Context: an optimization exercise on an open-source flow, tuned for small area, a short achievable clock period and few clock cycles. The choices shown serve that exercise and are no tape-out recipe.
At most, simulation tests tie the RTL to the original design; equivalence was not proved.
Not every run is shown, and edits may drop behaviour that the tests do not exercise.
Only the layout flow was run in runs 2 to 11 and 14; the RTL was not checked for function there.

==> flow/flow/run.sh <==
#!/bin/bash
# The standard layout (standard synthesis included), with timing repair
# aiming at 6.9 ns of setup slack instead of 0.
set -euo pipefail
bash standard.sh SETUP_SLACK_MARGIN=6.9 finish > standard_flow.log 2>&1
==> flow/standard.sh <==
#!/bin/bash
# synth_recipe.tcl (not shown) runs the flow's synth.tcl, then flattens the netlist and writes it again
# the make line also repeats each setting of config.mk as NAME=value (left out here)
make -C /OpenROAD-flow-scripts/flow DESIGN_CONFIG=/design/flow/config.mk WORK_HOME=/design/flow/orfs CLKGATE_MAP_FILE= SYNTH_SCRIPT=/design/flow/synth_recipe.tcl "${@:-finish}"
==> flow/config.mk <==
export PLATFORM = sky130hd
export DESIGN_NAME = MatrixMultUnit
export DESIGN_NICKNAME = MatrixMultUnit
export VERILOG_FILES = /design/flow/design.v
export SDC_FILE = /design/flow/constraint.sdc
export NUM_CORES = 4
export LEC_CHECK = 0
export ABC_CLOCK_PERIOD_IN_PS = 3000
export CAP_MARGIN = 20
export CORE_MARGIN = 2
export CORE_UTILIZATION = 40
export SLEW_MARGIN = 20
export SYNTH_HIERARCHICAL = 1
==> flow/constraint.sdc <==
create_clock -name core_clock -period 10.0 [get_ports {clk}]
set_input_delay 2.0000 -clock core_clock [delete_from_list [all_inputs] [get_ports {clk}]]
set_output_delay 2.0000 -clock core_clock [all_outputs]
set_load 0.01 [all_outputs]
==> flow/design.v <==
module MatrixMultUnit(
  input  wire reset_n,
  input  wire clk,
  input  wire dut_valid,
  output wire dut_ready,
  output wire        dut__tb__sram_input_write_enable,
  output wire [15:0] dut__tb__sram_input_write_address,
  output wire [31:0] dut__tb__sram_input_write_data,
  output wire [15:0] dut__tb__sram_input_read_address,
  input  wire [31:0] tb__dut__sram_input_read_data,
  output wire        dut__tb__sram_weight_write_enable,
  output wire [15:0] dut__tb__sram_weight_write_address,
  output wire [31:0] dut__tb__sram_weight_write_data,
  output wire [15:0] dut__tb__sram_weight_read_address,
  input  wire [31:0] tb__dut__sram_weight_read_data,
  output wire        dut__tb__sram_result_write_enable,
  output wire [15:0] dut__tb__sram_result_write_address,
  output wire [31:0] dut__tb__sram_result_write_data,
  output wire [15:0] dut__tb__sram_result_read_address,
  input  wire [31:0] tb__dut__sram_result_read_data,
  output wire        dut__tb__sram_scratchpad_write_enable,
  output wire [15:0] dut__tb__sram_scratchpad_write_address,
  output wire [31:0] dut__tb__sram_scratchpad_write_data,
  output wire [15:0] dut__tb__sram_scratchpad_read_address,
  input  wire [31:0] tb__dut__sram_scratchpad_read_data
);
localparam S_IDLE  = 3'd0;
localparam S_LOAD0 = 3'd1;    
localparam S_LOAD1 = 3'd2;    
localparam S_LOAD2 = 3'd3;    
localparam S_RUN   = 3'd4;    
localparam S_DRAIN = 3'd5;    
localparam P_QKV = 2'd0;
localparam P_S   = 2'd1;
localparam P_Z   = 2'd2;
localparam P_END = 2'd3;
reg  [2:0]  state;
reg         ready;
reg  [1:0]  phase;
reg  [1:0]  m;           
reg  [6:0]  t;           
reg  [4:0]  j;           
reg  [4:0]  i;           
reg  [4:0]  n_r, d_r;
reg  [6:0]  k_r;
reg  [6:0]  tl;
reg  [4:0]  jl;
reg  [8:0]  nd;
reg  [10:0] a_addr, a_base;
reg  [11:0] b_addr, b_base;
reg  [10:0] waddr;
reg  [2:0]  dcnt;
wire lt = (t == tl);
wire lj = (j == jl);
wire li = (i == n_r);
wire is_z = (phase == P_Z);
wire [10:0] a_inc = a_addr + 11'd1;
wire [11:0] b_inc = b_addr + (is_z ? {7'd0, d_r} : 12'd1);
wire [11:0] b_col = b_base + 12'd1;
wire [11:0] nd2 = {2'b00, nd, 1'b0};
wire [10:0] nd3 = {2'b00, nd} + {1'b0, nd, 1'b0};
always @(posedge clk or negedge reset_n) begin
  if (!reset_n) begin
    state <= S_IDLE;
    ready <= 1'b1;
  end else begin
    case (state)
      S_IDLE:  if (dut_valid) begin state <= S_LOAD0; ready <= 1'b0; end
      S_LOAD0: state <= S_LOAD1;
      S_LOAD1: state <= S_LOAD2;
      S_LOAD2: state <= S_RUN;
      S_RUN:   if (lt & lj & li & (phase != P_QKV)) state <= S_DRAIN;
      S_DRAIN: if (dcnt == 3'd0) begin
                 if (phase == P_END) begin state <= S_IDLE; ready <= 1'b1; end
                 else state <= S_RUN;
               end
      default: begin state <= S_IDLE; ready <= 1'b1; end
    endcase
  end
end
always @(posedge clk) begin
  case (state)
    S_IDLE, S_LOAD0: begin
      a_addr <= 11'd0;
      b_addr <= 12'd0;
    end
    S_LOAD1: begin
      a_addr <= 11'd0;
      b_addr <= 12'd0;
      n_r <= tb__dut__sram_input_read_data[20:16];
      k_r <= tb__dut__sram_input_read_data[6:0];
      d_r <= tb__dut__sram_weight_read_data[4:0];
    end
    S_LOAD2: begin
      phase  <= P_QKV;
      m      <= 2'd0;
      t      <= 7'd1;
      j      <= 5'd1;
      i      <= 5'd1;
      tl     <= k_r;
      jl     <= d_r;
      a_addr <= 11'd1;
      a_base <= 11'd1;
      b_addr <= 12'd1;
      b_base <= 12'd1;
    end
    S_RUN: begin
      if (!lt) begin
        t      <= t + 7'd1;
        a_addr <= a_inc;
        b_addr <= b_inc;
      end else begin
        t <= 7'd1;
        if (!lj) begin
          j      <= j + 5'd1;
          a_addr <= a_base;
          if (is_z) begin
            b_addr <= b_col;
            b_base <= b_col;
          end else
            b_addr <= b_inc;
        end else if (!li) begin
          j      <= 5'd1;
          i      <= i + 5'd1;
          a_addr <= a_inc;
          a_base <= a_inc;
          if (is_z) begin
            b_addr <= nd2;
            b_base <= nd2;
          end else
            b_addr <= b_base;
        end else begin
          j <= 5'd1;
          i <= 5'd1;
          if (phase == P_QKV && m != 2'd2) begin
            m      <= m + 2'd1;
            a_addr <= 11'd1;
            a_base <= 11'd1;
            b_addr <= b_inc;
            b_base <= b_inc;
          end else if (phase == P_QKV) begin
            phase  <= P_S;
            tl     <= {2'b00, d_r};
            jl     <= n_r;
            a_addr <= 11'd0;
            a_base <= 11'd0;
            b_addr <= {3'b000, nd};
            b_base <= {3'b000, nd};
          end else if (phase == P_S) begin
            phase  <= P_Z;
            tl     <= {2'b00, n_r};
            jl     <= d_r;
            a_addr <= nd3;
            a_base <= nd3;
            b_addr <= nd2;
            b_base <= nd2;
          end else begin
            phase  <= P_END;
            a_addr <= a_base;
            b_addr <= b_base;
          end
        end
      end
    end
    default: begin
      a_addr <= a_base;
      b_addr <= b_base;
    end
  endcase
end
always @(posedge clk) begin
  nd <= n_r * d_r;
  if (state == S_RUN) dcnt <= 3'd4;
  else dcnt <= dcnt - 3'd1;
end
reg        src1;
reg        first1, first2, first3;
reg        last1, last2, last3, last4, we;
reg [31:0] op_a, op_b;
wire [31:0] acc;
always @(posedge clk) begin
  src1   <= (phase != P_QKV);
  first1 <= (t == 7'd1);
  first2 <= first1;
  first3 <= first2;
  op_a   <= src1 ? tb__dut__sram_result_read_data : tb__dut__sram_input_read_data;
  op_b   <= src1 ? tb__dut__sram_scratchpad_read_data : tb__dut__sram_weight_read_data;
end
always @(posedge clk or negedge reset_n) begin
  if (!reset_n) begin
    last1 <= 1'b0;
    last2 <= 1'b0;
    last3 <= 1'b0;
    last4 <= 1'b0;
    we    <= 1'b0;
  end else begin
    last1 <= (state == S_RUN) & lt;
    last2 <= last1;
    last3 <= last2;
    last4 <= last3;
    we    <= last4;
  end
end
always @(posedge clk) begin
  if (state == S_LOAD2) waddr <= 11'd0;
  else waddr <= waddr + {10'd0, we};
end
mmu_mac u_mac (
  .clk(clk),
  .a(op_a),
  .b(op_b),
  .zero_acc(first3),
  .acc(acc)
);
assign dut_ready = ready;
assign dut__tb__sram_input_write_enable   = 1'b0;
assign dut__tb__sram_input_write_address  = 16'd0;
assign dut__tb__sram_input_write_data     = 32'd0;
assign dut__tb__sram_weight_write_enable  = 1'b0;
assign dut__tb__sram_weight_write_address = 16'd0;
assign dut__tb__sram_weight_write_data    = 32'd0;
assign dut__tb__sram_input_read_address      = {5'd0, a_addr};
assign dut__tb__sram_result_read_address     = {5'd0, a_addr};
assign dut__tb__sram_weight_read_address     = {4'd0, b_addr};
assign dut__tb__sram_scratchpad_read_address = {4'd0, b_addr};
assign dut__tb__sram_result_write_enable      = we;
assign dut__tb__sram_result_write_address     = {5'd0, waddr};
assign dut__tb__sram_result_write_data        = acc;
assign dut__tb__sram_scratchpad_write_enable  = we;
assign dut__tb__sram_scratchpad_write_address = {5'd0, waddr};
assign dut__tb__sram_scratchpad_write_data    = acc;
endmodule
module mmu_mac(
  input  wire        clk,
  input  wire [31:0] a,
  input  wire [31:0] b,
  input  wire        zero_acc,
  output reg  [31:0] acc
);
wire xs1;
wire xc2;
wire xs4;
wire xc5;
wire xs7;
wire xc8;
wire xs10;
wire xc11;
wire xs13;
wire xc14;
wire xs16;
wire xc17;
wire xs19;
wire xs20;
wire xs21;
wire xs22;
wire xs23;
wire xc24;
wire xs26;
wire xc27;
wire xs29;
wire xc30;
wire xs32;
wire xc33;
wire xs35;
wire xc36;
wire xs38;
wire xc39;
wire xs41;
wire xc42;
wire xs44;
wire xc45;
wire xs47;
wire xc48;
wire xs50;
wire xc51;
wire xs53;
wire xc54;
wire xs56;
wire xc57;
wire xs59;
wire xc60;
wire xs62;
wire xc63;
wire xs65;
wire xc66;
wire xs68;
wire xc69;
wire xs71;
wire xc72;
wire xs74;
wire xc75;
wire xs77;
wire xc78;
wire xs80;
wire xc81;
wire xs83;
wire xc84;
wire xs86;
wire xc87;
wire xs89;
wire xc90;
wire xs92;
wire xc93;
wire xs95;
wire xc96;
wire xs98;
wire xc99;
wire xs101;
wire xc102;
wire xs104;
wire xc105;
wire xs107;
wire xc108;
wire xs110;
wire xc111;
wire xs113;
wire xc114;
wire xs116;
wire xc117;
wire xs119;
wire xc120;
wire xs122;
wire xc123;
wire xs125;
wire xc126;
wire xs128;
wire xc129;
wire xs131;
wire xc132;
wire xs134;
wire xc135;
wire xs137;
wire xc138;
wire xs140;
wire xc141;
wire xs143;
wire xc144;
wire xs146;
wire xc147;
wire xs149;
wire xc150;
wire xs152;
wire xc153;
wire xs155;
wire xc156;
wire xs158;
wire xc159;
wire xs161;
wire xc162;
wire xs164;
wire xc165;
wire xs167;
wire xc168;
wire xs170;
wire xc171;
wire xs173;
wire xc174;
wire xs176;
wire xc177;
wire xs179;
wire xc180;
wire xs182;
wire xc183;
wire xs185;
wire xc186;
wire xs188;
wire xc189;
wire xs191;
wire xc192;
wire xs194;
wire xc195;
wire xs197;
wire xc198;
wire xs200;
wire xc201;
wire xs203;
wire xc204;
wire xs206;
wire xc207;
wire xs209;
wire xc210;
wire xs212;
wire xc213;
wire xs215;
wire xc216;
wire xs218;
wire xc219;
wire xs221;
wire xc222;
wire xs224;
wire xc225;
wire xs227;
wire xc228;
wire xs230;
wire xc231;
wire xs233;
wire xc234;
wire xs236;
wire xc237;
wire xs239;
wire xs240;
wire xs241;
wire xs242;
wire xs243;
wire xs244;
wire xs245;
wire xs246;
wire xs247;
wire xs248;
wire xc249;
wire xs251;
wire xc252;
wire xs254;
wire xc255;
wire xs257;
wire xc258;
wire xs260;
wire xc261;
wire xs263;
wire xc264;
wire xs266;
wire xc267;
wire xs269;
wire xc270;
wire xs272;
wire xc273;
wire xs275;
wire xc276;
wire xs278;
wire xc279;
wire xs281;
wire xc282;
wire xs284;
wire xc285;
wire xs287;
wire xc288;
wire xs290;
wire xc291;
wire xs293;
wire xc294;
wire xs296;
wire xc297;
wire xs299;
wire xc300;
wire xs302;
wire xc303;
wire xs305;
wire xc306;
wire xs308;
wire xc309;
wire xs311;
wire xc312;
wire xs314;
wire xc315;
wire xs317;
wire xc318;
wire xs320;
wire xc321;
wire xs323;
wire xc324;
wire xs326;
wire xc327;
wire xs329;
wire xc330;
wire xs332;
wire xc333;
wire xs335;
wire xc336;
wire xs338;
wire xc339;
wire xs341;
wire xc342;
wire xs344;
wire xc345;
wire xs347;
wire xc348;
wire xs350;
wire xc351;
wire xs353;
wire xc354;
wire xs356;
wire xc357;
wire xs359;
wire xc360;
wire xs362;
wire xc363;
wire xs365;
wire xc366;
wire xs368;
wire xc369;
wire xs371;
wire xc372;
wire xs374;
wire xc375;
wire xs377;
wire xc378;
wire xs380;
wire xc381;
wire xs383;
wire xc384;
wire xs386;
wire xc387;
wire xs389;
wire xc390;
wire xs392;
wire xc393;
wire xs395;
wire xc396;
wire xs398;
wire xc399;
wire xs401;
wire xc402;
wire xs404;
wire xc405;
wire xs407;
wire xc408;
wire xs410;
wire xc411;
wire xs413;
wire xc414;
wire xs416;
wire xc417;
wire xs419;
wire xc420;
wire xs422;
wire xc423;
wire xs425;
wire xc426;
wire xs428;
wire xc429;
wire xs431;
wire xc432;
wire xs434;
wire xc435;
wire xs437;
wire xc438;
wire xs440;
wire xc441;
wire xs443;
wire xc444;
wire xs446;
wire xc447;
wire xs449;
wire xc450;
wire xs452;
wire xc453;
wire xs455;
wire xc456;
wire xs458;
wire xc459;
wire xs461;
wire xc462;
wire xs464;
wire xc465;
wire xs467;
wire xc468;
wire xs470;
wire xc471;
wire xs473;
wire xc474;
wire xs476;
wire xc477;
wire xs479;
wire xc480;
wire xs482;
wire xc483;
wire xs485;
wire xc486;
wire xs488;
wire xc489;
wire xs491;
wire xc492;
wire xs494;
wire xc495;
wire xs497;
wire xc498;
wire xs500;
wire xc501;
wire xs503;
wire xc504;
wire xs506;
wire xc507;
wire xs509;
wire xc510;
wire xs512;
wire xc513;
wire xs515;
wire xc516;
wire xs518;
wire xc519;
wire xs521;
wire xc522;
wire xs524;
wire xc525;
wire xs527;
wire xs528;
wire xs529;
wire xs530;
wire xs531;
wire xs532;
wire xs533;
wire xc534;
wire xs536;
wire xc537;
wire xs539;
wire xc540;
wire xs542;
wire xc543;
wire xs545;
wire xc546;
wire xs548;
wire xc549;
wire xs551;
wire xc552;
wire xs554;
wire xc555;
wire xs557;
wire xc558;
wire xs560;
wire xc561;
wire xs563;
wire xc564;
wire xs566;
wire xc567;
wire xs569;
wire xc570;
wire xs572;
wire xc573;
wire xs575;
wire xc576;
wire xs578;
wire xc579;
wire xs581;
wire xc582;
wire xs584;
wire xc585;
wire xs587;
wire xc588;
wire xs590;
wire xc591;
wire xs593;
wire xc594;
wire xs596;
wire xc597;
wire xs599;
wire xc600;
wire xs602;
wire xc603;
wire xs605;
wire xc606;
wire xs608;
wire xc609;
wire xs611;
wire xc612;
wire xs614;
wire xc615;
wire xs617;
wire xc618;
wire xs620;
wire xc621;
wire xs623;
wire xc624;
wire xs626;
wire xc627;
wire xs629;
wire xc630;
wire xs632;
wire xc633;
wire xs635;
wire xc636;
wire xs638;
wire xc639;
wire xs641;
wire xc642;
wire xs644;
wire xc645;
wire xs647;
wire xc648;
wire xs650;
wire xc651;
wire xs653;
wire xc654;
wire xs656;
wire xc657;
wire xs659;
wire xc660;
wire xs662;
wire xc663;
wire xs665;
wire xc666;
wire xs668;
wire xc669;
wire xs671;
wire xc672;
wire xs674;
wire xc675;
wire xs677;
wire xc678;
wire xs680;
wire xc681;
wire xs683;
wire xc684;
wire xs686;
wire xc687;
wire xs689;
wire xc690;
wire xs692;
wire xc693;
wire xs695;
wire xc696;
wire xs698;
wire xc699;
wire xs701;
wire xc702;
wire xs704;
wire xc705;
wire xs707;
wire xc708;
wire xs710;
wire xc711;
wire xs713;
wire xc714;
wire xs716;
wire xc717;
wire xs719;
wire xc720;
wire xs722;
wire xc723;
wire xs725;
wire xc726;
wire xs728;
wire xc729;
wire xs731;
wire xc732;
wire xs734;
wire xc735;
wire xs737;
wire xc738;
wire xs740;
wire xc741;
wire xs743;
wire xc744;
wire xs746;
wire xc747;
wire xs749;
wire xc750;
wire xs752;
wire xc753;
wire xs755;
wire xc756;
wire xs758;
wire xc759;
wire xs761;
wire xc762;
wire xs764;
wire xc765;
wire xs767;
wire xc768;
wire xs770;
wire xc771;
wire xs773;
wire xc774;
wire xs776;
wire xc777;
wire xs779;
wire xs780;
wire xs781;
wire xs782;
wire xs783;
wire xc784;
wire xs786;
wire xc787;
wire xs789;
wire xc790;
wire xs792;
wire xc793;
wire xs795;
wire xc796;
wire xs798;
wire xc799;
wire xs801;
wire xc802;
wire xs804;
wire xc805;
wire xs807;
wire xc808;
wire xs810;
wire xc811;
wire xs813;
wire xc814;
wire xs816;
wire xc817;
wire xs819;
wire xc820;
wire xs822;
wire xc823;
wire xs825;
wire xc826;
wire xs828;
wire xc829;
wire xs831;
wire xc832;
wire xs834;
wire xc835;
wire xs837;
wire xc838;
wire xs840;
wire xc841;
wire xs843;
wire xc844;
wire xs846;
wire xc847;
wire xs849;
wire xc850;
wire xs852;
wire xc853;
wire xs855;
wire xc856;
wire xs858;
wire xc859;
wire xs861;
wire xc862;
wire xs864;
wire xc865;
wire xs867;
wire xc868;
wire xs870;
wire xc871;
wire xs873;
wire xc874;
wire xs876;
wire xc877;
wire xs879;
wire xc880;
wire xs882;
wire xc883;
wire xs885;
wire xc886;
wire xs888;
wire xc889;
wire xs891;
wire xc892;
wire xs894;
wire xc895;
wire xs897;
wire xc898;
wire xs900;
wire xc901;
wire xs903;
wire xc904;
wire xs906;
wire xc907;
wire xs909;
wire xc910;
wire xs912;
wire xc913;
wire xs915;
wire xc916;
wire xs918;
wire xc919;
wire xs921;
wire xc922;
wire xs924;
wire xc925;
wire xs927;
wire xc928;
wire xs930;
wire xc931;
wire xs933;
wire xc934;
wire xs936;
wire xc937;
wire xs939;
wire xc940;
wire xs942;
wire xc943;
wire xs945;
wire xc946;
wire xs948;
wire xc949;
wire xs951;
wire xc952;
wire xs954;
wire xc955;
wire xs957;
wire xc958;
wire xs960;
wire xc961;
wire xs963;
wire xc964;
wire xs966;
wire xc967;
wire xs969;
wire xc970;
wire xs972;
wire xc973;
wire xs975;
wire xc976;
wire xs978;
wire xc979;
wire xs981;
wire xc982;
wire xs984;
wire xc985;
wire xs987;
wire xc988;
wire xs990;
wire xc991;
wire xs993;
wire xc994;
wire xs996;
wire xc997;
wire xs999;
wire xs1000;
wire xs1001;
wire ys1002;
wire yc1003;
wire ys1005;
wire yc1006;
wire ys1008;
wire yc1009;
wire ys1011;
wire yc1012;
wire ys1014;
wire yc1015;
wire ys1017;
wire yc1018;
wire ys1020;
wire yc1021;
wire ys1023;
wire yc1024;
wire ys1026;
wire yc1027;
wire ys1029;
wire yc1030;
wire ys1032;
wire yc1033;
wire ys1035;
wire yc1036;
wire ys1038;
wire yc1039;
wire ys1041;
wire yc1042;
wire ys1044;
wire yc1045;
wire ys1047;
wire yc1048;
wire ys1050;
wire yc1051;
wire ys1053;
wire yc1054;
wire ys1056;
wire yc1057;
wire ys1059;
wire yc1060;
wire ys1062;
wire yc1063;
wire ys1065;
wire yc1066;
wire ys1068;
wire yc1069;
wire ys1071;
wire yc1072;
wire ys1074;
wire yc1075;
wire ys1077;
wire yc1078;
wire ys1080;
wire yc1081;
wire ys1083;
wire yc1084;
wire ys1086;
wire yc1087;
wire ys1089;
wire yc1090;
wire ys1092;
wire yc1093;
wire ys1095;
wire yc1096;
wire ys1098;
wire yc1099;
wire ys1101;
wire yc1102;
wire ys1104;
wire yc1105;
wire ys1107;
wire yc1108;
wire ys1110;
wire yc1111;
wire ys1113;
wire yc1114;
wire ys1116;
wire yc1117;
wire ys1119;
wire yc1120;
wire ys1122;
wire yc1123;
wire ys1125;
wire yc1126;
wire ys1128;
wire yc1129;
wire ys1131;
wire yc1132;
wire ys1134;
wire yc1135;
wire ys1137;
wire yc1138;
wire ys1140;
wire yc1141;
wire ys1143;
wire yc1144;
wire ys1146;
wire yc1147;
wire ys1149;
wire yc1150;
wire ys1152;
wire yc1153;
wire ys1155;
wire yc1156;
wire ys1158;
wire yc1159;
wire ys1161;
wire ys1162;
wire ys1163;
wire yc1164;
wire ys1166;
wire yc1167;
wire ys1169;
wire yc1170;
wire ys1172;
wire yc1173;
wire ys1175;
wire yc1176;
wire ys1178;
wire yc1179;
wire ys1181;
wire yc1182;
wire ys1184;
wire yc1185;
wire ys1187;
wire yc1188;
wire ys1190;
wire yc1191;
wire ys1193;
wire yc1194;
wire ys1196;
wire yc1197;
wire ys1199;
wire yc1200;
wire ys1202;
wire yc1203;
wire ys1205;
wire yc1206;
wire ys1208;
wire yc1209;
wire ys1211;
wire yc1212;
wire ys1214;
wire yc1215;
wire ys1217;
wire yc1218;
wire ys1220;
wire yc1221;
wire ys1223;
wire yc1224;
wire ys1226;
wire yc1227;
wire ys1229;
wire yc1230;
wire ys1232;
wire yc1233;
wire ys1235;
wire yc1236;
wire ys1238;
wire yc1239;
wire ys1241;
wire yc1242;
wire ys1244;
wire yc1245;
wire ys1247;
wire yc1248;
wire ys1250;
wire yc1251;
wire ys1253;
wire yc1254;
wire ys1256;
wire yc1257;
wire ys1259;
wire yc1260;
wire ys1262;
wire yc1263;
wire ys1265;
wire yc1266;
wire ys1268;
wire yc1269;
wire ys1271;
wire yc1272;
wire ys1274;
wire yc1275;
wire ys1277;
wire yc1278;
wire ys1280;
wire yc1281;
wire ys1283;
wire yc1284;
wire ys1286;
wire yc1287;
wire ys1289;
wire yc1290;
wire ys1292;
wire yc1293;
wire ys1295;
wire yc1296;
wire ys1298;
wire yc1299;
wire ys1301;
wire yc1302;
wire ys1304;
wire yc1305;
wire ys1307;
wire yc1308;
wire ys1310;
wire yc1311;
wire ys1313;
wire yc1314;
wire ys1316;
wire yc1317;
wire ys1319;
wire yc1320;
wire ys1322;
wire yc1323;
wire ys1325;
wire yc1326;
wire ys1328;
wire yc1329;
wire ys1331;
wire yc1332;
wire ys1334;
wire ys1335;
wire ys1336;
wire yc1337;
wire ys1339;
wire yc1340;
wire ys1342;
wire yc1343;
wire ys1345;
wire yc1346;
wire ys1348;
wire yc1349;
wire ys1351;
wire yc1352;
wire ys1354;
wire yc1355;
wire ys1357;
wire yc1358;
wire ys1360;
wire yc1361;
wire ys1363;
wire yc1364;
wire ys1366;
wire yc1367;
wire ys1369;
wire yc1370;
wire ys1372;
wire yc1373;
wire ys1375;
wire yc1376;
wire ys1378;
wire yc1379;
wire ys1381;
wire yc1382;
wire ys1384;
wire yc1385;
wire ys1387;
wire yc1388;
wire ys1390;
wire yc1391;
wire ys1393;
wire yc1394;
wire ys1396;
wire yc1397;
wire ys1399;
wire yc1400;
wire ys1402;
wire yc1403;
wire ys1405;
wire yc1406;
wire ys1408;
wire yc1409;
wire ys1411;
wire yc1412;
wire ys1414;
wire yc1415;
wire ys1417;
wire yc1418;
wire ys1420;
wire yc1421;
wire ys1423;
wire yc1424;
wire ys1426;
wire ys1427;
wire yc1428;
wire ys1430;
wire yc1431;
wire ys1433;
wire yc1434;
wire ys1436;
wire yc1437;
wire ys1439;
wire yc1440;
wire ys1442;
wire yc1443;
wire ys1445;
wire yc1446;
wire ys1448;
wire yc1449;
wire ys1451;
wire yc1452;
wire ys1454;
wire yc1455;
wire ys1457;
wire yc1458;
wire ys1460;
wire yc1461;
wire ys1463;
wire yc1464;
wire ys1466;
wire yc1467;
wire ys1469;
wire yc1470;
wire ys1472;
wire yc1473;
wire ys1475;
wire yc1476;
wire ys1478;
wire yc1479;
wire ys1481;
wire yc1482;
wire ys1484;
wire yc1485;
wire ys1487;
wire yc1488;
wire ys1490;
wire yc1491;
wire ys1493;
wire yc1494;
wire ys1496;
wire yc1497;
wire ys1499;
wire yc1500;
wire ys1502;
wire yc1503;
wire ys1505;
wire yc1506;
wire ys1508;
wire yc1509;
wire ys1511;
wire yc1512;
wire ys1514;
wire yc1515;
wire ys1517;
wire yc1518;
wire ys1520;
reg q0_0;
reg q1_0;
reg q1_1;
reg q2_0;
reg q2_1;
reg q2_2;
reg q3_0;
reg q3_1;
reg q3_2;
reg q3_3;
reg q4_0;
reg q4_1;
reg q4_2;
reg q4_3;
reg q4_4;
reg q5_0;
reg q5_1;
reg q5_2;
reg q5_3;
reg q5_4;
reg q5_5;
reg q6_0;
reg q6_1;
reg q6_2;
reg q6_3;
reg q6_4;
reg q6_5;
reg q7_0;
reg q7_1;
reg q7_2;
reg q7_3;
reg q7_4;
reg q7_5;
reg q8_0;
reg q8_1;
reg q8_2;
reg q8_3;
reg q8_4;
reg q8_5;
reg q9_0;
reg q9_1;
reg q9_2;
reg q9_3;
reg q9_4;
reg q9_5;
reg q10_0;
reg q10_1;
reg q10_2;
reg q10_3;
reg q10_4;
reg q10_5;
reg q11_0;
reg q11_1;
reg q11_2;
reg q11_3;
reg q11_4;
reg q11_5;
reg q12_0;
reg q12_1;
reg q12_2;
reg q12_3;
reg q12_4;
reg q12_5;
reg q13_0;
reg q13_1;
reg q13_2;
reg q13_3;
reg q13_4;
reg q13_5;
reg q14_0;
reg q14_1;
reg q14_2;
reg q14_3;
reg q14_4;
reg q14_5;
reg q15_0;
reg q15_1;
reg q15_2;
reg q15_3;
reg q15_4;
reg q15_5;
reg q16_0;
reg q16_1;
reg q16_2;
reg q16_3;
reg q16_4;
reg q16_5;
reg q17_0;
reg q17_1;
reg q17_2;
reg q17_3;
reg q17_4;
reg q17_5;
reg q18_0;
reg q18_1;
reg q18_2;
reg q18_3;
reg q18_4;
reg q18_5;
reg q19_0;
reg q19_1;
reg q19_2;
reg q19_3;
reg q19_4;
reg q19_5;
reg q20_0;
reg q20_1;
reg q20_2;
reg q20_3;
reg q20_4;
reg q20_5;
reg q21_0;
reg q21_1;
reg q21_2;
reg q21_3;
reg q21_4;
reg q21_5;
reg q22_0;
reg q22_1;
reg q22_2;
reg q22_3;
reg q22_4;
reg q22_5;
reg q23_0;
reg q23_1;
reg q23_2;
reg q23_3;
reg q23_4;
reg q23_5;
reg q24_0;
reg q24_1;
reg q24_2;
reg q24_3;
reg q24_4;
reg q24_5;
reg q25_0;
reg q25_1;
reg q25_2;
reg q25_3;
reg q25_4;
reg q25_5;
reg q26_0;
reg q26_1;
reg q26_2;
reg q26_3;
reg q26_4;
reg q26_5;
reg q27_0;
reg q27_1;
reg q27_2;
reg q27_3;
reg q27_4;
reg q27_5;
reg q28_0;
reg q28_1;
reg q28_2;
reg q28_3;
reg q28_4;
reg q28_5;
reg q29_0;
reg q29_1;
reg q29_2;
reg q29_3;
reg q29_4;
reg q29_5;
reg q30_0;
reg q30_1;
reg q30_2;
reg q30_3;
reg q30_4;
reg q30_5;
reg q31_0;
reg q31_1;
reg q31_2;
reg q31_3;
reg q31_4;
reg q31_5;
reg [31:0] acc_s, acc_c;
wire [31:0] am_s = acc_s | {32{zero_acc}};
wire [31:0] am_c = acc_c | {32{zero_acc}};
wire pp0_0 = ~(a[0] & b[0]);
wire pp0_1 = ~(a[1] & b[0]);
wire pp0_2 = ~(a[2] & b[0]);
wire pp0_3 = ~(a[3] & b[0]);
wire pp0_4 = ~(a[4] & b[0]);
wire pp0_5 = ~(a[5] & b[0]);
wire pp0_6 = ~(a[6] & b[0]);
wire pp0_7 = ~(a[7] & b[0]);
wire pp0_8 = ~(a[8] & b[0]);
wire pp0_9 = ~(a[9] & b[0]);
wire pp0_10 = ~(a[10] & b[0]);
wire pp0_11 = ~(a[11] & b[0]);
wire pp0_12 = ~(a[12] & b[0]);
wire pp0_13 = ~(a[13] & b[0]);
wire pp0_14 = ~(a[14] & b[0]);
wire pp0_15 = ~(a[15] & b[0]);
wire pp0_16 = ~(a[16] & b[0]);
wire pp0_17 = ~(a[17] & b[0]);
wire pp0_18 = ~(a[18] & b[0]);
wire pp0_19 = ~(a[19] & b[0]);
wire pp0_20 = ~(a[20] & b[0]);
wire pp0_21 = ~(a[21] & b[0]);
wire pp0_22 = ~(a[22] & b[0]);
wire pp0_23 = ~(a[23] & b[0]);
wire pp0_24 = ~(a[24] & b[0]);
wire pp0_25 = ~(a[25] & b[0]);
wire pp0_26 = ~(a[26] & b[0]);
wire pp0_27 = ~(a[27] & b[0]);
wire pp0_28 = ~(a[28] & b[0]);
wire pp0_29 = ~(a[29] & b[0]);
wire pp0_30 = ~(a[30] & b[0]);
wire pp0_31 = ~(a[31] & b[0]);
wire pp1_0 = ~(a[0] & b[1]);
wire pp1_1 = ~(a[1] & b[1]);
wire pp1_2 = ~(a[2] & b[1]);
wire pp1_3 = ~(a[3] & b[1]);
wire pp1_4 = ~(a[4] & b[1]);
wire pp1_5 = ~(a[5] & b[1]);
wire pp1_6 = ~(a[6] & b[1]);
wire pp1_7 = ~(a[7] & b[1]);
wire pp1_8 = ~(a[8] & b[1]);
wire pp1_9 = ~(a[9] & b[1]);
wire pp1_10 = ~(a[10] & b[1]);
wire pp1_11 = ~(a[11] & b[1]);
wire pp1_12 = ~(a[12] & b[1]);
wire pp1_13 = ~(a[13] & b[1]);
wire pp1_14 = ~(a[14] & b[1]);
wire pp1_15 = ~(a[15] & b[1]);
wire pp1_16 = ~(a[16] & b[1]);
wire pp1_17 = ~(a[17] & b[1]);
wire pp1_18 = ~(a[18] & b[1]);
wire pp1_19 = ~(a[19] & b[1]);
wire pp1_20 = ~(a[20] & b[1]);
wire pp1_21 = ~(a[21] & b[1]);
wire pp1_22 = ~(a[22] & b[1]);
wire pp1_23 = ~(a[23] & b[1]);
wire pp1_24 = ~(a[24] & b[1]);
wire pp1_25 = ~(a[25] & b[1]);
wire pp1_26 = ~(a[26] & b[1]);
wire pp1_27 = ~(a[27] & b[1]);
wire pp1_28 = ~(a[28] & b[1]);
wire pp1_29 = ~(a[29] & b[1]);
wire pp1_30 = ~(a[30] & b[1]);
wire pp2_0 = ~(a[0] & b[2]);
wire pp2_1 = ~(a[1] & b[2]);
wire pp2_2 = ~(a[2] & b[2]);
wire pp2_3 = ~(a[3] & b[2]);
wire pp2_4 = ~(a[4] & b[2]);
wire pp2_5 = ~(a[5] & b[2]);
wire pp2_6 = ~(a[6] & b[2]);
wire pp2_7 = ~(a[7] & b[2]);
wire pp2_8 = ~(a[8] & b[2]);
wire pp2_9 = ~(a[9] & b[2]);
wire pp2_10 = ~(a[10] & b[2]);
wire pp2_11 = ~(a[11] & b[2]);
wire pp2_12 = ~(a[12] & b[2]);
wire pp2_13 = ~(a[13] & b[2]);
wire pp2_14 = ~(a[14] & b[2]);
wire pp2_15 = ~(a[15] & b[2]);
wire pp2_16 = ~(a[16] & b[2]);
wire pp2_17 = ~(a[17] & b[2]);
wire pp2_18 = ~(a[18] & b[2]);
wire pp2_19 = ~(a[19] & b[2]);
wire pp2_20 = ~(a[20] & b[2]);
wire pp2_21 = ~(a[21] & b[2]);
wire pp2_22 = ~(a[22] & b[2]);
wire pp2_23 = ~(a[23] & b[2]);
wire pp2_24 = ~(a[24] & b[2]);
wire pp2_25 = ~(a[25] & b[2]);
wire pp2_26 = ~(a[26] & b[2]);
wire pp2_27 = ~(a[27] & b[2]);
wire pp2_28 = ~(a[28] & b[2]);
wire pp2_29 = ~(a[29] & b[2]);
wire pp3_0 = ~(a[0] & b[3]);
wire pp3_1 = ~(a[1] & b[3]);
wire pp3_2 = ~(a[2] & b[3]);
wire pp3_3 = ~(a[3] & b[3]);
wire pp3_4 = ~(a[4] & b[3]);
wire pp3_5 = ~(a[5] & b[3]);
wire pp3_6 = ~(a[6] & b[3]);
wire pp3_7 = ~(a[7] & b[3]);
wire pp3_8 = ~(a[8] & b[3]);
wire pp3_9 = ~(a[9] & b[3]);
wire pp3_10 = ~(a[10] & b[3]);
wire pp3_11 = ~(a[11] & b[3]);
wire pp3_12 = ~(a[12] & b[3]);
wire pp3_13 = ~(a[13] & b[3]);
wire pp3_14 = ~(a[14] & b[3]);
wire pp3_15 = ~(a[15] & b[3]);
wire pp3_16 = ~(a[16] & b[3]);
wire pp3_17 = ~(a[17] & b[3]);
wire pp3_18 = ~(a[18] & b[3]);
wire pp3_19 = ~(a[19] & b[3]);
wire pp3_20 = ~(a[20] & b[3]);
wire pp3_21 = ~(a[21] & b[3]);
wire pp3_22 = ~(a[22] & b[3]);
wire pp3_23 = ~(a[23] & b[3]);
wire pp3_24 = ~(a[24] & b[3]);
wire pp3_25 = ~(a[25] & b[3]);
wire pp3_26 = ~(a[26] & b[3]);
wire pp3_27 = ~(a[27] & b[3]);
wire pp3_28 = ~(a[28] & b[3]);
wire pp4_0 = ~(a[0] & b[4]);
wire pp4_1 = ~(a[1] & b[4]);
wire pp4_2 = ~(a[2] & b[4]);
wire pp4_3 = ~(a[3] & b[4]);
wire pp4_4 = ~(a[4] & b[4]);
wire pp4_5 = ~(a[5] & b[4]);
wire pp4_6 = ~(a[6] & b[4]);
wire pp4_7 = ~(a[7] & b[4]);
wire pp4_8 = ~(a[8] & b[4]);
wire pp4_9 = ~(a[9] & b[4]);
wire pp4_10 = ~(a[10] & b[4]);
wire pp4_11 = ~(a[11] & b[4]);
wire pp4_12 = ~(a[12] & b[4]);
wire pp4_13 = ~(a[13] & b[4]);
wire pp4_14 = ~(a[14] & b[4]);
wire pp4_15 = ~(a[15] & b[4]);
wire pp4_16 = ~(a[16] & b[4]);
wire pp4_17 = ~(a[17] & b[4]);
wire pp4_18 = ~(a[18] & b[4]);
wire pp4_19 = ~(a[19] & b[4]);
wire pp4_20 = ~(a[20] & b[4]);
wire pp4_21 = ~(a[21] & b[4]);
wire pp4_22 = ~(a[22] & b[4]);
wire pp4_23 = ~(a[23] & b[4]);
wire pp4_24 = ~(a[24] & b[4]);
wire pp4_25 = ~(a[25] & b[4]);
wire pp4_26 = ~(a[26] & b[4]);
wire pp4_27 = ~(a[27] & b[4]);
wire pp5_0 = ~(a[0] & b[5]);
wire pp5_1 = ~(a[1] & b[5]);
wire pp5_2 = ~(a[2] & b[5]);
wire pp5_3 = ~(a[3] & b[5]);
wire pp5_4 = ~(a[4] & b[5]);
wire pp5_5 = ~(a[5] & b[5]);
wire pp5_6 = ~(a[6] & b[5]);
wire pp5_7 = ~(a[7] & b[5]);
wire pp5_8 = ~(a[8] & b[5]);
wire pp5_9 = ~(a[9] & b[5]);
wire pp5_10 = ~(a[10] & b[5]);
wire pp5_11 = ~(a[11] & b[5]);
wire pp5_12 = ~(a[12] & b[5]);
wire pp5_13 = ~(a[13] & b[5]);
wire pp5_14 = ~(a[14] & b[5]);
wire pp5_15 = ~(a[15] & b[5]);
wire pp5_16 = ~(a[16] & b[5]);
wire pp5_17 = ~(a[17] & b[5]);
wire pp5_18 = ~(a[18] & b[5]);
wire pp5_19 = ~(a[19] & b[5]);
wire pp5_20 = ~(a[20] & b[5]);
wire pp5_21 = ~(a[21] & b[5]);
wire pp5_22 = ~(a[22] & b[5]);
wire pp5_23 = ~(a[23] & b[5]);
wire pp5_24 = ~(a[24] & b[5]);
wire pp5_25 = ~(a[25] & b[5]);
wire pp5_26 = ~(a[26] & b[5]);
wire pp6_0 = ~(a[0] & b[6]);
wire pp6_1 = ~(a[1] & b[6]);
wire pp6_2 = ~(a[2] & b[6]);
wire pp6_3 = ~(a[3] & b[6]);
wire pp6_4 = ~(a[4] & b[6]);
wire pp6_5 = ~(a[5] & b[6]);
wire pp6_6 = ~(a[6] & b[6]);
wire pp6_7 = ~(a[7] & b[6]);
wire pp6_8 = ~(a[8] & b[6]);
wire pp6_9 = ~(a[9] & b[6]);
wire pp6_10 = ~(a[10] & b[6]);
wire pp6_11 = ~(a[11] & b[6]);
wire pp6_12 = ~(a[12] & b[6]);
wire pp6_13 = ~(a[13] & b[6]);
wire pp6_14 = ~(a[14] & b[6]);
wire pp6_15 = ~(a[15] & b[6]);
wire pp6_16 = ~(a[16] & b[6]);
wire pp6_17 = ~(a[17] & b[6]);
wire pp6_18 = ~(a[18] & b[6]);
wire pp6_19 = ~(a[19] & b[6]);
wire pp6_20 = ~(a[20] & b[6]);
wire pp6_21 = ~(a[21] & b[6]);
wire pp6_22 = ~(a[22] & b[6]);
wire pp6_23 = ~(a[23] & b[6]);
wire pp6_24 = ~(a[24] & b[6]);
wire pp6_25 = ~(a[25] & b[6]);
wire pp7_0 = ~(a[0] & b[7]);
wire pp7_1 = ~(a[1] & b[7]);
wire pp7_2 = ~(a[2] & b[7]);
wire pp7_3 = ~(a[3] & b[7]);
wire pp7_4 = ~(a[4] & b[7]);
wire pp7_5 = ~(a[5] & b[7]);
wire pp7_6 = ~(a[6] & b[7]);
wire pp7_7 = ~(a[7] & b[7]);
wire pp7_8 = ~(a[8] & b[7]);
wire pp7_9 = ~(a[9] & b[7]);
wire pp7_10 = ~(a[10] & b[7]);
wire pp7_11 = ~(a[11] & b[7]);
wire pp7_12 = ~(a[12] & b[7]);
wire pp7_13 = ~(a[13] & b[7]);
wire pp7_14 = ~(a[14] & b[7]);
wire pp7_15 = ~(a[15] & b[7]);
wire pp7_16 = ~(a[16] & b[7]);
wire pp7_17 = ~(a[17] & b[7]);
wire pp7_18 = ~(a[18] & b[7]);
wire pp7_19 = ~(a[19] & b[7]);
wire pp7_20 = ~(a[20] & b[7]);
wire pp7_21 = ~(a[21] & b[7]);
wire pp7_22 = ~(a[22] & b[7]);
wire pp7_23 = ~(a[23] & b[7]);
wire pp7_24 = ~(a[24] & b[7]);
wire pp8_0 = ~(a[0] & b[8]);
wire pp8_1 = ~(a[1] & b[8]);
wire pp8_2 = ~(a[2] & b[8]);
wire pp8_3 = ~(a[3] & b[8]);
wire pp8_4 = ~(a[4] & b[8]);
wire pp8_5 = ~(a[5] & b[8]);
wire pp8_6 = ~(a[6] & b[8]);
wire pp8_7 = ~(a[7] & b[8]);
wire pp8_8 = ~(a[8] & b[8]);
wire pp8_9 = ~(a[9] & b[8]);
wire pp8_10 = ~(a[10] & b[8]);
wire pp8_11 = ~(a[11] & b[8]);
wire pp8_12 = ~(a[12] & b[8]);
wire pp8_13 = ~(a[13] & b[8]);
wire pp8_14 = ~(a[14] & b[8]);
wire pp8_15 = ~(a[15] & b[8]);
wire pp8_16 = ~(a[16] & b[8]);
wire pp8_17 = ~(a[17] & b[8]);
wire pp8_18 = ~(a[18] & b[8]);
wire pp8_19 = ~(a[19] & b[8]);
wire pp8_20 = ~(a[20] & b[8]);
wire pp8_21 = ~(a[21] & b[8]);
wire pp8_22 = ~(a[22] & b[8]);
wire pp8_23 = ~(a[23] & b[8]);
wire pp9_0 = ~(a[0] & b[9]);
wire pp9_1 = ~(a[1] & b[9]);
wire pp9_2 = ~(a[2] & b[9]);
wire pp9_3 = ~(a[3] & b[9]);
wire pp9_4 = ~(a[4] & b[9]);
wire pp9_5 = ~(a[5] & b[9]);
wire pp9_6 = ~(a[6] & b[9]);
wire pp9_7 = ~(a[7] & b[9]);
wire pp9_8 = ~(a[8] & b[9]);
wire pp9_9 = ~(a[9] & b[9]);
wire pp9_10 = ~(a[10] & b[9]);
wire pp9_11 = ~(a[11] & b[9]);
wire pp9_12 = ~(a[12] & b[9]);
wire pp9_13 = ~(a[13] & b[9]);
wire pp9_14 = ~(a[14] & b[9]);
wire pp9_15 = ~(a[15] & b[9]);
wire pp9_16 = ~(a[16] & b[9]);
wire pp9_17 = ~(a[17] & b[9]);
wire pp9_18 = ~(a[18] & b[9]);
wire pp9_19 = ~(a[19] & b[9]);
wire pp9_20 = ~(a[20] & b[9]);
wire pp9_21 = ~(a[21] & b[9]);
wire pp9_22 = ~(a[22] & b[9]);
wire pp10_0 = ~(a[0] & b[10]);
wire pp10_1 = ~(a[1] & b[10]);
wire pp10_2 = ~(a[2] & b[10]);
wire pp10_3 = ~(a[3] & b[10]);
wire pp10_4 = ~(a[4] & b[10]);
wire pp10_5 = ~(a[5] & b[10]);
wire pp10_6 = ~(a[6] & b[10]);
wire pp10_7 = ~(a[7] & b[10]);
wire pp10_8 = ~(a[8] & b[10]);
wire pp10_9 = ~(a[9] & b[10]);
wire pp10_10 = ~(a[10] & b[10]);
wire pp10_11 = ~(a[11] & b[10]);
wire pp10_12 = ~(a[12] & b[10]);
wire pp10_13 = ~(a[13] & b[10]);
wire pp10_14 = ~(a[14] & b[10]);
wire pp10_15 = ~(a[15] & b[10]);
wire pp10_16 = ~(a[16] & b[10]);
wire pp10_17 = ~(a[17] & b[10]);
wire pp10_18 = ~(a[18] & b[10]);
wire pp10_19 = ~(a[19] & b[10]);
wire pp10_20 = ~(a[20] & b[10]);
wire pp10_21 = ~(a[21] & b[10]);
wire pp11_0 = ~(a[0] & b[11]);
wire pp11_1 = ~(a[1] & b[11]);
wire pp11_2 = ~(a[2] & b[11]);
wire pp11_3 = ~(a[3] & b[11]);
wire pp11_4 = ~(a[4] & b[11]);
wire pp11_5 = ~(a[5] & b[11]);
wire pp11_6 = ~(a[6] & b[11]);
wire pp11_7 = ~(a[7] & b[11]);
wire pp11_8 = ~(a[8] & b[11]);
wire pp11_9 = ~(a[9] & b[11]);
wire pp11_10 = ~(a[10] & b[11]);
wire pp11_11 = ~(a[11] & b[11]);
wire pp11_12 = ~(a[12] & b[11]);
wire pp11_13 = ~(a[13] & b[11]);
wire pp11_14 = ~(a[14] & b[11]);
wire pp11_15 = ~(a[15] & b[11]);
wire pp11_16 = ~(a[16] & b[11]);
wire pp11_17 = ~(a[17] & b[11]);
wire pp11_18 = ~(a[18] & b[11]);
wire pp11_19 = ~(a[19] & b[11]);
wire pp11_20 = ~(a[20] & b[11]);
wire pp12_0 = ~(a[0] & b[12]);
wire pp12_1 = ~(a[1] & b[12]);
wire pp12_2 = ~(a[2] & b[12]);
wire pp12_3 = ~(a[3] & b[12]);
wire pp12_4 = ~(a[4] & b[12]);
wire pp12_5 = ~(a[5] & b[12]);
wire pp12_6 = ~(a[6] & b[12]);
wire pp12_7 = ~(a[7] & b[12]);
wire pp12_8 = ~(a[8] & b[12]);
wire pp12_9 = ~(a[9] & b[12]);
wire pp12_10 = ~(a[10] & b[12]);
wire pp12_11 = ~(a[11] & b[12]);
wire pp12_12 = ~(a[12] & b[12]);
wire pp12_13 = ~(a[13] & b[12]);
wire pp12_14 = ~(a[14] & b[12]);
wire pp12_15 = ~(a[15] & b[12]);
wire pp12_16 = ~(a[16] & b[12]);
wire pp12_17 = ~(a[17] & b[12]);
wire pp12_18 = ~(a[18] & b[12]);
wire pp12_19 = ~(a[19] & b[12]);
wire pp13_0 = ~(a[0] & b[13]);
wire pp13_1 = ~(a[1] & b[13]);
wire pp13_2 = ~(a[2] & b[13]);
wire pp13_3 = ~(a[3] & b[13]);
wire pp13_4 = ~(a[4] & b[13]);
wire pp13_5 = ~(a[5] & b[13]);
wire pp13_6 = ~(a[6] & b[13]);
wire pp13_7 = ~(a[7] & b[13]);
wire pp13_8 = ~(a[8] & b[13]);
wire pp13_9 = ~(a[9] & b[13]);
wire pp13_10 = ~(a[10] & b[13]);
wire pp13_11 = ~(a[11] & b[13]);
wire pp13_12 = ~(a[12] & b[13]);
wire pp13_13 = ~(a[13] & b[13]);
wire pp13_14 = ~(a[14] & b[13]);
wire pp13_15 = ~(a[15] & b[13]);
wire pp13_16 = ~(a[16] & b[13]);
wire pp13_17 = ~(a[17] & b[13]);
wire pp13_18 = ~(a[18] & b[13]);
wire pp14_0 = ~(a[0] & b[14]);
wire pp14_1 = ~(a[1] & b[14]);
wire pp14_2 = ~(a[2] & b[14]);
wire pp14_3 = ~(a[3] & b[14]);
wire pp14_4 = ~(a[4] & b[14]);
wire pp14_5 = ~(a[5] & b[14]);
wire pp14_6 = ~(a[6] & b[14]);
wire pp14_7 = ~(a[7] & b[14]);
wire pp14_8 = ~(a[8] & b[14]);
wire pp14_9 = ~(a[9] & b[14]);
wire pp14_10 = ~(a[10] & b[14]);
wire pp14_11 = ~(a[11] & b[14]);
wire pp14_12 = ~(a[12] & b[14]);
wire pp14_13 = ~(a[13] & b[14]);
wire pp14_14 = ~(a[14] & b[14]);
wire pp14_15 = ~(a[15] & b[14]);
wire pp14_16 = ~(a[16] & b[14]);
wire pp14_17 = ~(a[17] & b[14]);
wire pp15_0 = ~(a[0] & b[15]);
wire pp15_1 = ~(a[1] & b[15]);
wire pp15_2 = ~(a[2] & b[15]);
wire pp15_3 = ~(a[3] & b[15]);
wire pp15_4 = ~(a[4] & b[15]);
wire pp15_5 = ~(a[5] & b[15]);
wire pp15_6 = ~(a[6] & b[15]);
wire pp15_7 = ~(a[7] & b[15]);
wire pp15_8 = ~(a[8] & b[15]);
wire pp15_9 = ~(a[9] & b[15]);
wire pp15_10 = ~(a[10] & b[15]);
wire pp15_11 = ~(a[11] & b[15]);
wire pp15_12 = ~(a[12] & b[15]);
wire pp15_13 = ~(a[13] & b[15]);
wire pp15_14 = ~(a[14] & b[15]);
wire pp15_15 = ~(a[15] & b[15]);
wire pp15_16 = ~(a[16] & b[15]);
wire pp16_0 = ~(a[0] & b[16]);
wire pp16_1 = ~(a[1] & b[16]);
wire pp16_2 = ~(a[2] & b[16]);
wire pp16_3 = ~(a[3] & b[16]);
wire pp16_4 = ~(a[4] & b[16]);
wire pp16_5 = ~(a[5] & b[16]);
wire pp16_6 = ~(a[6] & b[16]);
wire pp16_7 = ~(a[7] & b[16]);
wire pp16_8 = ~(a[8] & b[16]);
wire pp16_9 = ~(a[9] & b[16]);
wire pp16_10 = ~(a[10] & b[16]);
wire pp16_11 = ~(a[11] & b[16]);
wire pp16_12 = ~(a[12] & b[16]);
wire pp16_13 = ~(a[13] & b[16]);
wire pp16_14 = ~(a[14] & b[16]);
wire pp16_15 = ~(a[15] & b[16]);
wire pp17_0 = ~(a[0] & b[17]);
wire pp17_1 = ~(a[1] & b[17]);
wire pp17_2 = ~(a[2] & b[17]);
wire pp17_3 = ~(a[3] & b[17]);
wire pp17_4 = ~(a[4] & b[17]);
wire pp17_5 = ~(a[5] & b[17]);
wire pp17_6 = ~(a[6] & b[17]);
wire pp17_7 = ~(a[7] & b[17]);
wire pp17_8 = ~(a[8] & b[17]);
wire pp17_9 = ~(a[9] & b[17]);
wire pp17_10 = ~(a[10] & b[17]);
wire pp17_11 = ~(a[11] & b[17]);
wire pp17_12 = ~(a[12] & b[17]);
wire pp17_13 = ~(a[13] & b[17]);
wire pp17_14 = ~(a[14] & b[17]);
wire pp18_0 = ~(a[0] & b[18]);
wire pp18_1 = ~(a[1] & b[18]);
wire pp18_2 = ~(a[2] & b[18]);
wire pp18_3 = ~(a[3] & b[18]);
wire pp18_4 = ~(a[4] & b[18]);
wire pp18_5 = ~(a[5] & b[18]);
wire pp18_6 = ~(a[6] & b[18]);
wire pp18_7 = ~(a[7] & b[18]);
wire pp18_8 = ~(a[8] & b[18]);
wire pp18_9 = ~(a[9] & b[18]);
wire pp18_10 = ~(a[10] & b[18]);
wire pp18_11 = ~(a[11] & b[18]);
wire pp18_12 = ~(a[12] & b[18]);
wire pp18_13 = ~(a[13] & b[18]);
wire pp19_0 = ~(a[0] & b[19]);
wire pp19_1 = ~(a[1] & b[19]);
wire pp19_2 = ~(a[2] & b[19]);
wire pp19_3 = ~(a[3] & b[19]);
wire pp19_4 = ~(a[4] & b[19]);
wire pp19_5 = ~(a[5] & b[19]);
wire pp19_6 = ~(a[6] & b[19]);
wire pp19_7 = ~(a[7] & b[19]);
wire pp19_8 = ~(a[8] & b[19]);
wire pp19_9 = ~(a[9] & b[19]);
wire pp19_10 = ~(a[10] & b[19]);
wire pp19_11 = ~(a[11] & b[19]);
wire pp19_12 = ~(a[12] & b[19]);
wire pp20_0 = ~(a[0] & b[20]);
wire pp20_1 = ~(a[1] & b[20]);
wire pp20_2 = ~(a[2] & b[20]);
wire pp20_3 = ~(a[3] & b[20]);
wire pp20_4 = ~(a[4] & b[20]);
wire pp20_5 = ~(a[5] & b[20]);
wire pp20_6 = ~(a[6] & b[20]);
wire pp20_7 = ~(a[7] & b[20]);
wire pp20_8 = ~(a[8] & b[20]);
wire pp20_9 = ~(a[9] & b[20]);
wire pp20_10 = ~(a[10] & b[20]);
wire pp20_11 = ~(a[11] & b[20]);
wire pp21_0 = ~(a[0] & b[21]);
wire pp21_1 = ~(a[1] & b[21]);
wire pp21_2 = ~(a[2] & b[21]);
wire pp21_3 = ~(a[3] & b[21]);
wire pp21_4 = ~(a[4] & b[21]);
wire pp21_5 = ~(a[5] & b[21]);
wire pp21_6 = ~(a[6] & b[21]);
wire pp21_7 = ~(a[7] & b[21]);
wire pp21_8 = ~(a[8] & b[21]);
wire pp21_9 = ~(a[9] & b[21]);
wire pp21_10 = ~(a[10] & b[21]);
wire pp22_0 = ~(a[0] & b[22]);
wire pp22_1 = ~(a[1] & b[22]);
wire pp22_2 = ~(a[2] & b[22]);
wire pp22_3 = ~(a[3] & b[22]);
wire pp22_4 = ~(a[4] & b[22]);
wire pp22_5 = ~(a[5] & b[22]);
wire pp22_6 = ~(a[6] & b[22]);
wire pp22_7 = ~(a[7] & b[22]);
wire pp22_8 = ~(a[8] & b[22]);
wire pp22_9 = ~(a[9] & b[22]);
wire pp23_0 = ~(a[0] & b[23]);
wire pp23_1 = ~(a[1] & b[23]);
wire pp23_2 = ~(a[2] & b[23]);
wire pp23_3 = ~(a[3] & b[23]);
wire pp23_4 = ~(a[4] & b[23]);
wire pp23_5 = ~(a[5] & b[23]);
wire pp23_6 = ~(a[6] & b[23]);
wire pp23_7 = ~(a[7] & b[23]);
wire pp23_8 = ~(a[8] & b[23]);
wire pp24_0 = ~(a[0] & b[24]);
wire pp24_1 = ~(a[1] & b[24]);
wire pp24_2 = ~(a[2] & b[24]);
wire pp24_3 = ~(a[3] & b[24]);
wire pp24_4 = ~(a[4] & b[24]);
wire pp24_5 = ~(a[5] & b[24]);
wire pp24_6 = ~(a[6] & b[24]);
wire pp24_7 = ~(a[7] & b[24]);
wire pp25_0 = ~(a[0] & b[25]);
wire pp25_1 = ~(a[1] & b[25]);
wire pp25_2 = ~(a[2] & b[25]);
wire pp25_3 = ~(a[3] & b[25]);
wire pp25_4 = ~(a[4] & b[25]);
wire pp25_5 = ~(a[5] & b[25]);
wire pp25_6 = ~(a[6] & b[25]);
wire pp26_0 = ~(a[0] & b[26]);
wire pp26_1 = ~(a[1] & b[26]);
wire pp26_2 = ~(a[2] & b[26]);
wire pp26_3 = ~(a[3] & b[26]);
wire pp26_4 = ~(a[4] & b[26]);
wire pp26_5 = ~(a[5] & b[26]);
wire pp27_0 = ~(a[0] & b[27]);
wire pp27_1 = ~(a[1] & b[27]);
wire pp27_2 = ~(a[2] & b[27]);
wire pp27_3 = ~(a[3] & b[27]);
wire pp27_4 = ~(a[4] & b[27]);
wire pp28_0 = ~(a[0] & b[28]);
wire pp28_1 = ~(a[1] & b[28]);
wire pp28_2 = ~(a[2] & b[28]);
wire pp28_3 = ~(a[3] & b[28]);
wire pp29_0 = ~(a[0] & b[29]);
wire pp29_1 = ~(a[1] & b[29]);
wire pp29_2 = ~(a[2] & b[29]);
wire pp30_0 = ~(a[0] & b[30]);
wire pp30_1 = ~(a[1] & b[30]);
wire pp31_0 = ~(a[0] & b[31]);
mmu_han h3 (.a(pp0_28), .b(pp1_27), .s(xs1), .co(xc2));
mmu_fa f6 (.a(pp0_29), .b(pp1_28), .c(pp2_27), .s(xs4), .co(xc5));
mmu_han h9 (.a(pp3_26), .b(pp4_25), .s(xs7), .co(xc8));
mmu_fa f12 (.a(pp0_30), .b(pp1_29), .c(pp2_28), .s(xs10), .co(xc11));
mmu_fa f15 (.a(pp3_27), .b(pp4_26), .c(pp5_25), .s(xs13), .co(xc14));
mmu_han h18 (.a(pp6_24), .b(pp7_23), .s(xs16), .co(xc17));
assign xs19 = pp0_31 ^ pp1_30 ^ pp2_29;
assign xs20 = pp3_28 ^ pp4_27 ^ pp5_26;
assign xs21 = pp6_25 ^ pp7_24 ^ pp8_23;
assign xs22 = ~(pp9_22 ^ pp10_21);
mmu_han h25 (.a(pp0_19), .b(pp1_18), .s(xs23), .co(xc24));
mmu_fa f28 (.a(pp0_20), .b(pp1_19), .c(pp2_18), .s(xs26), .co(xc27));
mmu_han h31 (.a(pp3_17), .b(pp4_16), .s(xs29), .co(xc30));
mmu_fa f34 (.a(pp0_21), .b(pp1_20), .c(pp2_19), .s(xs32), .co(xc33));
mmu_fa f37 (.a(pp3_18), .b(pp4_17), .c(pp5_16), .s(xs35), .co(xc36));
mmu_han h40 (.a(pp6_15), .b(pp7_14), .s(xs38), .co(xc39));
mmu_fa f43 (.a(pp0_22), .b(pp1_21), .c(pp2_20), .s(xs41), .co(xc42));
mmu_fa f46 (.a(pp3_19), .b(pp4_18), .c(pp5_17), .s(xs44), .co(xc45));
mmu_fa f49 (.a(pp6_16), .b(pp7_15), .c(pp8_14), .s(xs47), .co(xc48));
mmu_han h52 (.a(pp9_13), .b(pp10_12), .s(xs50), .co(xc51));
mmu_fa f55 (.a(pp0_23), .b(pp1_22), .c(pp2_21), .s(xs53), .co(xc54));
mmu_fa f58 (.a(pp3_20), .b(pp4_19), .c(pp5_18), .s(xs56), .co(xc57));
mmu_fa f61 (.a(pp6_17), .b(pp7_16), .c(pp8_15), .s(xs59), .co(xc60));
mmu_fa f64 (.a(pp9_14), .b(pp10_13), .c(pp11_12), .s(xs62), .co(xc63));
mmu_han h67 (.a(pp12_11), .b(pp13_10), .s(xs65), .co(xc66));
mmu_fa f70 (.a(pp0_24), .b(pp1_23), .c(pp2_22), .s(xs68), .co(xc69));
mmu_fa f73 (.a(pp3_21), .b(pp4_20), .c(pp5_19), .s(xs71), .co(xc72));
mmu_fa f76 (.a(pp6_18), .b(pp7_17), .c(pp8_16), .s(xs74), .co(xc75));
mmu_fa f79 (.a(pp9_15), .b(pp10_14), .c(pp11_13), .s(xs77), .co(xc78));
mmu_fa f82 (.a(pp12_12), .b(pp13_11), .c(pp14_10), .s(xs80), .co(xc81));
mmu_han h85 (.a(pp15_9), .b(pp16_8), .s(xs83), .co(xc84));
mmu_fa f88 (.a(pp0_25), .b(pp1_24), .c(pp2_23), .s(xs86), .co(xc87));
mmu_fa f91 (.a(pp3_22), .b(pp4_21), .c(pp5_20), .s(xs89), .co(xc90));
mmu_fa f94 (.a(pp6_19), .b(pp7_18), .c(pp8_17), .s(xs92), .co(xc93));
mmu_fa f97 (.a(pp9_16), .b(pp10_15), .c(pp11_14), .s(xs95), .co(xc96));
mmu_fa f100 (.a(pp12_13), .b(pp13_12), .c(pp14_11), .s(xs98), .co(xc99));
mmu_fa f103 (.a(pp15_10), .b(pp16_9), .c(pp17_8), .s(xs101), .co(xc102));
mmu_han h106 (.a(pp18_7), .b(pp19_6), .s(xs104), .co(xc105));
mmu_fa f109 (.a(pp0_26), .b(pp1_25), .c(pp2_24), .s(xs107), .co(xc108));
mmu_fa f112 (.a(pp3_23), .b(pp4_22), .c(pp5_21), .s(xs110), .co(xc111));
mmu_fa f115 (.a(pp6_20), .b(pp7_19), .c(pp8_18), .s(xs113), .co(xc114));
mmu_fa f118 (.a(pp9_17), .b(pp10_16), .c(pp11_15), .s(xs116), .co(xc117));
mmu_fa f121 (.a(pp12_14), .b(pp13_13), .c(pp14_12), .s(xs119), .co(xc120));
mmu_fa f124 (.a(pp15_11), .b(pp16_10), .c(pp17_9), .s(xs122), .co(xc123));
mmu_fa f127 (.a(pp18_8), .b(pp19_7), .c(pp20_6), .s(xs125), .co(xc126));
mmu_han h130 (.a(pp21_5), .b(pp22_4), .s(xs128), .co(xc129));
mmu_fa f133 (.a(pp0_27), .b(pp1_26), .c(pp2_25), .s(xs131), .co(xc132));
mmu_fa f136 (.a(pp3_24), .b(pp4_23), .c(pp5_22), .s(xs134), .co(xc135));
mmu_fa f139 (.a(pp6_21), .b(pp7_20), .c(pp8_19), .s(xs137), .co(xc138));
mmu_fa f142 (.a(pp9_18), .b(pp10_17), .c(pp11_16), .s(xs140), .co(xc141));
mmu_fa f145 (.a(pp12_15), .b(pp13_14), .c(pp14_13), .s(xs143), .co(xc144));
mmu_fa f148 (.a(pp15_12), .b(pp16_11), .c(pp17_10), .s(xs146), .co(xc147));
mmu_fa f151 (.a(pp18_9), .b(pp19_8), .c(pp20_7), .s(xs149), .co(xc150));
mmu_fa f154 (.a(pp21_6), .b(pp22_5), .c(pp23_4), .s(xs152), .co(xc153));
mmu_han h157 (.a(pp24_3), .b(pp25_2), .s(xs155), .co(xc156));
mmu_fa f160 (.a(pp2_26), .b(pp3_25), .c(pp4_24), .s(xs158), .co(xc159));
mmu_fa f163 (.a(pp5_23), .b(pp6_22), .c(pp7_21), .s(xs161), .co(xc162));
mmu_fa f166 (.a(pp8_20), .b(pp9_19), .c(pp10_18), .s(xs164), .co(xc165));
mmu_fa f169 (.a(pp11_17), .b(pp12_16), .c(pp13_15), .s(xs167), .co(xc168));
mmu_fa f172 (.a(pp14_14), .b(pp15_13), .c(pp16_12), .s(xs170), .co(xc171));
mmu_fa f175 (.a(pp17_11), .b(pp18_10), .c(pp19_9), .s(xs173), .co(xc174));
mmu_fa f178 (.a(pp20_8), .b(pp21_7), .c(pp22_6), .s(xs176), .co(xc177));
mmu_fa f181 (.a(pp23_5), .b(pp24_4), .c(pp25_3), .s(xs179), .co(xc180));
mmu_fa f184 (.a(pp26_2), .b(pp27_1), .c(pp28_0), .s(xs182), .co(xc183));
mmu_fa f187 (.a(pp5_24), .b(pp6_23), .c(pp7_22), .s(xs185), .co(xc186));
mmu_fa f190 (.a(pp8_21), .b(pp9_20), .c(pp10_19), .s(xs188), .co(xc189));
mmu_fa f193 (.a(pp11_18), .b(pp12_17), .c(pp13_16), .s(xs191), .co(xc192));
mmu_fa f196 (.a(pp14_15), .b(pp15_14), .c(pp16_13), .s(xs194), .co(xc195));
mmu_fa f199 (.a(pp17_12), .b(pp18_11), .c(pp19_10), .s(xs197), .co(xc198));
mmu_fa f202 (.a(pp20_9), .b(pp21_8), .c(pp22_7), .s(xs200), .co(xc201));
mmu_fa f205 (.a(pp23_6), .b(pp24_5), .c(pp25_4), .s(xs203), .co(xc204));
mmu_fa f208 (.a(pp26_3), .b(pp27_2), .c(pp28_1), .s(xs206), .co(xc207));
mmu_fa f211 (.a(pp29_0), .b(xc2), .c(xs7), .s(xs209), .co(xc210));
mmu_fa f214 (.a(pp8_22), .b(pp9_21), .c(pp10_20), .s(xs212), .co(xc213));
mmu_fa f217 (.a(pp11_19), .b(pp12_18), .c(pp13_17), .s(xs215), .co(xc216));
mmu_fa f220 (.a(pp14_16), .b(pp15_15), .c(pp16_14), .s(xs218), .co(xc219));
mmu_fa f223 (.a(pp17_13), .b(pp18_12), .c(pp19_11), .s(xs221), .co(xc222));
mmu_fa f226 (.a(pp20_10), .b(pp21_9), .c(pp22_8), .s(xs224), .co(xc225));
mmu_fa f229 (.a(pp23_7), .b(pp24_6), .c(pp25_5), .s(xs227), .co(xc228));
mmu_fa f232 (.a(pp26_4), .b(pp27_3), .c(pp28_2), .s(xs230), .co(xc231));
mmu_fa f235 (.a(pp29_1), .b(pp30_0), .c(xc8), .s(xs233), .co(xc234));
mmu_fa f238 (.a(xs16), .b(xc5), .c(xs10), .s(xs236), .co(xc237));
assign xs239 = pp11_20 ^ pp12_19 ^ pp13_18;
assign xs240 = pp14_17 ^ pp15_16 ^ pp16_15;
assign xs241 = pp17_14 ^ pp18_13 ^ pp19_12;
assign xs242 = pp20_11 ^ pp21_10 ^ pp22_9;
assign xs243 = pp23_8 ^ pp24_7 ^ pp25_6;
assign xs244 = pp26_5 ^ pp27_4 ^ pp28_3;
assign xs245 = pp29_2 ^ pp30_1 ^ pp31_0;
assign xs246 = xc17 ^ xs22 ^ xc11;
assign xs247 = xc14 ^ xs19 ^ xs20;
mmu_han h250 (.a(pp0_13), .b(pp1_12), .s(xs248), .co(xc249));
mmu_fa f253 (.a(pp0_14), .b(pp1_13), .c(pp2_12), .s(xs251), .co(xc252));
mmu_han h256 (.a(pp3_11), .b(pp4_10), .s(xs254), .co(xc255));
mmu_fa f259 (.a(pp0_15), .b(pp1_14), .c(pp2_13), .s(xs257), .co(xc258));
mmu_fa f262 (.a(pp3_12), .b(pp4_11), .c(pp5_10), .s(xs260), .co(xc261));
mmu_han h265 (.a(pp6_9), .b(pp7_8), .s(xs263), .co(xc264));
mmu_fa f268 (.a(pp0_16), .b(pp1_15), .c(pp2_14), .s(xs266), .co(xc267));
mmu_fa f271 (.a(pp3_13), .b(pp4_12), .c(pp5_11), .s(xs269), .co(xc270));
mmu_fa f274 (.a(pp6_10), .b(pp7_9), .c(pp8_8), .s(xs272), .co(xc273));
mmu_han h277 (.a(pp9_7), .b(pp10_6), .s(xs275), .co(xc276));
mmu_fa f280 (.a(pp0_17), .b(pp1_16), .c(pp2_15), .s(xs278), .co(xc279));
mmu_fa f283 (.a(pp3_14), .b(pp4_13), .c(pp5_12), .s(xs281), .co(xc282));
mmu_fa f286 (.a(pp6_11), .b(pp7_10), .c(pp8_9), .s(xs284), .co(xc285));
mmu_fa f289 (.a(pp9_8), .b(pp10_7), .c(pp11_6), .s(xs287), .co(xc288));
mmu_han h292 (.a(pp12_5), .b(pp13_4), .s(xs290), .co(xc291));
mmu_fa f295 (.a(pp0_18), .b(pp1_17), .c(pp2_16), .s(xs293), .co(xc294));
mmu_fa f298 (.a(pp3_15), .b(pp4_14), .c(pp5_13), .s(xs296), .co(xc297));
mmu_fa f301 (.a(pp6_12), .b(pp7_11), .c(pp8_10), .s(xs299), .co(xc300));
mmu_fa f304 (.a(pp9_9), .b(pp10_8), .c(pp11_7), .s(xs302), .co(xc303));
mmu_fa f307 (.a(pp12_6), .b(pp13_5), .c(pp14_4), .s(xs305), .co(xc306));
mmu_han h310 (.a(pp15_3), .b(pp16_2), .s(xs308), .co(xc309));
mmu_fa f313 (.a(pp2_17), .b(pp3_16), .c(pp4_15), .s(xs311), .co(xc312));
mmu_fa f316 (.a(pp5_14), .b(pp6_13), .c(pp7_12), .s(xs314), .co(xc315));
mmu_fa f319 (.a(pp8_11), .b(pp9_10), .c(pp10_9), .s(xs317), .co(xc318));
mmu_fa f322 (.a(pp11_8), .b(pp12_7), .c(pp13_6), .s(xs320), .co(xc321));
mmu_fa f325 (.a(pp14_5), .b(pp15_4), .c(pp16_3), .s(xs323), .co(xc324));
mmu_fa f328 (.a(pp17_2), .b(pp18_1), .c(pp19_0), .s(xs326), .co(xc327));
mmu_fa f331 (.a(pp5_15), .b(pp6_14), .c(pp7_13), .s(xs329), .co(xc330));
mmu_fa f334 (.a(pp8_12), .b(pp9_11), .c(pp10_10), .s(xs332), .co(xc333));
mmu_fa f337 (.a(pp11_9), .b(pp12_8), .c(pp13_7), .s(xs335), .co(xc336));
mmu_fa f340 (.a(pp14_6), .b(pp15_5), .c(pp16_4), .s(xs338), .co(xc339));
mmu_fa f343 (.a(pp17_3), .b(pp18_2), .c(pp19_1), .s(xs341), .co(xc342));
mmu_fa f346 (.a(pp20_0), .b(xc24), .c(xs29), .s(xs344), .co(xc345));
mmu_fa f349 (.a(pp8_13), .b(pp9_12), .c(pp10_11), .s(xs347), .co(xc348));
mmu_fa f352 (.a(pp11_10), .b(pp12_9), .c(pp13_8), .s(xs350), .co(xc351));
mmu_fa f355 (.a(pp14_7), .b(pp15_6), .c(pp16_5), .s(xs353), .co(xc354));
mmu_fa f358 (.a(pp17_4), .b(pp18_3), .c(pp19_2), .s(xs356), .co(xc357));
mmu_fa f361 (.a(pp20_1), .b(pp21_0), .c(xc30), .s(xs359), .co(xc360));
mmu_fa f364 (.a(xs38), .b(xc27), .c(xs32), .s(xs362), .co(xc363));
mmu_fa f367 (.a(pp11_11), .b(pp12_10), .c(pp13_9), .s(xs365), .co(xc366));
mmu_fa f370 (.a(pp14_8), .b(pp15_7), .c(pp16_6), .s(xs368), .co(xc369));
mmu_fa f373 (.a(pp17_5), .b(pp18_4), .c(pp19_3), .s(xs371), .co(xc372));
mmu_fa f376 (.a(pp20_2), .b(pp21_1), .c(pp22_0), .s(xs374), .co(xc375));
mmu_fa f379 (.a(xc39), .b(xs50), .c(xc33), .s(xs377), .co(xc378));
mmu_fa f382 (.a(xc36), .b(xs41), .c(xs44), .s(xs380), .co(xc381));
mmu_fa f385 (.a(pp14_9), .b(pp15_8), .c(pp16_7), .s(xs383), .co(xc384));
mmu_fa f388 (.a(pp17_6), .b(pp18_5), .c(pp19_4), .s(xs386), .co(xc387));
mmu_fa f391 (.a(pp20_3), .b(pp21_2), .c(pp22_1), .s(xs389), .co(xc390));
mmu_fa f394 (.a(pp23_0), .b(xc51), .c(xs65), .s(xs392), .co(xc393));
mmu_fa f397 (.a(xc42), .b(xc45), .c(xc48), .s(xs395), .co(xc396));
mmu_fa f400 (.a(xs53), .b(xs56), .c(xs59), .s(xs398), .co(xc399));
mmu_fa f403 (.a(pp17_7), .b(pp18_6), .c(pp19_5), .s(xs401), .co(xc402));
mmu_fa f406 (.a(pp20_4), .b(pp21_3), .c(pp22_2), .s(xs404), .co(xc405));
mmu_fa f409 (.a(pp23_1), .b(pp24_0), .c(xc66), .s(xs407), .co(xc408));
mmu_fa f412 (.a(xs83), .b(xc54), .c(xc57), .s(xs410), .co(xc411));
mmu_fa f415 (.a(xc60), .b(xc63), .c(xs68), .s(xs413), .co(xc414));
mmu_fa f418 (.a(xs71), .b(xs74), .c(xs77), .s(xs416), .co(xc417));
mmu_fa f421 (.a(pp20_5), .b(pp21_4), .c(pp22_3), .s(xs419), .co(xc420));
mmu_fa f424 (.a(pp23_2), .b(pp24_1), .c(pp25_0), .s(xs422), .co(xc423));
mmu_fa f427 (.a(xc84), .b(xs104), .c(xc69), .s(xs425), .co(xc426));
mmu_fa f430 (.a(xc72), .b(xc75), .c(xc78), .s(xs428), .co(xc429));
mmu_fa f433 (.a(xc81), .b(xs86), .c(xs89), .s(xs431), .co(xc432));
mmu_fa f436 (.a(xs92), .b(xs95), .c(xs98), .s(xs434), .co(xc435));
mmu_fa f439 (.a(pp23_3), .b(pp24_2), .c(pp25_1), .s(xs437), .co(xc438));
mmu_fa f442 (.a(pp26_0), .b(xc105), .c(xs128), .s(xs440), .co(xc441));
mmu_fa f445 (.a(xc87), .b(xc90), .c(xc93), .s(xs443), .co(xc444));
mmu_fa f448 (.a(xc96), .b(xc99), .c(xc102), .s(xs446), .co(xc447));
mmu_fa f451 (.a(xs107), .b(xs110), .c(xs113), .s(xs449), .co(xc450));
mmu_fa f454 (.a(xs116), .b(xs119), .c(xs122), .s(xs452), .co(xc453));
mmu_fa f457 (.a(pp26_1), .b(pp27_0), .c(xc129), .s(xs455), .co(xc456));
mmu_fa f460 (.a(xs155), .b(xc108), .c(xc111), .s(xs458), .co(xc459));
mmu_fa f463 (.a(xc114), .b(xc117), .c(xc120), .s(xs461), .co(xc462));
mmu_fa f466 (.a(xc123), .b(xc126), .c(xs131), .s(xs464), .co(xc465));
mmu_fa f469 (.a(xs134), .b(xs137), .c(xs140), .s(xs467), .co(xc468));
mmu_fa f472 (.a(xs143), .b(xs146), .c(xs149), .s(xs470), .co(xc471));
mmu_fa f475 (.a(xc156), .b(xs1), .c(xc132), .s(xs473), .co(xc474));
mmu_fa f478 (.a(xc135), .b(xc138), .c(xc141), .s(xs476), .co(xc477));
mmu_fa f481 (.a(xc144), .b(xc147), .c(xc150), .s(xs479), .co(xc480));
mmu_fa f484 (.a(xc153), .b(xs158), .c(xs161), .s(xs482), .co(xc483));
mmu_fa f487 (.a(xs164), .b(xs167), .c(xs170), .s(xs485), .co(xc486));
mmu_fa f490 (.a(xs173), .b(xs176), .c(xs179), .s(xs488), .co(xc489));
mmu_fa f493 (.a(xc159), .b(xc162), .c(xc165), .s(xs491), .co(xc492));
mmu_fa f496 (.a(xc168), .b(xc171), .c(xc174), .s(xs494), .co(xc495));
mmu_fa f499 (.a(xc177), .b(xc180), .c(xc183), .s(xs497), .co(xc498));
mmu_fa f502 (.a(xs185), .b(xs188), .c(xs191), .s(xs500), .co(xc501));
mmu_fa f505 (.a(xs194), .b(xs197), .c(xs200), .s(xs503), .co(xc504));
mmu_fa f508 (.a(xs203), .b(xs206), .c(xs4), .s(xs506), .co(xc507));
mmu_fa f511 (.a(xc186), .b(xc189), .c(xc192), .s(xs509), .co(xc510));
mmu_fa f514 (.a(xc195), .b(xc198), .c(xc201), .s(xs512), .co(xc513));
mmu_fa f517 (.a(xc204), .b(xc207), .c(xs212), .s(xs515), .co(xc516));
mmu_fa f520 (.a(xs215), .b(xs218), .c(xs221), .s(xs518), .co(xc519));
mmu_fa f523 (.a(xs224), .b(xs227), .c(xs230), .s(xs521), .co(xc522));
mmu_fa f526 (.a(xs13), .b(xc210), .c(xs233), .s(xs524), .co(xc525));
assign xs527 = xc213 ^ xc216 ^ xc219;
assign xs528 = xc222 ^ xc225 ^ xc228;
assign xs529 = xc231 ^ xs239 ^ xs240;
assign xs530 = xs241 ^ xs242 ^ xs243;
assign xs531 = xs244 ^ xs245 ^ xs21;
assign xs532 = xc234 ^ xc237 ^ xs246;
mmu_han h535 (.a(pp0_9), .b(pp1_8), .s(xs533), .co(xc534));
mmu_fa f538 (.a(pp0_10), .b(pp1_9), .c(pp2_8), .s(xs536), .co(xc537));
mmu_han h541 (.a(pp3_7), .b(pp4_6), .s(xs539), .co(xc540));
mmu_fa f544 (.a(pp0_11), .b(pp1_10), .c(pp2_9), .s(xs542), .co(xc543));
mmu_fa f547 (.a(pp3_8), .b(pp4_7), .c(pp5_6), .s(xs545), .co(xc546));
mmu_han h550 (.a(pp6_5), .b(pp7_4), .s(xs548), .co(xc549));
mmu_fa f553 (.a(pp0_12), .b(pp1_11), .c(pp2_10), .s(xs551), .co(xc552));
mmu_fa f556 (.a(pp3_9), .b(pp4_8), .c(pp5_7), .s(xs554), .co(xc555));
mmu_fa f559 (.a(pp6_6), .b(pp7_5), .c(pp8_4), .s(xs557), .co(xc558));
mmu_han h562 (.a(pp9_3), .b(pp10_2), .s(xs560), .co(xc561));
mmu_fa f565 (.a(pp2_11), .b(pp3_10), .c(pp4_9), .s(xs563), .co(xc564));
mmu_fa f568 (.a(pp5_8), .b(pp6_7), .c(pp7_6), .s(xs566), .co(xc567));
mmu_fa f571 (.a(pp8_5), .b(pp9_4), .c(pp10_3), .s(xs569), .co(xc570));
mmu_fa f574 (.a(pp11_2), .b(pp12_1), .c(pp13_0), .s(xs572), .co(xc573));
mmu_fa f577 (.a(pp5_9), .b(pp6_8), .c(pp7_7), .s(xs575), .co(xc576));
mmu_fa f580 (.a(pp8_6), .b(pp9_5), .c(pp10_4), .s(xs578), .co(xc579));
mmu_fa f583 (.a(pp11_3), .b(pp12_2), .c(pp13_1), .s(xs581), .co(xc582));
mmu_fa f586 (.a(pp14_0), .b(xc249), .c(xs254), .s(xs584), .co(xc585));
mmu_fa f589 (.a(pp8_7), .b(pp9_6), .c(pp10_5), .s(xs587), .co(xc588));
mmu_fa f592 (.a(pp11_4), .b(pp12_3), .c(pp13_2), .s(xs590), .co(xc591));
mmu_fa f595 (.a(pp14_1), .b(pp15_0), .c(xc255), .s(xs593), .co(xc594));
mmu_fa f598 (.a(xs263), .b(xc252), .c(xs257), .s(xs596), .co(xc597));
mmu_fa f601 (.a(pp11_5), .b(pp12_4), .c(pp13_3), .s(xs599), .co(xc600));
mmu_fa f604 (.a(pp14_2), .b(pp15_1), .c(pp16_0), .s(xs602), .co(xc603));
mmu_fa f607 (.a(xc264), .b(xs275), .c(xc258), .s(xs605), .co(xc606));
mmu_fa f610 (.a(xc261), .b(xs266), .c(xs269), .s(xs608), .co(xc609));
mmu_fa f613 (.a(pp14_3), .b(pp15_2), .c(pp16_1), .s(xs611), .co(xc612));
mmu_fa f616 (.a(pp17_0), .b(xc276), .c(xs290), .s(xs614), .co(xc615));
mmu_fa f619 (.a(xc267), .b(xc270), .c(xc273), .s(xs617), .co(xc618));
mmu_fa f622 (.a(xs278), .b(xs281), .c(xs284), .s(xs620), .co(xc621));
mmu_fa f625 (.a(pp17_1), .b(pp18_0), .c(xc291), .s(xs623), .co(xc624));
mmu_fa f628 (.a(xs308), .b(xc279), .c(xc282), .s(xs626), .co(xc627));
mmu_fa f631 (.a(xc285), .b(xc288), .c(xs293), .s(xs629), .co(xc630));
mmu_fa f634 (.a(xs296), .b(xs299), .c(xs302), .s(xs632), .co(xc633));
mmu_fa f637 (.a(xc309), .b(xs23), .c(xc294), .s(xs635), .co(xc636));
mmu_fa f640 (.a(xc297), .b(xc300), .c(xc303), .s(xs638), .co(xc639));
mmu_fa f643 (.a(xc306), .b(xs311), .c(xs314), .s(xs641), .co(xc642));
mmu_fa f646 (.a(xs317), .b(xs320), .c(xs323), .s(xs644), .co(xc645));
mmu_fa f649 (.a(xc312), .b(xc315), .c(xc318), .s(xs647), .co(xc648));
mmu_fa f652 (.a(xc321), .b(xc324), .c(xc327), .s(xs650), .co(xc651));
mmu_fa f655 (.a(xs329), .b(xs332), .c(xs335), .s(xs653), .co(xc654));
mmu_fa f658 (.a(xs338), .b(xs341), .c(xs26), .s(xs656), .co(xc657));
mmu_fa f661 (.a(xc330), .b(xc333), .c(xc336), .s(xs659), .co(xc660));
mmu_fa f664 (.a(xc339), .b(xc342), .c(xs347), .s(xs662), .co(xc663));
mmu_fa f667 (.a(xs350), .b(xs353), .c(xs356), .s(xs665), .co(xc666));
mmu_fa f670 (.a(xs35), .b(xc345), .c(xs359), .s(xs668), .co(xc669));
mmu_fa f673 (.a(xc348), .b(xc351), .c(xc354), .s(xs671), .co(xc672));
mmu_fa f676 (.a(xc357), .b(xs365), .c(xs368), .s(xs674), .co(xc675));
mmu_fa f679 (.a(xs371), .b(xs374), .c(xs47), .s(xs677), .co(xc678));
mmu_fa f682 (.a(xc360), .b(xc363), .c(xs377), .s(xs680), .co(xc681));
mmu_fa f685 (.a(xc366), .b(xc369), .c(xc372), .s(xs683), .co(xc684));
mmu_fa f688 (.a(xc375), .b(xs383), .c(xs386), .s(xs686), .co(xc687));
mmu_fa f691 (.a(xs389), .b(xs62), .c(xs392), .s(xs689), .co(xc690));
mmu_fa f694 (.a(xc378), .b(xc381), .c(xs395), .s(xs692), .co(xc693));
mmu_fa f697 (.a(xc384), .b(xc387), .c(xc390), .s(xs695), .co(xc696));
mmu_fa f700 (.a(xs401), .b(xs404), .c(xs80), .s(xs698), .co(xc699));
mmu_fa f703 (.a(xc393), .b(xs407), .c(xc396), .s(xs701), .co(xc702));
mmu_fa f706 (.a(xc399), .b(xs410), .c(xs413), .s(xs704), .co(xc705));
mmu_fa f709 (.a(xc402), .b(xc405), .c(xs419), .s(xs707), .co(xc708));
mmu_fa f712 (.a(xs422), .b(xs101), .c(xc408), .s(xs710), .co(xc711));
mmu_fa f715 (.a(xc411), .b(xc414), .c(xc417), .s(xs713), .co(xc714));
mmu_fa f718 (.a(xs425), .b(xs428), .c(xs431), .s(xs716), .co(xc717));
mmu_fa f721 (.a(xc420), .b(xc423), .c(xs437), .s(xs719), .co(xc720));
mmu_fa f724 (.a(xs125), .b(xs440), .c(xc426), .s(xs722), .co(xc723));
mmu_fa f727 (.a(xc429), .b(xc432), .c(xc435), .s(xs725), .co(xc726));
mmu_fa f730 (.a(xs443), .b(xs446), .c(xs449), .s(xs728), .co(xc729));
mmu_fa f733 (.a(xc438), .b(xs152), .c(xc441), .s(xs731), .co(xc732));
mmu_fa f736 (.a(xs455), .b(xc444), .c(xc447), .s(xs734), .co(xc735));
mmu_fa f739 (.a(xc450), .b(xc453), .c(xs458), .s(xs737), .co(xc738));
mmu_fa f742 (.a(xs461), .b(xs464), .c(xs467), .s(xs740), .co(xc741));
mmu_fa f745 (.a(xs182), .b(xc456), .c(xc459), .s(xs743), .co(xc744));
mmu_fa f748 (.a(xc462), .b(xc465), .c(xc468), .s(xs746), .co(xc747));
mmu_fa f751 (.a(xc471), .b(xs473), .c(xs476), .s(xs749), .co(xc750));
mmu_fa f754 (.a(xs479), .b(xs482), .c(xs485), .s(xs752), .co(xc753));
mmu_fa f757 (.a(xs209), .b(xc474), .c(xc477), .s(xs755), .co(xc756));
mmu_fa f760 (.a(xc480), .b(xc483), .c(xc486), .s(xs758), .co(xc759));
mmu_fa f763 (.a(xc489), .b(xs491), .c(xs494), .s(xs761), .co(xc762));
mmu_fa f766 (.a(xs497), .b(xs500), .c(xs503), .s(xs764), .co(xc765));
mmu_fa f769 (.a(xc492), .b(xc495), .c(xc498), .s(xs767), .co(xc768));
mmu_fa f772 (.a(xc501), .b(xc504), .c(xc507), .s(xs770), .co(xc771));
mmu_fa f775 (.a(xs509), .b(xs512), .c(xs515), .s(xs773), .co(xc774));
mmu_fa f778 (.a(xs518), .b(xs521), .c(xs236), .s(xs776), .co(xc777));
assign xs779 = xc510 ^ xc513 ^ xc516;
assign xs780 = xc519 ^ xc522 ^ xs527;
assign xs781 = xs528 ^ xs529 ^ xs530;
assign xs782 = xs531 ^ xs247 ^ xc525;
mmu_han h785 (.a(pp0_6), .b(pp1_5), .s(xs783), .co(xc784));
mmu_fa f788 (.a(pp0_7), .b(pp1_6), .c(pp2_5), .s(xs786), .co(xc787));
mmu_han h791 (.a(pp3_4), .b(pp4_3), .s(xs789), .co(xc790));
mmu_fa f794 (.a(pp0_8), .b(pp1_7), .c(pp2_6), .s(xs792), .co(xc793));
mmu_fa f797 (.a(pp3_5), .b(pp4_4), .c(pp5_3), .s(xs795), .co(xc796));
mmu_han h800 (.a(pp6_2), .b(pp7_1), .s(xs798), .co(xc799));
mmu_fa f803 (.a(pp2_7), .b(pp3_6), .c(pp4_5), .s(xs801), .co(xc802));
mmu_fa f806 (.a(pp5_4), .b(pp6_3), .c(pp7_2), .s(xs804), .co(xc805));
mmu_fa f809 (.a(pp8_1), .b(pp9_0), .c(xs533), .s(xs807), .co(xc808));
mmu_fa f812 (.a(pp5_5), .b(pp6_4), .c(pp7_3), .s(xs810), .co(xc811));
mmu_fa f815 (.a(pp8_2), .b(pp9_1), .c(pp10_0), .s(xs813), .co(xc814));
mmu_fa f818 (.a(xc534), .b(xs539), .c(xs536), .s(xs816), .co(xc817));
mmu_fa f821 (.a(pp8_3), .b(pp9_2), .c(pp10_1), .s(xs819), .co(xc820));
mmu_fa f824 (.a(pp11_0), .b(xc540), .c(xs548), .s(xs822), .co(xc823));
mmu_fa f827 (.a(xc537), .b(xs542), .c(xs545), .s(xs825), .co(xc826));
mmu_fa f830 (.a(pp11_1), .b(pp12_0), .c(xc549), .s(xs828), .co(xc829));
mmu_fa f833 (.a(xs560), .b(xc543), .c(xc546), .s(xs831), .co(xc832));
mmu_fa f836 (.a(xs551), .b(xs554), .c(xs557), .s(xs834), .co(xc835));
mmu_fa f839 (.a(xc561), .b(xs248), .c(xc552), .s(xs837), .co(xc838));
mmu_fa f842 (.a(xc555), .b(xc558), .c(xs563), .s(xs840), .co(xc841));
mmu_fa f845 (.a(xs566), .b(xs569), .c(xs572), .s(xs843), .co(xc844));
mmu_fa f848 (.a(xc564), .b(xc567), .c(xc570), .s(xs846), .co(xc847));
mmu_fa f851 (.a(xc573), .b(xs575), .c(xs578), .s(xs849), .co(xc850));
mmu_fa f854 (.a(xs581), .b(xs251), .c(xs584), .s(xs852), .co(xc853));
mmu_fa f857 (.a(xc576), .b(xc579), .c(xc582), .s(xs855), .co(xc856));
mmu_fa f860 (.a(xs587), .b(xs590), .c(xs260), .s(xs858), .co(xc859));
mmu_fa f863 (.a(xc585), .b(xs593), .c(xs596), .s(xs861), .co(xc862));
mmu_fa f866 (.a(xc588), .b(xc591), .c(xs599), .s(xs864), .co(xc865));
mmu_fa f869 (.a(xs602), .b(xs272), .c(xc594), .s(xs867), .co(xc868));
mmu_fa f872 (.a(xc597), .b(xs605), .c(xs608), .s(xs870), .co(xc871));
mmu_fa f875 (.a(xc600), .b(xc603), .c(xs611), .s(xs873), .co(xc874));
mmu_fa f878 (.a(xs287), .b(xs614), .c(xc606), .s(xs876), .co(xc877));
mmu_fa f881 (.a(xc609), .b(xs617), .c(xs620), .s(xs879), .co(xc880));
mmu_fa f884 (.a(xc612), .b(xs305), .c(xc615), .s(xs882), .co(xc883));
mmu_fa f887 (.a(xs623), .b(xc618), .c(xc621), .s(xs885), .co(xc886));
mmu_fa f890 (.a(xs626), .b(xs629), .c(xs632), .s(xs888), .co(xc889));
mmu_fa f893 (.a(xs326), .b(xc624), .c(xc627), .s(xs891), .co(xc892));
mmu_fa f896 (.a(xc630), .b(xc633), .c(xs635), .s(xs894), .co(xc895));
mmu_fa f899 (.a(xs638), .b(xs641), .c(xs644), .s(xs897), .co(xc898));
mmu_fa f902 (.a(xs344), .b(xc636), .c(xc639), .s(xs900), .co(xc901));
mmu_fa f905 (.a(xc642), .b(xc645), .c(xs647), .s(xs903), .co(xc904));
mmu_fa f908 (.a(xs650), .b(xs653), .c(xs656), .s(xs906), .co(xc907));
mmu_fa f911 (.a(xc648), .b(xc651), .c(xc654), .s(xs909), .co(xc910));
mmu_fa f914 (.a(xc657), .b(xs659), .c(xs662), .s(xs912), .co(xc913));
mmu_fa f917 (.a(xs665), .b(xs362), .c(xs668), .s(xs915), .co(xc916));
mmu_fa f920 (.a(xc660), .b(xc663), .c(xc666), .s(xs918), .co(xc919));
mmu_fa f923 (.a(xs671), .b(xs674), .c(xs677), .s(xs921), .co(xc922));
mmu_fa f926 (.a(xs380), .b(xc669), .c(xs680), .s(xs924), .co(xc925));
mmu_fa f929 (.a(xc672), .b(xc675), .c(xc678), .s(xs927), .co(xc928));
mmu_fa f932 (.a(xs683), .b(xs686), .c(xs398), .s(xs930), .co(xc931));
mmu_fa f935 (.a(xs689), .b(xc681), .c(xs692), .s(xs933), .co(xc934));
mmu_fa f938 (.a(xc684), .b(xc687), .c(xs695), .s(xs936), .co(xc937));
mmu_fa f941 (.a(xs698), .b(xs416), .c(xc690), .s(xs939), .co(xc940));
mmu_fa f944 (.a(xc693), .b(xs701), .c(xs704), .s(xs942), .co(xc943));
mmu_fa f947 (.a(xc696), .b(xc699), .c(xs707), .s(xs945), .co(xc946));
mmu_fa f950 (.a(xs434), .b(xs710), .c(xc702), .s(xs948), .co(xc949));
mmu_fa f953 (.a(xc705), .b(xs713), .c(xs716), .s(xs951), .co(xc952));
mmu_fa f956 (.a(xc708), .b(xs719), .c(xs452), .s(xs954), .co(xc955));
mmu_fa f959 (.a(xc711), .b(xc714), .c(xs722), .s(xs957), .co(xc958));
mmu_fa f962 (.a(xc717), .b(xs725), .c(xs728), .s(xs960), .co(xc961));
mmu_fa f965 (.a(xc720), .b(xs470), .c(xc723), .s(xs963), .co(xc964));
mmu_fa f968 (.a(xs731), .b(xc726), .c(xs734), .s(xs966), .co(xc967));
mmu_fa f971 (.a(xc729), .b(xs737), .c(xs740), .s(xs969), .co(xc970));
mmu_fa f974 (.a(xs488), .b(xc732), .c(xc735), .s(xs972), .co(xc973));
mmu_fa f977 (.a(xc738), .b(xs743), .c(xc741), .s(xs975), .co(xc976));
mmu_fa f980 (.a(xs746), .b(xs749), .c(xs752), .s(xs978), .co(xc979));
mmu_fa f983 (.a(xs506), .b(xc744), .c(xc747), .s(xs981), .co(xc982));
mmu_fa f986 (.a(xc750), .b(xs755), .c(xc753), .s(xs984), .co(xc985));
mmu_fa f989 (.a(xs758), .b(xs761), .c(xs764), .s(xs987), .co(xc988));
mmu_fa f992 (.a(xc756), .b(xs524), .c(xc759), .s(xs990), .co(xc991));
mmu_fa f995 (.a(xc762), .b(xs767), .c(xc765), .s(xs993), .co(xc994));
mmu_fa f998 (.a(xs770), .b(xs773), .c(xs776), .s(xs996), .co(xc997));
assign xs999 = xc768 ^ xc771 ^ xc774;
assign xs1000 = xc777 ^ xs779 ^ xs780;
assign xs1001 = xs532 ^ xs781 ^ xs782;
mmu_han h1004 (.a(q4_0), .b(q4_1), .s(ys1002), .co(yc1003));
mmu_fa f1007 (.a(q5_0), .b(q5_1), .c(q5_2), .s(ys1005), .co(yc1006));
mmu_han h1010 (.a(q5_3), .b(q5_4), .s(ys1008), .co(yc1009));
mmu_fa f1013 (.a(q6_0), .b(q6_1), .c(q6_2), .s(ys1011), .co(yc1012));
mmu_fa f1016 (.a(q6_3), .b(q6_4), .c(q6_5), .s(ys1014), .co(yc1015));
mmu_fa f1019 (.a(q7_0), .b(q7_1), .c(q7_2), .s(ys1017), .co(yc1018));
mmu_fa f1022 (.a(q7_3), .b(q7_4), .c(q7_5), .s(ys1020), .co(yc1021));
mmu_fa f1025 (.a(q8_0), .b(q8_1), .c(q8_2), .s(ys1023), .co(yc1024));
mmu_fa f1028 (.a(q8_3), .b(q8_4), .c(q8_5), .s(ys1026), .co(yc1027));
mmu_fa f1031 (.a(q9_0), .b(q9_1), .c(q9_2), .s(ys1029), .co(yc1030));
mmu_fa f1034 (.a(q9_3), .b(q9_4), .c(q9_5), .s(ys1032), .co(yc1033));
mmu_fa f1037 (.a(q10_0), .b(q10_1), .c(q10_2), .s(ys1035), .co(yc1036));
mmu_fa f1040 (.a(q10_3), .b(q10_4), .c(q10_5), .s(ys1038), .co(yc1039));
mmu_fa f1043 (.a(q11_0), .b(q11_1), .c(q11_2), .s(ys1041), .co(yc1042));
mmu_fa f1046 (.a(q11_3), .b(q11_4), .c(q11_5), .s(ys1044), .co(yc1045));
mmu_fa f1049 (.a(q12_0), .b(q12_1), .c(q12_2), .s(ys1047), .co(yc1048));
mmu_fa f1052 (.a(q12_3), .b(q12_4), .c(q12_5), .s(ys1050), .co(yc1051));
mmu_fa f1055 (.a(q13_0), .b(q13_1), .c(q13_2), .s(ys1053), .co(yc1054));
mmu_fa f1058 (.a(q13_3), .b(q13_4), .c(q13_5), .s(ys1056), .co(yc1057));
mmu_fa f1061 (.a(q14_0), .b(q14_1), .c(q14_2), .s(ys1059), .co(yc1060));
mmu_fa f1064 (.a(q14_3), .b(q14_4), .c(q14_5), .s(ys1062), .co(yc1063));
mmu_fa f1067 (.a(q15_0), .b(q15_1), .c(q15_2), .s(ys1065), .co(yc1066));
mmu_fa f1070 (.a(q15_3), .b(q15_4), .c(q15_5), .s(ys1068), .co(yc1069));
mmu_fa f1073 (.a(q16_0), .b(q16_1), .c(q16_2), .s(ys1071), .co(yc1072));
mmu_fa f1076 (.a(q16_3), .b(q16_4), .c(q16_5), .s(ys1074), .co(yc1075));
mmu_fa f1079 (.a(q17_0), .b(q17_1), .c(q17_2), .s(ys1077), .co(yc1078));
mmu_fa f1082 (.a(q17_3), .b(q17_4), .c(q17_5), .s(ys1080), .co(yc1081));
mmu_fa f1085 (.a(q18_0), .b(q18_1), .c(q18_2), .s(ys1083), .co(yc1084));
mmu_fa f1088 (.a(q18_3), .b(q18_4), .c(q18_5), .s(ys1086), .co(yc1087));
mmu_fa f1091 (.a(q19_0), .b(q19_1), .c(q19_2), .s(ys1089), .co(yc1090));
mmu_fa f1094 (.a(q19_3), .b(q19_4), .c(q19_5), .s(ys1092), .co(yc1093));
mmu_fa f1097 (.a(q20_0), .b(q20_1), .c(q20_2), .s(ys1095), .co(yc1096));
mmu_fa f1100 (.a(q20_3), .b(q20_4), .c(q20_5), .s(ys1098), .co(yc1099));
mmu_fa f1103 (.a(q21_0), .b(q21_1), .c(q21_2), .s(ys1101), .co(yc1102));
mmu_fa f1106 (.a(q21_3), .b(q21_4), .c(q21_5), .s(ys1104), .co(yc1105));
mmu_fa f1109 (.a(q22_0), .b(q22_1), .c(q22_2), .s(ys1107), .co(yc1108));
mmu_fa f1112 (.a(q22_3), .b(q22_4), .c(q22_5), .s(ys1110), .co(yc1111));
mmu_fa f1115 (.a(q23_0), .b(q23_1), .c(q23_2), .s(ys1113), .co(yc1114));
mmu_fa f1118 (.a(q23_3), .b(q23_4), .c(q23_5), .s(ys1116), .co(yc1117));
mmu_fa f1121 (.a(q24_0), .b(q24_1), .c(q24_2), .s(ys1119), .co(yc1120));
mmu_fa f1124 (.a(q24_3), .b(q24_4), .c(q24_5), .s(ys1122), .co(yc1123));
mmu_fa f1127 (.a(q25_0), .b(q25_1), .c(q25_2), .s(ys1125), .co(yc1126));
mmu_fa f1130 (.a(q25_3), .b(q25_4), .c(q25_5), .s(ys1128), .co(yc1129));
mmu_fa f1133 (.a(q26_0), .b(q26_1), .c(q26_2), .s(ys1131), .co(yc1132));
mmu_fa f1136 (.a(q26_3), .b(q26_4), .c(q26_5), .s(ys1134), .co(yc1135));
mmu_fa f1139 (.a(q27_0), .b(q27_1), .c(q27_2), .s(ys1137), .co(yc1138));
mmu_fa f1142 (.a(q27_3), .b(q27_4), .c(q27_5), .s(ys1140), .co(yc1141));
mmu_fa f1145 (.a(q28_0), .b(q28_1), .c(q28_2), .s(ys1143), .co(yc1144));
mmu_fa f1148 (.a(q28_3), .b(q28_4), .c(q28_5), .s(ys1146), .co(yc1147));
mmu_fa f1151 (.a(q29_0), .b(q29_1), .c(q29_2), .s(ys1149), .co(yc1150));
mmu_fa f1154 (.a(q29_3), .b(q29_4), .c(q29_5), .s(ys1152), .co(yc1153));
mmu_fa f1157 (.a(q30_0), .b(q30_1), .c(q30_2), .s(ys1155), .co(yc1156));
mmu_fa f1160 (.a(q30_3), .b(q30_4), .c(q30_5), .s(ys1158), .co(yc1159));
assign ys1161 = q31_0 ^ q31_1 ^ q31_2;
assign ys1162 = q31_3 ^ q31_4 ^ q31_5;
mmu_han h1165 (.a(q2_0), .b(q2_1), .s(ys1163), .co(yc1164));
mmu_fa f1168 (.a(q3_0), .b(q3_1), .c(q3_2), .s(ys1166), .co(yc1167));
mmu_han h1171 (.a(q3_3), .b(am_s[3]), .s(ys1169), .co(yc1170));
mmu_fa f1174 (.a(q4_2), .b(q4_3), .c(q4_4), .s(ys1172), .co(yc1173));
mmu_fa f1177 (.a(am_s[4]), .b(am_c[4]), .c(ys1002), .s(ys1175), .co(yc1176));
mmu_fa f1180 (.a(q5_5), .b(am_s[5]), .c(am_c[5]), .s(ys1178), .co(yc1179));
mmu_fa f1183 (.a(yc1003), .b(ys1008), .c(ys1005), .s(ys1181), .co(yc1182));
mmu_fa f1186 (.a(am_s[6]), .b(am_c[6]), .c(yc1009), .s(ys1184), .co(yc1185));
mmu_fa f1189 (.a(yc1006), .b(ys1011), .c(ys1014), .s(ys1187), .co(yc1188));
mmu_fa f1192 (.a(am_s[7]), .b(am_c[7]), .c(yc1012), .s(ys1190), .co(yc1191));
mmu_fa f1195 (.a(yc1015), .b(ys1017), .c(ys1020), .s(ys1193), .co(yc1194));
mmu_fa f1198 (.a(am_s[8]), .b(am_c[8]), .c(yc1018), .s(ys1196), .co(yc1197));
mmu_fa f1201 (.a(yc1021), .b(ys1023), .c(ys1026), .s(ys1199), .co(yc1200));
mmu_fa f1204 (.a(am_s[9]), .b(am_c[9]), .c(yc1024), .s(ys1202), .co(yc1203));
mmu_fa f1207 (.a(yc1027), .b(ys1029), .c(ys1032), .s(ys1205), .co(yc1206));
mmu_fa f1210 (.a(am_s[10]), .b(am_c[10]), .c(yc1030), .s(ys1208), .co(yc1209));
mmu_fa f1213 (.a(yc1033), .b(ys1035), .c(ys1038), .s(ys1211), .co(yc1212));
mmu_fa f1216 (.a(am_s[11]), .b(am_c[11]), .c(yc1036), .s(ys1214), .co(yc1215));
mmu_fa f1219 (.a(yc1039), .b(ys1041), .c(ys1044), .s(ys1217), .co(yc1218));
mmu_fa f1222 (.a(am_s[12]), .b(am_c[12]), .c(yc1042), .s(ys1220), .co(yc1221));
mmu_fa f1225 (.a(yc1045), .b(ys1047), .c(ys1050), .s(ys1223), .co(yc1224));
mmu_fa f1228 (.a(am_s[13]), .b(am_c[13]), .c(yc1048), .s(ys1226), .co(yc1227));
mmu_fa f1231 (.a(yc1051), .b(ys1053), .c(ys1056), .s(ys1229), .co(yc1230));
mmu_fa f1234 (.a(am_s[14]), .b(am_c[14]), .c(yc1054), .s(ys1232), .co(yc1233));
mmu_fa f1237 (.a(yc1057), .b(ys1059), .c(ys1062), .s(ys1235), .co(yc1236));
mmu_fa f1240 (.a(am_s[15]), .b(am_c[15]), .c(yc1060), .s(ys1238), .co(yc1239));
mmu_fa f1243 (.a(yc1063), .b(ys1065), .c(ys1068), .s(ys1241), .co(yc1242));
mmu_fa f1246 (.a(am_s[16]), .b(am_c[16]), .c(yc1066), .s(ys1244), .co(yc1245));
mmu_fa f1249 (.a(yc1069), .b(ys1071), .c(ys1074), .s(ys1247), .co(yc1248));
mmu_fa f1252 (.a(am_s[17]), .b(am_c[17]), .c(yc1072), .s(ys1250), .co(yc1251));
mmu_fa f1255 (.a(yc1075), .b(ys1077), .c(ys1080), .s(ys1253), .co(yc1254));
mmu_fa f1258 (.a(am_s[18]), .b(am_c[18]), .c(yc1078), .s(ys1256), .co(yc1257));
mmu_fa f1261 (.a(yc1081), .b(ys1083), .c(ys1086), .s(ys1259), .co(yc1260));
mmu_fa f1264 (.a(am_s[19]), .b(am_c[19]), .c(yc1084), .s(ys1262), .co(yc1263));
mmu_fa f1267 (.a(yc1087), .b(ys1089), .c(ys1092), .s(ys1265), .co(yc1266));
mmu_fa f1270 (.a(am_s[20]), .b(am_c[20]), .c(yc1090), .s(ys1268), .co(yc1269));
mmu_fa f1273 (.a(yc1093), .b(ys1095), .c(ys1098), .s(ys1271), .co(yc1272));
mmu_fa f1276 (.a(am_s[21]), .b(am_c[21]), .c(yc1096), .s(ys1274), .co(yc1275));
mmu_fa f1279 (.a(yc1099), .b(ys1101), .c(ys1104), .s(ys1277), .co(yc1278));
mmu_fa f1282 (.a(am_s[22]), .b(am_c[22]), .c(yc1102), .s(ys1280), .co(yc1281));
mmu_fa f1285 (.a(yc1105), .b(ys1107), .c(ys1110), .s(ys1283), .co(yc1284));
mmu_fa f1288 (.a(am_s[23]), .b(am_c[23]), .c(yc1108), .s(ys1286), .co(yc1287));
mmu_fa f1291 (.a(yc1111), .b(ys1113), .c(ys1116), .s(ys1289), .co(yc1290));
mmu_fa f1294 (.a(am_s[24]), .b(am_c[24]), .c(yc1114), .s(ys1292), .co(yc1293));
mmu_fa f1297 (.a(yc1117), .b(ys1119), .c(ys1122), .s(ys1295), .co(yc1296));
mmu_fa f1300 (.a(am_s[25]), .b(am_c[25]), .c(yc1120), .s(ys1298), .co(yc1299));
mmu_fa f1303 (.a(yc1123), .b(ys1125), .c(ys1128), .s(ys1301), .co(yc1302));
mmu_fa f1306 (.a(am_s[26]), .b(am_c[26]), .c(yc1126), .s(ys1304), .co(yc1305));
mmu_fa f1309 (.a(yc1129), .b(ys1131), .c(ys1134), .s(ys1307), .co(yc1308));
mmu_fa f1312 (.a(am_s[27]), .b(am_c[27]), .c(yc1132), .s(ys1310), .co(yc1311));
mmu_fa f1315 (.a(yc1135), .b(ys1137), .c(ys1140), .s(ys1313), .co(yc1314));
mmu_fa f1318 (.a(am_s[28]), .b(am_c[28]), .c(yc1138), .s(ys1316), .co(yc1317));
mmu_fa f1321 (.a(yc1141), .b(ys1143), .c(ys1146), .s(ys1319), .co(yc1320));
mmu_fa f1324 (.a(am_s[29]), .b(am_c[29]), .c(yc1144), .s(ys1322), .co(yc1323));
mmu_fa f1327 (.a(yc1147), .b(ys1149), .c(ys1152), .s(ys1325), .co(yc1326));
mmu_fa f1330 (.a(am_s[30]), .b(am_c[30]), .c(yc1150), .s(ys1328), .co(yc1329));
mmu_fa f1333 (.a(yc1153), .b(ys1155), .c(ys1158), .s(ys1331), .co(yc1332));
assign ys1334 = am_s[31] ^ am_c[31] ^ yc1156;
assign ys1335 = yc1159 ^ ys1161 ^ ys1162;
mmu_han h1338 (.a(q1_0), .b(q1_1), .s(ys1336), .co(yc1337));
mmu_fa f1341 (.a(q2_2), .b(am_s[2]), .c(am_c[2]), .s(ys1339), .co(yc1340));
mmu_fa f1344 (.a(am_c[3]), .b(yc1164), .c(ys1169), .s(ys1342), .co(yc1343));
mmu_fa f1347 (.a(yc1170), .b(yc1167), .c(ys1172), .s(ys1345), .co(yc1346));
mmu_fa f1350 (.a(yc1173), .b(ys1178), .c(yc1176), .s(ys1348), .co(yc1349));
mmu_fa f1353 (.a(yc1179), .b(ys1184), .c(yc1182), .s(ys1351), .co(yc1352));
mmu_fa f1356 (.a(yc1185), .b(yc1188), .c(ys1190), .s(ys1354), .co(yc1355));
mmu_fa f1359 (.a(yc1191), .b(yc1194), .c(ys1196), .s(ys1357), .co(yc1358));
mmu_fa f1362 (.a(yc1197), .b(yc1200), .c(ys1202), .s(ys1360), .co(yc1361));
mmu_fa f1365 (.a(yc1203), .b(yc1206), .c(ys1208), .s(ys1363), .co(yc1364));
mmu_fa f1368 (.a(yc1209), .b(yc1212), .c(ys1214), .s(ys1366), .co(yc1367));
mmu_fa f1371 (.a(yc1215), .b(yc1218), .c(ys1220), .s(ys1369), .co(yc1370));
mmu_fa f1374 (.a(yc1221), .b(yc1224), .c(ys1226), .s(ys1372), .co(yc1373));
mmu_fa f1377 (.a(yc1227), .b(yc1230), .c(ys1232), .s(ys1375), .co(yc1376));
mmu_fa f1380 (.a(yc1233), .b(yc1236), .c(ys1238), .s(ys1378), .co(yc1379));
mmu_fa f1383 (.a(yc1239), .b(yc1242), .c(ys1244), .s(ys1381), .co(yc1382));
mmu_fa f1386 (.a(yc1245), .b(yc1248), .c(ys1250), .s(ys1384), .co(yc1385));
mmu_fa f1389 (.a(yc1251), .b(yc1254), .c(ys1256), .s(ys1387), .co(yc1388));
mmu_fa f1392 (.a(yc1257), .b(yc1260), .c(ys1262), .s(ys1390), .co(yc1391));
mmu_fa f1395 (.a(yc1263), .b(yc1266), .c(ys1268), .s(ys1393), .co(yc1394));
mmu_fa f1398 (.a(yc1269), .b(yc1272), .c(ys1274), .s(ys1396), .co(yc1397));
mmu_fa f1401 (.a(yc1275), .b(yc1278), .c(ys1280), .s(ys1399), .co(yc1400));
mmu_fa f1404 (.a(yc1281), .b(yc1284), .c(ys1286), .s(ys1402), .co(yc1403));
mmu_fa f1407 (.a(yc1287), .b(yc1290), .c(ys1292), .s(ys1405), .co(yc1406));
mmu_fa f1410 (.a(yc1293), .b(yc1296), .c(ys1298), .s(ys1408), .co(yc1409));
mmu_fa f1413 (.a(yc1299), .b(yc1302), .c(ys1304), .s(ys1411), .co(yc1412));
mmu_fa f1416 (.a(yc1305), .b(yc1308), .c(ys1310), .s(ys1414), .co(yc1415));
mmu_fa f1419 (.a(yc1311), .b(yc1314), .c(ys1316), .s(ys1417), .co(yc1418));
mmu_fa f1422 (.a(yc1317), .b(yc1320), .c(ys1322), .s(ys1420), .co(yc1421));
mmu_fa f1425 (.a(yc1323), .b(yc1326), .c(ys1328), .s(ys1423), .co(yc1424));
assign ys1426 = yc1329 ^ yc1332 ^ ys1334;
mmu_han h1429 (.a(q0_0), .b(am_s[0]), .s(ys1427), .co(yc1428));
mmu_fa f1432 (.a(am_s[1]), .b(am_c[1]), .c(ys1336), .s(ys1430), .co(yc1431));
mmu_fa f1435 (.a(yc1337), .b(ys1163), .c(ys1339), .s(ys1433), .co(yc1434));
mmu_fa f1438 (.a(yc1340), .b(ys1166), .c(ys1342), .s(ys1436), .co(yc1437));
mmu_fa f1441 (.a(yc1343), .b(ys1175), .c(ys1345), .s(ys1439), .co(yc1440));
mmu_fa f1444 (.a(yc1346), .b(ys1181), .c(ys1348), .s(ys1442), .co(yc1443));
mmu_fa f1447 (.a(ys1187), .b(yc1349), .c(ys1351), .s(ys1445), .co(yc1446));
mmu_fa f1450 (.a(ys1193), .b(yc1352), .c(ys1354), .s(ys1448), .co(yc1449));
mmu_fa f1453 (.a(ys1199), .b(yc1355), .c(ys1357), .s(ys1451), .co(yc1452));
mmu_fa f1456 (.a(ys1205), .b(yc1358), .c(ys1360), .s(ys1454), .co(yc1455));
mmu_fa f1459 (.a(ys1211), .b(yc1361), .c(ys1363), .s(ys1457), .co(yc1458));
mmu_fa f1462 (.a(ys1217), .b(yc1364), .c(ys1366), .s(ys1460), .co(yc1461));
mmu_fa f1465 (.a(ys1223), .b(yc1367), .c(ys1369), .s(ys1463), .co(yc1464));
mmu_fa f1468 (.a(ys1229), .b(yc1370), .c(ys1372), .s(ys1466), .co(yc1467));
mmu_fa f1471 (.a(ys1235), .b(yc1373), .c(ys1375), .s(ys1469), .co(yc1470));
mmu_fa f1474 (.a(ys1241), .b(yc1376), .c(ys1378), .s(ys1472), .co(yc1473));
mmu_fa f1477 (.a(ys1247), .b(yc1379), .c(ys1381), .s(ys1475), .co(yc1476));
mmu_fa f1480 (.a(ys1253), .b(yc1382), .c(ys1384), .s(ys1478), .co(yc1479));
mmu_fa f1483 (.a(ys1259), .b(yc1385), .c(ys1387), .s(ys1481), .co(yc1482));
mmu_fa f1486 (.a(ys1265), .b(yc1388), .c(ys1390), .s(ys1484), .co(yc1485));
mmu_fa f1489 (.a(ys1271), .b(yc1391), .c(ys1393), .s(ys1487), .co(yc1488));
mmu_fa f1492 (.a(ys1277), .b(yc1394), .c(ys1396), .s(ys1490), .co(yc1491));
mmu_fa f1495 (.a(ys1283), .b(yc1397), .c(ys1399), .s(ys1493), .co(yc1494));
mmu_fa f1498 (.a(ys1289), .b(yc1400), .c(ys1402), .s(ys1496), .co(yc1497));
mmu_fa f1501 (.a(ys1295), .b(yc1403), .c(ys1405), .s(ys1499), .co(yc1500));
mmu_fa f1504 (.a(ys1301), .b(yc1406), .c(ys1408), .s(ys1502), .co(yc1503));
mmu_fa f1507 (.a(ys1307), .b(yc1409), .c(ys1411), .s(ys1505), .co(yc1506));
mmu_fa f1510 (.a(ys1313), .b(yc1412), .c(ys1414), .s(ys1508), .co(yc1509));
mmu_fa f1513 (.a(ys1319), .b(yc1415), .c(ys1417), .s(ys1511), .co(yc1512));
mmu_fa f1516 (.a(ys1325), .b(yc1418), .c(ys1420), .s(ys1514), .co(yc1515));
mmu_fa f1519 (.a(ys1331), .b(yc1421), .c(ys1423), .s(ys1517), .co(yc1518));
assign ys1520 = ys1335 ^ yc1424 ^ ys1426;
wire [31:0] as_t = ~acc_s;
wire [31:0] ac_t = ~acc_c;
always @(posedge clk) begin
  q0_0 <= pp0_0;
  q1_0 <= pp0_1;
  q1_1 <= pp1_0;
  q2_0 <= pp0_2;
  q2_1 <= pp1_1;
  q2_2 <= pp2_0;
  q3_0 <= pp0_3;
  q3_1 <= pp1_2;
  q3_2 <= pp2_1;
  q3_3 <= pp3_0;
  q4_0 <= pp0_4;
  q4_1 <= pp1_3;
  q4_2 <= pp2_2;
  q4_3 <= pp3_1;
  q4_4 <= pp4_0;
  q5_0 <= pp0_5;
  q5_1 <= pp1_4;
  q5_2 <= pp2_3;
  q5_3 <= pp3_2;
  q5_4 <= pp4_1;
  q5_5 <= pp5_0;
  q6_0 <= xs783;
  q6_1 <= pp2_4;
  q6_2 <= pp3_3;
  q6_3 <= pp4_2;
  q6_4 <= pp5_1;
  q6_5 <= pp6_0;
  q7_0 <= xc784;
  q7_1 <= xs786;
  q7_2 <= xs789;
  q7_3 <= pp5_2;
  q7_4 <= pp6_1;
  q7_5 <= pp7_0;
  q8_0 <= xc787;
  q8_1 <= xc790;
  q8_2 <= xs792;
  q8_3 <= xs795;
  q8_4 <= xs798;
  q8_5 <= pp8_0;
  q9_0 <= xc793;
  q9_1 <= xc796;
  q9_2 <= xc799;
  q9_3 <= xs801;
  q9_4 <= xs804;
  q9_5 <= xs807;
  q10_0 <= xc802;
  q10_1 <= xc805;
  q10_2 <= xc808;
  q10_3 <= xs810;
  q10_4 <= xs813;
  q10_5 <= xs816;
  q11_0 <= xc811;
  q11_1 <= xc814;
  q11_2 <= xc817;
  q11_3 <= xs819;
  q11_4 <= xs822;
  q11_5 <= xs825;
  q12_0 <= xc820;
  q12_1 <= xc823;
  q12_2 <= xc826;
  q12_3 <= xs828;
  q12_4 <= xs831;
  q12_5 <= xs834;
  q13_0 <= xc829;
  q13_1 <= xc832;
  q13_2 <= xc835;
  q13_3 <= xs837;
  q13_4 <= xs840;
  q13_5 <= xs843;
  q14_0 <= xc838;
  q14_1 <= xc841;
  q14_2 <= xc844;
  q14_3 <= xs846;
  q14_4 <= xs849;
  q14_5 <= xs852;
  q15_0 <= xc847;
  q15_1 <= xc850;
  q15_2 <= xc853;
  q15_3 <= xs855;
  q15_4 <= xs858;
  q15_5 <= xs861;
  q16_0 <= xc856;
  q16_1 <= xc859;
  q16_2 <= xc862;
  q16_3 <= xs864;
  q16_4 <= xs867;
  q16_5 <= xs870;
  q17_0 <= xc865;
  q17_1 <= xc868;
  q17_2 <= xc871;
  q17_3 <= xs873;
  q17_4 <= xs876;
  q17_5 <= xs879;
  q18_0 <= xc874;
  q18_1 <= xc877;
  q18_2 <= xc880;
  q18_3 <= xs882;
  q18_4 <= xs885;
  q18_5 <= xs888;
  q19_0 <= xc883;
  q19_1 <= xc886;
  q19_2 <= xc889;
  q19_3 <= xs891;
  q19_4 <= xs894;
  q19_5 <= xs897;
  q20_0 <= xc892;
  q20_1 <= xc895;
  q20_2 <= xc898;
  q20_3 <= xs900;
  q20_4 <= xs903;
  q20_5 <= xs906;
  q21_0 <= xc901;
  q21_1 <= xc904;
  q21_2 <= xc907;
  q21_3 <= xs909;
  q21_4 <= xs912;
  q21_5 <= xs915;
  q22_0 <= xc910;
  q22_1 <= xc913;
  q22_2 <= xc916;
  q22_3 <= xs918;
  q22_4 <= xs921;
  q22_5 <= xs924;
  q23_0 <= xc919;
  q23_1 <= xc922;
  q23_2 <= xc925;
  q23_3 <= xs927;
  q23_4 <= xs930;
  q23_5 <= xs933;
  q24_0 <= xc928;
  q24_1 <= xc931;
  q24_2 <= xc934;
  q24_3 <= xs936;
  q24_4 <= xs939;
  q24_5 <= xs942;
  q25_0 <= xc937;
  q25_1 <= xc940;
  q25_2 <= xc943;
  q25_3 <= xs945;
  q25_4 <= xs948;
  q25_5 <= xs951;
  q26_0 <= xc946;
  q26_1 <= xc949;
  q26_2 <= xc952;
  q26_3 <= xs954;
  q26_4 <= xs957;
  q26_5 <= xs960;
  q27_0 <= xc955;
  q27_1 <= xc958;
  q27_2 <= xc961;
  q27_3 <= xs963;
  q27_4 <= xs966;
  q27_5 <= xs969;
  q28_0 <= xc964;
  q28_1 <= xc967;
  q28_2 <= xc970;
  q28_3 <= xs972;
  q28_4 <= xs975;
  q28_5 <= xs978;
  q29_0 <= xc973;
  q29_1 <= xc976;
  q29_2 <= xc979;
  q29_3 <= xs981;
  q29_4 <= xs984;
  q29_5 <= xs987;
  q30_0 <= xc982;
  q30_1 <= xc985;
  q30_2 <= xc988;
  q30_3 <= xs990;
  q30_4 <= xs993;
  q30_5 <= xs996;
  q31_0 <= xc991;
  q31_1 <= xc994;
  q31_2 <= xc997;
  q31_3 <= xs999;
  q31_4 <= xs1000;
  q31_5 <= xs1001;
  acc_s <= {yc1518, yc1515, yc1512, yc1509, yc1506, yc1503, yc1500, yc1497, yc1494, yc1491, yc1488, yc1485, yc1482, yc1479, yc1476, yc1473, yc1470, yc1467, yc1464, yc1461, yc1458, yc1455, yc1452, yc1449, yc1446, yc1443, yc1440, yc1437, yc1434, yc1431, yc1428, ys1427};
  acc_c <= {ys1520, ys1517, ys1514, ys1511, ys1508, ys1505, ys1502, ys1499, ys1496, ys1493, ys1490, ys1487, ys1484, ys1481, ys1478, ys1475, ys1472, ys1469, ys1466, ys1463, ys1460, ys1457, ys1454, ys1451, ys1448, ys1445, ys1442, ys1439, ys1436, ys1433, ys1430, am_c[0]};
  acc   <= as_t + ac_t;
end
endmodule
module mmu_fa(input wire a, input wire b, input wire c, output wire s, output wire co);
assign s  = a ^ b ^ c;
assign co = (a & b) | (a & c) | (b & c);
endmodule
module mmu_han(input wire a, input wire b, output wire s, output wire co);
assign s  = ~(a ^ b);
assign co = a | b;
endmodule
==> impl_results.md, run 1 <==
* Status: complete, no violations
* Number of setup violations in the final report at 0
* Pin count of the biggest net entering global routing at 65
* Vias in the first global route at 23300
* Starting Density at 0.404
* Max-slew violations at 0
* Root Driver: clkbuf_16
* Die ar. at 83700 um2
* Library cells used by synthesis at 90
* H-tree depth at 2
* Post-Place Cells at 4249
* Commonest non-fill, non-tap cells in the layout: nand2_1, fa_1, dfxtp_1, inv_1, clkdlybuf4s50_1
* Crit-path slowest cell: dfstp_2
* Core area at 80500 um2
* Path depth of the worst reg2reg path at 13
* R2R Setup Slk at 6.91 ns
* GRT overflow at 0
* Clock latency (worst-skew pair) at 0.64 ns
* Buffers & Inverters on Critical Path at 1
* Antenna cells at 0
* Initial DRC Count at 1567
* MaxCap Viol Count at 0
* Post-route ant nets at 0
* First-pass GRT wire length at 137000 um
* PnR worst setup slack at 6.74 ns
* CTS tree: built
* CP max FO at 2
* WS Path Type: flip-flop to output port
* Post-synth ARST share at 0.0192
* Initial antenna violation count at 0
* Tmin final at 3.26 ns
* Yosys warns at 8
* Max incr delay on CP at 0.54 ns
* RR Endpoint: nd[8]
* Largest delay share family, worst path: flip-flops
* Layout cells sized above 1 at 0.187
* Mapped Cells at 3117
* Hold Fails Final Rpt at 0
* Row cnt at 104
* Worst Tran Pin Value at 1.04 ns
* Routability congestion estimate at 0.895
* Post-detail-place hpwl at 62800 um
Testbench counts for the RTL of run 1, summed over its fixed seeds: cycles 565,141.
## run 1: layer usage
layer / part of all wire / wire length, um / vias to the layer above / GRT usage
li1: - / - / 10000 / -
met1: 0.42 / 38200 / 11100 / 0.296
met2: 0.46 / 41400 / 1087 / 0.338
met3: 0.081 / 7320 / 191 / 0.0384
met4: 0.039 / 3500 / 0 / 0.0786
met5: 0 / 0 / - / 0
## run 1: synth_stat cells, types with 31 or more instances
library cell  count
clkbuf_1        132
a21oi_1          76
xor2_1           54
nand3_1          34
o21ai_0          52
edfxtp_1         73
mux2_2           74
nor2_1           91
and2_1           31
ha_1            104
fa_1            476
dfxtp_1         387
xnor2_1         110
nand2_1         614
buf_4           194
inv_1           225
or2_2            64
## run 1: state kept, by name (all words and copies together), names as in the netlist, 2 cells and up
signal       count
j                5
tl               7
waddr           11
op_a            32
u_mac.acc_c     32
b_addr          12
u_mac.acc_s     32
op_b            32
n_r              5
i                5
m                2
phase            2
nd               9
b_base          12
u_mac.acc       32
state            3
a_addr          11
jl               5
t                7
a_base          11
d_r              5
k_r              7
dcnt             3
## run 1: Yosys stat by module, one instance, submodules excluded
module,flops+latches,cells inside
mmu_fa,0,1
MatrixMultUnit,196,1167
mmu_han,0,5
mmu_mac,273,1330
## run 1: what timing repair did
item / in CTS / in global routing
endpoints found under the setup margin: 236 / 173
pin swaps: 7 / 8
setup buffers: 55 / 11
resized for setup: 780 / 63
cloned: 0 / 5
## run 1: cell type report
class	count	area [um2]	area share
clock inverters	35	409	0.0107
flip-flops and latches	469	10400	0.272
repair buffers	370	3710	0.0967
inverters	226	865	0.0226
well taps	1060	1330	0.0346
multi-input cells	2195	20100	0.524
clock buffers	67	1510	0.0395
## run 1: logic make-up (layout without fill, tap and decap cells)
kind of cell / Yosys count / count (layout) / share of synthesized area
muxes: 88 / 88 / 0.0299
and+or+nand+nor: 921 / 921 / 0.123
buffers and inverters: 578 / 698 / 0.0899
adders and majority gates: 580 / 580 / 0.333
other: 1 / 126 / 0.000115
xor gates and xnor gates: 164 / 164 / 0.0441
AOI/OAI and AO/OA: 316 / 316 / 0.0686
DFF: 469 / 469 / 0.312
## run 1: worst min-delay path by stage
stage,end,slack [ns],cells past startpoint
finish,first3,0.33,0
global route,first3,0.34,0
CTS,first3,0.34,0
detailed placement,first3,0.32,0
global placement,first3,0.31,0
floorplan,first2,0.31,0
## run 1: worst reg2reg max path: stages (launching register included)
cell and delay (ns):
edfxtp_1 0.44, buf_4 0.19, nand2_1 0.09, fa_1 0.45
fa_1 0.54, inv_1 0.04, ha_1 0.33, ha_4 0.28
inv_1 0.05, nor2_1 0.13, nor2_1 0.08, o21bai_1 0.17
a21oi_2 0.08, xnor2_1 0.12
## run 1: per-stage QoR
stage	cell area [um2]	utilization	hold WS (ns)
floorplan	33100	-	0.310
global placement	35300	0.438	0.312
detailed placement	35300	0.438	0.322
CTS	37900	0.471	0.336
global route	38300	0.476	0.341
finish	38300	0.476	0.331
**Run 1: gate-type map**

(3 px per um)
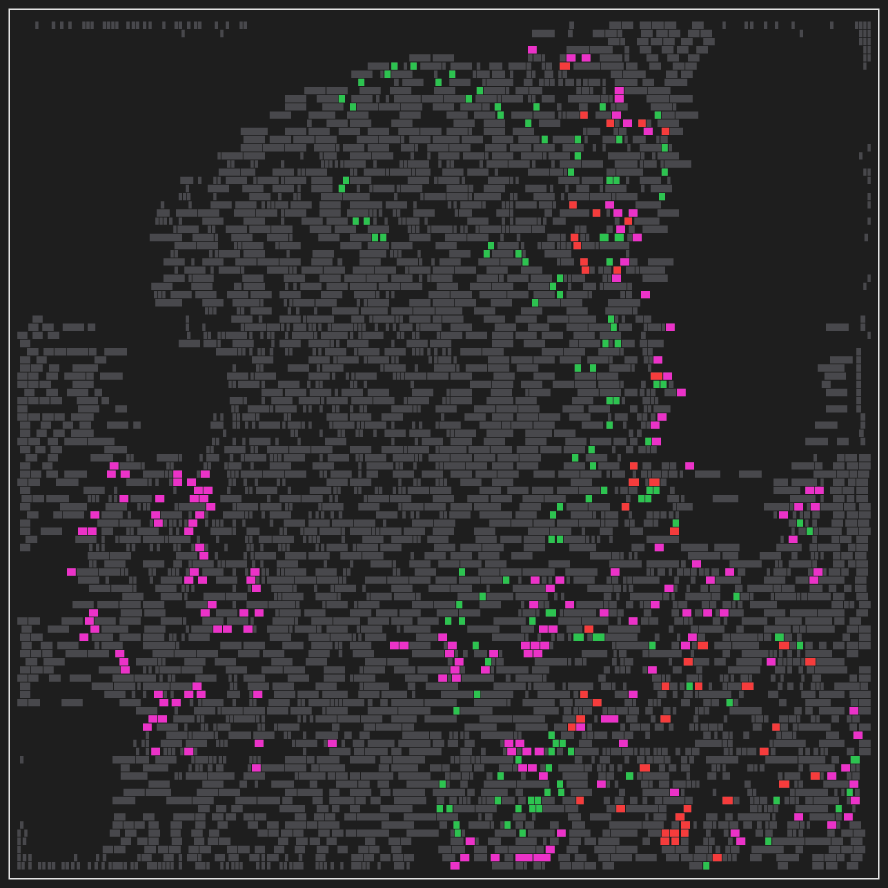
- AND and OR gates: green (cells 122)
- AND-OR and OR-AND gates: red (cells 49; where a vertical strip on the right)
- XOR/XNOR gates: magenta (cells 164)
most common cell after layout, fill and taps aside: nand2_1
Final Non-Filler Cells: 4422
multi-input combinational area share: 0.524

**Run 1: pin map**

(1.5 px per um) Pins as bars across the die edge, other pins in grey.
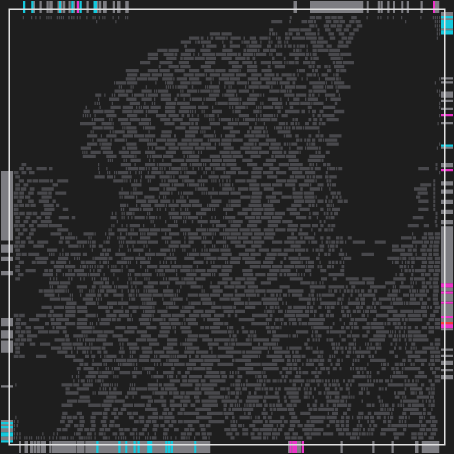
- dut__tb__sram_weight_read_address: magenta (pins 16; direction output; edge 9 right, 5 bottom, 2 top)
- dut__tb__sram_input_write_data: cyan (pins 32; direction output; edge 12 bottom, 8 right, 7 top, 5 left)
- dut_ready: red (pins 1; direction output; edge right)
- all pins by edge: 151 bottom, 93 right, 80 top, 68 left
Die X-Extent: 289 um
Die Span Y: 289 um
# port buffers: 265

**Run 1: met2 routing**

(1.5 px per um)
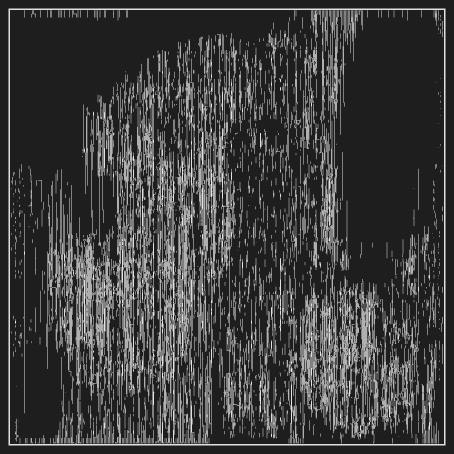
- longest straight run: 133 um
- share of all routed wire: 46%
- wire length on this layer: 41.4 mm
met2 Usage GRT: 0.338
vias: 22400
drt total wl: 90400 um

**Run 1: wires at chosen ports, followed through buffers**

(1 px per um)
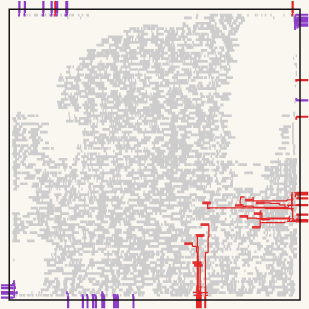
- dut__tb__sram_weight_read_address: red (bits 16; direction output; edge 9 right, 5 bottom, 2 top; end cells 16; buffers 12; wire 816 um)
- dut__tb__sram_input_write_data: purple (bits 32; direction output; edge 12 bottom, 8 right, 7 top, 5 left; end cells 32; buffers 0; wire 165 um)
I/O Pins: 392

**Run 1: finished layout with every layer on**

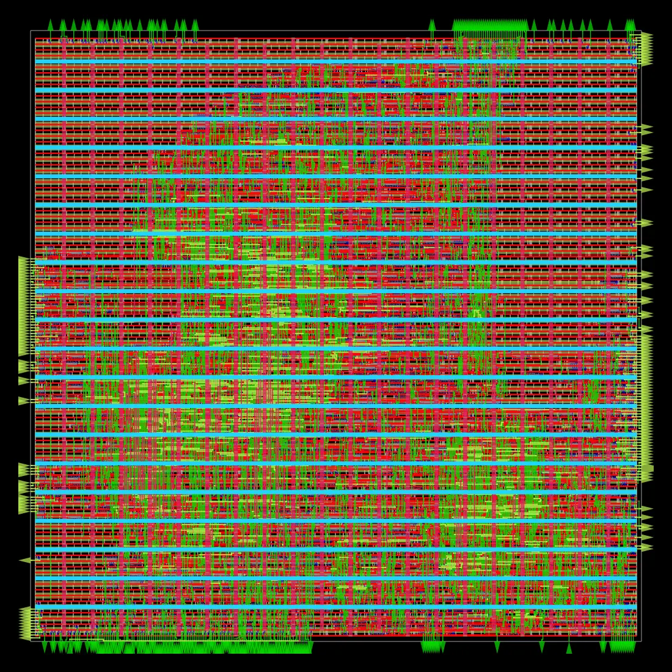

==> run 2: changes to the inputs <==
--- a/flow/design.v
+++ b/flow/design.v
@@ -35,7 +35,7 @@
 localparam P_Z   = 2'd2;
 localparam P_END = 2'd3;
 reg  [2:0]  state;
-reg         ready;
+reg         busy;
 reg  [1:0]  phase;
 reg  [1:0]  m;           
 reg  [6:0]  t;           
@@ -62,19 +62,19 @@
 always @(posedge clk or negedge reset_n) begin
   if (!reset_n) begin
     state <= S_IDLE;
-    ready <= 1'b1;
+    busy  <= 1'b0;
   end else begin
     case (state)
-      S_IDLE:  if (dut_valid) begin state <= S_LOAD0; ready <= 1'b0; end
+      S_IDLE:  if (dut_valid) begin state <= S_LOAD0; busy <= 1'b1; end
       S_LOAD0: state <= S_LOAD1;
       S_LOAD1: state <= S_LOAD2;
       S_LOAD2: state <= S_RUN;
       S_RUN:   if (lt & lj & li & (phase != P_QKV)) state <= S_DRAIN;
       S_DRAIN: if (dcnt == 3'd0) begin
-                 if (phase == P_END) begin state <= S_IDLE; ready <= 1'b1; end
+                 if (phase == P_END) begin state <= S_IDLE; busy <= 1'b0; end
                  else state <= S_RUN;
                end
-      default: begin state <= S_IDLE; ready <= 1'b1; end
+      default: begin state <= S_IDLE; busy <= 1'b0; end
     endcase
   end
 end
@@ -212,7 +212,7 @@
   .zero_acc(first3),
   .acc(acc)
 );
-assign dut_ready = ready;
+assign dut_ready = ~busy;
 assign dut__tb__sram_input_write_enable   = 1'b0;
 assign dut__tb__sram_input_write_address  = 16'd0;
 assign dut__tb__sram_input_write_data     = 32'd0;
==> flow/flow/run.sh (replaced) <==
#!/bin/bash
# The standard layout (standard synthesis included), with timing repair
# aiming at 7.0 ns of setup slack instead of 0.
set -euo pipefail
bash standard.sh SETUP_SLACK_MARGIN=7.0 finish > standard_flow.log 2>&1
**Run 2: finished layout with every layer on**

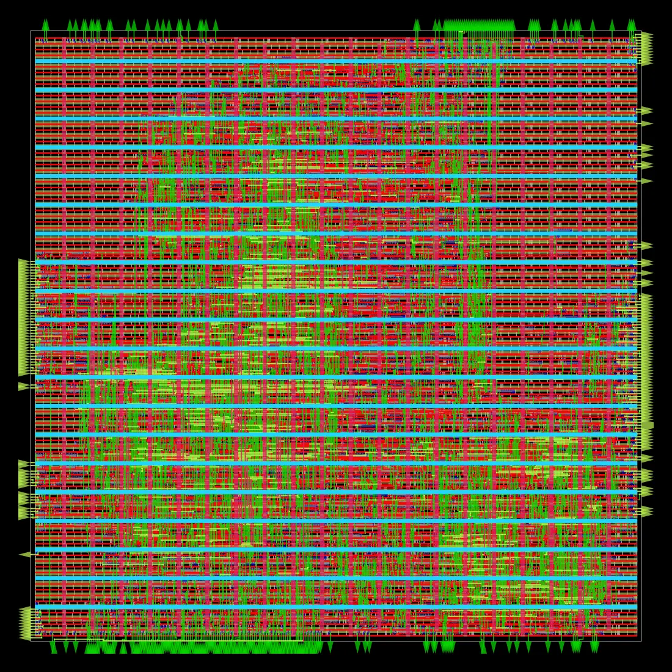
drt total wl: 89400 um
Die ar.: 83600 um2
Final Non-Filler Cells: 4438
fin area: 38400 um2

**Run 2: pin map**

(1.5 px per um) Pins as bars across the die edge, other pins in grey.
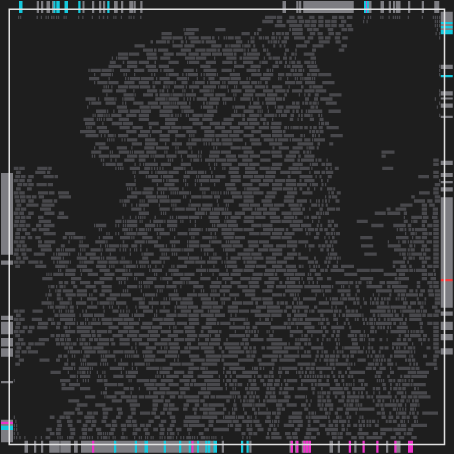
Die X-Extent: 289 um
Die Span Y: 289 um

==> run 2 against run 1 <==
Sequential cell count unchanged. Sequential share of layout area barely moved. Still clean on timing, DRC and antenna. Non-clock buffer count rose by 5. Global-route usage fell by 0.34 points. Synthesized cell count rose by 0.55%. Highest routed layer unchanged. First-iteration DRC count increased by 7.3%.
==> impl_results.md, run 2 <==
* Status: complete, no violations (unchanged)
* WS Path Type: flip-flop to output port (unchanged)
* Worst path cell trace: inv_2, buf_6 (was buf_6)
* Max-slew violations at 0 (unchanged)
* # port buffers at 265 (unchanged)
* Count leader, synth: nand2_1 (unchanged)
* Synth top cells by count: nand2_1, fa_1, dfxtp_1 (unchanged)
* Footprint of the multi-input gates at 20000 um2 (was 20100 um2)
* CP max FO at 2 (unchanged)
* Pin count of the biggest net entering global routing at 65 (unchanged)
* Row cnt at 104 (unchanged)
* Buffers & Inverters on Critical Path at 2 (was 1)
* GRT overflow at 0 (unchanged)
* Share of the synthesized area in the top cell type at 0.293 (about the same)
* MaxCap Viol Count at 0 (unchanged)
* Post-Place Cells at 4260 (was 4249)
* Core area at 80500 um2 (unchanged)
* Tmin final at 3.19 ns (was 3.26 ns)
* R2R Setup Slk at 6.98 ns (was 6.91 ns)
* GRT Resource Usage Total at 0.211 (was 0.214)
* Number of setup violations in the final report at 0 (unchanged)
* I/O Pins at 392 (unchanged)
* Hold path cells at 0 (unchanged)
* Layout cells sized above 1 at 0.187 (about the same)
* Final period util at 0.319 (was 0.326)
* Starting Density at 0.404 (about the same)
* Hold Fails Final Rpt at 0 (unchanged)
* First-pass GRT wire length at 135000 um (was 137000 um)
* Antenna cells at 0 (unchanged)
* DR WL/cell at 20.1 um (was 20.4 um)
* Post-route ant nets at 0 (unchanged)
* PnR worst setup slack at 6.81 ns (was 6.74 ns)
* Initial antenna violation count at 0 (unchanged)
* Path depth of the worst reg2reg path at 12 (was 13)
* Routability congestion estimate at 0.895 (about the same)
* Initial DRC Count at 1681 (was 1567)
* Vias at 22600 (was 22400)
* H-tree depth at 2 (unchanged)
* CTS tree: built (unchanged)
* Fin Setup TNS at 0 ns (unchanged)
* Yosys warns at 8 (unchanged)
* Mapped Cells at 3134 (was 3117)
* Post-synth ARST share at 0.0192 (unchanged)
* Vias in the first global route at 23500 (was 23300)
* Root Driver: clkbuf_16 (unchanged)
* RSZ-0062 raised after global routing: true (unchanged)
* Post-detail-place hpwl at 61500 um (was 62800 um)
* Library cells used by synthesis at 93 (was 90)
* Largest delay share family, worst path: flip-flops (unchanged)
* Worst Tran Pin Value at 0.861 ns (was 1.04 ns)
* Max incr delay on CP at 0.39 ns (was 0.54 ns)
* Clock latency (worst-skew pair) at 0.64 ns (about the same)
* Commonest non-fill, non-tap cells in the layout: nand2_1, fa_1, dfxtp_1, inv_1, buf_6 (was nand2_1, fa_1, dfxtp_1, inv_1, clkdlybuf4s50_1)
-- run 2: cell types whose count changed after synthesis, moves of 6 or more --
cell      previous run  this run
nand3_1             34        53
inv_1              225       238
buf_2               14        24
clkbuf_1           132       123
o211ai_1             6        15
o31ai_1             11         2
xnor2_1            110       119
a22oi_1             14         6
xor2_1              54        47
a21oi_1             76        82
o221ai_1            12         6
-- run 2: final timing paths --
| kind | startpoint | endpoint |
|---|---|---|
| min | first1 | first2 |
| max reg2reg | d_r[2] | nd[8] |
| min reg2reg | first1 | first2 |
| max | busy | dut_ready |
| max in group asynchronous | reset_n | state[2] |
| min in group asynchronous | reset_n | we |
-- run 2: worst register-to-register path, cell delays in order (launching register included) --
cell,delay [ns]
edfxtp_1,0.43
nand2_2,0.09
fa_1,0.57
fa_1,0.44
fa_1,0.51
inv_2,0.04
ha_4,0.22
a21oi_2,0.13
nor2_1,0.05
nor2_1,0.12
o21bai_1,0.07
a21oi_1,0.15
xnor2_1,0.13
-- run 2: cell families after synthesis --
family | share of synthesized area
simple gates | 0.125
buf+inv | 0.0925
fa+ha+maj | 0.333
flops | 0.312
compound gates | 0.0645
xor+xnor | 0.0447
mux | 0.0273
other cells | 0.000115
-- run 2: per-layer routing --
layer / up-vias / routed length (um) / track usage
li1: 10100 / - / -
met1: 11300 / 38000 / 0.288
met2: 1063 / 41200 / 0.340
met3: 184 / 7230 / 0.0414
met4: 0 / 2910 / 0.0634
met5: - / 0 / 0
-- run 2: metrics by stage --
stage                     instance area, um2  hold slack, ns   util
after floorplan                        33000           0.310      -
after global placement                 35100           0.311  0.436
after detailed placement               35100           0.314  0.436
after CTS                              37900           0.329  0.470
after global routing                   38400           0.351  0.477
final                                  38400           0.326  0.477
-- run 2: modules after synthesis (local to each module, per instance) --
module          flops+latches  cell area (um2)
mmu_han                     0             27.5
mmu_mac                   273            10800
MatrixMultUnit            196            11500
mmu_fa                      0             20.0
-- run 2: area by class of cell --
cell class              count  share of cell area
clock buffers              74              0.0391
well taps                1060              0.0346
clock inverters            26             0.00971
inverters                 239              0.0235
multi-input cells        2195               0.521
flip-flops and latches    469               0.271
repair buffers            375               0.100
-- run 2: repair_timing --
item | in CTS | in global routing
resized for setup | 810 | 72
pin swaps | 10 | 20
setup endpoints to repair | 244 | 206
buffers inserted | 55 | 20
gates cloned | 0 | 3
hold buffers | 0 | 0
**Run 2: met2 routing**

(1.5 px per um)
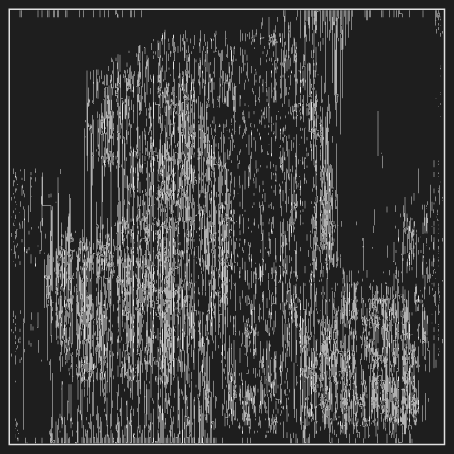

==> run 3: changes to the inputs <==
--- a/flow/config.mk
+++ b/flow/config.mk
@@ -9,5 +9,7 @@
 export CAP_MARGIN = 20
 export CORE_MARGIN = 2
 export CORE_UTILIZATION = 40
+export CTS_CLUSTER_DIAMETER = 60
+export CTS_CLUSTER_SIZE = 25
 export SLEW_MARGIN = 20
 export SYNTH_HIERARCHICAL = 1
**Run 3: met2 routing**

(1.5 px per um)
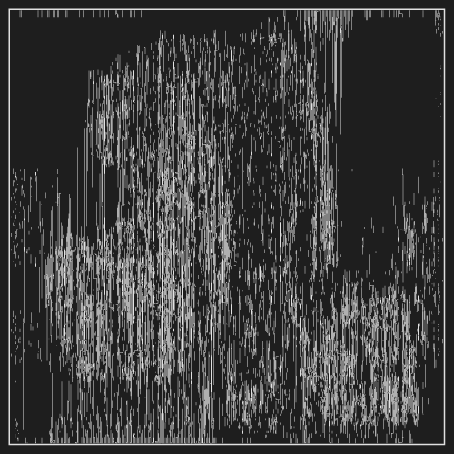
- main direction: vertical
- wire length on this layer: 40.8 mm
- share of all routed wire: 46%
met2 Usage GRT: 0.338
vias: 22300

==> run 3 against run 2 <==
Still clean. Register-to-register slack about the same. Via count shrank 0.89%. Die area stayed put. Clock-buffer cell count down 25. Sequential cell count unchanged. Utilization shrank 0.22 points. Critical path type unchanged.
==> impl_results.md, run 3 <==
* GRT overflow at 0 (unchanged)
* MaxCap Viol Count at 0 (unchanged)
* # port buffers at 265 (unchanged)
* Number of setup violations in the final report at 0 (unchanged)
* Post-synth EDFFs at 73 (unchanged)
* Yosys warns at 8 (unchanged)
* H-tree depth at 2 (unchanged)
* WS Path Type: flip-flop to output port (unchanged)
* Root Driver: clkbuf_16 (unchanged)
* Post-detail-place hpwl at 61500 um (unchanged)
* Count leader, synth: nand2_1 (unchanged)
* Layout cells sized above 1 at 0.186 (was 0.187)
* RSZ-0062 raised after global routing: true (unchanged)
* CTS tree: built (unchanged)
* Antenna cells at 0 (unchanged)
* Die ar. at 83600 um2 (unchanged)
* Initial DRC Count at 1721 (was 1681)
* Post-route ant nets at 0 (unchanged)
* GRT Resource Usage Total at 0.209 (was 0.211)
* Vias in the first global route at 23300 (was 23500)
* Tmin final at 3.19 ns (about the same)
* Routability congestion estimate at 0.895 (unchanged)
* Most common cell after layout, fill and taps aside: nand2_1 (unchanged)
* Status: complete, no violations (unchanged)
* Die Span Y at 289 um (unchanged)
* Max-slew violations at 0 (unchanged)
* Mapped Cells at 3134 (unchanged)
* Die X-Extent at 289 um (unchanged)
* Starting Density at 0.404 (unchanged)
* CP startpoint: busy (unchanged)
* Final period util at 0.319 (about the same)
* Worst Tran Pin Value at 0.882 ns (was 0.861 ns)
* Synth top cells by count: nand2_1, fa_1, dfxtp_1 (unchanged)
* Library cells used by synthesis at 93 (unchanged)
* Path depth of the worst reg2reg path at 12 (unchanged)
* Setup crit end: dut_ready (unchanged)
* Hold Fails Final Rpt at 0 (unchanged)
* Initial antenna violation count at 0 (unchanged)
* Crit end category: output port (unchanged)
* Commonest non-fill, non-tap cells in the layout: nand2_1, fa_1, dfxtp_1, inv_1, buf_6 (unchanged)
* Post-synth ARST share at 0.0192 (unchanged)
* Core area at 80500 um2 (unchanged)
* Clock latency (worst-skew pair) at 0.62 ns (was 0.64 ns)
* RR Endpoint: b_addr[8] (was nd[8])
* Pin count of the biggest net entering global routing at 65 (unchanged)
* CP max FO at 2 (unchanged)
* Hold Path Class: flip-flop to flip-flop (unchanged)
* DR WL/cell at 20.0 um (was 20.1 um)
* Share of the synthesized area in the top cell type at 0.293 (unchanged)
* Detailed Routing Iterations Pass 1 at 5 (unchanged)
* I/O Pins at 392 (unchanged)
* First-pass GRT wire length at 134000 um (was 135000 um)
* R2R Setup Slk at 6.97 ns (was 6.98 ns)
* Reg2reg start: phase[1] (was d_r[2])
**Run 3: finished layout with every layer on**

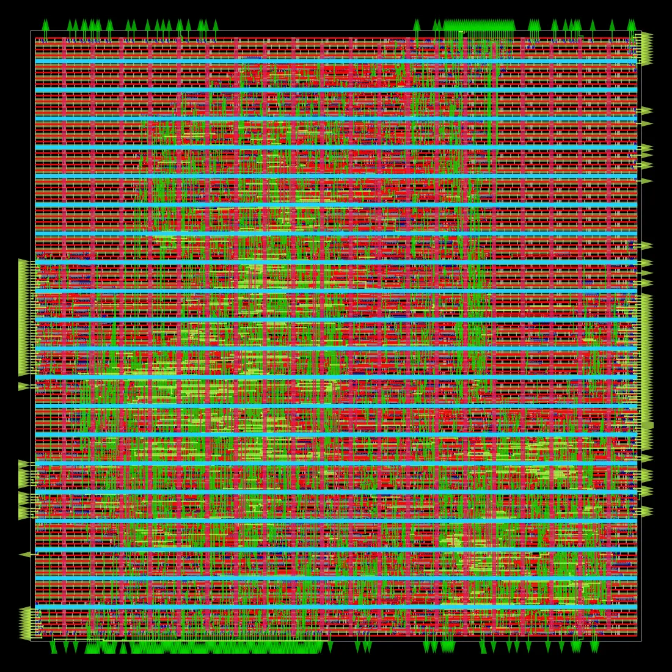
Core Util, Final: 0.474
fin area: 38200 um2
Final Non-Filler Cells: 4423
drt total wl: 88300 um
row cnt: 104

[run 3: logic make-up (layout without fill, tap and decap cells)]
| family | Yosys count | count (layout) | synth area share |
|---|---|---|---|
| fa+ha+maj | 580 | 580 | 0.333 |
| simple gates | 940 | 940 | 0.125 |
| buf+inv | 595 | 699 | 0.0925 |
| compound gates | 303 | 303 | 0.0645 |
| flops | 469 | 469 | 0.312 |
| mux | 80 | 80 | 0.0273 |
| other cells | 1 | 126 | 0.000115 |
| xor+xnor | 166 | 166 | 0.0447 |
[run 3: cell type report]
cell class	count	area, um2	area share
clock buffer	49	1170	0.0307
clock inverter	37	547	0.0143
inverter	239	903	0.0236
multi-input combinational	2195	20000	0.523
sequential	469	10400	0.273
tap	1060	1330	0.0347
timing repair buffer	374	3850	0.101
[run 3: repair_timing]
item	in CTS	in global routing
gates resized for setup	795	86
pin swaps	10	15
buffers inserted	55	19
hold buffers	0	0
setup endpoints to repair	244	204
gates cloned	0	3
[run 3: how the worst min path moves through the flow]
| stage | from | end | slack [ns] | cells past startpoint |
|---|---|---|---|---|
| 6_report | first1 | first2 | 0.33 | 0 |
| 5_1_grt | first2 | first3 | 0.35 | 0 |
| 4_1_cts | first1 | first2 | 0.33 | 0 |
| 3_5_place_dp | first1 | first2 | 0.31 | 0 |
| 3_3_place_gp | first2 | first3 | 0.31 | 0 |
| 2_1_floorplan | first1 | first2 | 0.31 | 0 |
[run 3: worst max-delay path, stage by stage, from the launching register on]
cell	delay, ns
dfrtp_1	0.39
inv_2	0.07
buf_6	0.10
[run 3: through the flow]
| step | area [um2] | setup slack [ns] | cells | hold slack, ns |
|---|---|---|---|---|
| floorplan | 33000 | 7.00 | 3259 | 0.310 |
| global placement | 35100 | 6.23 | 4260 | 0.311 |
| detailed placement | 35100 | 6.09 | 4260 | 0.314 |
| CTS | 37600 | 6.78 | 4401 | 0.330 |
| global route | 38200 | 6.78 | 4423 | 0.346 |
| finish | 38200 | 6.81 | 4423 | 0.328 |
[run 3: Yosys stat by module, one instance, submodules excluded]
module,flops+latches,area (um2),cells,times used
MatrixMultUnit,196,11500,1184,1
mmu_fa,0,20.0,1,465
mmu_han,0,27.5,5,31
mmu_mac,273,10800,1330,1
[run 3: routing by layer]
layer / up-vias / track usage / routed length [um]
li1: 10000 / - / -
met1: 11100 / 0.290 / 37600
met2: 1017 / 0.338 / 40800
met3: 178 / 0.0328 / 6950
met4: 0 / 0.0646 / 2940
met5: - / 0 / 0
**Run 3: pin map**

(1.5 px per um) Pins as bars across the die edge, other pins in grey.
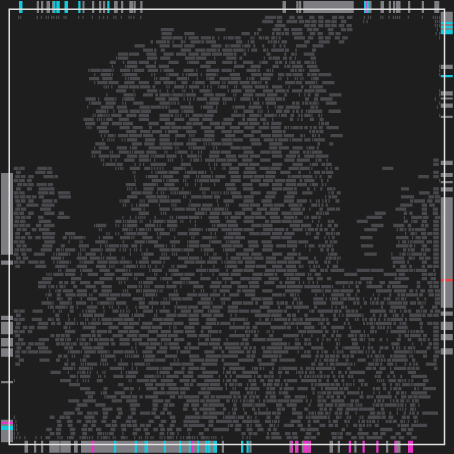

==> run 4: changes to the inputs <==
==> flow/flow/run.sh (replaced) <==
#!/bin/bash
# The standard layout (standard synthesis included), with timing repair
# aiming at 7.0 ns of setup slack instead of 0, and buf_2 as the port buffer.
set -euo pipefail
bash standard.sh SETUP_SLACK_MARGIN=7.0 "BUFFER_PORTS_ARGS=-buffer_cell sky130_fd_sc_hd__buf_2" finish > standard_flow.log 2>&1
**Run 4: pin map**

(1.5 px per um) Pins as bars across the die edge, other pins in grey.
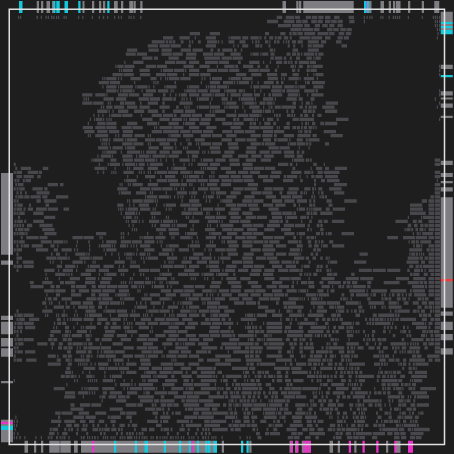

**Run 4: met2 routing**

(1.5 px per um)
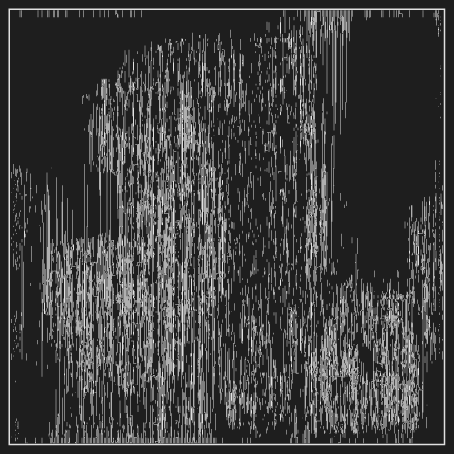
- nets with wire on the layer: 3419
- wire length on this layer: 41.6 mm
- share of all routed wire: 46%
met2 Usage GRT: 0.336
vias: 22500
drt total wl: 89600 um

==> run 4 against run 3 <==
Still clean on timing, DRC and antenna. Register-to-register slack got worse by 0.03 ns. Area after synthesis unchanged. Cell count increased by 0.59%. Global-route usage about the same. Sequential share of layout area increased by 0.24 points. Largest cell class unchanged.
==> impl_results.md, run 4 <==
* Synth top cells by count: nand2_1, fa_1, dfxtp_1 (unchanged)
* CP max FO at 3 (was 2)
* Pin count of the biggest net entering global routing at 65 (unchanged)
* Post-DP Area at 33800 um2 (was 35100 um2)
* Hold Startpoint: first1 (unchanged)
* RSZ-0062 raised after global routing: true (unchanged)
* Hold Fails Final Rpt at 0 (unchanged)
* Hold Buf Count CTS at 0 (unchanged)
* Post-route ant nets at 0 (unchanged)
* Most common cell after layout, fill and taps aside: nand2_1 (unchanged)
* Count leader, synth: nand2_1 (unchanged)
* Initial DRC Count at 1602 (was 1721)
* I/O Pins at 392 (unchanged)
* WS Path Type: flip-flop to output port (unchanged)
* Share of the synthesized area in the top cell type at 0.293 (unchanged)
* Vias in the first global route at 23200 (was 23300)
* Commonest non-fill, non-tap cells in the layout: nand2_1, fa_1, dfxtp_1, inv_1, buf_6 (unchanged)
* # port buffers at 265 (unchanged)
* Max incr delay on CP at 0.43 ns (was 0.39 ns)
* Clock latency (worst-skew pair) at 0.63 ns (was 0.62 ns)
* Status: complete, no violations (unchanged)
* Crit-path slowest cell: dfrtp_1 (unchanged)
* Worst path cell trace: buf_6 (was inv_2, buf_6)
* Max-slew violations at 0 (unchanged)
* Fin Setup TNS at 0 ns (unchanged)
* Buffers & Inverters on Critical Path at 1 (was 2)
* Post-synth ARST share at 0.0192 (unchanged)
* Routability congestion estimate at 0.875 (was 0.895)
* First-pass GRT wire length at 134000 um (about the same)
* Row cnt at 104 (unchanged)
* Library cells used by synthesis at 93 (unchanged)
* Hold Path Class: flip-flop to flip-flop (unchanged)
* Layout cells sized above 1 at 0.234 (was 0.186)
* Die Span Y at 289 um (unchanged)
* MaxCap Viol Count at 0 (unchanged)
* DR WL/cell at 20.1 um (was 20.0 um)
* Tmin final at 3.21 ns (was 3.19 ns)
* GRT overflow at 0 (unchanged)
* Root Driver: clkbuf_16 (unchanged)
* H-tree depth at 2 (unchanged)
* Die X-Extent at 289 um (unchanged)
* CTS tree: built (unchanged)
* Reg2reg start: d_r[3] (was phase[1])
* Largest delay share family, worst path: flip-flops (unchanged)
* Number of setup violations in the final report at 0 (unchanged)
* Worst Tran Pin Value at 0.835 ns (was 0.882 ns)
* Die ar. at 83600 um2 (unchanged)
## run 4: cell counts after synthesis
Identical to the previous run, type by type.
## run 4: final cells by class
class	count	area (um2)
Antenna cell	1	2.50
Clock buffer	49	1230
Clock inverter	41	622
Fill cell	7337	42600
Inverter	239	901
Multi-Input combinational cell	2195	20000
Sequential cell	469	10500
Tap cell	1060	1330
Timing Repair Buffer	395	3420
## run 4: path summary, 6_finish.rpt
| path | cells after the start | endpoint | slack (ns) |
|---|---|---|---|
| max in group asynchronous | 1 | state[1] | 8.58 |
| hold / removal | 0 | first2 | 0.33 |
| setup reg to reg | 11 | nd[7] | 6.94 |
| hold reg to reg | 0 | first2 | 0.33 |
| min in group asynchronous | 1 | we | 1.22 |
| setup / recovery | 1 | dut__tb__sram_scratchpad_write_enable | 6.79 |
## run 4: logic make-up (layout without fill, tap and decap cells)
| family | count (synthesis) | after routing | synth area share |
|---|---|---|---|
| fa+ha+maj | 580 | 580 | 0.333 |
| xor+xnor | 166 | 166 | 0.0447 |
| other cells | 1 | 127 | 0.000115 |
| flops | 469 | 469 | 0.312 |
| simple gates | 940 | 940 | 0.125 |
| buf+inv | 595 | 724 | 0.0925 |
| mux | 80 | 80 | 0.0273 |
| compound gates | 303 | 303 | 0.0645 |
## run 4: metal layers
metal	part of all wire	wire length, um	global-route usage	vias to the layer above
met5	0	0	0	-
met4	0.035	3160	0.0687	0
met3	0.075	6710	0.0349	186
met2	0.46	41600	0.336	1032
met1	0.43	38200	0.289	11200
li1	-	-	-	10100
## run 4: per-module statistics from Yosys (local to each module, per instance)
module / flip-flops and latches / times used / area [um2]
MatrixMultUnit: 196 / 1 / 11500
mmu_mac: 273 / 1 / 10800
mmu_han: 0 / 31 / 27.5
mmu_fa: 0 / 465 / 20.0
## run 4: metrics by stage
| stage | setup WS, ns | util | cells | hold WS, ns |
|---|---|---|---|---|
| 2_1_floorplan | 7.00 | - | 3259 | 0.310 |
| 3_3_place_gp | 6.15 | 0.420 | 4260 | 0.312 |
| 3_5_place_dp | 6.11 | 0.420 | 4260 | 0.314 |
| 4_1_cts | 6.75 | 0.463 | 4410 | 0.334 |
| 5_1_grt | 6.75 | 0.472 | 4448 | 0.339 |
| 6_report | 6.79 | 0.472 | 4449 | 0.333 |
## run 4: what timing repair did
action,4_1_cts,5_1_grt
setup endpoints to repair,238,203
buffers inserted,60,34
cloned,0,4
hold endpoints to repair,0,0
gates resized for setup,284,72
pin swaps,7,27
**Run 4: finished layout with every layer on**

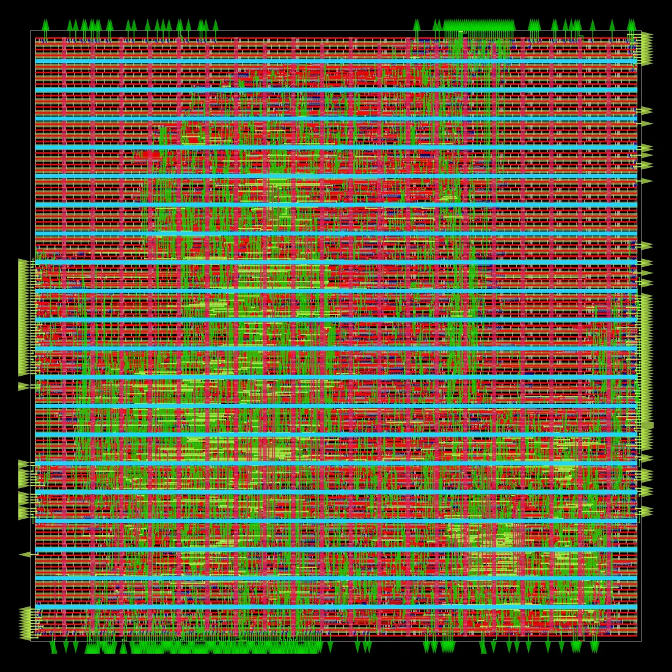

==> run 5: changes to the inputs <==
==> flow/flow/run.sh (replaced) <==
#!/bin/bash
# The standard layout (standard synthesis included), with timing repair
# aiming at 6.85 ns of setup slack instead of 0.
set -euo pipefail
bash standard.sh SETUP_SLACK_MARGIN=6.85 finish > standard_flow.log 2>&1
--- a/flow/config.mk
+++ b/flow/config.mk
@@ -9,7 +9,5 @@
 export CAP_MARGIN = 20
 export CORE_MARGIN = 2
 export CORE_UTILIZATION = 40
-export CTS_CLUSTER_DIAMETER = 60
-export CTS_CLUSTER_SIZE = 25
 export SLEW_MARGIN = 20
 export SYNTH_HIERARCHICAL = 1
**Run 5: finished layout with every layer on**

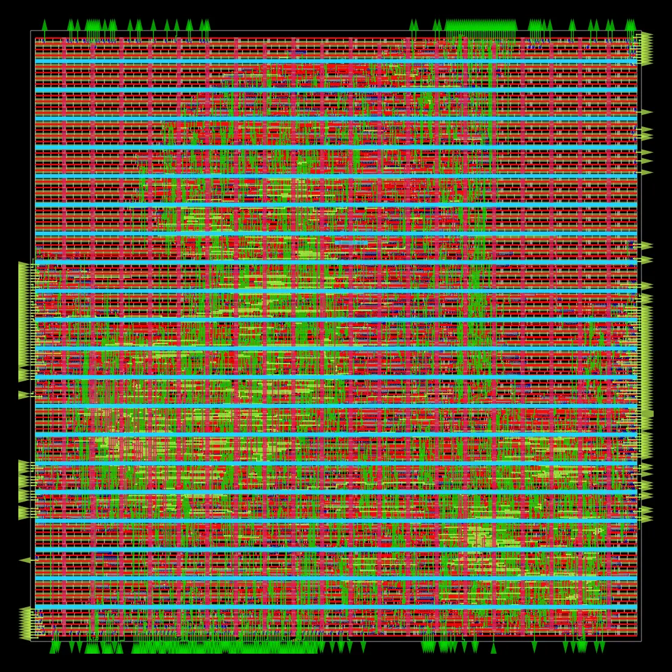
Core Util, Final: 0.468
fin area: 37700 um2
drt total wl: 88000 um
Final Non-Filler Cells: 4434

==> run 5 against run 4 <==
Highest routed layer is now met5. Clock-buffer cell count increased by 26. First-iteration DRC count decreased by 8.4%. Sequential cell count unchanged. Register-to-register slack got worse by 0.06 ns. Die area unchanged. Wire length decreased by 1.8%. Cell count decreased by 0.34%. Setup slack got worse by 0.0021 ns. Synthesized cell count unchanged. Via count decreased by 0.30%. Global-route usage increased by 0.25 points.
==> impl_results.md, run 5 <==
* Routability congestion estimate at 0.896 (was 0.875)
* Die X-Extent at 289 um (unchanged)
* First-pass GRT wire length at 136000 um (was 134000 um)
* Status: complete, no violations (unchanged)
* Vias at 22400 (was 22500)
* Setup crit end: dut_ready (was dut__tb__sram_scratchpad_write_enable)
* Die Span Y at 289 um (unchanged)
* Dpl ws at 6.00 ns (was 6.11 ns)
* WS Path Type: flip-flop to output port (unchanged)
* RSZ-0062 raised after global routing: true (unchanged)
* Share of the synthesized area in the top cell type at 0.293 (unchanged)
* Hold Fails Final Rpt at 0 (unchanged)
* Fillers at 7470 (was 7337)
* Post-Syn Area at 32500 um2 (unchanged)
* Most common cell after layout, fill and taps aside: nand2_1 (unchanged)
* Mapped Cells at 3134 (unchanged)
* Count leader, synth: nand2_1 (unchanged)
* Routed length on met1 at 37500 um (was 38200 um)
* Setup Skew at 0.0324 ns (was 0.0345 ns)
* DR WL/cell at 19.9 um (was 20.1 um)
* MaxCap Viol Count at 0 (unchanged)
* Starting Density at 0.404 (unchanged)
* Final period util at 0.321 (about the same)
* CTS sink count at 469 (unchanged)
* Fmax achieved at 311 MHz (was 312 MHz)
* Synth top cells by count: nand2_1, fa_1, dfxtp_1 (unchanged)
* Crit end category: output port (unchanged)
* CP max FO at 2 (was 3)
* DR vias/cell at 5.05 (about the same)
* Synth area leader: fa_1 (unchanged)
* PnR worst setup slack at 6.79 ns (about the same)
* RR Endpoint: tl[0] (was nd[7])
* Antenna cells at 0 (was 1)
* Arrival @ worst endpoint at 1.21 ns (about the same)
* Initial antenna violation count at 1 (was 0)
* Worst Tran Pin Value at 0.868 ns (was 0.835 ns)
* I/O Pins at 392 (unchanged)
* Initial DRC Count at 1467 (was 1602)
* R2R Setup Slk at 6.88 ns (was 6.94 ns)
* Clock buffer depth at 3 (unchanged)
* CP startpoint: busy (was we)
* Root Driver: clkbuf_16 (unchanged)
* Critical Path Source Type: flip-flop (unchanged)
* Slew HR at 0.420 (was 0.442)
* Tmin final at 3.21 ns (about the same)
* TritonCTS buffer count at 55 (was 48)
* Reg2reg start: t[3] (was d_r[3])
* Worst-path clk slew at 0.06 ns (was 0.08 ns)
* Row cnt at 104 (unchanged)
* Clock latency (worst-skew pair) at 0.64 ns (was 0.63 ns)
* Top post-synthesis cells by area: fa_1, dfxtp_1, nand2_1 (unchanged)
* DRC viols at 0 (unchanged)
* Post-Synth XOR/XNOR Area at 0.0447 (unchanged)
* CTS tree: built (unchanged)
* Highest metal used: met5 (was met4)
* Post-synthesis sequential area ratio at 0.312 (unchanged)
* Multiplexer share of the synthesized area at 0.0273 (unchanged)
* Compound-Gate Fraction of Synth Area at 0.0645 (unchanged)
* Synth Area per Inst at 10.4 um2 (unchanged)
* Area growth from synthesis to layout at 15.8% (was 16.8%)
* GRT Resource Usage Total at 0.212 (was 0.209)
* # port buffers at 265 (unchanged)
* Post-detail-place hpwl at 62200 um (was 60700 um)
* Post-DP Area at 35200 um2 (was 33800 um2)
* Yosys warns at 8 (unchanged)
* Pin count of the biggest net entering global routing at 65 (unchanged)
* Flops & latches, synth at 469 (unchanged)
* Simple-gate share of the synthesized area at 0.125 (unchanged)
* Post-synth EDFFs at 73 (unchanged)
* Largest family of logic cells by synthesized area: adder cells (unchanged)
* H-tree depth at 2 (unchanged)
* Adder-cell share of the synthesized area at 0.333 (unchanged)
* Post-synth top flop: dfxtp_1 (unchanged)
* GRT overflow at 0 (unchanged)
* Layout cells sized above 1 at 0.175 (was 0.234)
* Vias in the first global route at 23400 (was 23200)
* Max-slew violations at 0 (unchanged)
* Hold Path Class: flip-flop to flip-flop (unchanged)
* Post-route ant nets at 0 (unchanged)
* Wire length on met3 at 6800 um (was 6710 um)
* DR WL met2 at 40700 um (was 41600 um)
* Core area at 80500 um2 (unchanged)
* Path depth of the worst reg2reg path at 8 (was 11)
* Detailed Routing Iterations Pass 1 at 6 (was 7)
* Die ar. at 83600 um2 (unchanged)
* Number of setup violations in the final report at 0 (unchanged)
* Post-layout nets at 4040 (was 4059)
* Library cells used by synthesis at 93 (unchanged)
* Fin Setup TNS at 0 ns (unchanged)
* CP Data Required Time at 8.00 ns (about the same)
* Post-synth ARST share at 0.0192 (unchanged)
* Commonest non-fill, non-tap cells in the layout: nand2_1, fa_1, dfxtp_1, inv_1, clkdlybuf4s50_1 (was nand2_1, fa_1, dfxtp_1, inv_1, buf_6)
**Run 5: wires at chosen ports, followed through buffers**

(1 px per um)
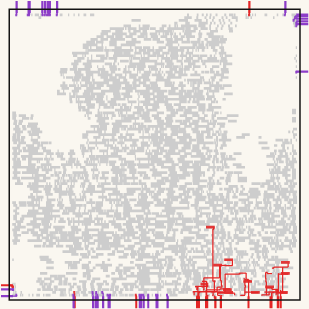

[run 5: per-layer routing]
layer | GRT usage | vias to the layer above
met2 | 0.345 | 1055
met1 | 0.286 | 11100
met3 | 0.0369 | 201
met4 | 0.0742 | 2
li1 | - | 10000
met5 | 0 | -
[run 5: area by class of cell]
class | instances | area (um2) | share of cell area
multi-input combinational | 2195 | 19900 | 0.528
sequential | 469 | 10300 | 0.275
timing repair buffer | 369 | 3330 | 0.0884
clock buffer | 75 | 1510 | 0.0402
tap | 1060 | 1330 | 0.0352
inverter | 239 | 901 | 0.0239
clock inverter | 27 | 357 | 0.00947
[run 5: timing repair]
item	CTS	global route
pin swaps	1	11
setup buffers	53	11
hold buffers	0	0
resized for setup	694	65
setup endpoints to repair	197	137
[run 5: per-module statistics from Yosys (local to each module, per instance)]
module          cell area (um2)  cells  flip-flops and latches  copies in the design
mmu_han                    27.5      5                       0                    31
MatrixMultUnit            11500   1184                     196                     1
mmu_fa                     20.0      1                       0                   465
mmu_mac                   10800   1330                     273                     1
[run 5: cell families (layout without fill, tap and decap cells)]
group | after synthesis | in the layout
AOI/OAI and AO/OA | 303 | 303
xor gates and xnor gates | 166 | 166
adders and majority gates | 580 | 580
buffers and inverters | 595 | 710
DFF | 469 | 469
muxes | 80 | 80
other | 1 | 126
and+or+nand+nor | 940 | 940
[run 5: worst max-delay path, cell delays in order (launching register included)]
cell and delay [ns]:
dfrtp_1 0.39, inv_2 0.08, buf_6 0.10
[run 5: how the worst min path moves through the flow]
stage	endpoint	from	cells after the start	slack [ns]
3_3_place_gp	first2	first1	0	0.31
2_1_floorplan	first2	first1	0	0.31
5_1_grt	first2	first1	0	0.35
6_report	first3	first2	0	0.33
3_5_place_dp	first3	first2	0	0.32
4_1_cts	first3	first2	0	0.33
[run 5: per-stage QoR]
step / hold slack [ns] / cells
3_3_place_gp: 0.311 / 4268
3_5_place_dp: 0.319 / 4268
5_1_grt: 0.346 / 4434
4_1_cts: 0.333 / 4423
6_report: 0.327 / 4434
2_1_floorplan: 0.310 / 3259
==> run 6: changes to the inputs <==
--- a/flow/config.mk
+++ b/flow/config.mk
@@ -5,7 +5,7 @@
 export SDC_FILE = /design/flow/constraint.sdc
 export NUM_CORES = 4
 export LEC_CHECK = 0
-export ABC_CLOCK_PERIOD_IN_PS = 3000
+export ABC_CLOCK_PERIOD_IN_PS = 4000
 export CAP_MARGIN = 20
 export CORE_MARGIN = 2
 export CORE_UTILIZATION = 40
**Run 6: met2 routing**

(1.5 px per um)
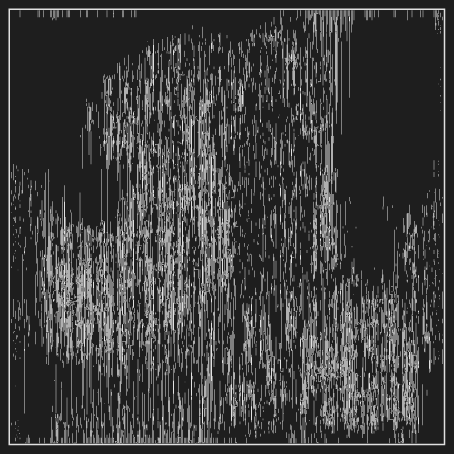
- nets with wire on the layer: 3406
- longest straight run: 84.3 um
- share of all routed wire: 46%
- main direction: vertical
met2 Usage GRT: 0.345
vias: 22400

==> run 6 against run 5 <==
Cell count unchanged. Die area unchanged. Setup slack unchanged. Global-route usage unchanged. Critical path type unchanged. Critical endpoint unchanged.
==> impl_results.md, run 6 <==
* Hold Fails Final Rpt at 0 (unchanged)
* Max-slew violations at 0 (unchanged)
* GRT overflow at 0 (unchanged)
* Clock buffer depth at 3 (unchanged)
* First-pass GRT wire length at 136000 um (unchanged)
* Worst path cell trace: inv_2, buf_6 (unchanged)
* Final period util at 0.321 (unchanged)
* Worst Tran Pin Value at 0.868 ns (unchanged)
* CP max FO at 2 (unchanged)
* Root Driver: clkbuf_16 (unchanged)
* H-tree depth at 2 (unchanged)
* Mapped Cells at 3134 (unchanged)
* Die ar. at 83600 um2 (unchanged)
* Synth Area per Inst at 10.4 um2 (unchanged)
* Area growth from synthesis to layout at 15.8% (unchanged)
* Setup Skew at 0.0324 ns (unchanged)
* GRT Resource Usage Total at 0.212 (unchanged)
* Antenna cells at 0 (unchanged)
* Share of the synthesized area in the top cell type at 0.293 (unchanged)
* Initial DRC Count at 1467 (unchanged)
* Most common cell after layout, fill and taps aside: nand2_1 (unchanged)
* Commonest non-fill, non-tap cells in the layout: nand2_1, fa_1, dfxtp_1, inv_1, clkdlybuf4s50_1 (unchanged)
* Crit-path slowest cell: dfrtp_1 (unchanged)
* Fin Setup TNS at 0 ns (unchanged)
* CP Data Required Time at 8.00 ns (about the same)
* Post-synth ARST share at 0.0192 (unchanged)
* RSZ-0062 raised after global routing: true (unchanged)
* Initial antenna violation count at 1 (unchanged)
* Hold Buf Count CTS at 0 (unchanged)
* Post-detail-place hpwl at 62200 um (unchanged)
* Dpl ws at 6.00 ns (unchanged)
* Layout cells sized above 1 at 0.175 (unchanged)
* # port buffers at 265 (unchanged)
* Stages on the worst setup path at 2 (unchanged)
* Library cells used by synthesis at 93 (unchanged)
* Crit end category: output port (unchanged)
* Clock latency (worst-skew pair) at 0.64 ns (about the same)
* Largest delay share family, worst path: flip-flops (unchanged)
* Detailed Routing Iterations Pass 1 at 6 (unchanged)
* Core area at 80500 um2 (unchanged)
* WS Path Type: flip-flop to output port (unchanged)
* TritonCTS buffer count at 55 (unchanged)
* Yosys warns at 8 (unchanged)
* Top post-synthesis cells by area: fa_1, dfxtp_1, nand2_1 (unchanged)
* CTS tree: built (unchanged)
* Post-synth EDFFs at 73 (unchanged)
* Tmin final at 3.21 ns (unchanged)
* Flops & latches, synth at 469 (unchanged)
* Count leader, synth: nand2_1 (unchanged)
* Drt total wl at 88000 um (unchanged)
* Post-synthesis sequential area ratio at 0.312 (unchanged)
* Critical Path Source Type: flip-flop (unchanged)
* Status: complete, no violations (unchanged)
* Vias in the first global route at 23400 (unchanged)
* Post-Syn Area at 32500 um2 (unchanged)
* DRC viols at 0 (unchanged)
* Post-synth top flop: dfxtp_1 (unchanged)
* Fillers at 7470 (unchanged)
* Post-layout nets at 4040 (unchanged)
* Final Non-Filler Cells at 4434 (unchanged)
* Starting Density at 0.404 (unchanged)
* Pin count of the biggest net entering global routing at 65 (unchanged)
* Max incr delay on CP at 0.39 ns (about the same)
* Die X-Extent at 289 um (unchanged)
**Run 6: pin map**

(1.5 px per um) Pins as bars across the die edge, other pins in grey.
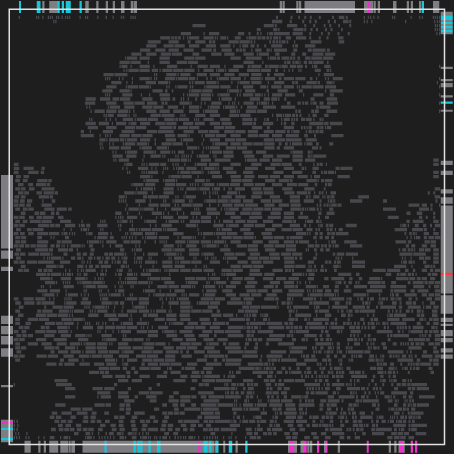

[run 6: stage by stage]
| stage | hold slack (ns) | area, um2 | utilization |
|---|---|---|---|
| after floorplan | 0.310 | 33000 | - |
| after global placement | 0.311 | 35200 | 0.437 |
| final | 0.327 | 37700 | 0.468 |
| after global routing | 0.346 | 37700 | 0.468 |
| after CTS | 0.333 | 37300 | 0.464 |
| after detailed placement | 0.319 | 35200 | 0.437 |
[run 6: what timing repair did]
action	4_1_cts	5_1_grt
gates resized for setup	694	65
setup endpoints to repair	197	137
setup buffers	53	11
pin swaps	1	11
hold endpoints to repair	0	0
[run 6: cell type report]
type | count | area [um2] | share of cell area
multi-input combinational | 2195 | 19900 | 0.528
inverter | 239 | 901 | 0.0239
sequential | 469 | 10300 | 0.275
clock buffer | 75 | 1510 | 0.0402
clock inverter | 27 | 357 | 0.00947
timing repair buffer | 369 | 3330 | 0.0884
tap | 1060 | 1330 | 0.0352
[run 6: cell families (layout without fill, tap and decap cells)]
family,count (synthesis),after routing,synth area share
AOI/OAI and AO/OA,303,303,0.0645
xor gates and xnor gates,166,166,0.0447
adders and majority gates,580,580,0.333
buffers and inverters,595,710,0.0925
DFF,469,469,0.312
muxes,80,80,0.0273
other,1,126,0.000115
and+or+nand+nor,940,940,0.125
[run 6: per-module statistics from Yosys (local to each module, per instance)]
module / times used / cells inside
MatrixMultUnit: 1 / 1184
mmu_mac: 1 / 1330
mmu_han: 31 / 5
mmu_fa: 465 / 1
[run 6: metal layers]
layer,global-route usage,share of wire,up-vias
met4,0.0742,0.034,2
met1,0.286,0.43,11100
met3,0.0369,0.077,201
li1,-,-,10000
met5,0,0.00015,-
met2,0.345,0.46,1055
[run 6: path summary, 6_finish.rpt]
kind	startpoint	end	slack, ns
setup / recovery	busy	dut_ready	6.79
hold / removal	first2	first3	0.33
setup reg to reg	t[3]	tl[0]	6.88
hold reg to reg	first2	first3	0.33
max in group asynchronous	reset_n	last1	8.01
min in group asynchronous	reset_n	we	1.67
[run 6: worst reg2reg max path, cell delays in order (launching register included)]
cell and delay [ns]:
edfxtp_1 0.47, xor2_1 0.18, nor4_1 0.29, nand4_1 0.13, buf_4 0.25, nand2b_1 0.48, inv_2 0.25, nor2_2 0.12
a21oi_2 0.55
**Run 6: gate-type map**

(3 px per um)
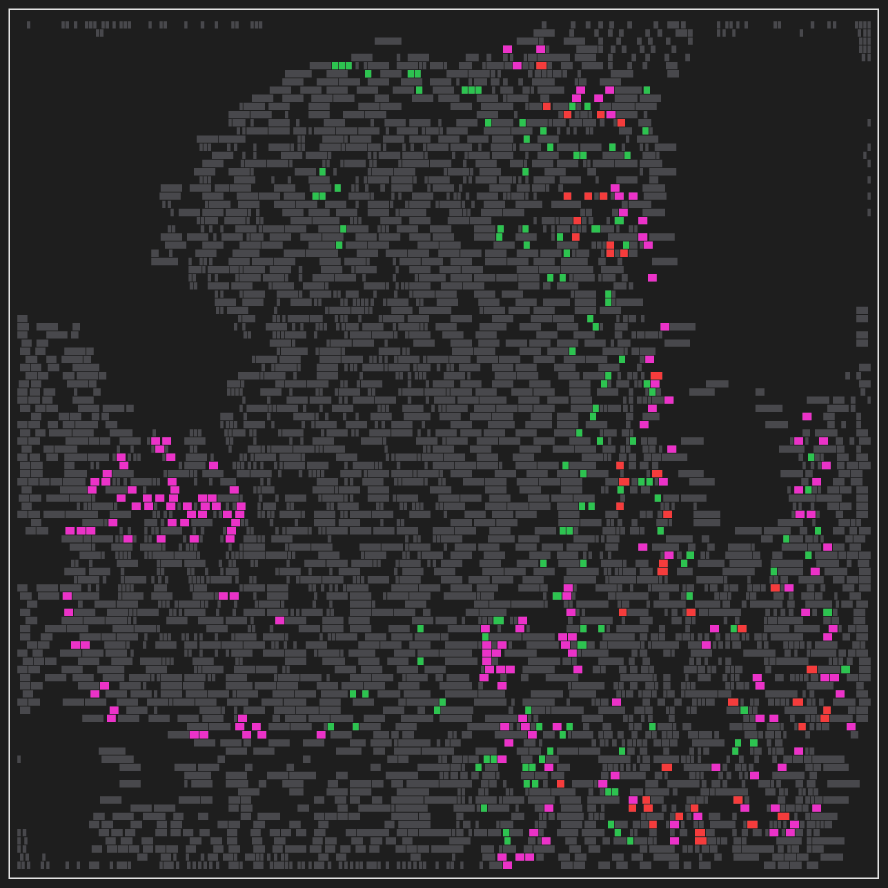

==> run 7: changes to the inputs <==
--- a/flow/config.mk
+++ b/flow/config.mk
@@ -5,9 +5,9 @@
 export SDC_FILE = /design/flow/constraint.sdc
 export NUM_CORES = 4
 export LEC_CHECK = 0
-export ABC_CLOCK_PERIOD_IN_PS = 4000
+export ABC_CLOCK_PERIOD_IN_PS = 3000
 export CAP_MARGIN = 20
 export CORE_MARGIN = 2
-export CORE_UTILIZATION = 40
+export CORE_UTILIZATION = 65
 export SLEW_MARGIN = 20
 export SYNTH_HIERARCHICAL = 1
**Run 7: gate-type map**

(3 px per um)
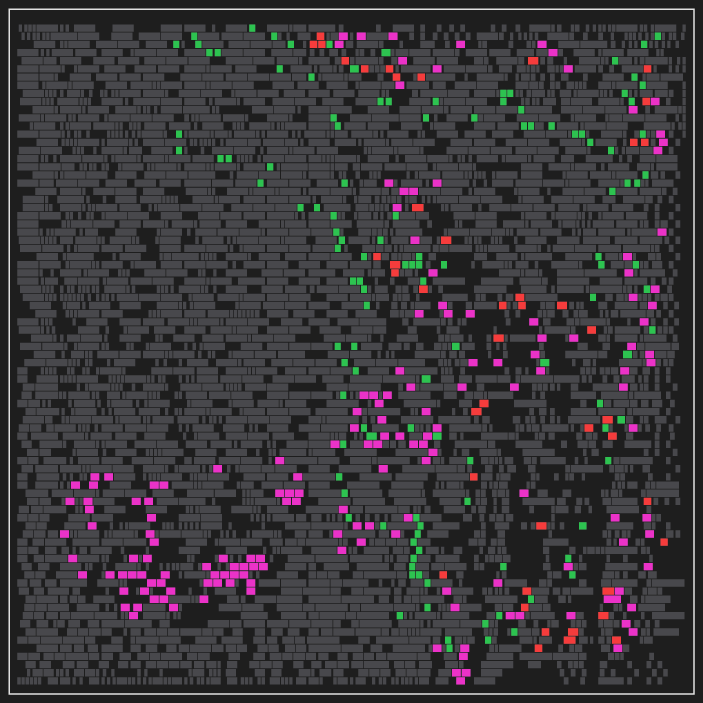
- AND-OR and OR-AND gates: red (cells 44)
- XOR/XNOR gates: magenta (cells 166; where widely spread)
- AND and OR gates: green (cells 122)
Final Non-Filler Cells: 4013
multi-input combinational area share: 0.547

==> run 7 against run 6 <==
Utilization is 27 points higher. Global-route usage increased by 15 points. Cell count down 9.5%. First-iteration DRC count is 45% higher. Sequential cell count unchanged. Sequential share of layout area is 0.92 points higher. Critical path depth unchanged. Area after synthesis unchanged. Via count grew 5.2%. Worst hold slack barely moved.
==> impl_results.md, run 7 <==
* Status: complete, no violations (unchanged)
* CTS tree: built (unchanged)
* TritonCTS buffer count at 51 (was 55)
* Most common cell after layout, fill and taps aside: nand2_1 (unchanged)
* # port buffers at 265 (unchanged)
* Antenna cells at 0 (unchanged)
* Worst Hold Margin at 0.328 ns (was 0.327 ns)
* Top post-synthesis cells by area: fa_1, dfxtp_1, nand2_1 (unchanged)
* Dpl ws at 6.11 ns (was 6.00 ns)
* Detailed Routing Iterations Pass 1 at 8 (was 6)
* CP max FO at 2 (unchanged)
* Crit end category: output port (unchanged)
* Vias in the first global route at 25500 (was 23400)
* First-pass GRT wire length at 143000 um (was 136000 um)
* Yosys warns at 8 (unchanged)
* Count leader, synth: nand2_1 (unchanged)
* DR vias/cell at 5.87 (was 5.05)
* Core area at 49200 um2 (was 80500 um2)
* Die Span Y at 228 um (was 289 um)
* Clock buffer depth at 3 (unchanged)
* Area growth from synthesis to layout at 12.1% (was 15.8%)
* Max incr delay on CP at 0.39 ns (about the same)
* I/O Pins at 392 (unchanged)
* Hold endpoint: first2 (was first3)
* Crit-path slowest cell: dfrtp_1 (unchanged)
* Worst path cell trace: inv_2, buf_6 (unchanged)
* DR WL/cell at 23.5 um (was 19.9 um)
* Slew HR at 0.449 (was 0.420)
* R2R Setup Slk at 6.86 ns (was 6.88 ns)
* Post-synth EDFFs at 73 (unchanged)
* Worst Tran Pin Value at 0.827 ns (was 0.868 ns)
* Clock latency (worst-skew pair) at 0.61 ns (was 0.64 ns)
* Commonest non-fill, non-tap cells in the layout: nand2_1, fa_1, dfxtp_1, inv_1, buf_2 (was nand2_1, fa_1, dfxtp_1, inv_1, clkdlybuf4s50_1)
* Routability congestion estimate at 0.950 (was 0.896)
* Final period util at 0.316 (was 0.321)
* Mapped Cells at 3134 (unchanged)
* Max-slew violations at 0 (unchanged)
* Post-layout nets at 4017 (was 4040)
* H-tree depth at 2 (unchanged)
* Library cells used by synthesis at 93 (unchanged)
* RSZ-0062 raised after global routing: true (unchanged)
* Arrival @ worst endpoint at 1.16 ns (was 1.21 ns)
* Reg2reg start: op_b[22] (was t[3])
* Post-synth ARST share at 0.0192 (unchanged)
* Fin Setup TNS at 0 ns (unchanged)
* Layout cells sized above 1 at 0.170 (was 0.175)
* Setup Skew at 0.0160 ns (was 0.0324 ns)
* Post-synth top flop: dfxtp_1 (unchanged)
* Hold Buf Count CTS at 0 (unchanged)
* CP Data Required Time at 8.00 ns (about the same)
* Critical Path Source Type: flip-flop (unchanged)
* Synth top cells by count: nand2_1, fa_1, dfxtp_1 (unchanged)
* Initial antenna violation count at 0 (was 1)
* WS Path Type: flip-flop to output port (unchanged)
* Tmin final at 3.16 ns (was 3.21 ns)
* Path depth of the worst reg2reg path at 5 (was 8)
* Root Driver: clkbuf_16 (unchanged)
* Pin count of the biggest net entering global routing at 65 (unchanged)
* Die X-Extent at 228 um (was 289 um)
* Synth area leader: fa_1 (unchanged)
* GRT Resource Usage Total at 0.360 (was 0.212)
* Initial DRC Count at 2128 (was 1467)
* DRC viols at 0 (unchanged)
* CTS sink count at 469 (unchanged)
* Hold Startpoint: first1 (was first2)
* Synth Area per Inst at 10.4 um2 (unchanged)
* Post-synthesis sequential area ratio at 0.312 (unchanged)
* RR Endpoint: u_mac.q29_5 (was tl[0])
* Hold Path Class: flip-flop to flip-flop (unchanged)
* PnR worst setup slack at 6.84 ns (was 6.79 ns)
* Row cnt at 81 (was 104)
* Post-Syn Area at 32500 um2 (unchanged)
* Flops & latches, synth at 469 (unchanged)
* Number of setup violations in the final report at 0 (unchanged)
* Hold Fails Final Rpt at 0 (unchanged)
* Die ar. at 51900 um2 (was 83600 um2)
* MaxCap Viol Count at 0 (unchanged)
* GRT overflow at 0 (unchanged)
* Hold path cells at 0 (unchanged)
* Fmax achieved at 316 MHz (was 311 MHz)
* Starting Density at 0.662 (was 0.404)
* Share of the synthesized area in the top cell type at 0.293 (unchanged)
* Post-route ant nets at 0 (unchanged)
* Worst-path clk slew at 0.06 ns (about the same)
* Post-Place Cells at 3862 (was 4268)
**Run 7: met2 routing**

(2 px per um)
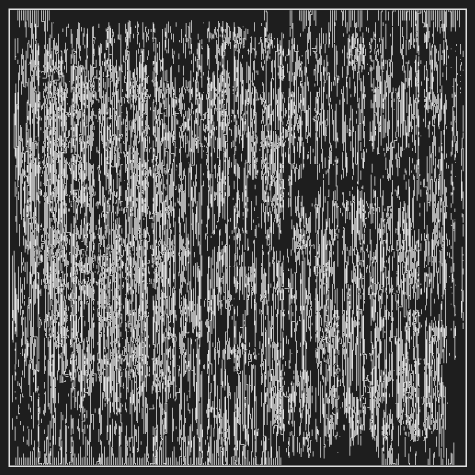
- main direction: vertical
- nets with wire on the layer: 3566
- share of all routed wire: 48%
met2 Usage GRT: 0.599
vias: 23600
drt total wl: 94300 um

[run 7: cell count changes in the layout (fill, tap and decap cells not counted), sizes merged]
| cell | change |
|---|---|
| buf | -24 |
| bufinv | -2 |
| clkbuf | +1 |
| clkinvlp | +2 |
| inv | -2 |
[run 7: per-module statistics from Yosys, one instance, submodules excluded]
module	cells	flops+latches	times used	cell area, um2
MatrixMultUnit	1184	196	1	11500
mmu_mac	1330	273	1	10800
mmu_fa	1	0	465	20.0
mmu_han	5	0	31	27.5
[run 7: worst max-delay path: cells and delay by family (launching register included)]
family / cells / cell delay [ns]
flops: 1 / 0.39
buf+inv: 2 / 0.17
[run 7: area by class of cell]
class	instances	area, um2
Timing Repair Buffer	350	2800
Tap cell	664	831
Multi-Input combinational cell	2195	19900
Fill cell	3414	12700
Inverter	239	901
Clock inverter	25	229
Sequential cell	469	10400
Clock buffer	71	1420
[run 7: metrics by stage]
| stage | cell area (um2) | utilization |
|---|---|---|
| after global routing | 36500 | 0.742 |
| after global placement | 34600 | 0.704 |
| after detailed placement | 34600 | 0.704 |
| after CTS | 36100 | 0.735 |
| after floorplan | 33000 | - |
| final | 36500 | 0.742 |
[run 7: metal layers]
layer / up-vias / GRT usage / part of all wire
met5: - / 0 / 0
met3: 428 / 0.0883 / 0.10
met1: 11600 / 0.441 / 0.36
li1: 9988 / - / -
met2: 1534 / 0.599 / 0.48
met4: 0 / 0.175 / 0.057
[run 7: cells by family after synthesis]
family | Yosys count | synth area share
adders and majority gates | 580 | 0.333
and+or+nand+nor | 940 | 0.125
buffers and inverters | 595 | 0.0925
AOI/OAI and AO/OA | 303 | 0.0645
muxes | 80 | 0.0273
other | 1 | 0.000115
DFF | 469 | 0.312
xor gates and xnor gates | 166 | 0.0447
[run 7: worst max path at each step]
stage                     slack (ns)          from                                 end
after global placement          6.19      phase[1]                           b_addr[8]
final                           6.84          busy                           dut_ready
after floorplan                 6.86        n_r[0]                               nd[8]
after CTS                       6.79  u_mac.acc[5]  dut__tb__sram_result_write_data[5]
after detailed placement        6.11      phase[1]                           b_addr[8]
after global routing            6.76        d_r[2]                               nd[8]
[run 7: repair_timing]
| action | 4_1_cts | 5_1_grt |
|---|---|---|
| setup endpoints to repair | 214 | 93 |
| gates cloned | 0 | 4 |
| buffers inserted | 42 | 9 |
| gates resized for setup | 631 | 56 |
| pin swaps | 3 | 14 |
**Run 7: wires at chosen ports, followed through buffers**

(1.5 px per um)
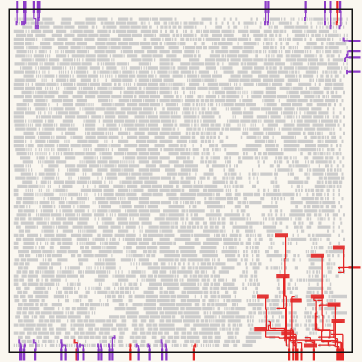

==> run 8: changes to the inputs <==
--- a/flow/config.mk
+++ b/flow/config.mk
@@ -8,6 +8,6 @@
 export ABC_CLOCK_PERIOD_IN_PS = 3000
 export CAP_MARGIN = 20
 export CORE_MARGIN = 2
-export CORE_UTILIZATION = 65
+export CORE_UTILIZATION = 55
 export SLEW_MARGIN = 20
 export SYNTH_HIERARCHICAL = 1
**Run 8: wires at chosen ports, followed through buffers**

(1.5 px per um)
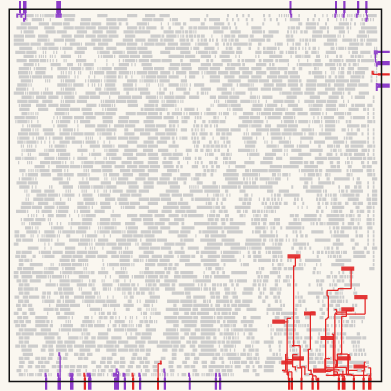
- dut__tb__sram_input_write_data: purple (bits 32; direction output; edge 16 bottom, 11 top, 5 right; end cells 32; buffers 0; wire 145 um)
- dut__tb__sram_weight_read_address: red (bits 16; direction output; edge 15 bottom, 1 right; end cells 16; buffers 12; wire 708 um)

==> run 8 against run 7 <==
Sequential cell count did not move. Fmax is 3.2% lower. Clock-buffer cell count fell by 4. Sequential share of layout area down 0.43 points. Cell count is 2.8% higher. Still clean. Non-clock buffer count is 2 higher. Global-route usage is 5.4 points lower. Critical path type unchanged. Critical path depth stayed put. Clock skew is 0.0043 ns lower.
==> impl_results.md, run 8 <==
* Status: complete, no violations (unchanged)
* Clock latency (worst-skew pair) at 0.63 ns (was 0.61 ns)
* Starting Density at 0.553 (was 0.662)
* Fmax achieved at 306 MHz (was 316 MHz)
* Detailed Routing Iterations Pass 1 at 6 (was 8)
* Post-Place Cells at 3963 (was 3862)
* Hold Fails Final Rpt at 0 (unchanged)
* # port buffers at 265 (unchanged)
* Worst-path clk slew at 0.06 ns (about the same)
* Core Util, Final at 0.631 (was 0.742)
* Synth area leader: fa_1 (unchanged)
* Post-synth ARST share at 0.0192 (unchanged)
* CTS sink count at 469 (unchanged)
* Post-Syn Area at 32500 um2 (unchanged)
* Flops & latches, synth at 469 (unchanged)
* RSZ-0062 raised after global routing: true (unchanged)
* Fin Setup TNS at 0 ns (unchanged)
* Vias in the first global route at 24300 (was 25500)
* Arrival @ worst endpoint at 1.27 ns (was 1.16 ns)
* CP startpoint: we (was busy)
* CP max FO at 3 (was 2)
* Count leader, synth: nand2_1 (unchanged)
* Slew HR at 0.394 (was 0.449)
* RR Endpoint: u_mac.q29_5 (unchanged)
* Commonest non-fill, non-tap cells in the layout: nand2_1, fa_1, dfxtp_1, inv_1, clkdlybuf4s50_1 (was nand2_1, fa_1, dfxtp_1, inv_1, buf_2)
* DR vias/cell at 5.55 (was 5.87)
* GRT Resource Usage Total at 0.306 (was 0.360)
* R2R Setup Slk at 6.85 ns (was 6.86 ns)
* Area growth from synthesis to layout at 14.0% (was 12.1%)
* Row cnt at 89 (was 81)
* Post-layout nets at 4022 (was 4017)
* Number of setup violations in the final report at 0 (unchanged)
* Max-slew violations at 0 (unchanged)
* Post-synth top flop: dfxtp_1 (unchanged)
* Routability congestion estimate at 0.904 (was 0.950)
* CP Data Required Time at 8.00 ns (about the same)
* Path depth of the worst reg2reg path at 5 (unchanged)
* First-pass GRT wire length at 141000 um (was 143000 um)
* Share of the synthesized area in the top cell type at 0.293 (unchanged)
* Yosys warns at 8 (unchanged)
* Reg2reg start: op_a[23] (was op_b[22])
* Clock buffer depth at 3 (unchanged)
* Worst Tran Pin Value at 0.902 ns (was 0.827 ns)
* Core area at 58800 um2 (was 49200 um2)
* I/O Pins at 392 (unchanged)
* Mapped Cells at 3134 (unchanged)
* Hold Buf Count CTS at 0 (unchanged)
* WS Path Type: flip-flop to output port (unchanged)
* Initial antenna violation count at 2 (was 0)
* Antenna cells at 0 (unchanged)
* Final Non-Filler Cells at 4127 (was 4013)
* Critical Path Source Type: flip-flop (unchanged)
* Pin count of the biggest net entering global routing at 65 (unchanged)
* H-tree depth at 2 (unchanged)
* Setup crit end: dut__tb__sram_result_write_enable (was dut_ready)
* Crit end category: output port (unchanged)
* Setup Skew at 0.0117 ns (was 0.0160 ns)
* Worst Hold Margin at 0.327 ns (was 0.328 ns)
* Post-route ant nets at 0 (unchanged)
* DRC viols at 0 (unchanged)
* Most common cell after layout, fill and taps aside: nand2_1 (unchanged)
* Final period util at 0.327 (was 0.316)
* Library cells used by synthesis at 93 (unchanged)
* MaxCap Viol Count at 0 (unchanged)
* Post-synthesis sequential area ratio at 0.312 (unchanged)
* CTS tree: built (unchanged)
* Die Span Y at 247 um (was 228 um)
* TritonCTS buffer count at 53 (was 51)
* Die ar. at 61100 um2 (was 51900 um2)
* Die X-Extent at 247 um (was 228 um)
* Hold Path Class: flip-flop to flip-flop (unchanged)
* Tmin final at 3.27 ns (was 3.16 ns)
* Root Driver: clkbuf_16 (unchanged)
* Top post-synthesis cells by area: fa_1, dfxtp_1, nand2_1 (unchanged)
* Layout cells sized above 1 at 0.175 (was 0.170)
* DR WL/cell at 22.4 um (was 23.5 um)
* Post-synth EDFFs at 73 (unchanged)
**Run 8: met2 routing**

(2 px per um)
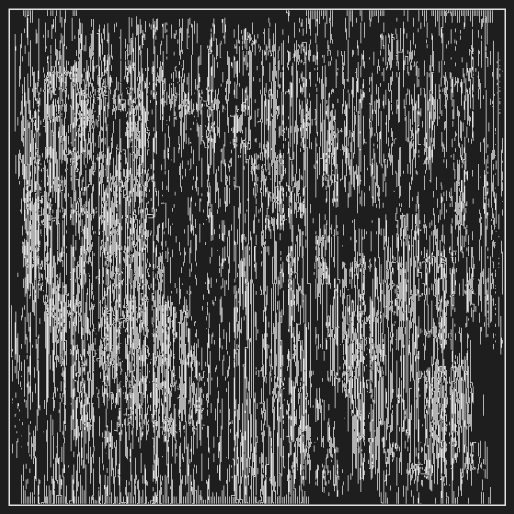
- share of all routed wire: 48%
- wire length on this layer: 44.4 mm
- main direction: vertical
- longest straight run: 116 um
vias: 22900
drt total wl: 92400 um
met2 Usage GRT: 0.511

run 8: cell type report:
class,count,area (um2)
Fill cell,4815,21700
Multi-Input combinational cell,2196,20000
Sequential cell,469,10400
Timing Repair Buffer,352,2940
Clock buffer,67,1450
Tap cell,773,967
Inverter,239,901
Clock inverter,31,507
run 8: logic make-up (layout without fill, tap and decap cells):
| kind of cell | count (synthesis) | count (layout) | share of synthesized area |
|---|---|---|---|
| xor+xnor | 166 | 166 | 0.0447 |
| mux | 80 | 80 | 0.0273 |
| buf+inv | 595 | 689 | 0.0925 |
| compound gates | 303 | 303 | 0.0645 |
| simple gates | 940 | 941 | 0.125 |
| fa+ha+maj | 580 | 580 | 0.333 |
| other cells | 1 | 126 | 0.000115 |
| flops | 469 | 469 | 0.312 |
run 8: how the worst min path moves through the flow:
stage	startpoint	end	slack [ns]	cells after the start
5_1_grt	first1	first2	0.32	0
2_1_floorplan	first1	first2	0.31	0
6_report	first1	first2	0.33	0
4_1_cts	first1	first2	0.33	0
3_3_place_gp	first2	first3	0.31	0
3_5_place_dp	first2	first3	0.31	0
run 8: layer usage:
layer	vias to the layer above	track usage	share of wire
met1	11400	0.396	0.39
met2	1207	0.511	0.48
met4	2	0.120	0.042
met3	263	0.0562	0.086
met5	-	0	0.00014
li1	10000	-	-
run 8: what timing repair did:
| action | 4_1_cts | 5_1_grt |
|---|---|---|
| resized for setup | 675 | 40 |
| pin swaps | 3 | 15 |
| buffers inserted | 46 | 18 |
| gates cloned | 0 | 2 |
| setup endpoints to repair | 236 | 81 |
run 8: modules after synthesis, one instance, submodules excluded:
module | cells inside | flops+latches | cell area [um2]
MatrixMultUnit | 1184 | 196 | 11500
mmu_fa | 1 | 0 | 20.0
mmu_han | 5 | 0 | 27.5
mmu_mac | 1330 | 273 | 10800
run 8: worst max-delay path: stages, from the launching register on:
cell and delay, ns:
dfrtp_1 0.42, buf_6 0.13, buf_6 0.11
run 8: stage by stage:
| stage | worst slack [ns] | cell area, um2 |
|---|---|---|
| 2_1_floorplan | 6.86 | 33000 |
| 3_3_place_gp | 6.05 | 34700 |
| 3_5_place_dp | 6.00 | 34700 |
| 4_1_cts | 6.67 | 36700 |
| 5_1_grt | 6.68 | 37100 |
| 6_report | 6.73 | 37100 |
**Run 8: finished layout with every layer on**

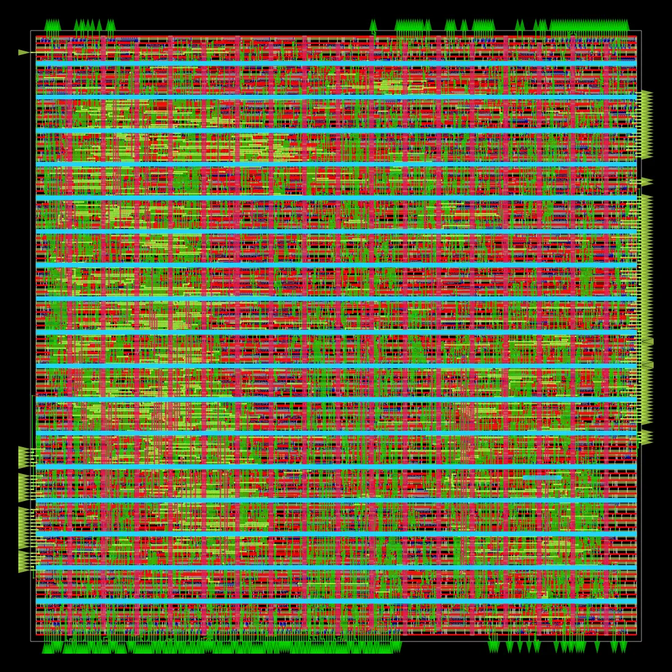

==> run 9: changes to the inputs <==
--- a/flow/config.mk
+++ b/flow/config.mk
@@ -8,6 +8,7 @@
 export ABC_CLOCK_PERIOD_IN_PS = 3000
 export CAP_MARGIN = 20
 export CORE_MARGIN = 2
-export CORE_UTILIZATION = 55
+export CORE_UTILIZATION = 70
+export PLACE_DENSITY = 0.8
 export SLEW_MARGIN = 20
 export SYNTH_HIERARCHICAL = 1
**Run 9: finished layout with every layer on**

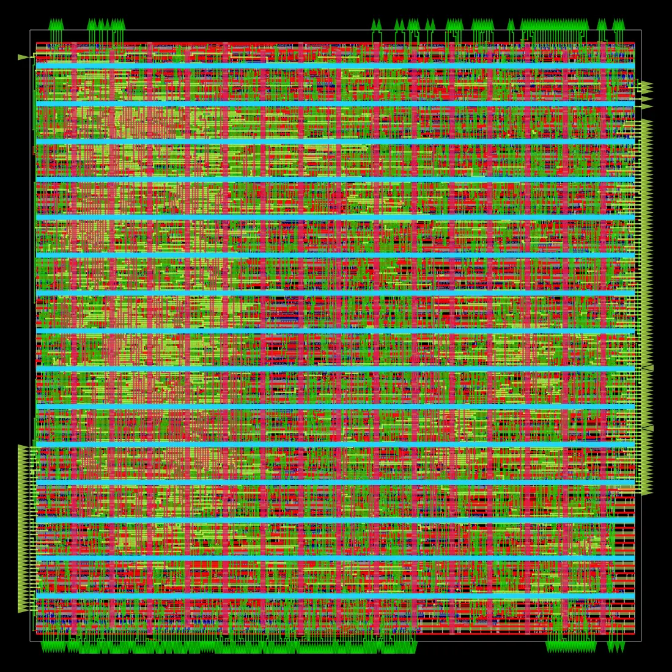
fin area: 36400 um2
Die X-Extent: 220 um
Die ar.: 48200 um2
Core Util, Final: 0.800
Die Span Y: 220 um

**Run 9: gate-type map**

(3 px per um)
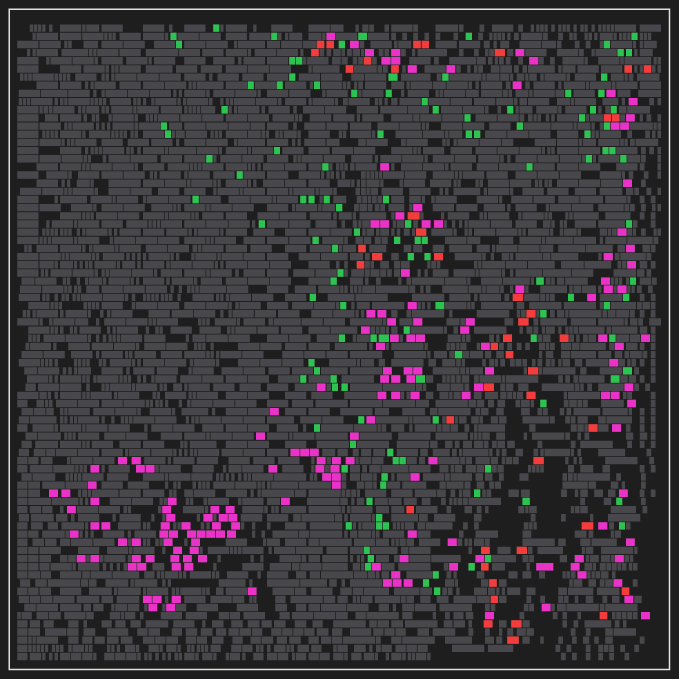
- AND and OR gates: green (cells 122)
- XOR/XNOR gates: magenta (cells 166)
- AND-OR and OR-AND gates: red (cells 44)
multi-input combinational area share: 0.546
Final Non-Filler Cells: 3950

==> run 9 against run 8 <==
Register-to-register slack hardly changed. Non-clock buffer count is 1 higher. First-iteration DRC count is 45% higher. Utilization is 17 points higher. Critical path type unchanged. Largest cell class unchanged. Highest routed layer is now met4.
==> impl_results.md, run 9 <==
* Worst Tran Pin Value at 0.954 ns (was 0.902 ns)
* GRT overflow at 0 (unchanged)
* Crit end category: output port (unchanged)
* Drt total wl at 98000 um (was 92400 um)
* Max-slew violations at 0 (unchanged)
* Clock buffer depth at 3 (unchanged)
* CP startpoint: we (unchanged)
* Routability congestion estimate at 0.960 (was 0.904)
* Mapped Cells at 3134 (unchanged)
* Starting Density at 0.714 (was 0.553)
* R2R Setup Slk at 6.86 ns (was 6.85 ns)
* Post-route ant nets at 0 (unchanged)
* Synth area leader: fa_1 (unchanged)
* Root Driver: clkbuf_16 (unchanged)
* Hold Path Class: flip-flop to flip-flop (unchanged)
* Hold Fails Final Rpt at 0 (unchanged)
* Synth Area per Inst at 10.4 um2 (unchanged)
* Commonest non-fill, non-tap cells in the layout: nand2_1, fa_1, dfxtp_1, inv_1, clkdlybuf4s50_1 (unchanged)
* Slew HR at 0.361 (was 0.394)
* Post-layout nets at 4019 (was 4022)
* H-tree depth at 2 (unchanged)
* Number of setup violations in the final report at 0 (unchanged)
* Vias in the first global route at 26000 (was 24300)
* Antenna cells at 0 (unchanged)
* DR WL/cell at 24.8 um (was 22.4 um)
* GRT Resource Usage Total at 0.408 (was 0.306)
* Layout cells sized above 1 at 0.170 (was 0.175)
* First-pass GRT wire length at 146000 um (was 141000 um)
* Yosys warns at 8 (unchanged)
* CTS sink count at 469 (unchanged)
* Count leader, synth: nand2_1 (unchanged)
* # port buffers at 265 (unchanged)
* Detailed Routing Iterations Pass 1 at 9 (was 6)
* PnR worst setup slack at 6.73 ns (about the same)
* RSZ-0062 raised after global routing: true (unchanged)
* Initial DRC Count at 2751 (was 1903)
* Core area at 45600 um2 (was 58800 um2)
* Path depth of the worst reg2reg path at 5 (unchanged)
* Status: complete, no violations (unchanged)
* Post-synth top flop: dfxtp_1 (unchanged)
* Flops & latches, synth at 469 (unchanged)
* Pin count of the biggest net entering global routing at 65 (unchanged)
* Row cnt at 78 (was 89)
* Share of the synthesized area in the top cell type at 0.293 (unchanged)
* Post-Syn Area at 32500 um2 (unchanged)
* Final period util at 0.327 (about the same)
* Area growth from synthesis to layout at 12.0% (was 14.0%)
* CP max FO at 3 (unchanged)
* Clock latency (worst-skew pair) at 0.61 ns (was 0.63 ns)
* Dpl ws at 6.08 ns (was 6.00 ns)
* CTS tree: built (unchanged)
* Vias at 24500 (was 22900)
* Arrival @ worst endpoint at 1.27 ns (about the same)
* Fmax achieved at 306 MHz (about the same)
* Hold endpoint: first2 (unchanged)
* MaxCap Viol Count at 0 (unchanged)
* DR vias/cell at 6.19 (was 5.55)
* Post-synth EDFFs at 73 (unchanged)
* Post-synthesis sequential area ratio at 0.312 (unchanged)
* WS Path Type: flip-flop to output port (unchanged)
* RR Endpoint: u_mac.q28_5 (was u_mac.q29_5)
* DRC viols at 0 (unchanged)
* Post-synth ARST share at 0.0192 (unchanged)
## run 9: metrics by stage
stage	hold WS (ns)	std cells	area, um2
2_1_floorplan	0.310	3259	33000
3_3_place_gp	0.312	3799	34500
3_5_place_dp	0.314	3799	34500
4_1_cts	0.329	3939	36200
5_1_grt	0.349	3950	36400
6_report	0.329	3950	36400
## run 9: logic make-up after synthesis
family	synth area share
muxes	0.0273
DFF	0.312
and+or+nand+nor	0.125
xor gates and xnor gates	0.0447
adders and majority gates	0.333
other	0.000115
AOI/OAI and AO/OA	0.0645
buffers and inverters	0.0925
## run 9: area by class of cell
type                            instances  area (um2)
Multi-Input combinational cell       2195       19900
Sequential cell                       469       10300
Fill cell                            2684        9130
Timing Repair Buffer                  353        2770
Clock buffer                           66        1430
Inverter                              239         901
Tap cell                              600         751
Clock inverter                         28         334
## run 9: what timing repair did
action | 4_1_cts | 5_1_grt
gates cloned | 0 | 1
hold endpoints to repair | 0 | 0
endpoints found under the setup margin | 235 | 50
pin swaps | 4 | 5
buffers inserted | 46 | 10
gates resized for setup | 645 | 36
## run 9: worst max path at each step
| stage | depth (start not counted) | end |
|---|---|---|
| 2_1_floorplan | 12 | nd[8] |
| 3_3_place_gp | 11 | b_addr[8] |
| 3_5_place_dp | 11 | b_addr[8] |
| 4_1_cts | 2 | dut__tb__sram_scratchpad_write_enable |
| 5_1_grt | 2 | dut__tb__sram_scratchpad_write_enable |
| 6_report | 2 | dut__tb__sram_scratchpad_write_enable |
## run 9: Yosys stat by module, one instance, submodules excluded
module	copies in the design	flip-flops and latches	cell area [um2]
MatrixMultUnit	1	196	11500
mmu_fa	465	0	20.0
mmu_han	31	0	27.5
mmu_mac	1	273	10800
## run 9: critical path: stages, from the launching register on
cell     delay [ns]
dfrtp_1        0.42
buf_6          0.13
buf_6          0.11
## run 9: routing by layer
metal  vias to the layer above  GRT usage  part of all wire
li1                      10000          -                 -
met1                     11800      0.486              0.34
met2                      2030      0.665              0.47
met3                       616      0.123              0.12
met4                         0      0.228             0.069
met5                         -          0                 0
**Run 9: wires at chosen ports, followed through buffers**

(1.5 px per um)
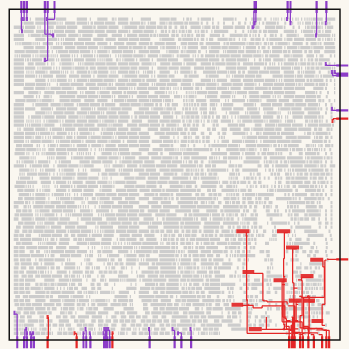

==> run 10: changes to the inputs <==
--- a/flow/config.mk
+++ b/flow/config.mk
@@ -8,7 +8,6 @@
 export ABC_CLOCK_PERIOD_IN_PS = 3000
 export CAP_MARGIN = 20
 export CORE_MARGIN = 2
-export CORE_UTILIZATION = 70
-export PLACE_DENSITY = 0.8
+export CORE_UTILIZATION = 75
 export SLEW_MARGIN = 20
 export SYNTH_HIERARCHICAL = 1
**Run 10: wires at chosen ports, followed through buffers**

(2 px per um)
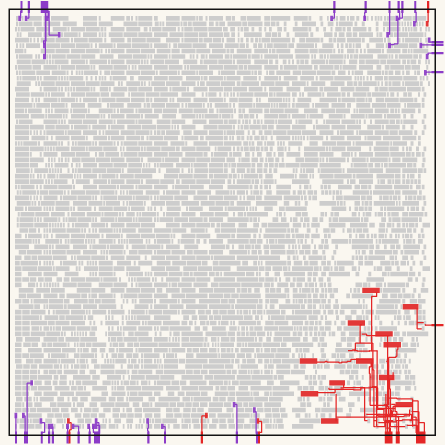
- dut__tb__sram_weight_read_address: red (bits 16; direction output; edge 14 bottom, 1 right, 1 top; end cells 16; buffers 12; wire 832 um)
- dut__tb__sram_input_write_data: purple (bits 32; direction output; edge 16 bottom, 12 top, 4 right; end cells 32; buffers 0; wire 282 um)

==> run 10 against run 9 <==
Cell count shrank 0.25%. Sequential cell count is the same. Synthesized cell count is the same. Die area shrank 6.5%. Fmax shrank 0.71%. Non-clock buffer count grew 4. Still clean on timing, DRC and antenna. Register-to-register slack lost 0.15 ns. First-iteration DRC count grew 41%. Sequential share of layout area is essentially flat.
==> impl_results.md, run 10 <==
* CTS sink count at 469 (unchanged)
* CTS tree: built (unchanged)
* Worst-path clk slew at 0.06 ns (about the same)
* Core area at 43000 um2 (was 45600 um2)
* WS Path Type: flip-flop to flip-flop (was flip-flop to output port)
* Post-layout nets at 4024 (was 4019)
* Slew HR at 0.425 (was 0.361)
* Routability congestion estimate at 0.963 (was 0.960)
* Worst path cell trace: nand2_1, fa_1, fa_1, fa_1, inv_1, ha_4, a21oi_2, nor2_1, nor2_1, o21bai_1, a21oi_2, xnor2_1 (was buf_6, buf_6)
* Top post-synthesis cells by area: fa_1, dfxtp_1, nand2_1 (unchanged)
* Starting Density at 0.757 (was 0.714)
* Post-route ant nets at 0 (unchanged)
* Dpl ws at 6.11 ns (was 6.08 ns)
* Post-synth ARST share at 0.0192 (unchanged)
* Post-synthesis sequential area ratio at 0.312 (unchanged)
* Arrival @ worst endpoint at 3.82 ns (was 1.27 ns)
* Row cnt at 76 (was 78)
* CP Data Required Time at 10.52 ns (was 8.00 ns)
* Clock buffer depth at 3 (unchanged)
* Synth top cells by count: nand2_1, fa_1, dfxtp_1 (unchanged)
* Crit end category: flip-flop (was output port)
* Post-synth EDFFs at 73 (unchanged)
* Post-detail-place hpwl at 67800 um (was 65400 um)
* Share of the synthesized area in the top cell type at 0.293 (unchanged)
* Library cells used by synthesis at 93 (unchanged)
* Most common cell after layout, fill and taps aside: nand2_1 (unchanged)
* TritonCTS buffer count at 50 (unchanged)
* Core Util, Final at 0.848 (was 0.800)
* Initial DRC Count at 3875 (was 2751)
* DR vias/cell at 6.66 (was 6.19)
* CP max FO at 3 (unchanged)
* Pin count of the biggest net entering global routing at 65 (unchanged)
* Yosys warns at 8 (unchanged)
* GRT overflow at 0 (unchanged)
* DRC viols at 0 (unchanged)
* Synth area leader: fa_1 (unchanged)
* Die ar. at 45100 um2 (was 48200 um2)
* Tmin final at 3.29 ns (was 3.27 ns)
* PnR worst setup slack at 6.71 ns (was 6.73 ns)
* Flops & latches, synth at 469 (unchanged)
* First-pass GRT wire length at 156000 um (was 146000 um)
* GRT Resource Usage Total at 0.472 (was 0.408)
* Root Driver: clkbuf_16 (unchanged)
* RSZ-0062 raised after global routing: true (unchanged)
* Commonest non-fill, non-tap cells in the layout: nand2_1, fa_1, dfxtp_1, inv_1, clkdlybuf4s50_1 (unchanged)
* Hold Buf Count CTS at 0 (unchanged)
* H-tree depth at 2 (unchanged)
* Final period util at 0.329 (was 0.327)
* Fmax achieved at 304 MHz (was 306 MHz)
* Post-Place Cells at 3781 (was 3799)
* Mapped Cells at 3134 (unchanged)
* Die X-Extent at 212 um (was 220 um)
* Status: complete, no violations (unchanged)
* Synth Area per Inst at 10.4 um2 (unchanged)
* Area growth from synthesis to layout at 12.0% (about the same)
* Critical Path Source Type: flip-flop (unchanged)
* DR WL/cell at 27.7 um (was 24.8 um)
* # port buffers at 265 (unchanged)
* Initial antenna violation count at 2 (was 0)
* CP most frequent cell: fa_1 (was buf_6)
* Worst Tran Pin Value at 0.862 ns (was 0.954 ns)
* Largest delay share family, worst path: adder cells (was flip-flops)
* Layout cells sized above 1 at 0.172 (was 0.170)
* Buffers & Inverters on Critical Path at 1 (was 2)
* Setup Skew at 0.0269 ns (was 0.0128 ns)
* I/O Pins at 392 (unchanged)
* Max-slew violations at 0 (unchanged)
* Hold Path Class: flip-flop to flip-flop (unchanged)
* Vias in the first global route at 27700 (was 26000)
* Detailed Routing Iterations Pass 1 at 14 (was 9)
* Hold Fails Final Rpt at 0 (unchanged)
* Crit-path slowest cell: fa_1 (was dfrtp_1)
* Post-Syn Area at 32500 um2 (unchanged)
* Count leader, synth: nand2_1 (unchanged)
* MaxCap Viol Count at 0 (unchanged)
* Final Non-Filler Cells at 3940 (was 3950)
* Die Span Y at 212 um (was 220 um)
* Fin Setup TNS at 0 ns (unchanged)
* Post-synth top flop: dfxtp_1 (unchanged)
* Clock latency (worst-skew pair) at 0.63 ns (was 0.61 ns)
* Number of setup violations in the final report at 0 (unchanged)
* Max incr delay on CP at 0.52 ns (was 0.42 ns)
**Run 10: met2 routing**

(2 px per um)
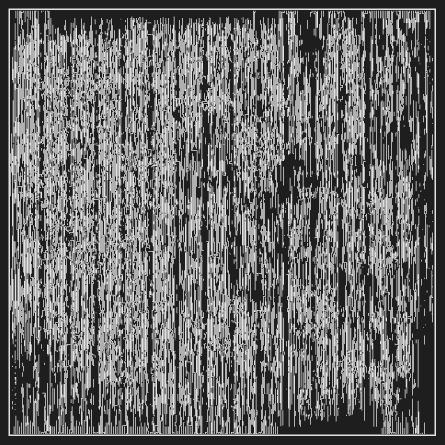
- wire length on this layer: 50.0 mm
- share of all routed wire: 46%
- main direction: vertical
- nets with wire on the layer: 3765
met2 Usage GRT: 0.751
vias: 26200
drt total wl: 109000 um

run 10: changes by cell type in the layout (fill, tap and decap cells not counted), moves of 3 or more:
cell,change
buf_6,+8
dfxtp_4,+3
inv_6,-4
ha_1,-5
clkbuf_1,+7
buf_2,-5
bufinv_16,-4
ha_4,+5
run 10: modules after synthesis (local to each module, per instance):
module,cell area [um2],cells,times used
mmu_han,27.5,5,31
MatrixMultUnit,11500,1184,1
mmu_mac,10800,1330,1
mmu_fa,20.0,1,465
run 10: per-layer routing:
layer,track usage,up-vias,share of wire
met4,0.359,4,0.098
met5,0.0122,-,0.00057
li1,-,10000,-
met1,0.527,12500,0.31
met2,0.751,2726,0.46
met3,0.161,1048,0.14
run 10: final timing paths:
kind | start | to | slack [ns] | depth (start not counted)
worst max-delay path | n_r[0] | nd[8] | 6.71 | 12
max in group asynchronous | reset_n | last1 | 7.94 | 1
worst min register to register | first2 | first3 | 0.33 | 0
worst max register to register | n_r[0] | nd[8] | 6.71 | 12
worst min-delay path | first2 | first3 | 0.33 | 0
min in group asynchronous | reset_n | last3 | 1.71 | 1
run 10: cell type report:
cell class / count / area, um2
well taps: 585 / 732
fillers: 2138 / 6540
diodes: 1 / 2.50
repair buffers: 357 / 2850
clock buffers: 70 / 1400
inverters: 239 / 901
clock inverters: 23 / 198
flip-flops and latches: 469 / 10400
multi-input cells: 2196 / 20000
run 10: what timing repair did:
item	4_1_cts	5_1_grt
pin swaps	9	14
setup buffers	40	22
endpoints found under the setup margin	239	84
cloned	0	3
resized for setup	647	60
run 10: logic make-up (layout without fill, tap and decap cells):
family | Yosys count | after routing | share of synthesized area
AO/OA/AOI/OAI | 303 | 303 | 0.0645
buffers and inverters | 595 | 689 | 0.0925
adder cells (fa/ha/maj) | 580 | 580 | 0.333
AND/OR/NAND/NOR | 940 | 941 | 0.125
other | 1 | 127 | 0.000115
XOR/XNOR | 166 | 166 | 0.0447
flip-flops | 469 | 469 | 0.312
multiplexers | 80 | 80 | 0.0273
run 10: per-stage QoR:
step / hold WS (ns) / cell area [um2]
final: 0.331 / 36400
after global routing: 0.334 / 36400
after CTS: 0.333 / 36000
after detailed placement: 0.316 / 34500
after global placement: 0.315 / 34500
after floorplan: 0.310 / 33000
**Run 10: pin map**

(2 px per um) Pins as bars across the die edge, other pins in grey.
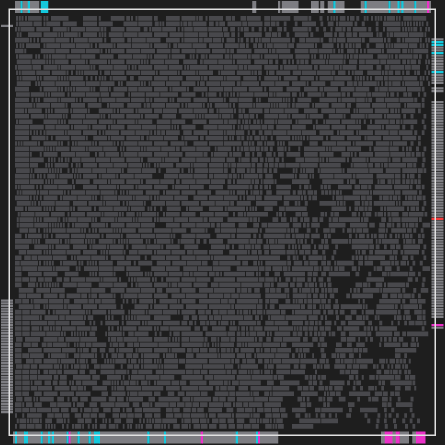

==> run 11: changes to the inputs <==
--- a/flow/design.v
+++ b/flow/design.v
@@ -169,7 +169,8 @@
   endcase
 end
 always @(posedge clk) begin
-  nd <= n_r * d_r;
+  if (state == S_LOAD2) nd <= 9'd0;
+  else if (state == S_RUN && lt && lj && phase == P_QKV && m == 2'd0) nd <= nd + {4'd0, d_r};
   if (state == S_RUN) dcnt <= 3'd4;
   else dcnt <= dcnt - 3'd1;
 end
--- a/flow/config.mk
+++ b/flow/config.mk
@@ -8,6 +8,6 @@
 export ABC_CLOCK_PERIOD_IN_PS = 3000
 export CAP_MARGIN = 20
 export CORE_MARGIN = 2
-export CORE_UTILIZATION = 75
+export CORE_UTILIZATION = 65
 export SLEW_MARGIN = 20
 export SYNTH_HIERARCHICAL = 1
**Run 11: pin map**

(2 px per um) Pins as bars across the die edge, other pins in grey.
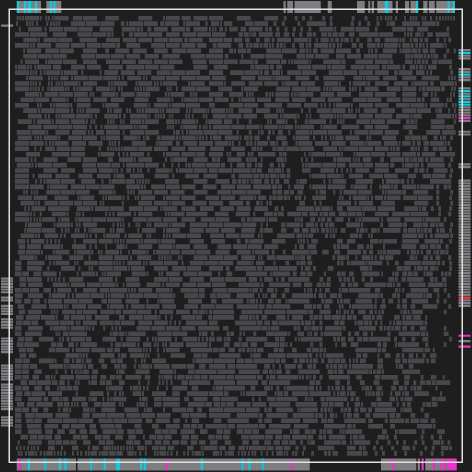
- dut_ready: red (pins 1; direction output; edge right)
- dut__tb__sram_input_write_data: cyan (pins 32; direction output; edge 14 bottom, 12 top, 6 right)
- dut__tb__sram_weight_read_address: magenta (pins 16; direction output; edge 13 bottom, 3 right)
- all pins by edge: 196 bottom, 77 top, 76 right, 43 left
Die X-Extent: 226 um
Die Span Y: 226 um

==> run 11 against run 10 <==
Wire length shrank 16%. Design area shrank 1.4%. Non-clock buffer count shrank 19. Critical path depth shrank 10. Sequential share of layout area grew 0.35 points. Worst hold slack lost 0.0050 ns. Utilization shrank 11 points. Global-route usage shrank 11 points. Clock-buffer cell count shrank 2. Register-to-register slack gained 0.10 ns.
==> impl_results.md, run 11 <==
* Status: complete, no violations (unchanged)
* Post-synthesis sequential area ratio at 0.318 (was 0.312)
* Seq. cell area at 10300 um2 (was 10400 um2)
* Hold Fails Final Rpt at 0 (unchanged)
* CTS tree: built (unchanged)
* MaxCap Viol Count at 0 (unchanged)
* Row cnt at 81 (was 76)
* Mapped Cells at 3063 (was 3134)
* DRC viols at 0 (unchanged)
* Post-route ant nets at 0 (unchanged)
* Arrival @ worst endpoint at 1.23 ns (was 3.82 ns)
* Flops & latches, synth at 469 (unchanged)
* Most common cell after layout, fill and taps aside: nand2_1 (unchanged)
* Post-synth EDFFs at 73 (unchanged)
* Routability congestion estimate at 0.953 (was 0.963)
* Vias in the first global route at 24100 (was 27700)
* CP max FO at 2 (was 3)
* Die ar. at 51000 um2 (was 45100 um2)
* Post-detail-place hpwl at 63200 um (was 67800 um)
* Yosys warns at 8 (unchanged)
* Post-Syn Area at 32000 um2 (was 32500 um2)
* Synth area leader: fa_1 (unchanged)
* H-tree depth at 2 (unchanged)
* Pin count of the biggest net entering global routing at 65 (unchanged)
* Worst Tran Pin Value at 1.07 ns (was 0.862 ns)
* PnR worst setup slack at 6.77 ns (was 6.71 ns)
* Core area at 48700 um2 (was 43000 um2)
* Top post-synthesis cells by area: fa_1, dfxtp_1, nand2_1 (unchanged)
* Slew HR at 0.283 (was 0.425)
* Tmin final at 3.23 ns (was 3.29 ns)
* Footprint of the multi-input gates at 19400 um2 (was 20000 um2)
* Detailed Routing Iterations Pass 1 at 6 (was 14)
* Initial antenna violation count at 2 (unchanged)
* TritonCTS buffer count at 51 (was 50)
* Number of setup violations in the final report at 0 (unchanged)
* Crit end category: output port (was flip-flop)
* Final period util at 0.323 (was 0.329)
* Critical Path Source Type: flip-flop (unchanged)
* GRT Resource Usage Total at 0.361 (was 0.472)
* Library cells used by synthesis at 91 (was 93)
* # port buffers at 265 (unchanged)
* Post-synth ARST share at 0.0192 (unchanged)
* Fmax achieved at 310 MHz (was 304 MHz)
* First-pass GRT wire length at 137000 um (was 156000 um)
* Hold Path Class: flip-flop to flip-flop (unchanged)
* Dpl ws at 6.45 ns (was 6.11 ns)
* RSZ-0062 raised after global routing: true (unchanged)
* CTS sink count at 469 (unchanged)
* Root Driver: clkbuf_16 (unchanged)
* Commonest non-fill, non-tap cells in the layout: nand2_1, fa_1, dfxtp_1, inv_1, clkdlybuf4s50_1 (unchanged)
* Count leader, synth: nand2_1 (unchanged)
* Worst Hold Margin at 0.326 ns (was 0.331 ns)
* Clock buffer depth at 3 (unchanged)
* DR vias/cell at 5.84 (was 6.66)
* Area growth from synthesis to layout at 12.3% (was 12.0%)
* Layout cells sized above 1 at 0.170 (was 0.172)
* Clock latency (worst-skew pair) at 0.62 ns (was 0.63 ns)
* Starting Density at 0.656 (was 0.757)
* Fin Setup TNS at 0 ns (unchanged)
* Max-slew violations at 0 (unchanged)
* GRT overflow at 0 (unchanged)
* Worst-path clk slew at 0.06 ns (about the same)
* Post-layout nets at 3924 (was 4024)
* R2R Setup Slk at 6.81 ns (was 6.71 ns)
* CP Data Required Time at 8.00 ns (was 10.52 ns)
* Synth top cells by count: nand2_1, fa_1, dfxtp_1 (unchanged)
* Initial DRC Count at 2110 (was 3875)
* Share of the synthesized area in the top cell type at 0.294 (was 0.293)
* Post-DP Area at 34100 um2 (was 34500 um2)
* Setup Skew at 0.0179 ns (was 0.0269 ns)
**Run 11: met2 routing**

(2 px per um)
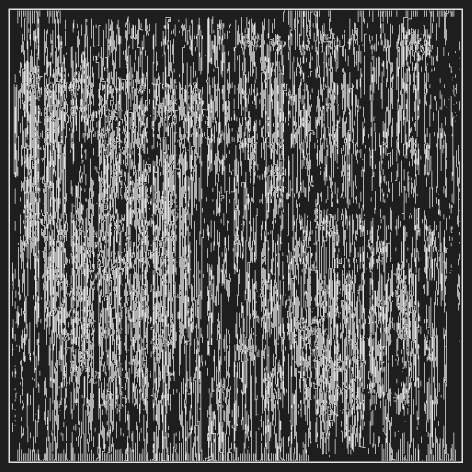
met2 Usage GRT: 0.597
drt total wl: 91600 um
vias: 23000

## run 11: changes by cell type in the layout (fill, tap and decap cells not counted), sizes merged, moves of 5 or more
cell	delta
a22oi	+5
inv	-10
ha	-11
xnor2	-13
nand3	-10
fa	-7
nand2b	-5
and2	-15
xor2	+8
o21ai	-9
buf	-19
a31oi	-6
a21oi	-7
## run 11: final timing paths
kind,depth (start not counted),endpoint,from
setup reg to reg,5,u_mac.q27_5,op_a[22]
min in group asynchronous,1,last4,reset_n
hold / removal,0,first2,first1
setup / recovery,2,dut_ready,busy
hold reg to reg,0,first2,first1
max in group asynchronous,1,state[0],reset_n
## run 11: logic make-up after synthesis
logic type,Yosys count,synth area share
AND/OR/NAND/NOR,914,0.123
buffers and inverters,577,0.0911
adder cells (fa/ha/maj),562,0.330
flip-flops,469,0.318
AO/OA/AOI/OAI,294,0.0644
XOR/XNOR,161,0.0441
multiplexers,85,0.0294
other,1,0.000117
## run 11: per-stage QoR
step | util | cells
final | 0.737 | 3940
after global placement | 0.699 | 3795
after global routing | 0.737 | 3938
after floorplan | - | 3188
after detailed placement | 0.699 | 3795
after CTS | 0.731 | 3922
## run 11: area by class of cell
type,count,share of cell area
diodes,2,0.000139
clock buffers,68,0.0404
clock inverters,28,0.00958
inverters,229,0.0239
multi-input cells,2142,0.541
flip-flops and latches,469,0.288
well taps,664,0.0231
repair buffers,338,0.0742
## run 11: per-module statistics from Yosys (local to each module, per instance)
module / cell area, um2 / times used / cells inside / flip-flops and latches
MatrixMultUnit: 11000 / 1 / 1113 / 196
mmu_mac: 10800 / 1 / 1330 / 273
mmu_han: 27.5 / 31 / 5 / 0
mmu_fa: 20.0 / 465 / 1 / 0
## run 11: repair_timing
item                                    4_1_cts  5_1_grt
endpoints found under the setup margin      210       54
gates resized for setup                     633       42
pin swaps                                     0        6
buffers inserted                             31       13
gates cloned                                  0        3
## run 11: worst max-delay path, stage by stage (launching register included)
cell and delay [ns]:
dfrtp_1 0.43, inv_2 0.08, buf_6 0.10
## run 11: layer usage
metal,up-vias,share of wire,track usage
met5,-,0,0
met4,0,0.063,0.191
met3,383,0.097,0.0769
met2,1492,0.48,0.597
met1,11400,0.36,0.446
li1,9749,-,-
**Run 11: finished layout with every layer on**

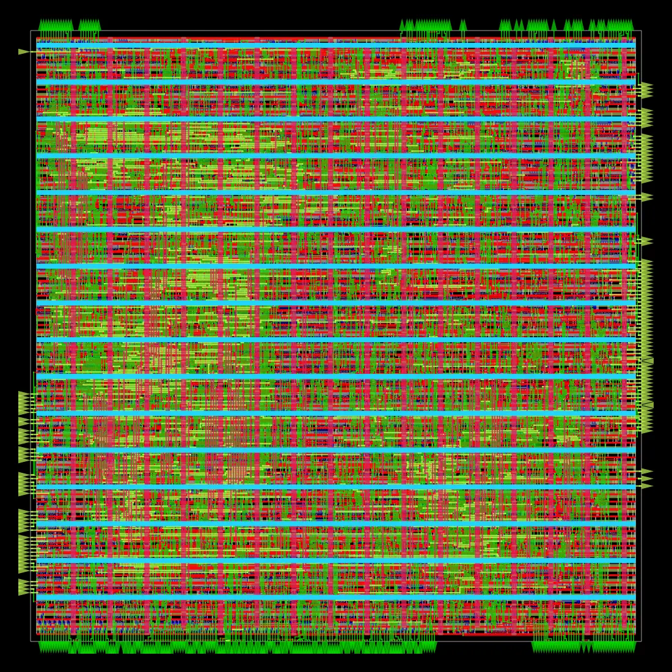

==> run 12: changes to the inputs <==
--- a/flow/design.v
+++ b/flow/design.v
@@ -53,9 +53,10 @@
 wire lt = (t == tl);
 wire lj = (j == jl);
 wire li = (i == n_r);
-wire is_z = (phase == P_Z);
+reg        is_z;         
+reg  [4:0] b_step;       
 wire [10:0] a_inc = a_addr + 11'd1;
-wire [11:0] b_inc = b_addr + (is_z ? {7'd0, d_r} : 12'd1);
+wire [11:0] b_inc = b_addr + {7'd0, b_step};
 wire [11:0] b_col = b_base + 12'd1;
 wire [11:0] nd2 = {2'b00, nd, 1'b0};
 wire [10:0] nd3 = {2'b00, nd} + {1'b0, nd, 1'b0};
@@ -99,6 +100,8 @@
       i      <= 5'd1;
       tl     <= k_r;
       jl     <= d_r;
+      is_z   <= 1'b0;
+      b_step <= 5'd1;
       a_addr <= 11'd1;
       a_base <= 11'd1;
       b_addr <= 12'd1;
@@ -148,6 +151,8 @@
             b_base <= {3'b000, nd};
           end else if (phase == P_S) begin
             phase  <= P_Z;
+            is_z   <= 1'b1;
+            b_step <= d_r;
             tl     <= {2'b00, n_r};
             jl     <= d_r;
             a_addr <= nd3;
**Run 12: finished layout with every layer on**

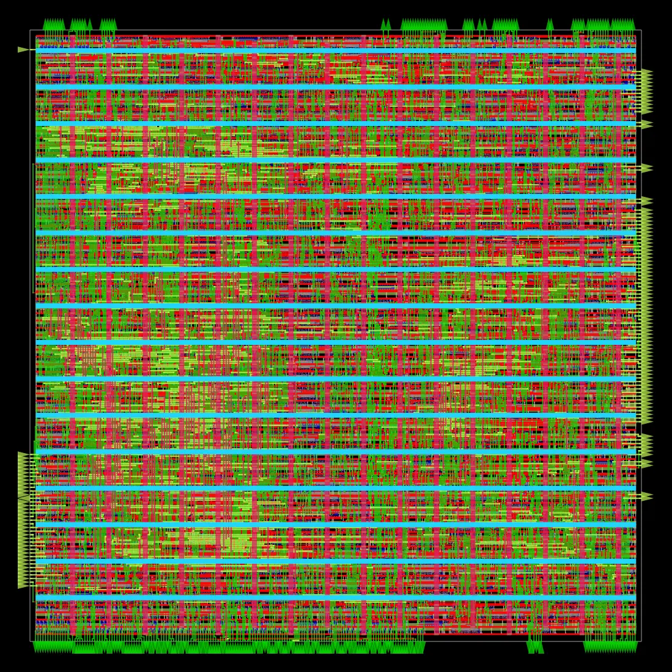
drt total wl: 90400 um
Die ar.: 52000 um2
row cnt: 82
Core Util, Final: 0.729
Die Span Y: 228 um

==> run 12 against run 11 <==
Still clean on timing, DRC and antenna. Wire length decreased by 1.3%. Non-clock buffer count decreased by 10. Clock-buffer cell count increased by 11. Clock skew increased by 0.011 ns. Cell count increased by 1.5%. Critical path type unchanged.
==> impl_results.md, run 12 <==
* Max-slew violations at 0 (unchanged)
* Seq. cell area at 10500 um2 (was 10300 um2)
* Synth Area per Inst at 10.4 um2 (about the same)
* CP max FO at 3 (was 2)
* Post-route ant nets at 0 (unchanged)
* RR Endpoint: u_mac.q28_5 (was u_mac.q27_5)
* Fillers at 3602 (was 3515)
* Initial DRC Count at 2070 (was 2110)
* Worst path cell trace: buf_2 (was inv_2, buf_6)
* Hold endpoint: first2 (unchanged)
* Library cells used by synthesis at 93 (was 91)
* Vias in the first global route at 24800 (was 24100)
* Count leader, synth: nand2_1 (unchanged)
* Detailed Routing Iterations Pass 1 at 6 (unchanged)
* I/O Pins at 392 (unchanged)
* CP Data Required Time at 8.00 ns (about the same)
* Hold Startpoint: first1 (unchanged)
* M3 GR Usage at 0.0794 (was 0.0769)
* Core area at 49900 um2 (was 48700 um2)
* GR peak layer: met2 (unchanged)
* DR WL/cell at 22.6 um (was 23.2 um)
* Met1 Use GR at 0.445 (was 0.446)
* Status: complete, no violations (unchanged)
* GRT Resource Usage Total at 0.352 (was 0.361)
* RSZ-0062 raised after global routing: true (unchanged)
* Crit-path slowest cell: dfrtp_1 (unchanged)
* Clock buffer depth at 3 (unchanged)
* Largest delay share family, worst path: flip-flops (unchanged)
* Post-synth ARST share at 0.0189 (was 0.0192)
* Stages on the worst setup path at 1 (was 2)
* Commonest non-fill, non-tap cells in the layout: nand2_1, fa_1, dfxtp_1, inv_1, clkdlybuf4s50_1 (unchanged)
* Top post-synthesis cells by area: fa_1, dfxtp_1, edfxtp_1 (was fa_1, dfxtp_1, nand2_1)
* Reg2reg start: op_a[21] (was op_a[22])
* Most common cell after layout, fill and taps aside: nand2_1 (unchanged)
* Worst Hold Margin at 0.330 ns (was 0.326 ns)
* Post-synthesis sequential area ratio at 0.317 (was 0.318)
* CP startpoint: we (was busy)
* Final period util at 0.316 (was 0.323)
* R2R Setup Slk at 6.87 ns (was 6.81 ns)
* Die X-Extent at 228 um (was 226 um)
* Path depth of the worst reg2reg path at 5 (unchanged)
* Post-detail-place hpwl at 64100 um (was 63200 um)
* Starting Density at 0.654 (was 0.656)
* Post-layout nets at 3976 (was 3924)
* Synth area leader: fa_1 (unchanged)
* DR vias/cell at 5.84 (about the same)
* Area growth from synthesis to layout at 11.5% (was 12.3%)
* Root Driver: clkbuf_16 (unchanged)
* Share of the synthesized area in the top cell type at 0.288 (was 0.294)
* TritonCTS buffer count at 53 (was 51)
* Number of setup violations in the final report at 0 (unchanged)
* Post-synth top flop: dfxtp_1 (unchanged)
* Met2 Usage GRT at 0.584 (was 0.597)
* Buffers & Inverters on Critical Path at 1 (was 2)
* Critical Path Source Type: flip-flop (unchanged)
* MaxCap Viol Count at 0 (unchanged)
* Hold Path Class: flip-flop to flip-flop (unchanged)
* Tmin final at 3.16 ns (was 3.23 ns)
* Worst-path clk slew at 0.06 ns (about the same)
* Fin Setup TNS at 0 ns (unchanged)
* Hold path cells at 0 (unchanged)
* Worst Tran Pin Value at 0.973 ns (was 1.07 ns)
Testbench counts for the RTL of run 12, summed over its fixed seeds: cycles 565,141.
**Run 12: gate-type map**

(3 px per um)
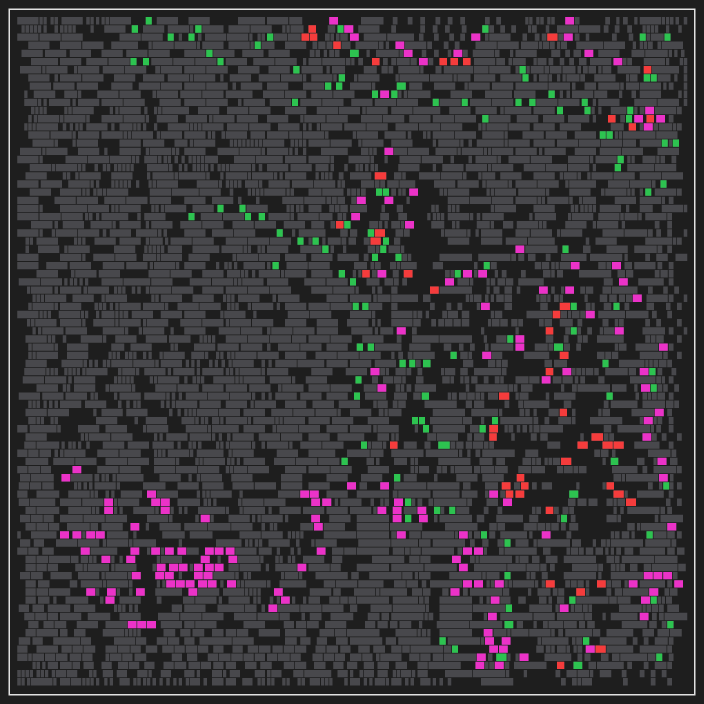
- XOR/XNOR gates: magenta (cells 158; where widely spread)
- AND and OR gates: green (cells 122)
- AND-OR and OR-AND gates: red (cells 49)
multi-input combinational area share: 0.546
Final Non-Filler Cells: 3999

[run 12: worst max-delay path by stage]
| stage | to | slack [ns] |
|---|---|---|
| final | dut__tb__sram_result_write_enable | 6.84 |
| after global routing | u_mac.q31_5 | 6.69 |
| after CTS | dut__tb__sram_result_write_data[27] | 6.77 |
| after detailed placement | tl[4] | 6.09 |
| after global placement | tl[5] | 6.19 |
| after floorplan | u_mac.q24_5 | 7.07 |
[run 12: cell type report]
type	count	area share
inverter	228	0.0237
multi-input combinational	2197	0.546
clock inverter	19	0.00502
sequential	475	0.289
antenna	1	0.0000688
tap	672	0.0231
timing repair buffer	328	0.0700
clock buffer	79	0.0435
[run 12: cells by family (layout without fill, tap and decap cells)]
group	count (synthesis)	in the layout	share of synthesized area
muxes	99	99	0.0332
and+or+nand+nor	942	942	0.126
DFF	475	475	0.317
other	1	127	0.000115
AOI/OAI and AO/OA	310	310	0.0668
adders and majority gates	562	562	0.324
xor gates and xnor gates	158	158	0.0424
buffers and inverters	583	654	0.0908
[run 12: stage by stage]
| stage | instances | instance area, um2 | worst slack, ns |
|---|---|---|---|
| after floorplan | 3255 | 33100 | 7.07 |
| final | 3999 | 36400 | 6.84 |
| after CTS | 3993 | 36300 | 6.77 |
| after global routing | 3998 | 36400 | 6.69 |
| after detailed placement | 3869 | 34700 | 6.09 |
| after global placement | 3868 | 34700 | 6.19 |
[run 12: what timing repair did]
item                       CTS  global route
gates resized for setup    639            19
hold endpoints to repair     0             0
setup endpoints to repair  204            69
setup buffers               26             5
[run 12: layer usage]
| layer | wire (um) | part of all wire |
|---|---|---|
| met1 | 33500 | 0.37 |
| met2 | 43600 | 0.48 |
| met3 | 8980 | 0.099 |
| met4 | 4340 | 0.048 |
| met5 | 0 | 0 |
[run 12: worst register-to-register path: cells and delay by family (launching register included)]
family / cells / cell delay [ns]
DFF: 1 / 0.79
adders and majority gates: 4 / 2.05
and+or+nand+nor: 1 / 0.16
[run 12: Yosys stat by module, one instance, submodules excluded]
| module | flip-flops and latches | cells inside | copies in the design | area (um2) |
|---|---|---|---|---|
| MatrixMultUnit | 202 | 1180 | 1 | 11600 |
| mmu_mac | 273 | 1330 | 1 | 10800 |
| mmu_han | 0 | 5 | 31 | 27.5 |
| mmu_fa | 0 | 1 | 465 | 20.0 |
**Run 12: wires at chosen ports, followed through buffers**

(1.5 px per um)
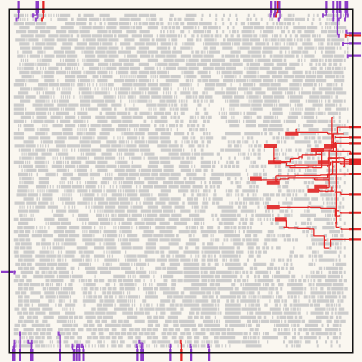

## Run 13: large edit since run 12, in outline
flow/design.v: 2698 -> 2883 lines; modules unchanged: 2
  MatrixMultUnit: edited, 238 -> 424 lines
  mmu_mac: edited, 2452 -> 2451 lines
==> flow/flow/run.sh (replaced) <==
#!/bin/bash
# The standard layout (standard synthesis included), with timing repair
# aiming at 6.8 ns of setup slack instead of 0.
set -euo pipefail
bash standard.sh SETUP_SLACK_MARGIN=6.8 finish > standard_flow.log 2>&1
--- a/flow/config.mk
+++ b/flow/config.mk
@@ -9,5 +9,5 @@
 export CAP_MARGIN = 20
 export CORE_MARGIN = 2
-export CORE_UTILIZATION = 65
+export CORE_UTILIZATION = 40
 export SLEW_MARGIN = 20
 export SYNTH_HIERARCHICAL = 1
**Run 13: wires at chosen ports, followed through buffers**

(1 px per um)
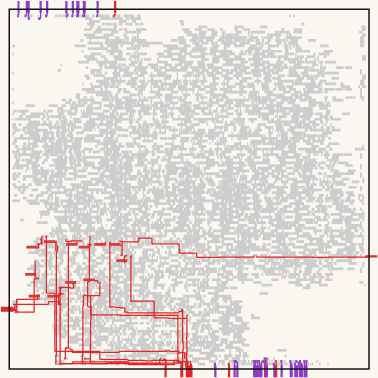
- dut__tb__sram_input_write_data: purple (bits 32; direction output; edge 20 bottom, 12 top; end cells 32; buffers 0; wire 186 um)
- dut__tb__sram_weight_read_address: red (bits 16; direction output; edge 11 bottom, 3 left, 1 top, 1 right; end cells 16; buffers 28; wire 2530 um)
# port buffers: 268

==> run 13 against run 12 <==
Critical endpoint is now pa[24]. First-iteration DRC count up 93%. Non-clock buffer count up 295.
==> impl_results.md, run 13 <==
* DR vias/cell at 5.42 (was 5.84)
* Worst-path clk slew at 0.06 ns (about the same)
* DRC viols at 0 (unchanged)
* Final period util at 0.406 (was 0.316)
* MaxCap Viol Count at 0 (unchanged)
* Clock latency (worst-skew pair) at 0.72 ns (was 0.62 ns)
* Post-detail-place hpwl at 119000 um (was 64100 um)
* RR Endpoint: a_base[8] (was u_mac.q28_5)
* H-tree depth at 3 (was 2)
* Row cnt at 129 (was 82)
* Flops & latches, synth at 769 (was 475)
* Max-slew violations at 0 (unchanged)
* Initial DRC Count at 3993 (was 2070)
* Root Driver: clkbuf_16 (unchanged)
* Yosys warns at 8 (unchanged)
* Mapped Cells at 4860 (was 3130)
* CP Data Required Time at 10.57 ns (was 8.00 ns)
* Initial antenna violation count at 11 (was 0)
* Fmax achieved at 246 MHz (was 316 MHz)
* Area growth from synthesis to layout at 23.2% (was 11.5%)
* CP max FO at 3 (unchanged)
* Critical Path Source Type: input port (was flip-flop)
* Die X-Extent at 358 um (was 228 um)
* Post-Place Cells at 6534 (was 3869)
* TritonCTS buffer count at 89 (was 53)
* WS Path Type: input port to flip-flop (was flip-flop to output port)
* Die Span Y at 358 um (was 228 um)
* Synth top cells by count: nand2_1, fa_1, dfxtp_1 (unchanged)
* Top post-synthesis cells by area: fa_1, dfxtp_1, edfxtp_1 (unchanged)
* Worst Tran Pin Value at 1.04 ns (was 0.973 ns)
* Fin area at 61800 um2 (was 36400 um2)
* Layout cells sized above 1 at 0.218 (was 0.161)
* R2R Setup Slk at 6.44 ns (was 6.87 ns)
* Post-synth ARST share at 0.0195 (was 0.0189)
* CTS tree: built (unchanged)
* GRT overflow at 0 (unchanged)
* Number of setup violations in the final report at 0 (unchanged)
* Hold Fails Final Rpt at 0 (unchanged)
* Hold Path Class: flip-flop to flip-flop (unchanged)
* Setup Skew at 0.0406 ns (was 0.0290 ns)
* Vias at 37900 (was 23400)
* Clock buffer depth at 3 (unchanged)
* Synth area leader: fa_1 (unchanged)
* Core area at 124000 um2 (was 49900 um2)
* Starting Density at 0.404 (was 0.654)
* Hold Startpoint: f3_wa[2] (was first1)
* Status: complete, no violations (unchanged)
* Dpl ws at 4.63 ns (was 6.09 ns)
* Routability congestion estimate at 0.919 (was 0.943)
* Share of the synthesized area in the top cell type at 0.195 (was 0.288)
* DR WL/cell at 24.0 um (was 22.6 um)
* Post-layout nets at 6154 (was 3976)
* Drt total wl at 168000 um (was 90400 um)
* Path depth of the worst reg2reg path at 18 (was 5)
* Arrival @ worst endpoint at 4.63 ns (was 1.16 ns)
* Fillers at 11100 (was 3602)
* Hold path cells at 0 (unchanged)
* Slew HR at 0.304 (was 0.350)
* Reg2reg start: d_r[0] (was op_a[21])
* RSZ-0062 raised after global routing: true (unchanged)
* Commonest non-fill, non-tap cells in the layout: nand2_1, fa_1, dfxtp_1, inv_1, edfxtp_1 (was nand2_1, fa_1, dfxtp_1, inv_1, clkdlybuf4s50_1)
* GRT Resource Usage Total at 0.255 (was 0.352)
* Footprint of the multi-input gates at 31200 um2 (was 19800 um2)
* Synth Area per Inst at 10.3 um2 (was 10.4 um2)
Testbench counts for the RTL of run 13, summed over its fixed seeds: cycles 401,826.
**Run 13: gate-type map**

(2 px per um)
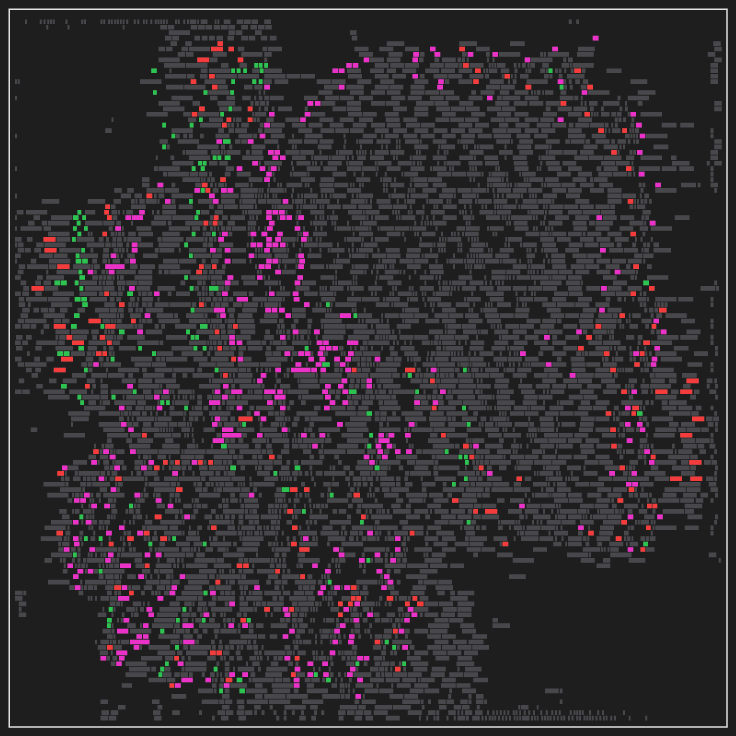
- AND-OR and OR-AND gates: red (cells 181; where widely spread)
- XOR/XNOR gates: magenta (cells 383; where widely spread)
- AND and OR gates: green (cells 158)
multi-input combinational area share: 0.505
Final Non-Filler Cells: 7002

[run 13: logic make-up (layout without fill, tap and decap cells)]
group,after synthesis,after routing,synth area share
muxes,59,59,0.0129
and+or+nand+nor,1369,1369,0.121
adders and majority gates,740,740,0.258
AOI/OAI and AO/OA,810,811,0.108
DFF,769,769,0.363
xor gates and xnor gates,383,383,0.0675
other,1,129,0.0000748
buffers and inverters,729,1105,0.0690
[run 13: worst max-delay path by stage]
stage | start | endpoint | slack, ns | cells after the start
6_report | tb__dut__sram_weight_read_data[0] | pa[24] | 5.94 | 13
4_1_cts | tb__dut__sram_weight_read_data[0] | pa[24] | 6.01 | 13
2_1_floorplan | tb__dut__sram_weight_read_data[0] | pa[24] | 5.58 | 12
3_3_place_gp | tb__dut__sram_result_read_data[0] | pa[24] | 4.63 | 13
5_1_grt | tb__dut__sram_weight_read_data[0] | pa[24] | 5.88 | 13
3_5_place_dp | tb__dut__sram_result_read_data[1] | pa[31] | 4.63 | 12
[run 13: repair_timing]
| item | 4_1_cts | 5_1_grt |
|---|---|---|
| setup endpoints to repair | 416 | 219 |
| cloned | 1 | 7 |
| resized for setup | 1115 | 200 |
| setup buffers | 198 | 88 |
| hold buffers | 0 | 0 |
| pin swaps | 172 | 105 |
[run 13: metal layers]
layer / GRT usage / wire length [um]
met3: 0.0647 / 18000
met5: 0 / 27
met2: 0.375 / 71600
met1: 0.367 / 73100
met4: 0.0817 / 5500
[run 13: layout make-up]
class | instances | share of cell area
Antenna cell | 6 | 0.000243
Clock buffer | 117 | 0.0407
Clock inverter | 50 | 0.00919
Inverter | 315 | 0.0200
Multi-Input combinational cell | 3485 | 0.505
Sequential cell | 769 | 0.298
Tap cell | 1637 | 0.0332
Timing Repair Buffer | 623 | 0.0937
[run 13: metrics by stage]
step	util	hold slack, ns
finish	0.498	0.319
global route	0.498	0.324
CTS	0.484	0.314
detailed placement	0.435	0.312
global placement	0.435	0.310
floorplan	-	0.310
[run 13: worst max-delay path: stages]
cell,delay (ns)
buf_8,0.11
a221o_1,0.34
ha_4,0.18
fa_2,0.34
a21o_1,0.18
nand4_1,0.12
nand3_4,0.13
a21oi_4,0.28
o21ai_2,0.10
or4b_4,0.50
o2111ai_2,0.11
a21oi_2,0.08
xor2_1,0.15
[run 13: modules after synthesis, one instance, submodules excluded]
module | flip-flops and latches | area [um2]
mmu_fa | 0 | 20.0
mmu_mac | 241 | 9600
MatrixMultUnit | 528 | 30400
mmu_han | 0 | 27.5
**Run 13: met2 routing**

(1.5 px per um)
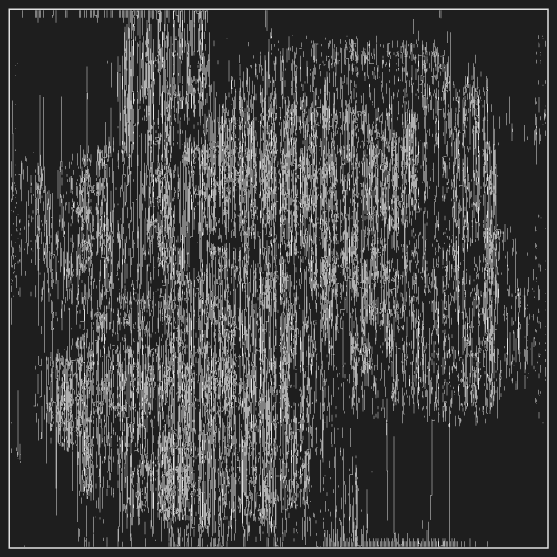

==> run 14: too many edits to list; what changed since run 13 <==
flow/design.v: 2883 -> 2582 lines; modules unchanged: 2
  MatrixMultUnit: edited, 424 -> 232 lines
  mmu_mac: edited, 2451 -> 2342 lines
==> flow/flow/run.sh (replaced) <==
#!/bin/bash
# The standard layout (standard synthesis included), with timing repair
# aiming at 7.0 ns of setup slack instead of 0.
set -euo pipefail
bash standard.sh SETUP_SLACK_MARGIN=7.0 finish > standard_flow.log 2>&1
**Run 14: met2 routing**

(1.5 px per um)
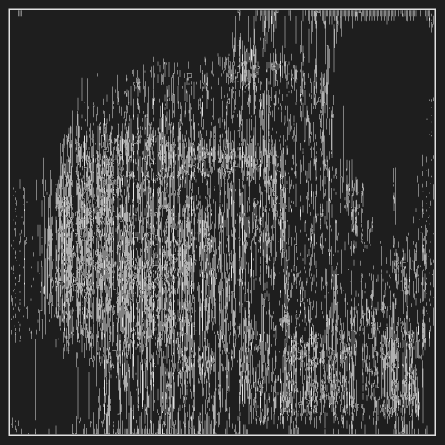
- longest straight run: 106 um
- main direction: vertical
vias: 23200
drt total wl: 94500 um

==> run 14 against run 13 <==
Design area decreased by 35%. Clock-buffer cell count decreased by 45. Via count is 39% lower. Worst hold slack better by 0.010 ns. Critical path type is now flip-flop to flip-flop. Area after synthesis fell by 38%.
==> impl_results.md, run 14 <==
* Status: complete, no violations (unchanged)
* Share of the synthesized area in the top cell type at 0.306 (was 0.195)
* Post-synth EDFFs at 73 (was 276)
* Root Driver: clkbuf_16 (unchanged)
* Post-DP Area at 33800 um2 (was 54000 um2)
* Die ar. at 80100 um2 (was 128000 um2)
* DR vias/cell at 5.12 (was 5.42)
* Crit-path slowest cell: fa_2 (was or4b_4)
* Fin Setup TNS at 0 ns (unchanged)
* Pin count of the biggest net entering global routing at 61 (was 68)
* GRT overflow at 0 (unchanged)
* Path depth of the worst reg2reg path at 8 (was 18)
* Tmin final at 3.30 ns (was 4.06 ns)
* Clock latency (worst-skew pair) at 0.64 ns (was 0.72 ns)
* Post-synthesis sequential area ratio at 0.291 (was 0.363)
* MaxCap Viol Count at 0 (unchanged)
* Top post-synthesis cells by area: fa_1, dfxtp_1, nand2_1 (was fa_1, dfxtp_1, edfxtp_1)
* Hold path cells at 0 (unchanged)
* Post-layout nets at 4150 (was 6154)
* Mapped Cells at 3048 (was 4860)
* Adder-cell share of the synthesized area at 0.348 (was 0.258)
* Reg2reg start: op_a[20] (was d_r[0])
* Number of setup violations in the final report at 0 (unchanged)
* Vias in the first global route at 24000 (was 37500)
* Most common cell after layout, fill and taps aside: nand2_1 (unchanged)
* Fmax achieved at 303 MHz (was 246 MHz)
* Die Span Y at 283 um (was 358 um)
* Slew HR at 0.404 (was 0.304)
* CP startpoint: op_a[20] (was tb__dut__sram_weight_read_data[0])
* Hold Buf Count CTS at 0 (unchanged)
* Yosys warns at 8 (unchanged)
* Hold Fails Final Rpt at 0 (unchanged)
* Commonest non-fill, non-tap cells in the layout: nand2_1, fa_1, inv_1, dfxtp_1, buf_4 (was nand2_1, fa_1, dfxtp_1, inv_1, edfxtp_1)
* Setup Skew at 0.0382 ns (was 0.0406 ns)
* Synth area leader: fa_1 (unchanged)
* Starting Density at 0.403 (was 0.404)
* H-tree depth at 2 (was 3)
* RSZ-0062 raised after global routing: true (unchanged)
* CP most frequent cell: fa_2
* Core area at 77300 um2 (was 124000 um2)
* Initial DRC Count at 2266 (was 3993)
* R2R Setup Slk at 6.70 ns (was 6.44 ns)
* TritonCTS buffer count at 50 (was 89)
* Count leader, synth: nand2_1 (unchanged)
* Post-route ant nets at 0 (unchanged)
* Worst-path clk slew at 0.06 ns (about the same)
* CTS sink count at 414 (was 769)
* Routability congestion estimate at 0.880 (was 0.919)
* First-pass GRT wire length at 142000 um (was 243000 um)
* Worst path cell trace: buf_6, buf_12, nand2_4, fa_2, fa_1, fa_2, fa_1, fa_2 (was buf_8, a221o_1, ha_4, fa_2, a21o_1, nand4_1, nand3_4, a21oi_4, o21ai_2, or4b_4, o2111ai_2, a21oi_2, xor2_1)
* CP Data Required Time at 10.55 ns (was 10.57 ns)
* Post-Syn Area at 31200 um2 (was 50200 um2)
* DR WL/cell at 20.9 um (was 24.0 um)
* Fillers at 6760 (was 11100)
* Footprint of the multi-input gates at 20500 um2 (was 31200 um2)
* WS Path Type: flip-flop to flip-flop (was input port to flip-flop)
* Largest family of logic cells by synthesized area: adder cells (unchanged)
* Post-Place Cells at 4150 (was 6534)
* Max-slew violations at 0 (unchanged)
* Area growth from synthesis to layout at 28.8% (was 23.2%)
* Flops & latches, synth at 414 (was 769)
* Crit end category: flip-flop (unchanged)
* RR Endpoint: u_mac.q25_3 (was a_base[8])
* Arrival @ worst endpoint at 3.85 ns (was 4.63 ns)
* Seq. cell area at 9420 um2 (was 18400 um2)
* Hold Path Class: flip-flop to flip-flop (unchanged)
* Post-Synth XOR/XNOR Area at 0.0475 (was 0.0675)
* Initial antenna violation count at 2 (was 11)
* Compound-Gate Fraction of Synth Area at 0.0591 (was 0.108)
* Die X-Extent at 283 um (was 358 um)
* DRC viols at 0 (unchanged)
* Post-detail-place hpwl at 60100 um (was 119000 um)
* Clock buffer depth at 3 (unchanged)
* Final period util at 0.330 (was 0.406)
* Critical Path Source Type: flip-flop (was input port)
* Library cells used by synthesis at 86 (was 102)
* Setup crit end: u_mac.q25_3 (was pa[24])
* Fin area at 40100 um2 (was 61800 um2)
* CP max FO at 6 (was 3)
* Multiplexer share of the synthesized area at 0.0282 (was 0.0129)
* Post-synth ARST share at 0.0217 (was 0.0195)
* Synth top cells by count: nand2_1, fa_1, dfxtp_1 (unchanged)
* CTS tree: built (unchanged)
* Max incr delay on CP at 0.56 ns (was 0.50 ns)
* Synth Area per Inst at 10.2 um2 (was 10.3 um2)
* I/O Pins at 392 (unchanged)
* Worst Tran Pin Value at 0.895 ns (was 1.04 ns)
* GRT Resource Usage Total at 0.231 (was 0.255)
* Simple-gate share of the synthesized area at 0.131 (was 0.121)
* Post-synth top flop: dfxtp_1 (unchanged)
* Row cnt at 102 (was 129)
* Layout cells sized above 1 at 0.295 (was 0.218)
* # port buffers at 265 (was 268)
**Run 14: gate-type map**

(3 px per um)
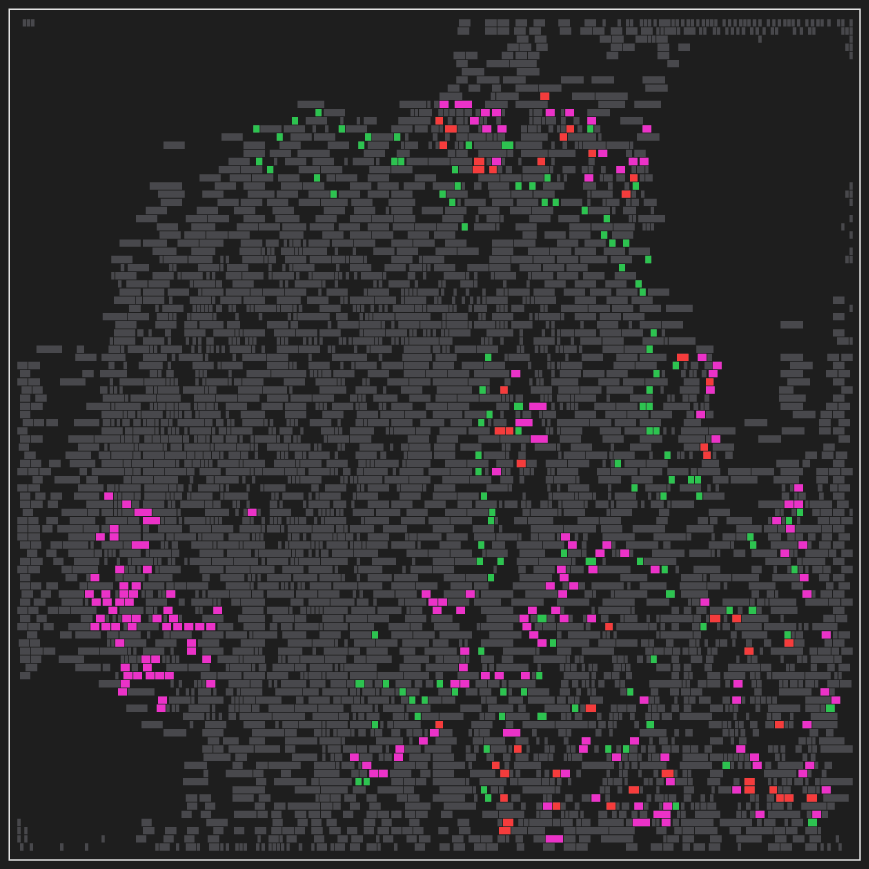
Final Non-Filler Cells: 4523
multi-input combinational area share: 0.512

## run 14: cell types whose count changed after synthesis, moves of 104 or more
| cell | previous run | this run |
|---|---|---|
| edfxtp_1 | 276 | 73 |
| nand2_1 | 768 | 616 |
| ha_1 | 251 | 104 |
| dfxtp_1 | 478 | 332 |
| nor2_1 | 220 | 98 |
| a21oi_1 | 197 | 78 |
| xnor2_1 | 226 | 119 |
| xor2_1 | 154 | 50 |
## run 14: how the worst min path moves through the flow
stage	startpoint	end	slack [ns]
after global placement	first1	first2	0.31
after CTS	first1	first2	0.33
after global routing	first1	first2	0.34
final	first1	first2	0.33
after detailed placement	first1	first2	0.32
after floorplan	first1	first2	0.31
## run 14: final cells by class
cell class	instances	share of cell area
Clock inverter	21	0.00923
Clock buffer	72	0.0363
Antenna cell	3	0.000187
Timing Repair Buffer	568	0.153
Tap cell	1040	0.0324
Inverter	233	0.0220
Multi-Input combinational cell	2172	0.512
Sequential cell	414	0.235
## run 14: metal layers
layer,routed length (um),part of all wire,up-vias,GRT usage
met2,42900,0.45,1340,0.364
met1,37300,0.39,11400,0.298
met4,5600,0.059,0,0.126
met3,8750,0.093,322,0.0495
li1,-,-,10100,-
met5,0,0,-,0.00238
## run 14: Yosys stat by module, one instance, submodules excluded
module | times used | cells | area (um2) | flops+latches
mmu_mac | 1 | 1244 | 9450 | 218
mmu_han | 31 | 5 | 27.5 | 0
MatrixMultUnit | 1 | 1184 | 11500 | 196
mmu_fa | 465 | 1 | 20.0 | 0
## run 14: worst max-delay path, delay by kind of cell, from the launching register on
kind / cells / cell delay [ns]
flip-flops: 1 / 0.41
adder cells (fa/ha/maj): 5 / 2.53
buffers and inverters: 2 / 0.24
AND/OR/NAND/NOR: 1 / 0.04
## run 14: kinds of logic after synthesis
logic type / after synthesis
adders and majority gates: 580
DFF: 414
other: 1
buffers and inverters: 587
and+or+nand+nor: 942
AOI/OAI and AO/OA: 276
xor gates and xnor gates: 169
muxes: 79
## run 14: what timing repair did
| action | 4_1_cts | 5_1_grt |
|---|---|---|
| cloned | 10 | 1 |
| resized for setup | 1016 | 183 |
| pin swaps | 70 | 82 |
| setup buffers | 214 | 52 |
| endpoints found under the hold margin | 0 | 0 |
| setup endpoints to repair | 227 | 236 |
## run 14: through the flow
| stage | utilization | setup slack, ns | hold slack (ns) |
|---|---|---|---|
| CTS | 0.503 | 6.75 | 0.331 |
| global placement | 0.437 | 6.21 | 0.311 |
| floorplan | - | 6.93 | 0.310 |
| finish | 0.519 | 6.70 | 0.329 |
| global route | 0.519 | 6.64 | 0.344 |
| detailed placement | 0.437 | 6.15 | 0.316 |

## Gallery

Pin map.
Plate I
(1.5 px per um) Pins as bars across the die edge, other pins in grey.
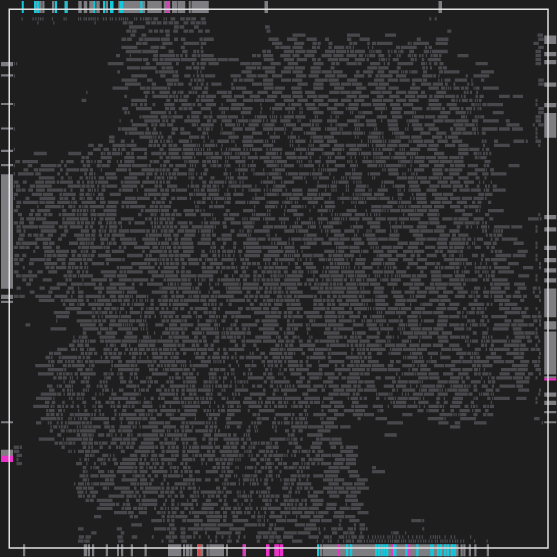
Plate II
(1.5 px per um) Pins as bars across the die edge, other pins in grey.
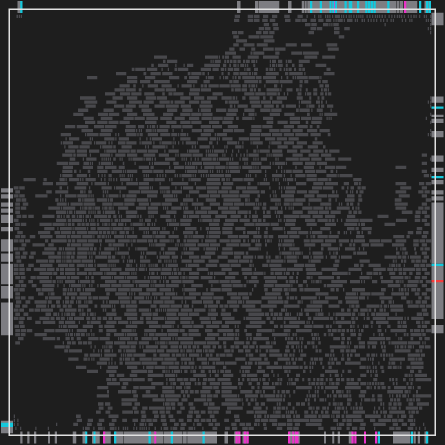
Plate III
(2 px per um) Pins as bars across the die edge, other pins in grey.
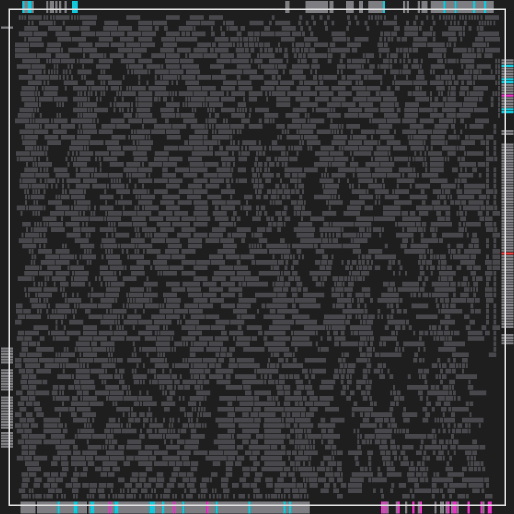
run 14 -> Plate II
run 13 -> Plate I
run 8 -> Plate III
- smallest die: Plate III
- largest die: Plate I


==> gallery <==
Finished layout with every layer on.
panel A
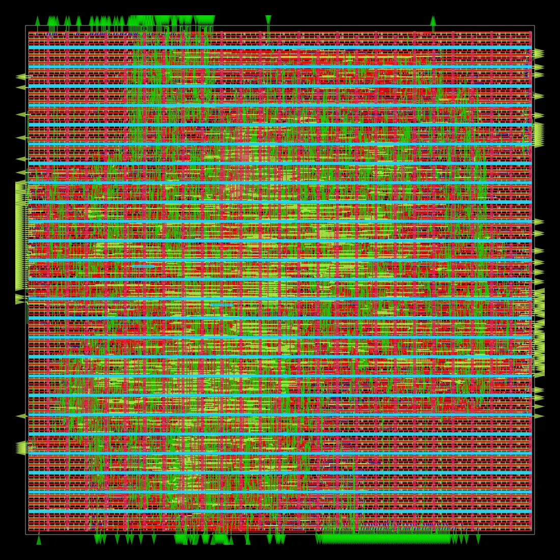
panel B
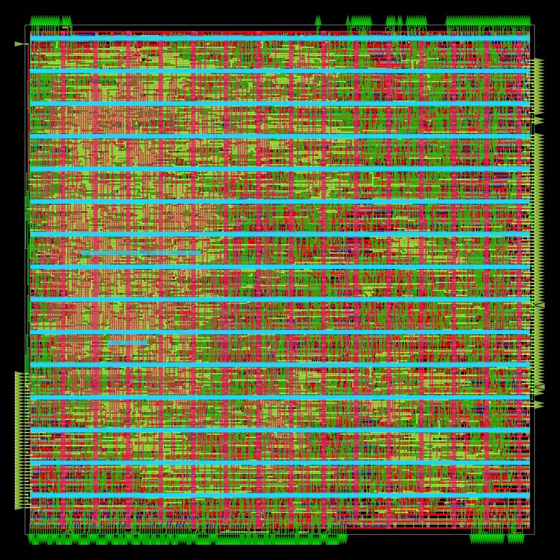
panel C
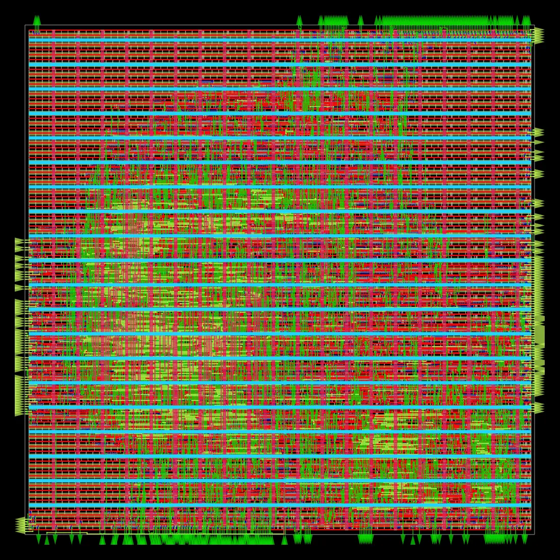
Of these, largest die: panel A
| from | picture |
|---|---|
| run 14 | panel C |
| run 10 | panel B |
| run 13 | panel A |

==> re-timing with driven ports <==
No port has a modelled driver above. Below, the same layouts with a new extraction and two added sets of constraints. Step 1: set_driving_cell puts a clkbuf_16 on clk and a buf_2 on each other input, an assumption about the parent block. Step 2, shift: input delay + t, output delay - t, t = (earliest + latest rising clock arrival at the registers) / 2. This alone moves slack from input paths to output paths. a / b / c = ideal / step 1 / step 2; a / b = the first two.
| run | t, ns | setup slack, ns | worst setup path after step 2 |
|---|---|---|---|
| run 1 | 0.684 | 6.742 / 6.677 / 6.685 | input to register |
| run 2 | 0.685 | 6.806 / 6.742 / 6.596 | input to register |
| run 3 | 0.672 | 6.812 / 6.751 / 6.604 | input to register |
| run 4 | 0.683 | 6.791 / 6.721 / 6.940 | register to register |
| run 5 | 0.697 | 6.789 / 6.724 / 6.593 | input to register |
| run 6 | 0.697 | 6.789 / 6.724 / 6.593 | input to register |
| run 7 | 0.659 | 6.837 / 6.777 / 6.726 | input to register |
| run 8 | 0.676 | 6.732 / 6.673 / 6.602 | input to register |
| run 9 | 0.664 | 6.731 / 6.671 / 6.565 | input to register |
| run 10 | 0.676 | 6.708 / 6.708 / 6.680 | input to register |
| run 11 | 0.670 | 6.771 / 6.710 / 6.807 | register to register |
| run 12 | 0.671 | 6.836 / 6.771 / 6.874 | register to register |
| run 13 | 0.778 | 5.940 / 5.932 / 5.153 | input to register |
| run 14 | 0.682 | 6.697 / 6.697 / 6.573 | input to register |
After both steps every run listed still meets setup and hold. For run 13, which loses most, drivers alone change the setup slack by -0.008 ns; drivers and shift together by -0.787 ns.
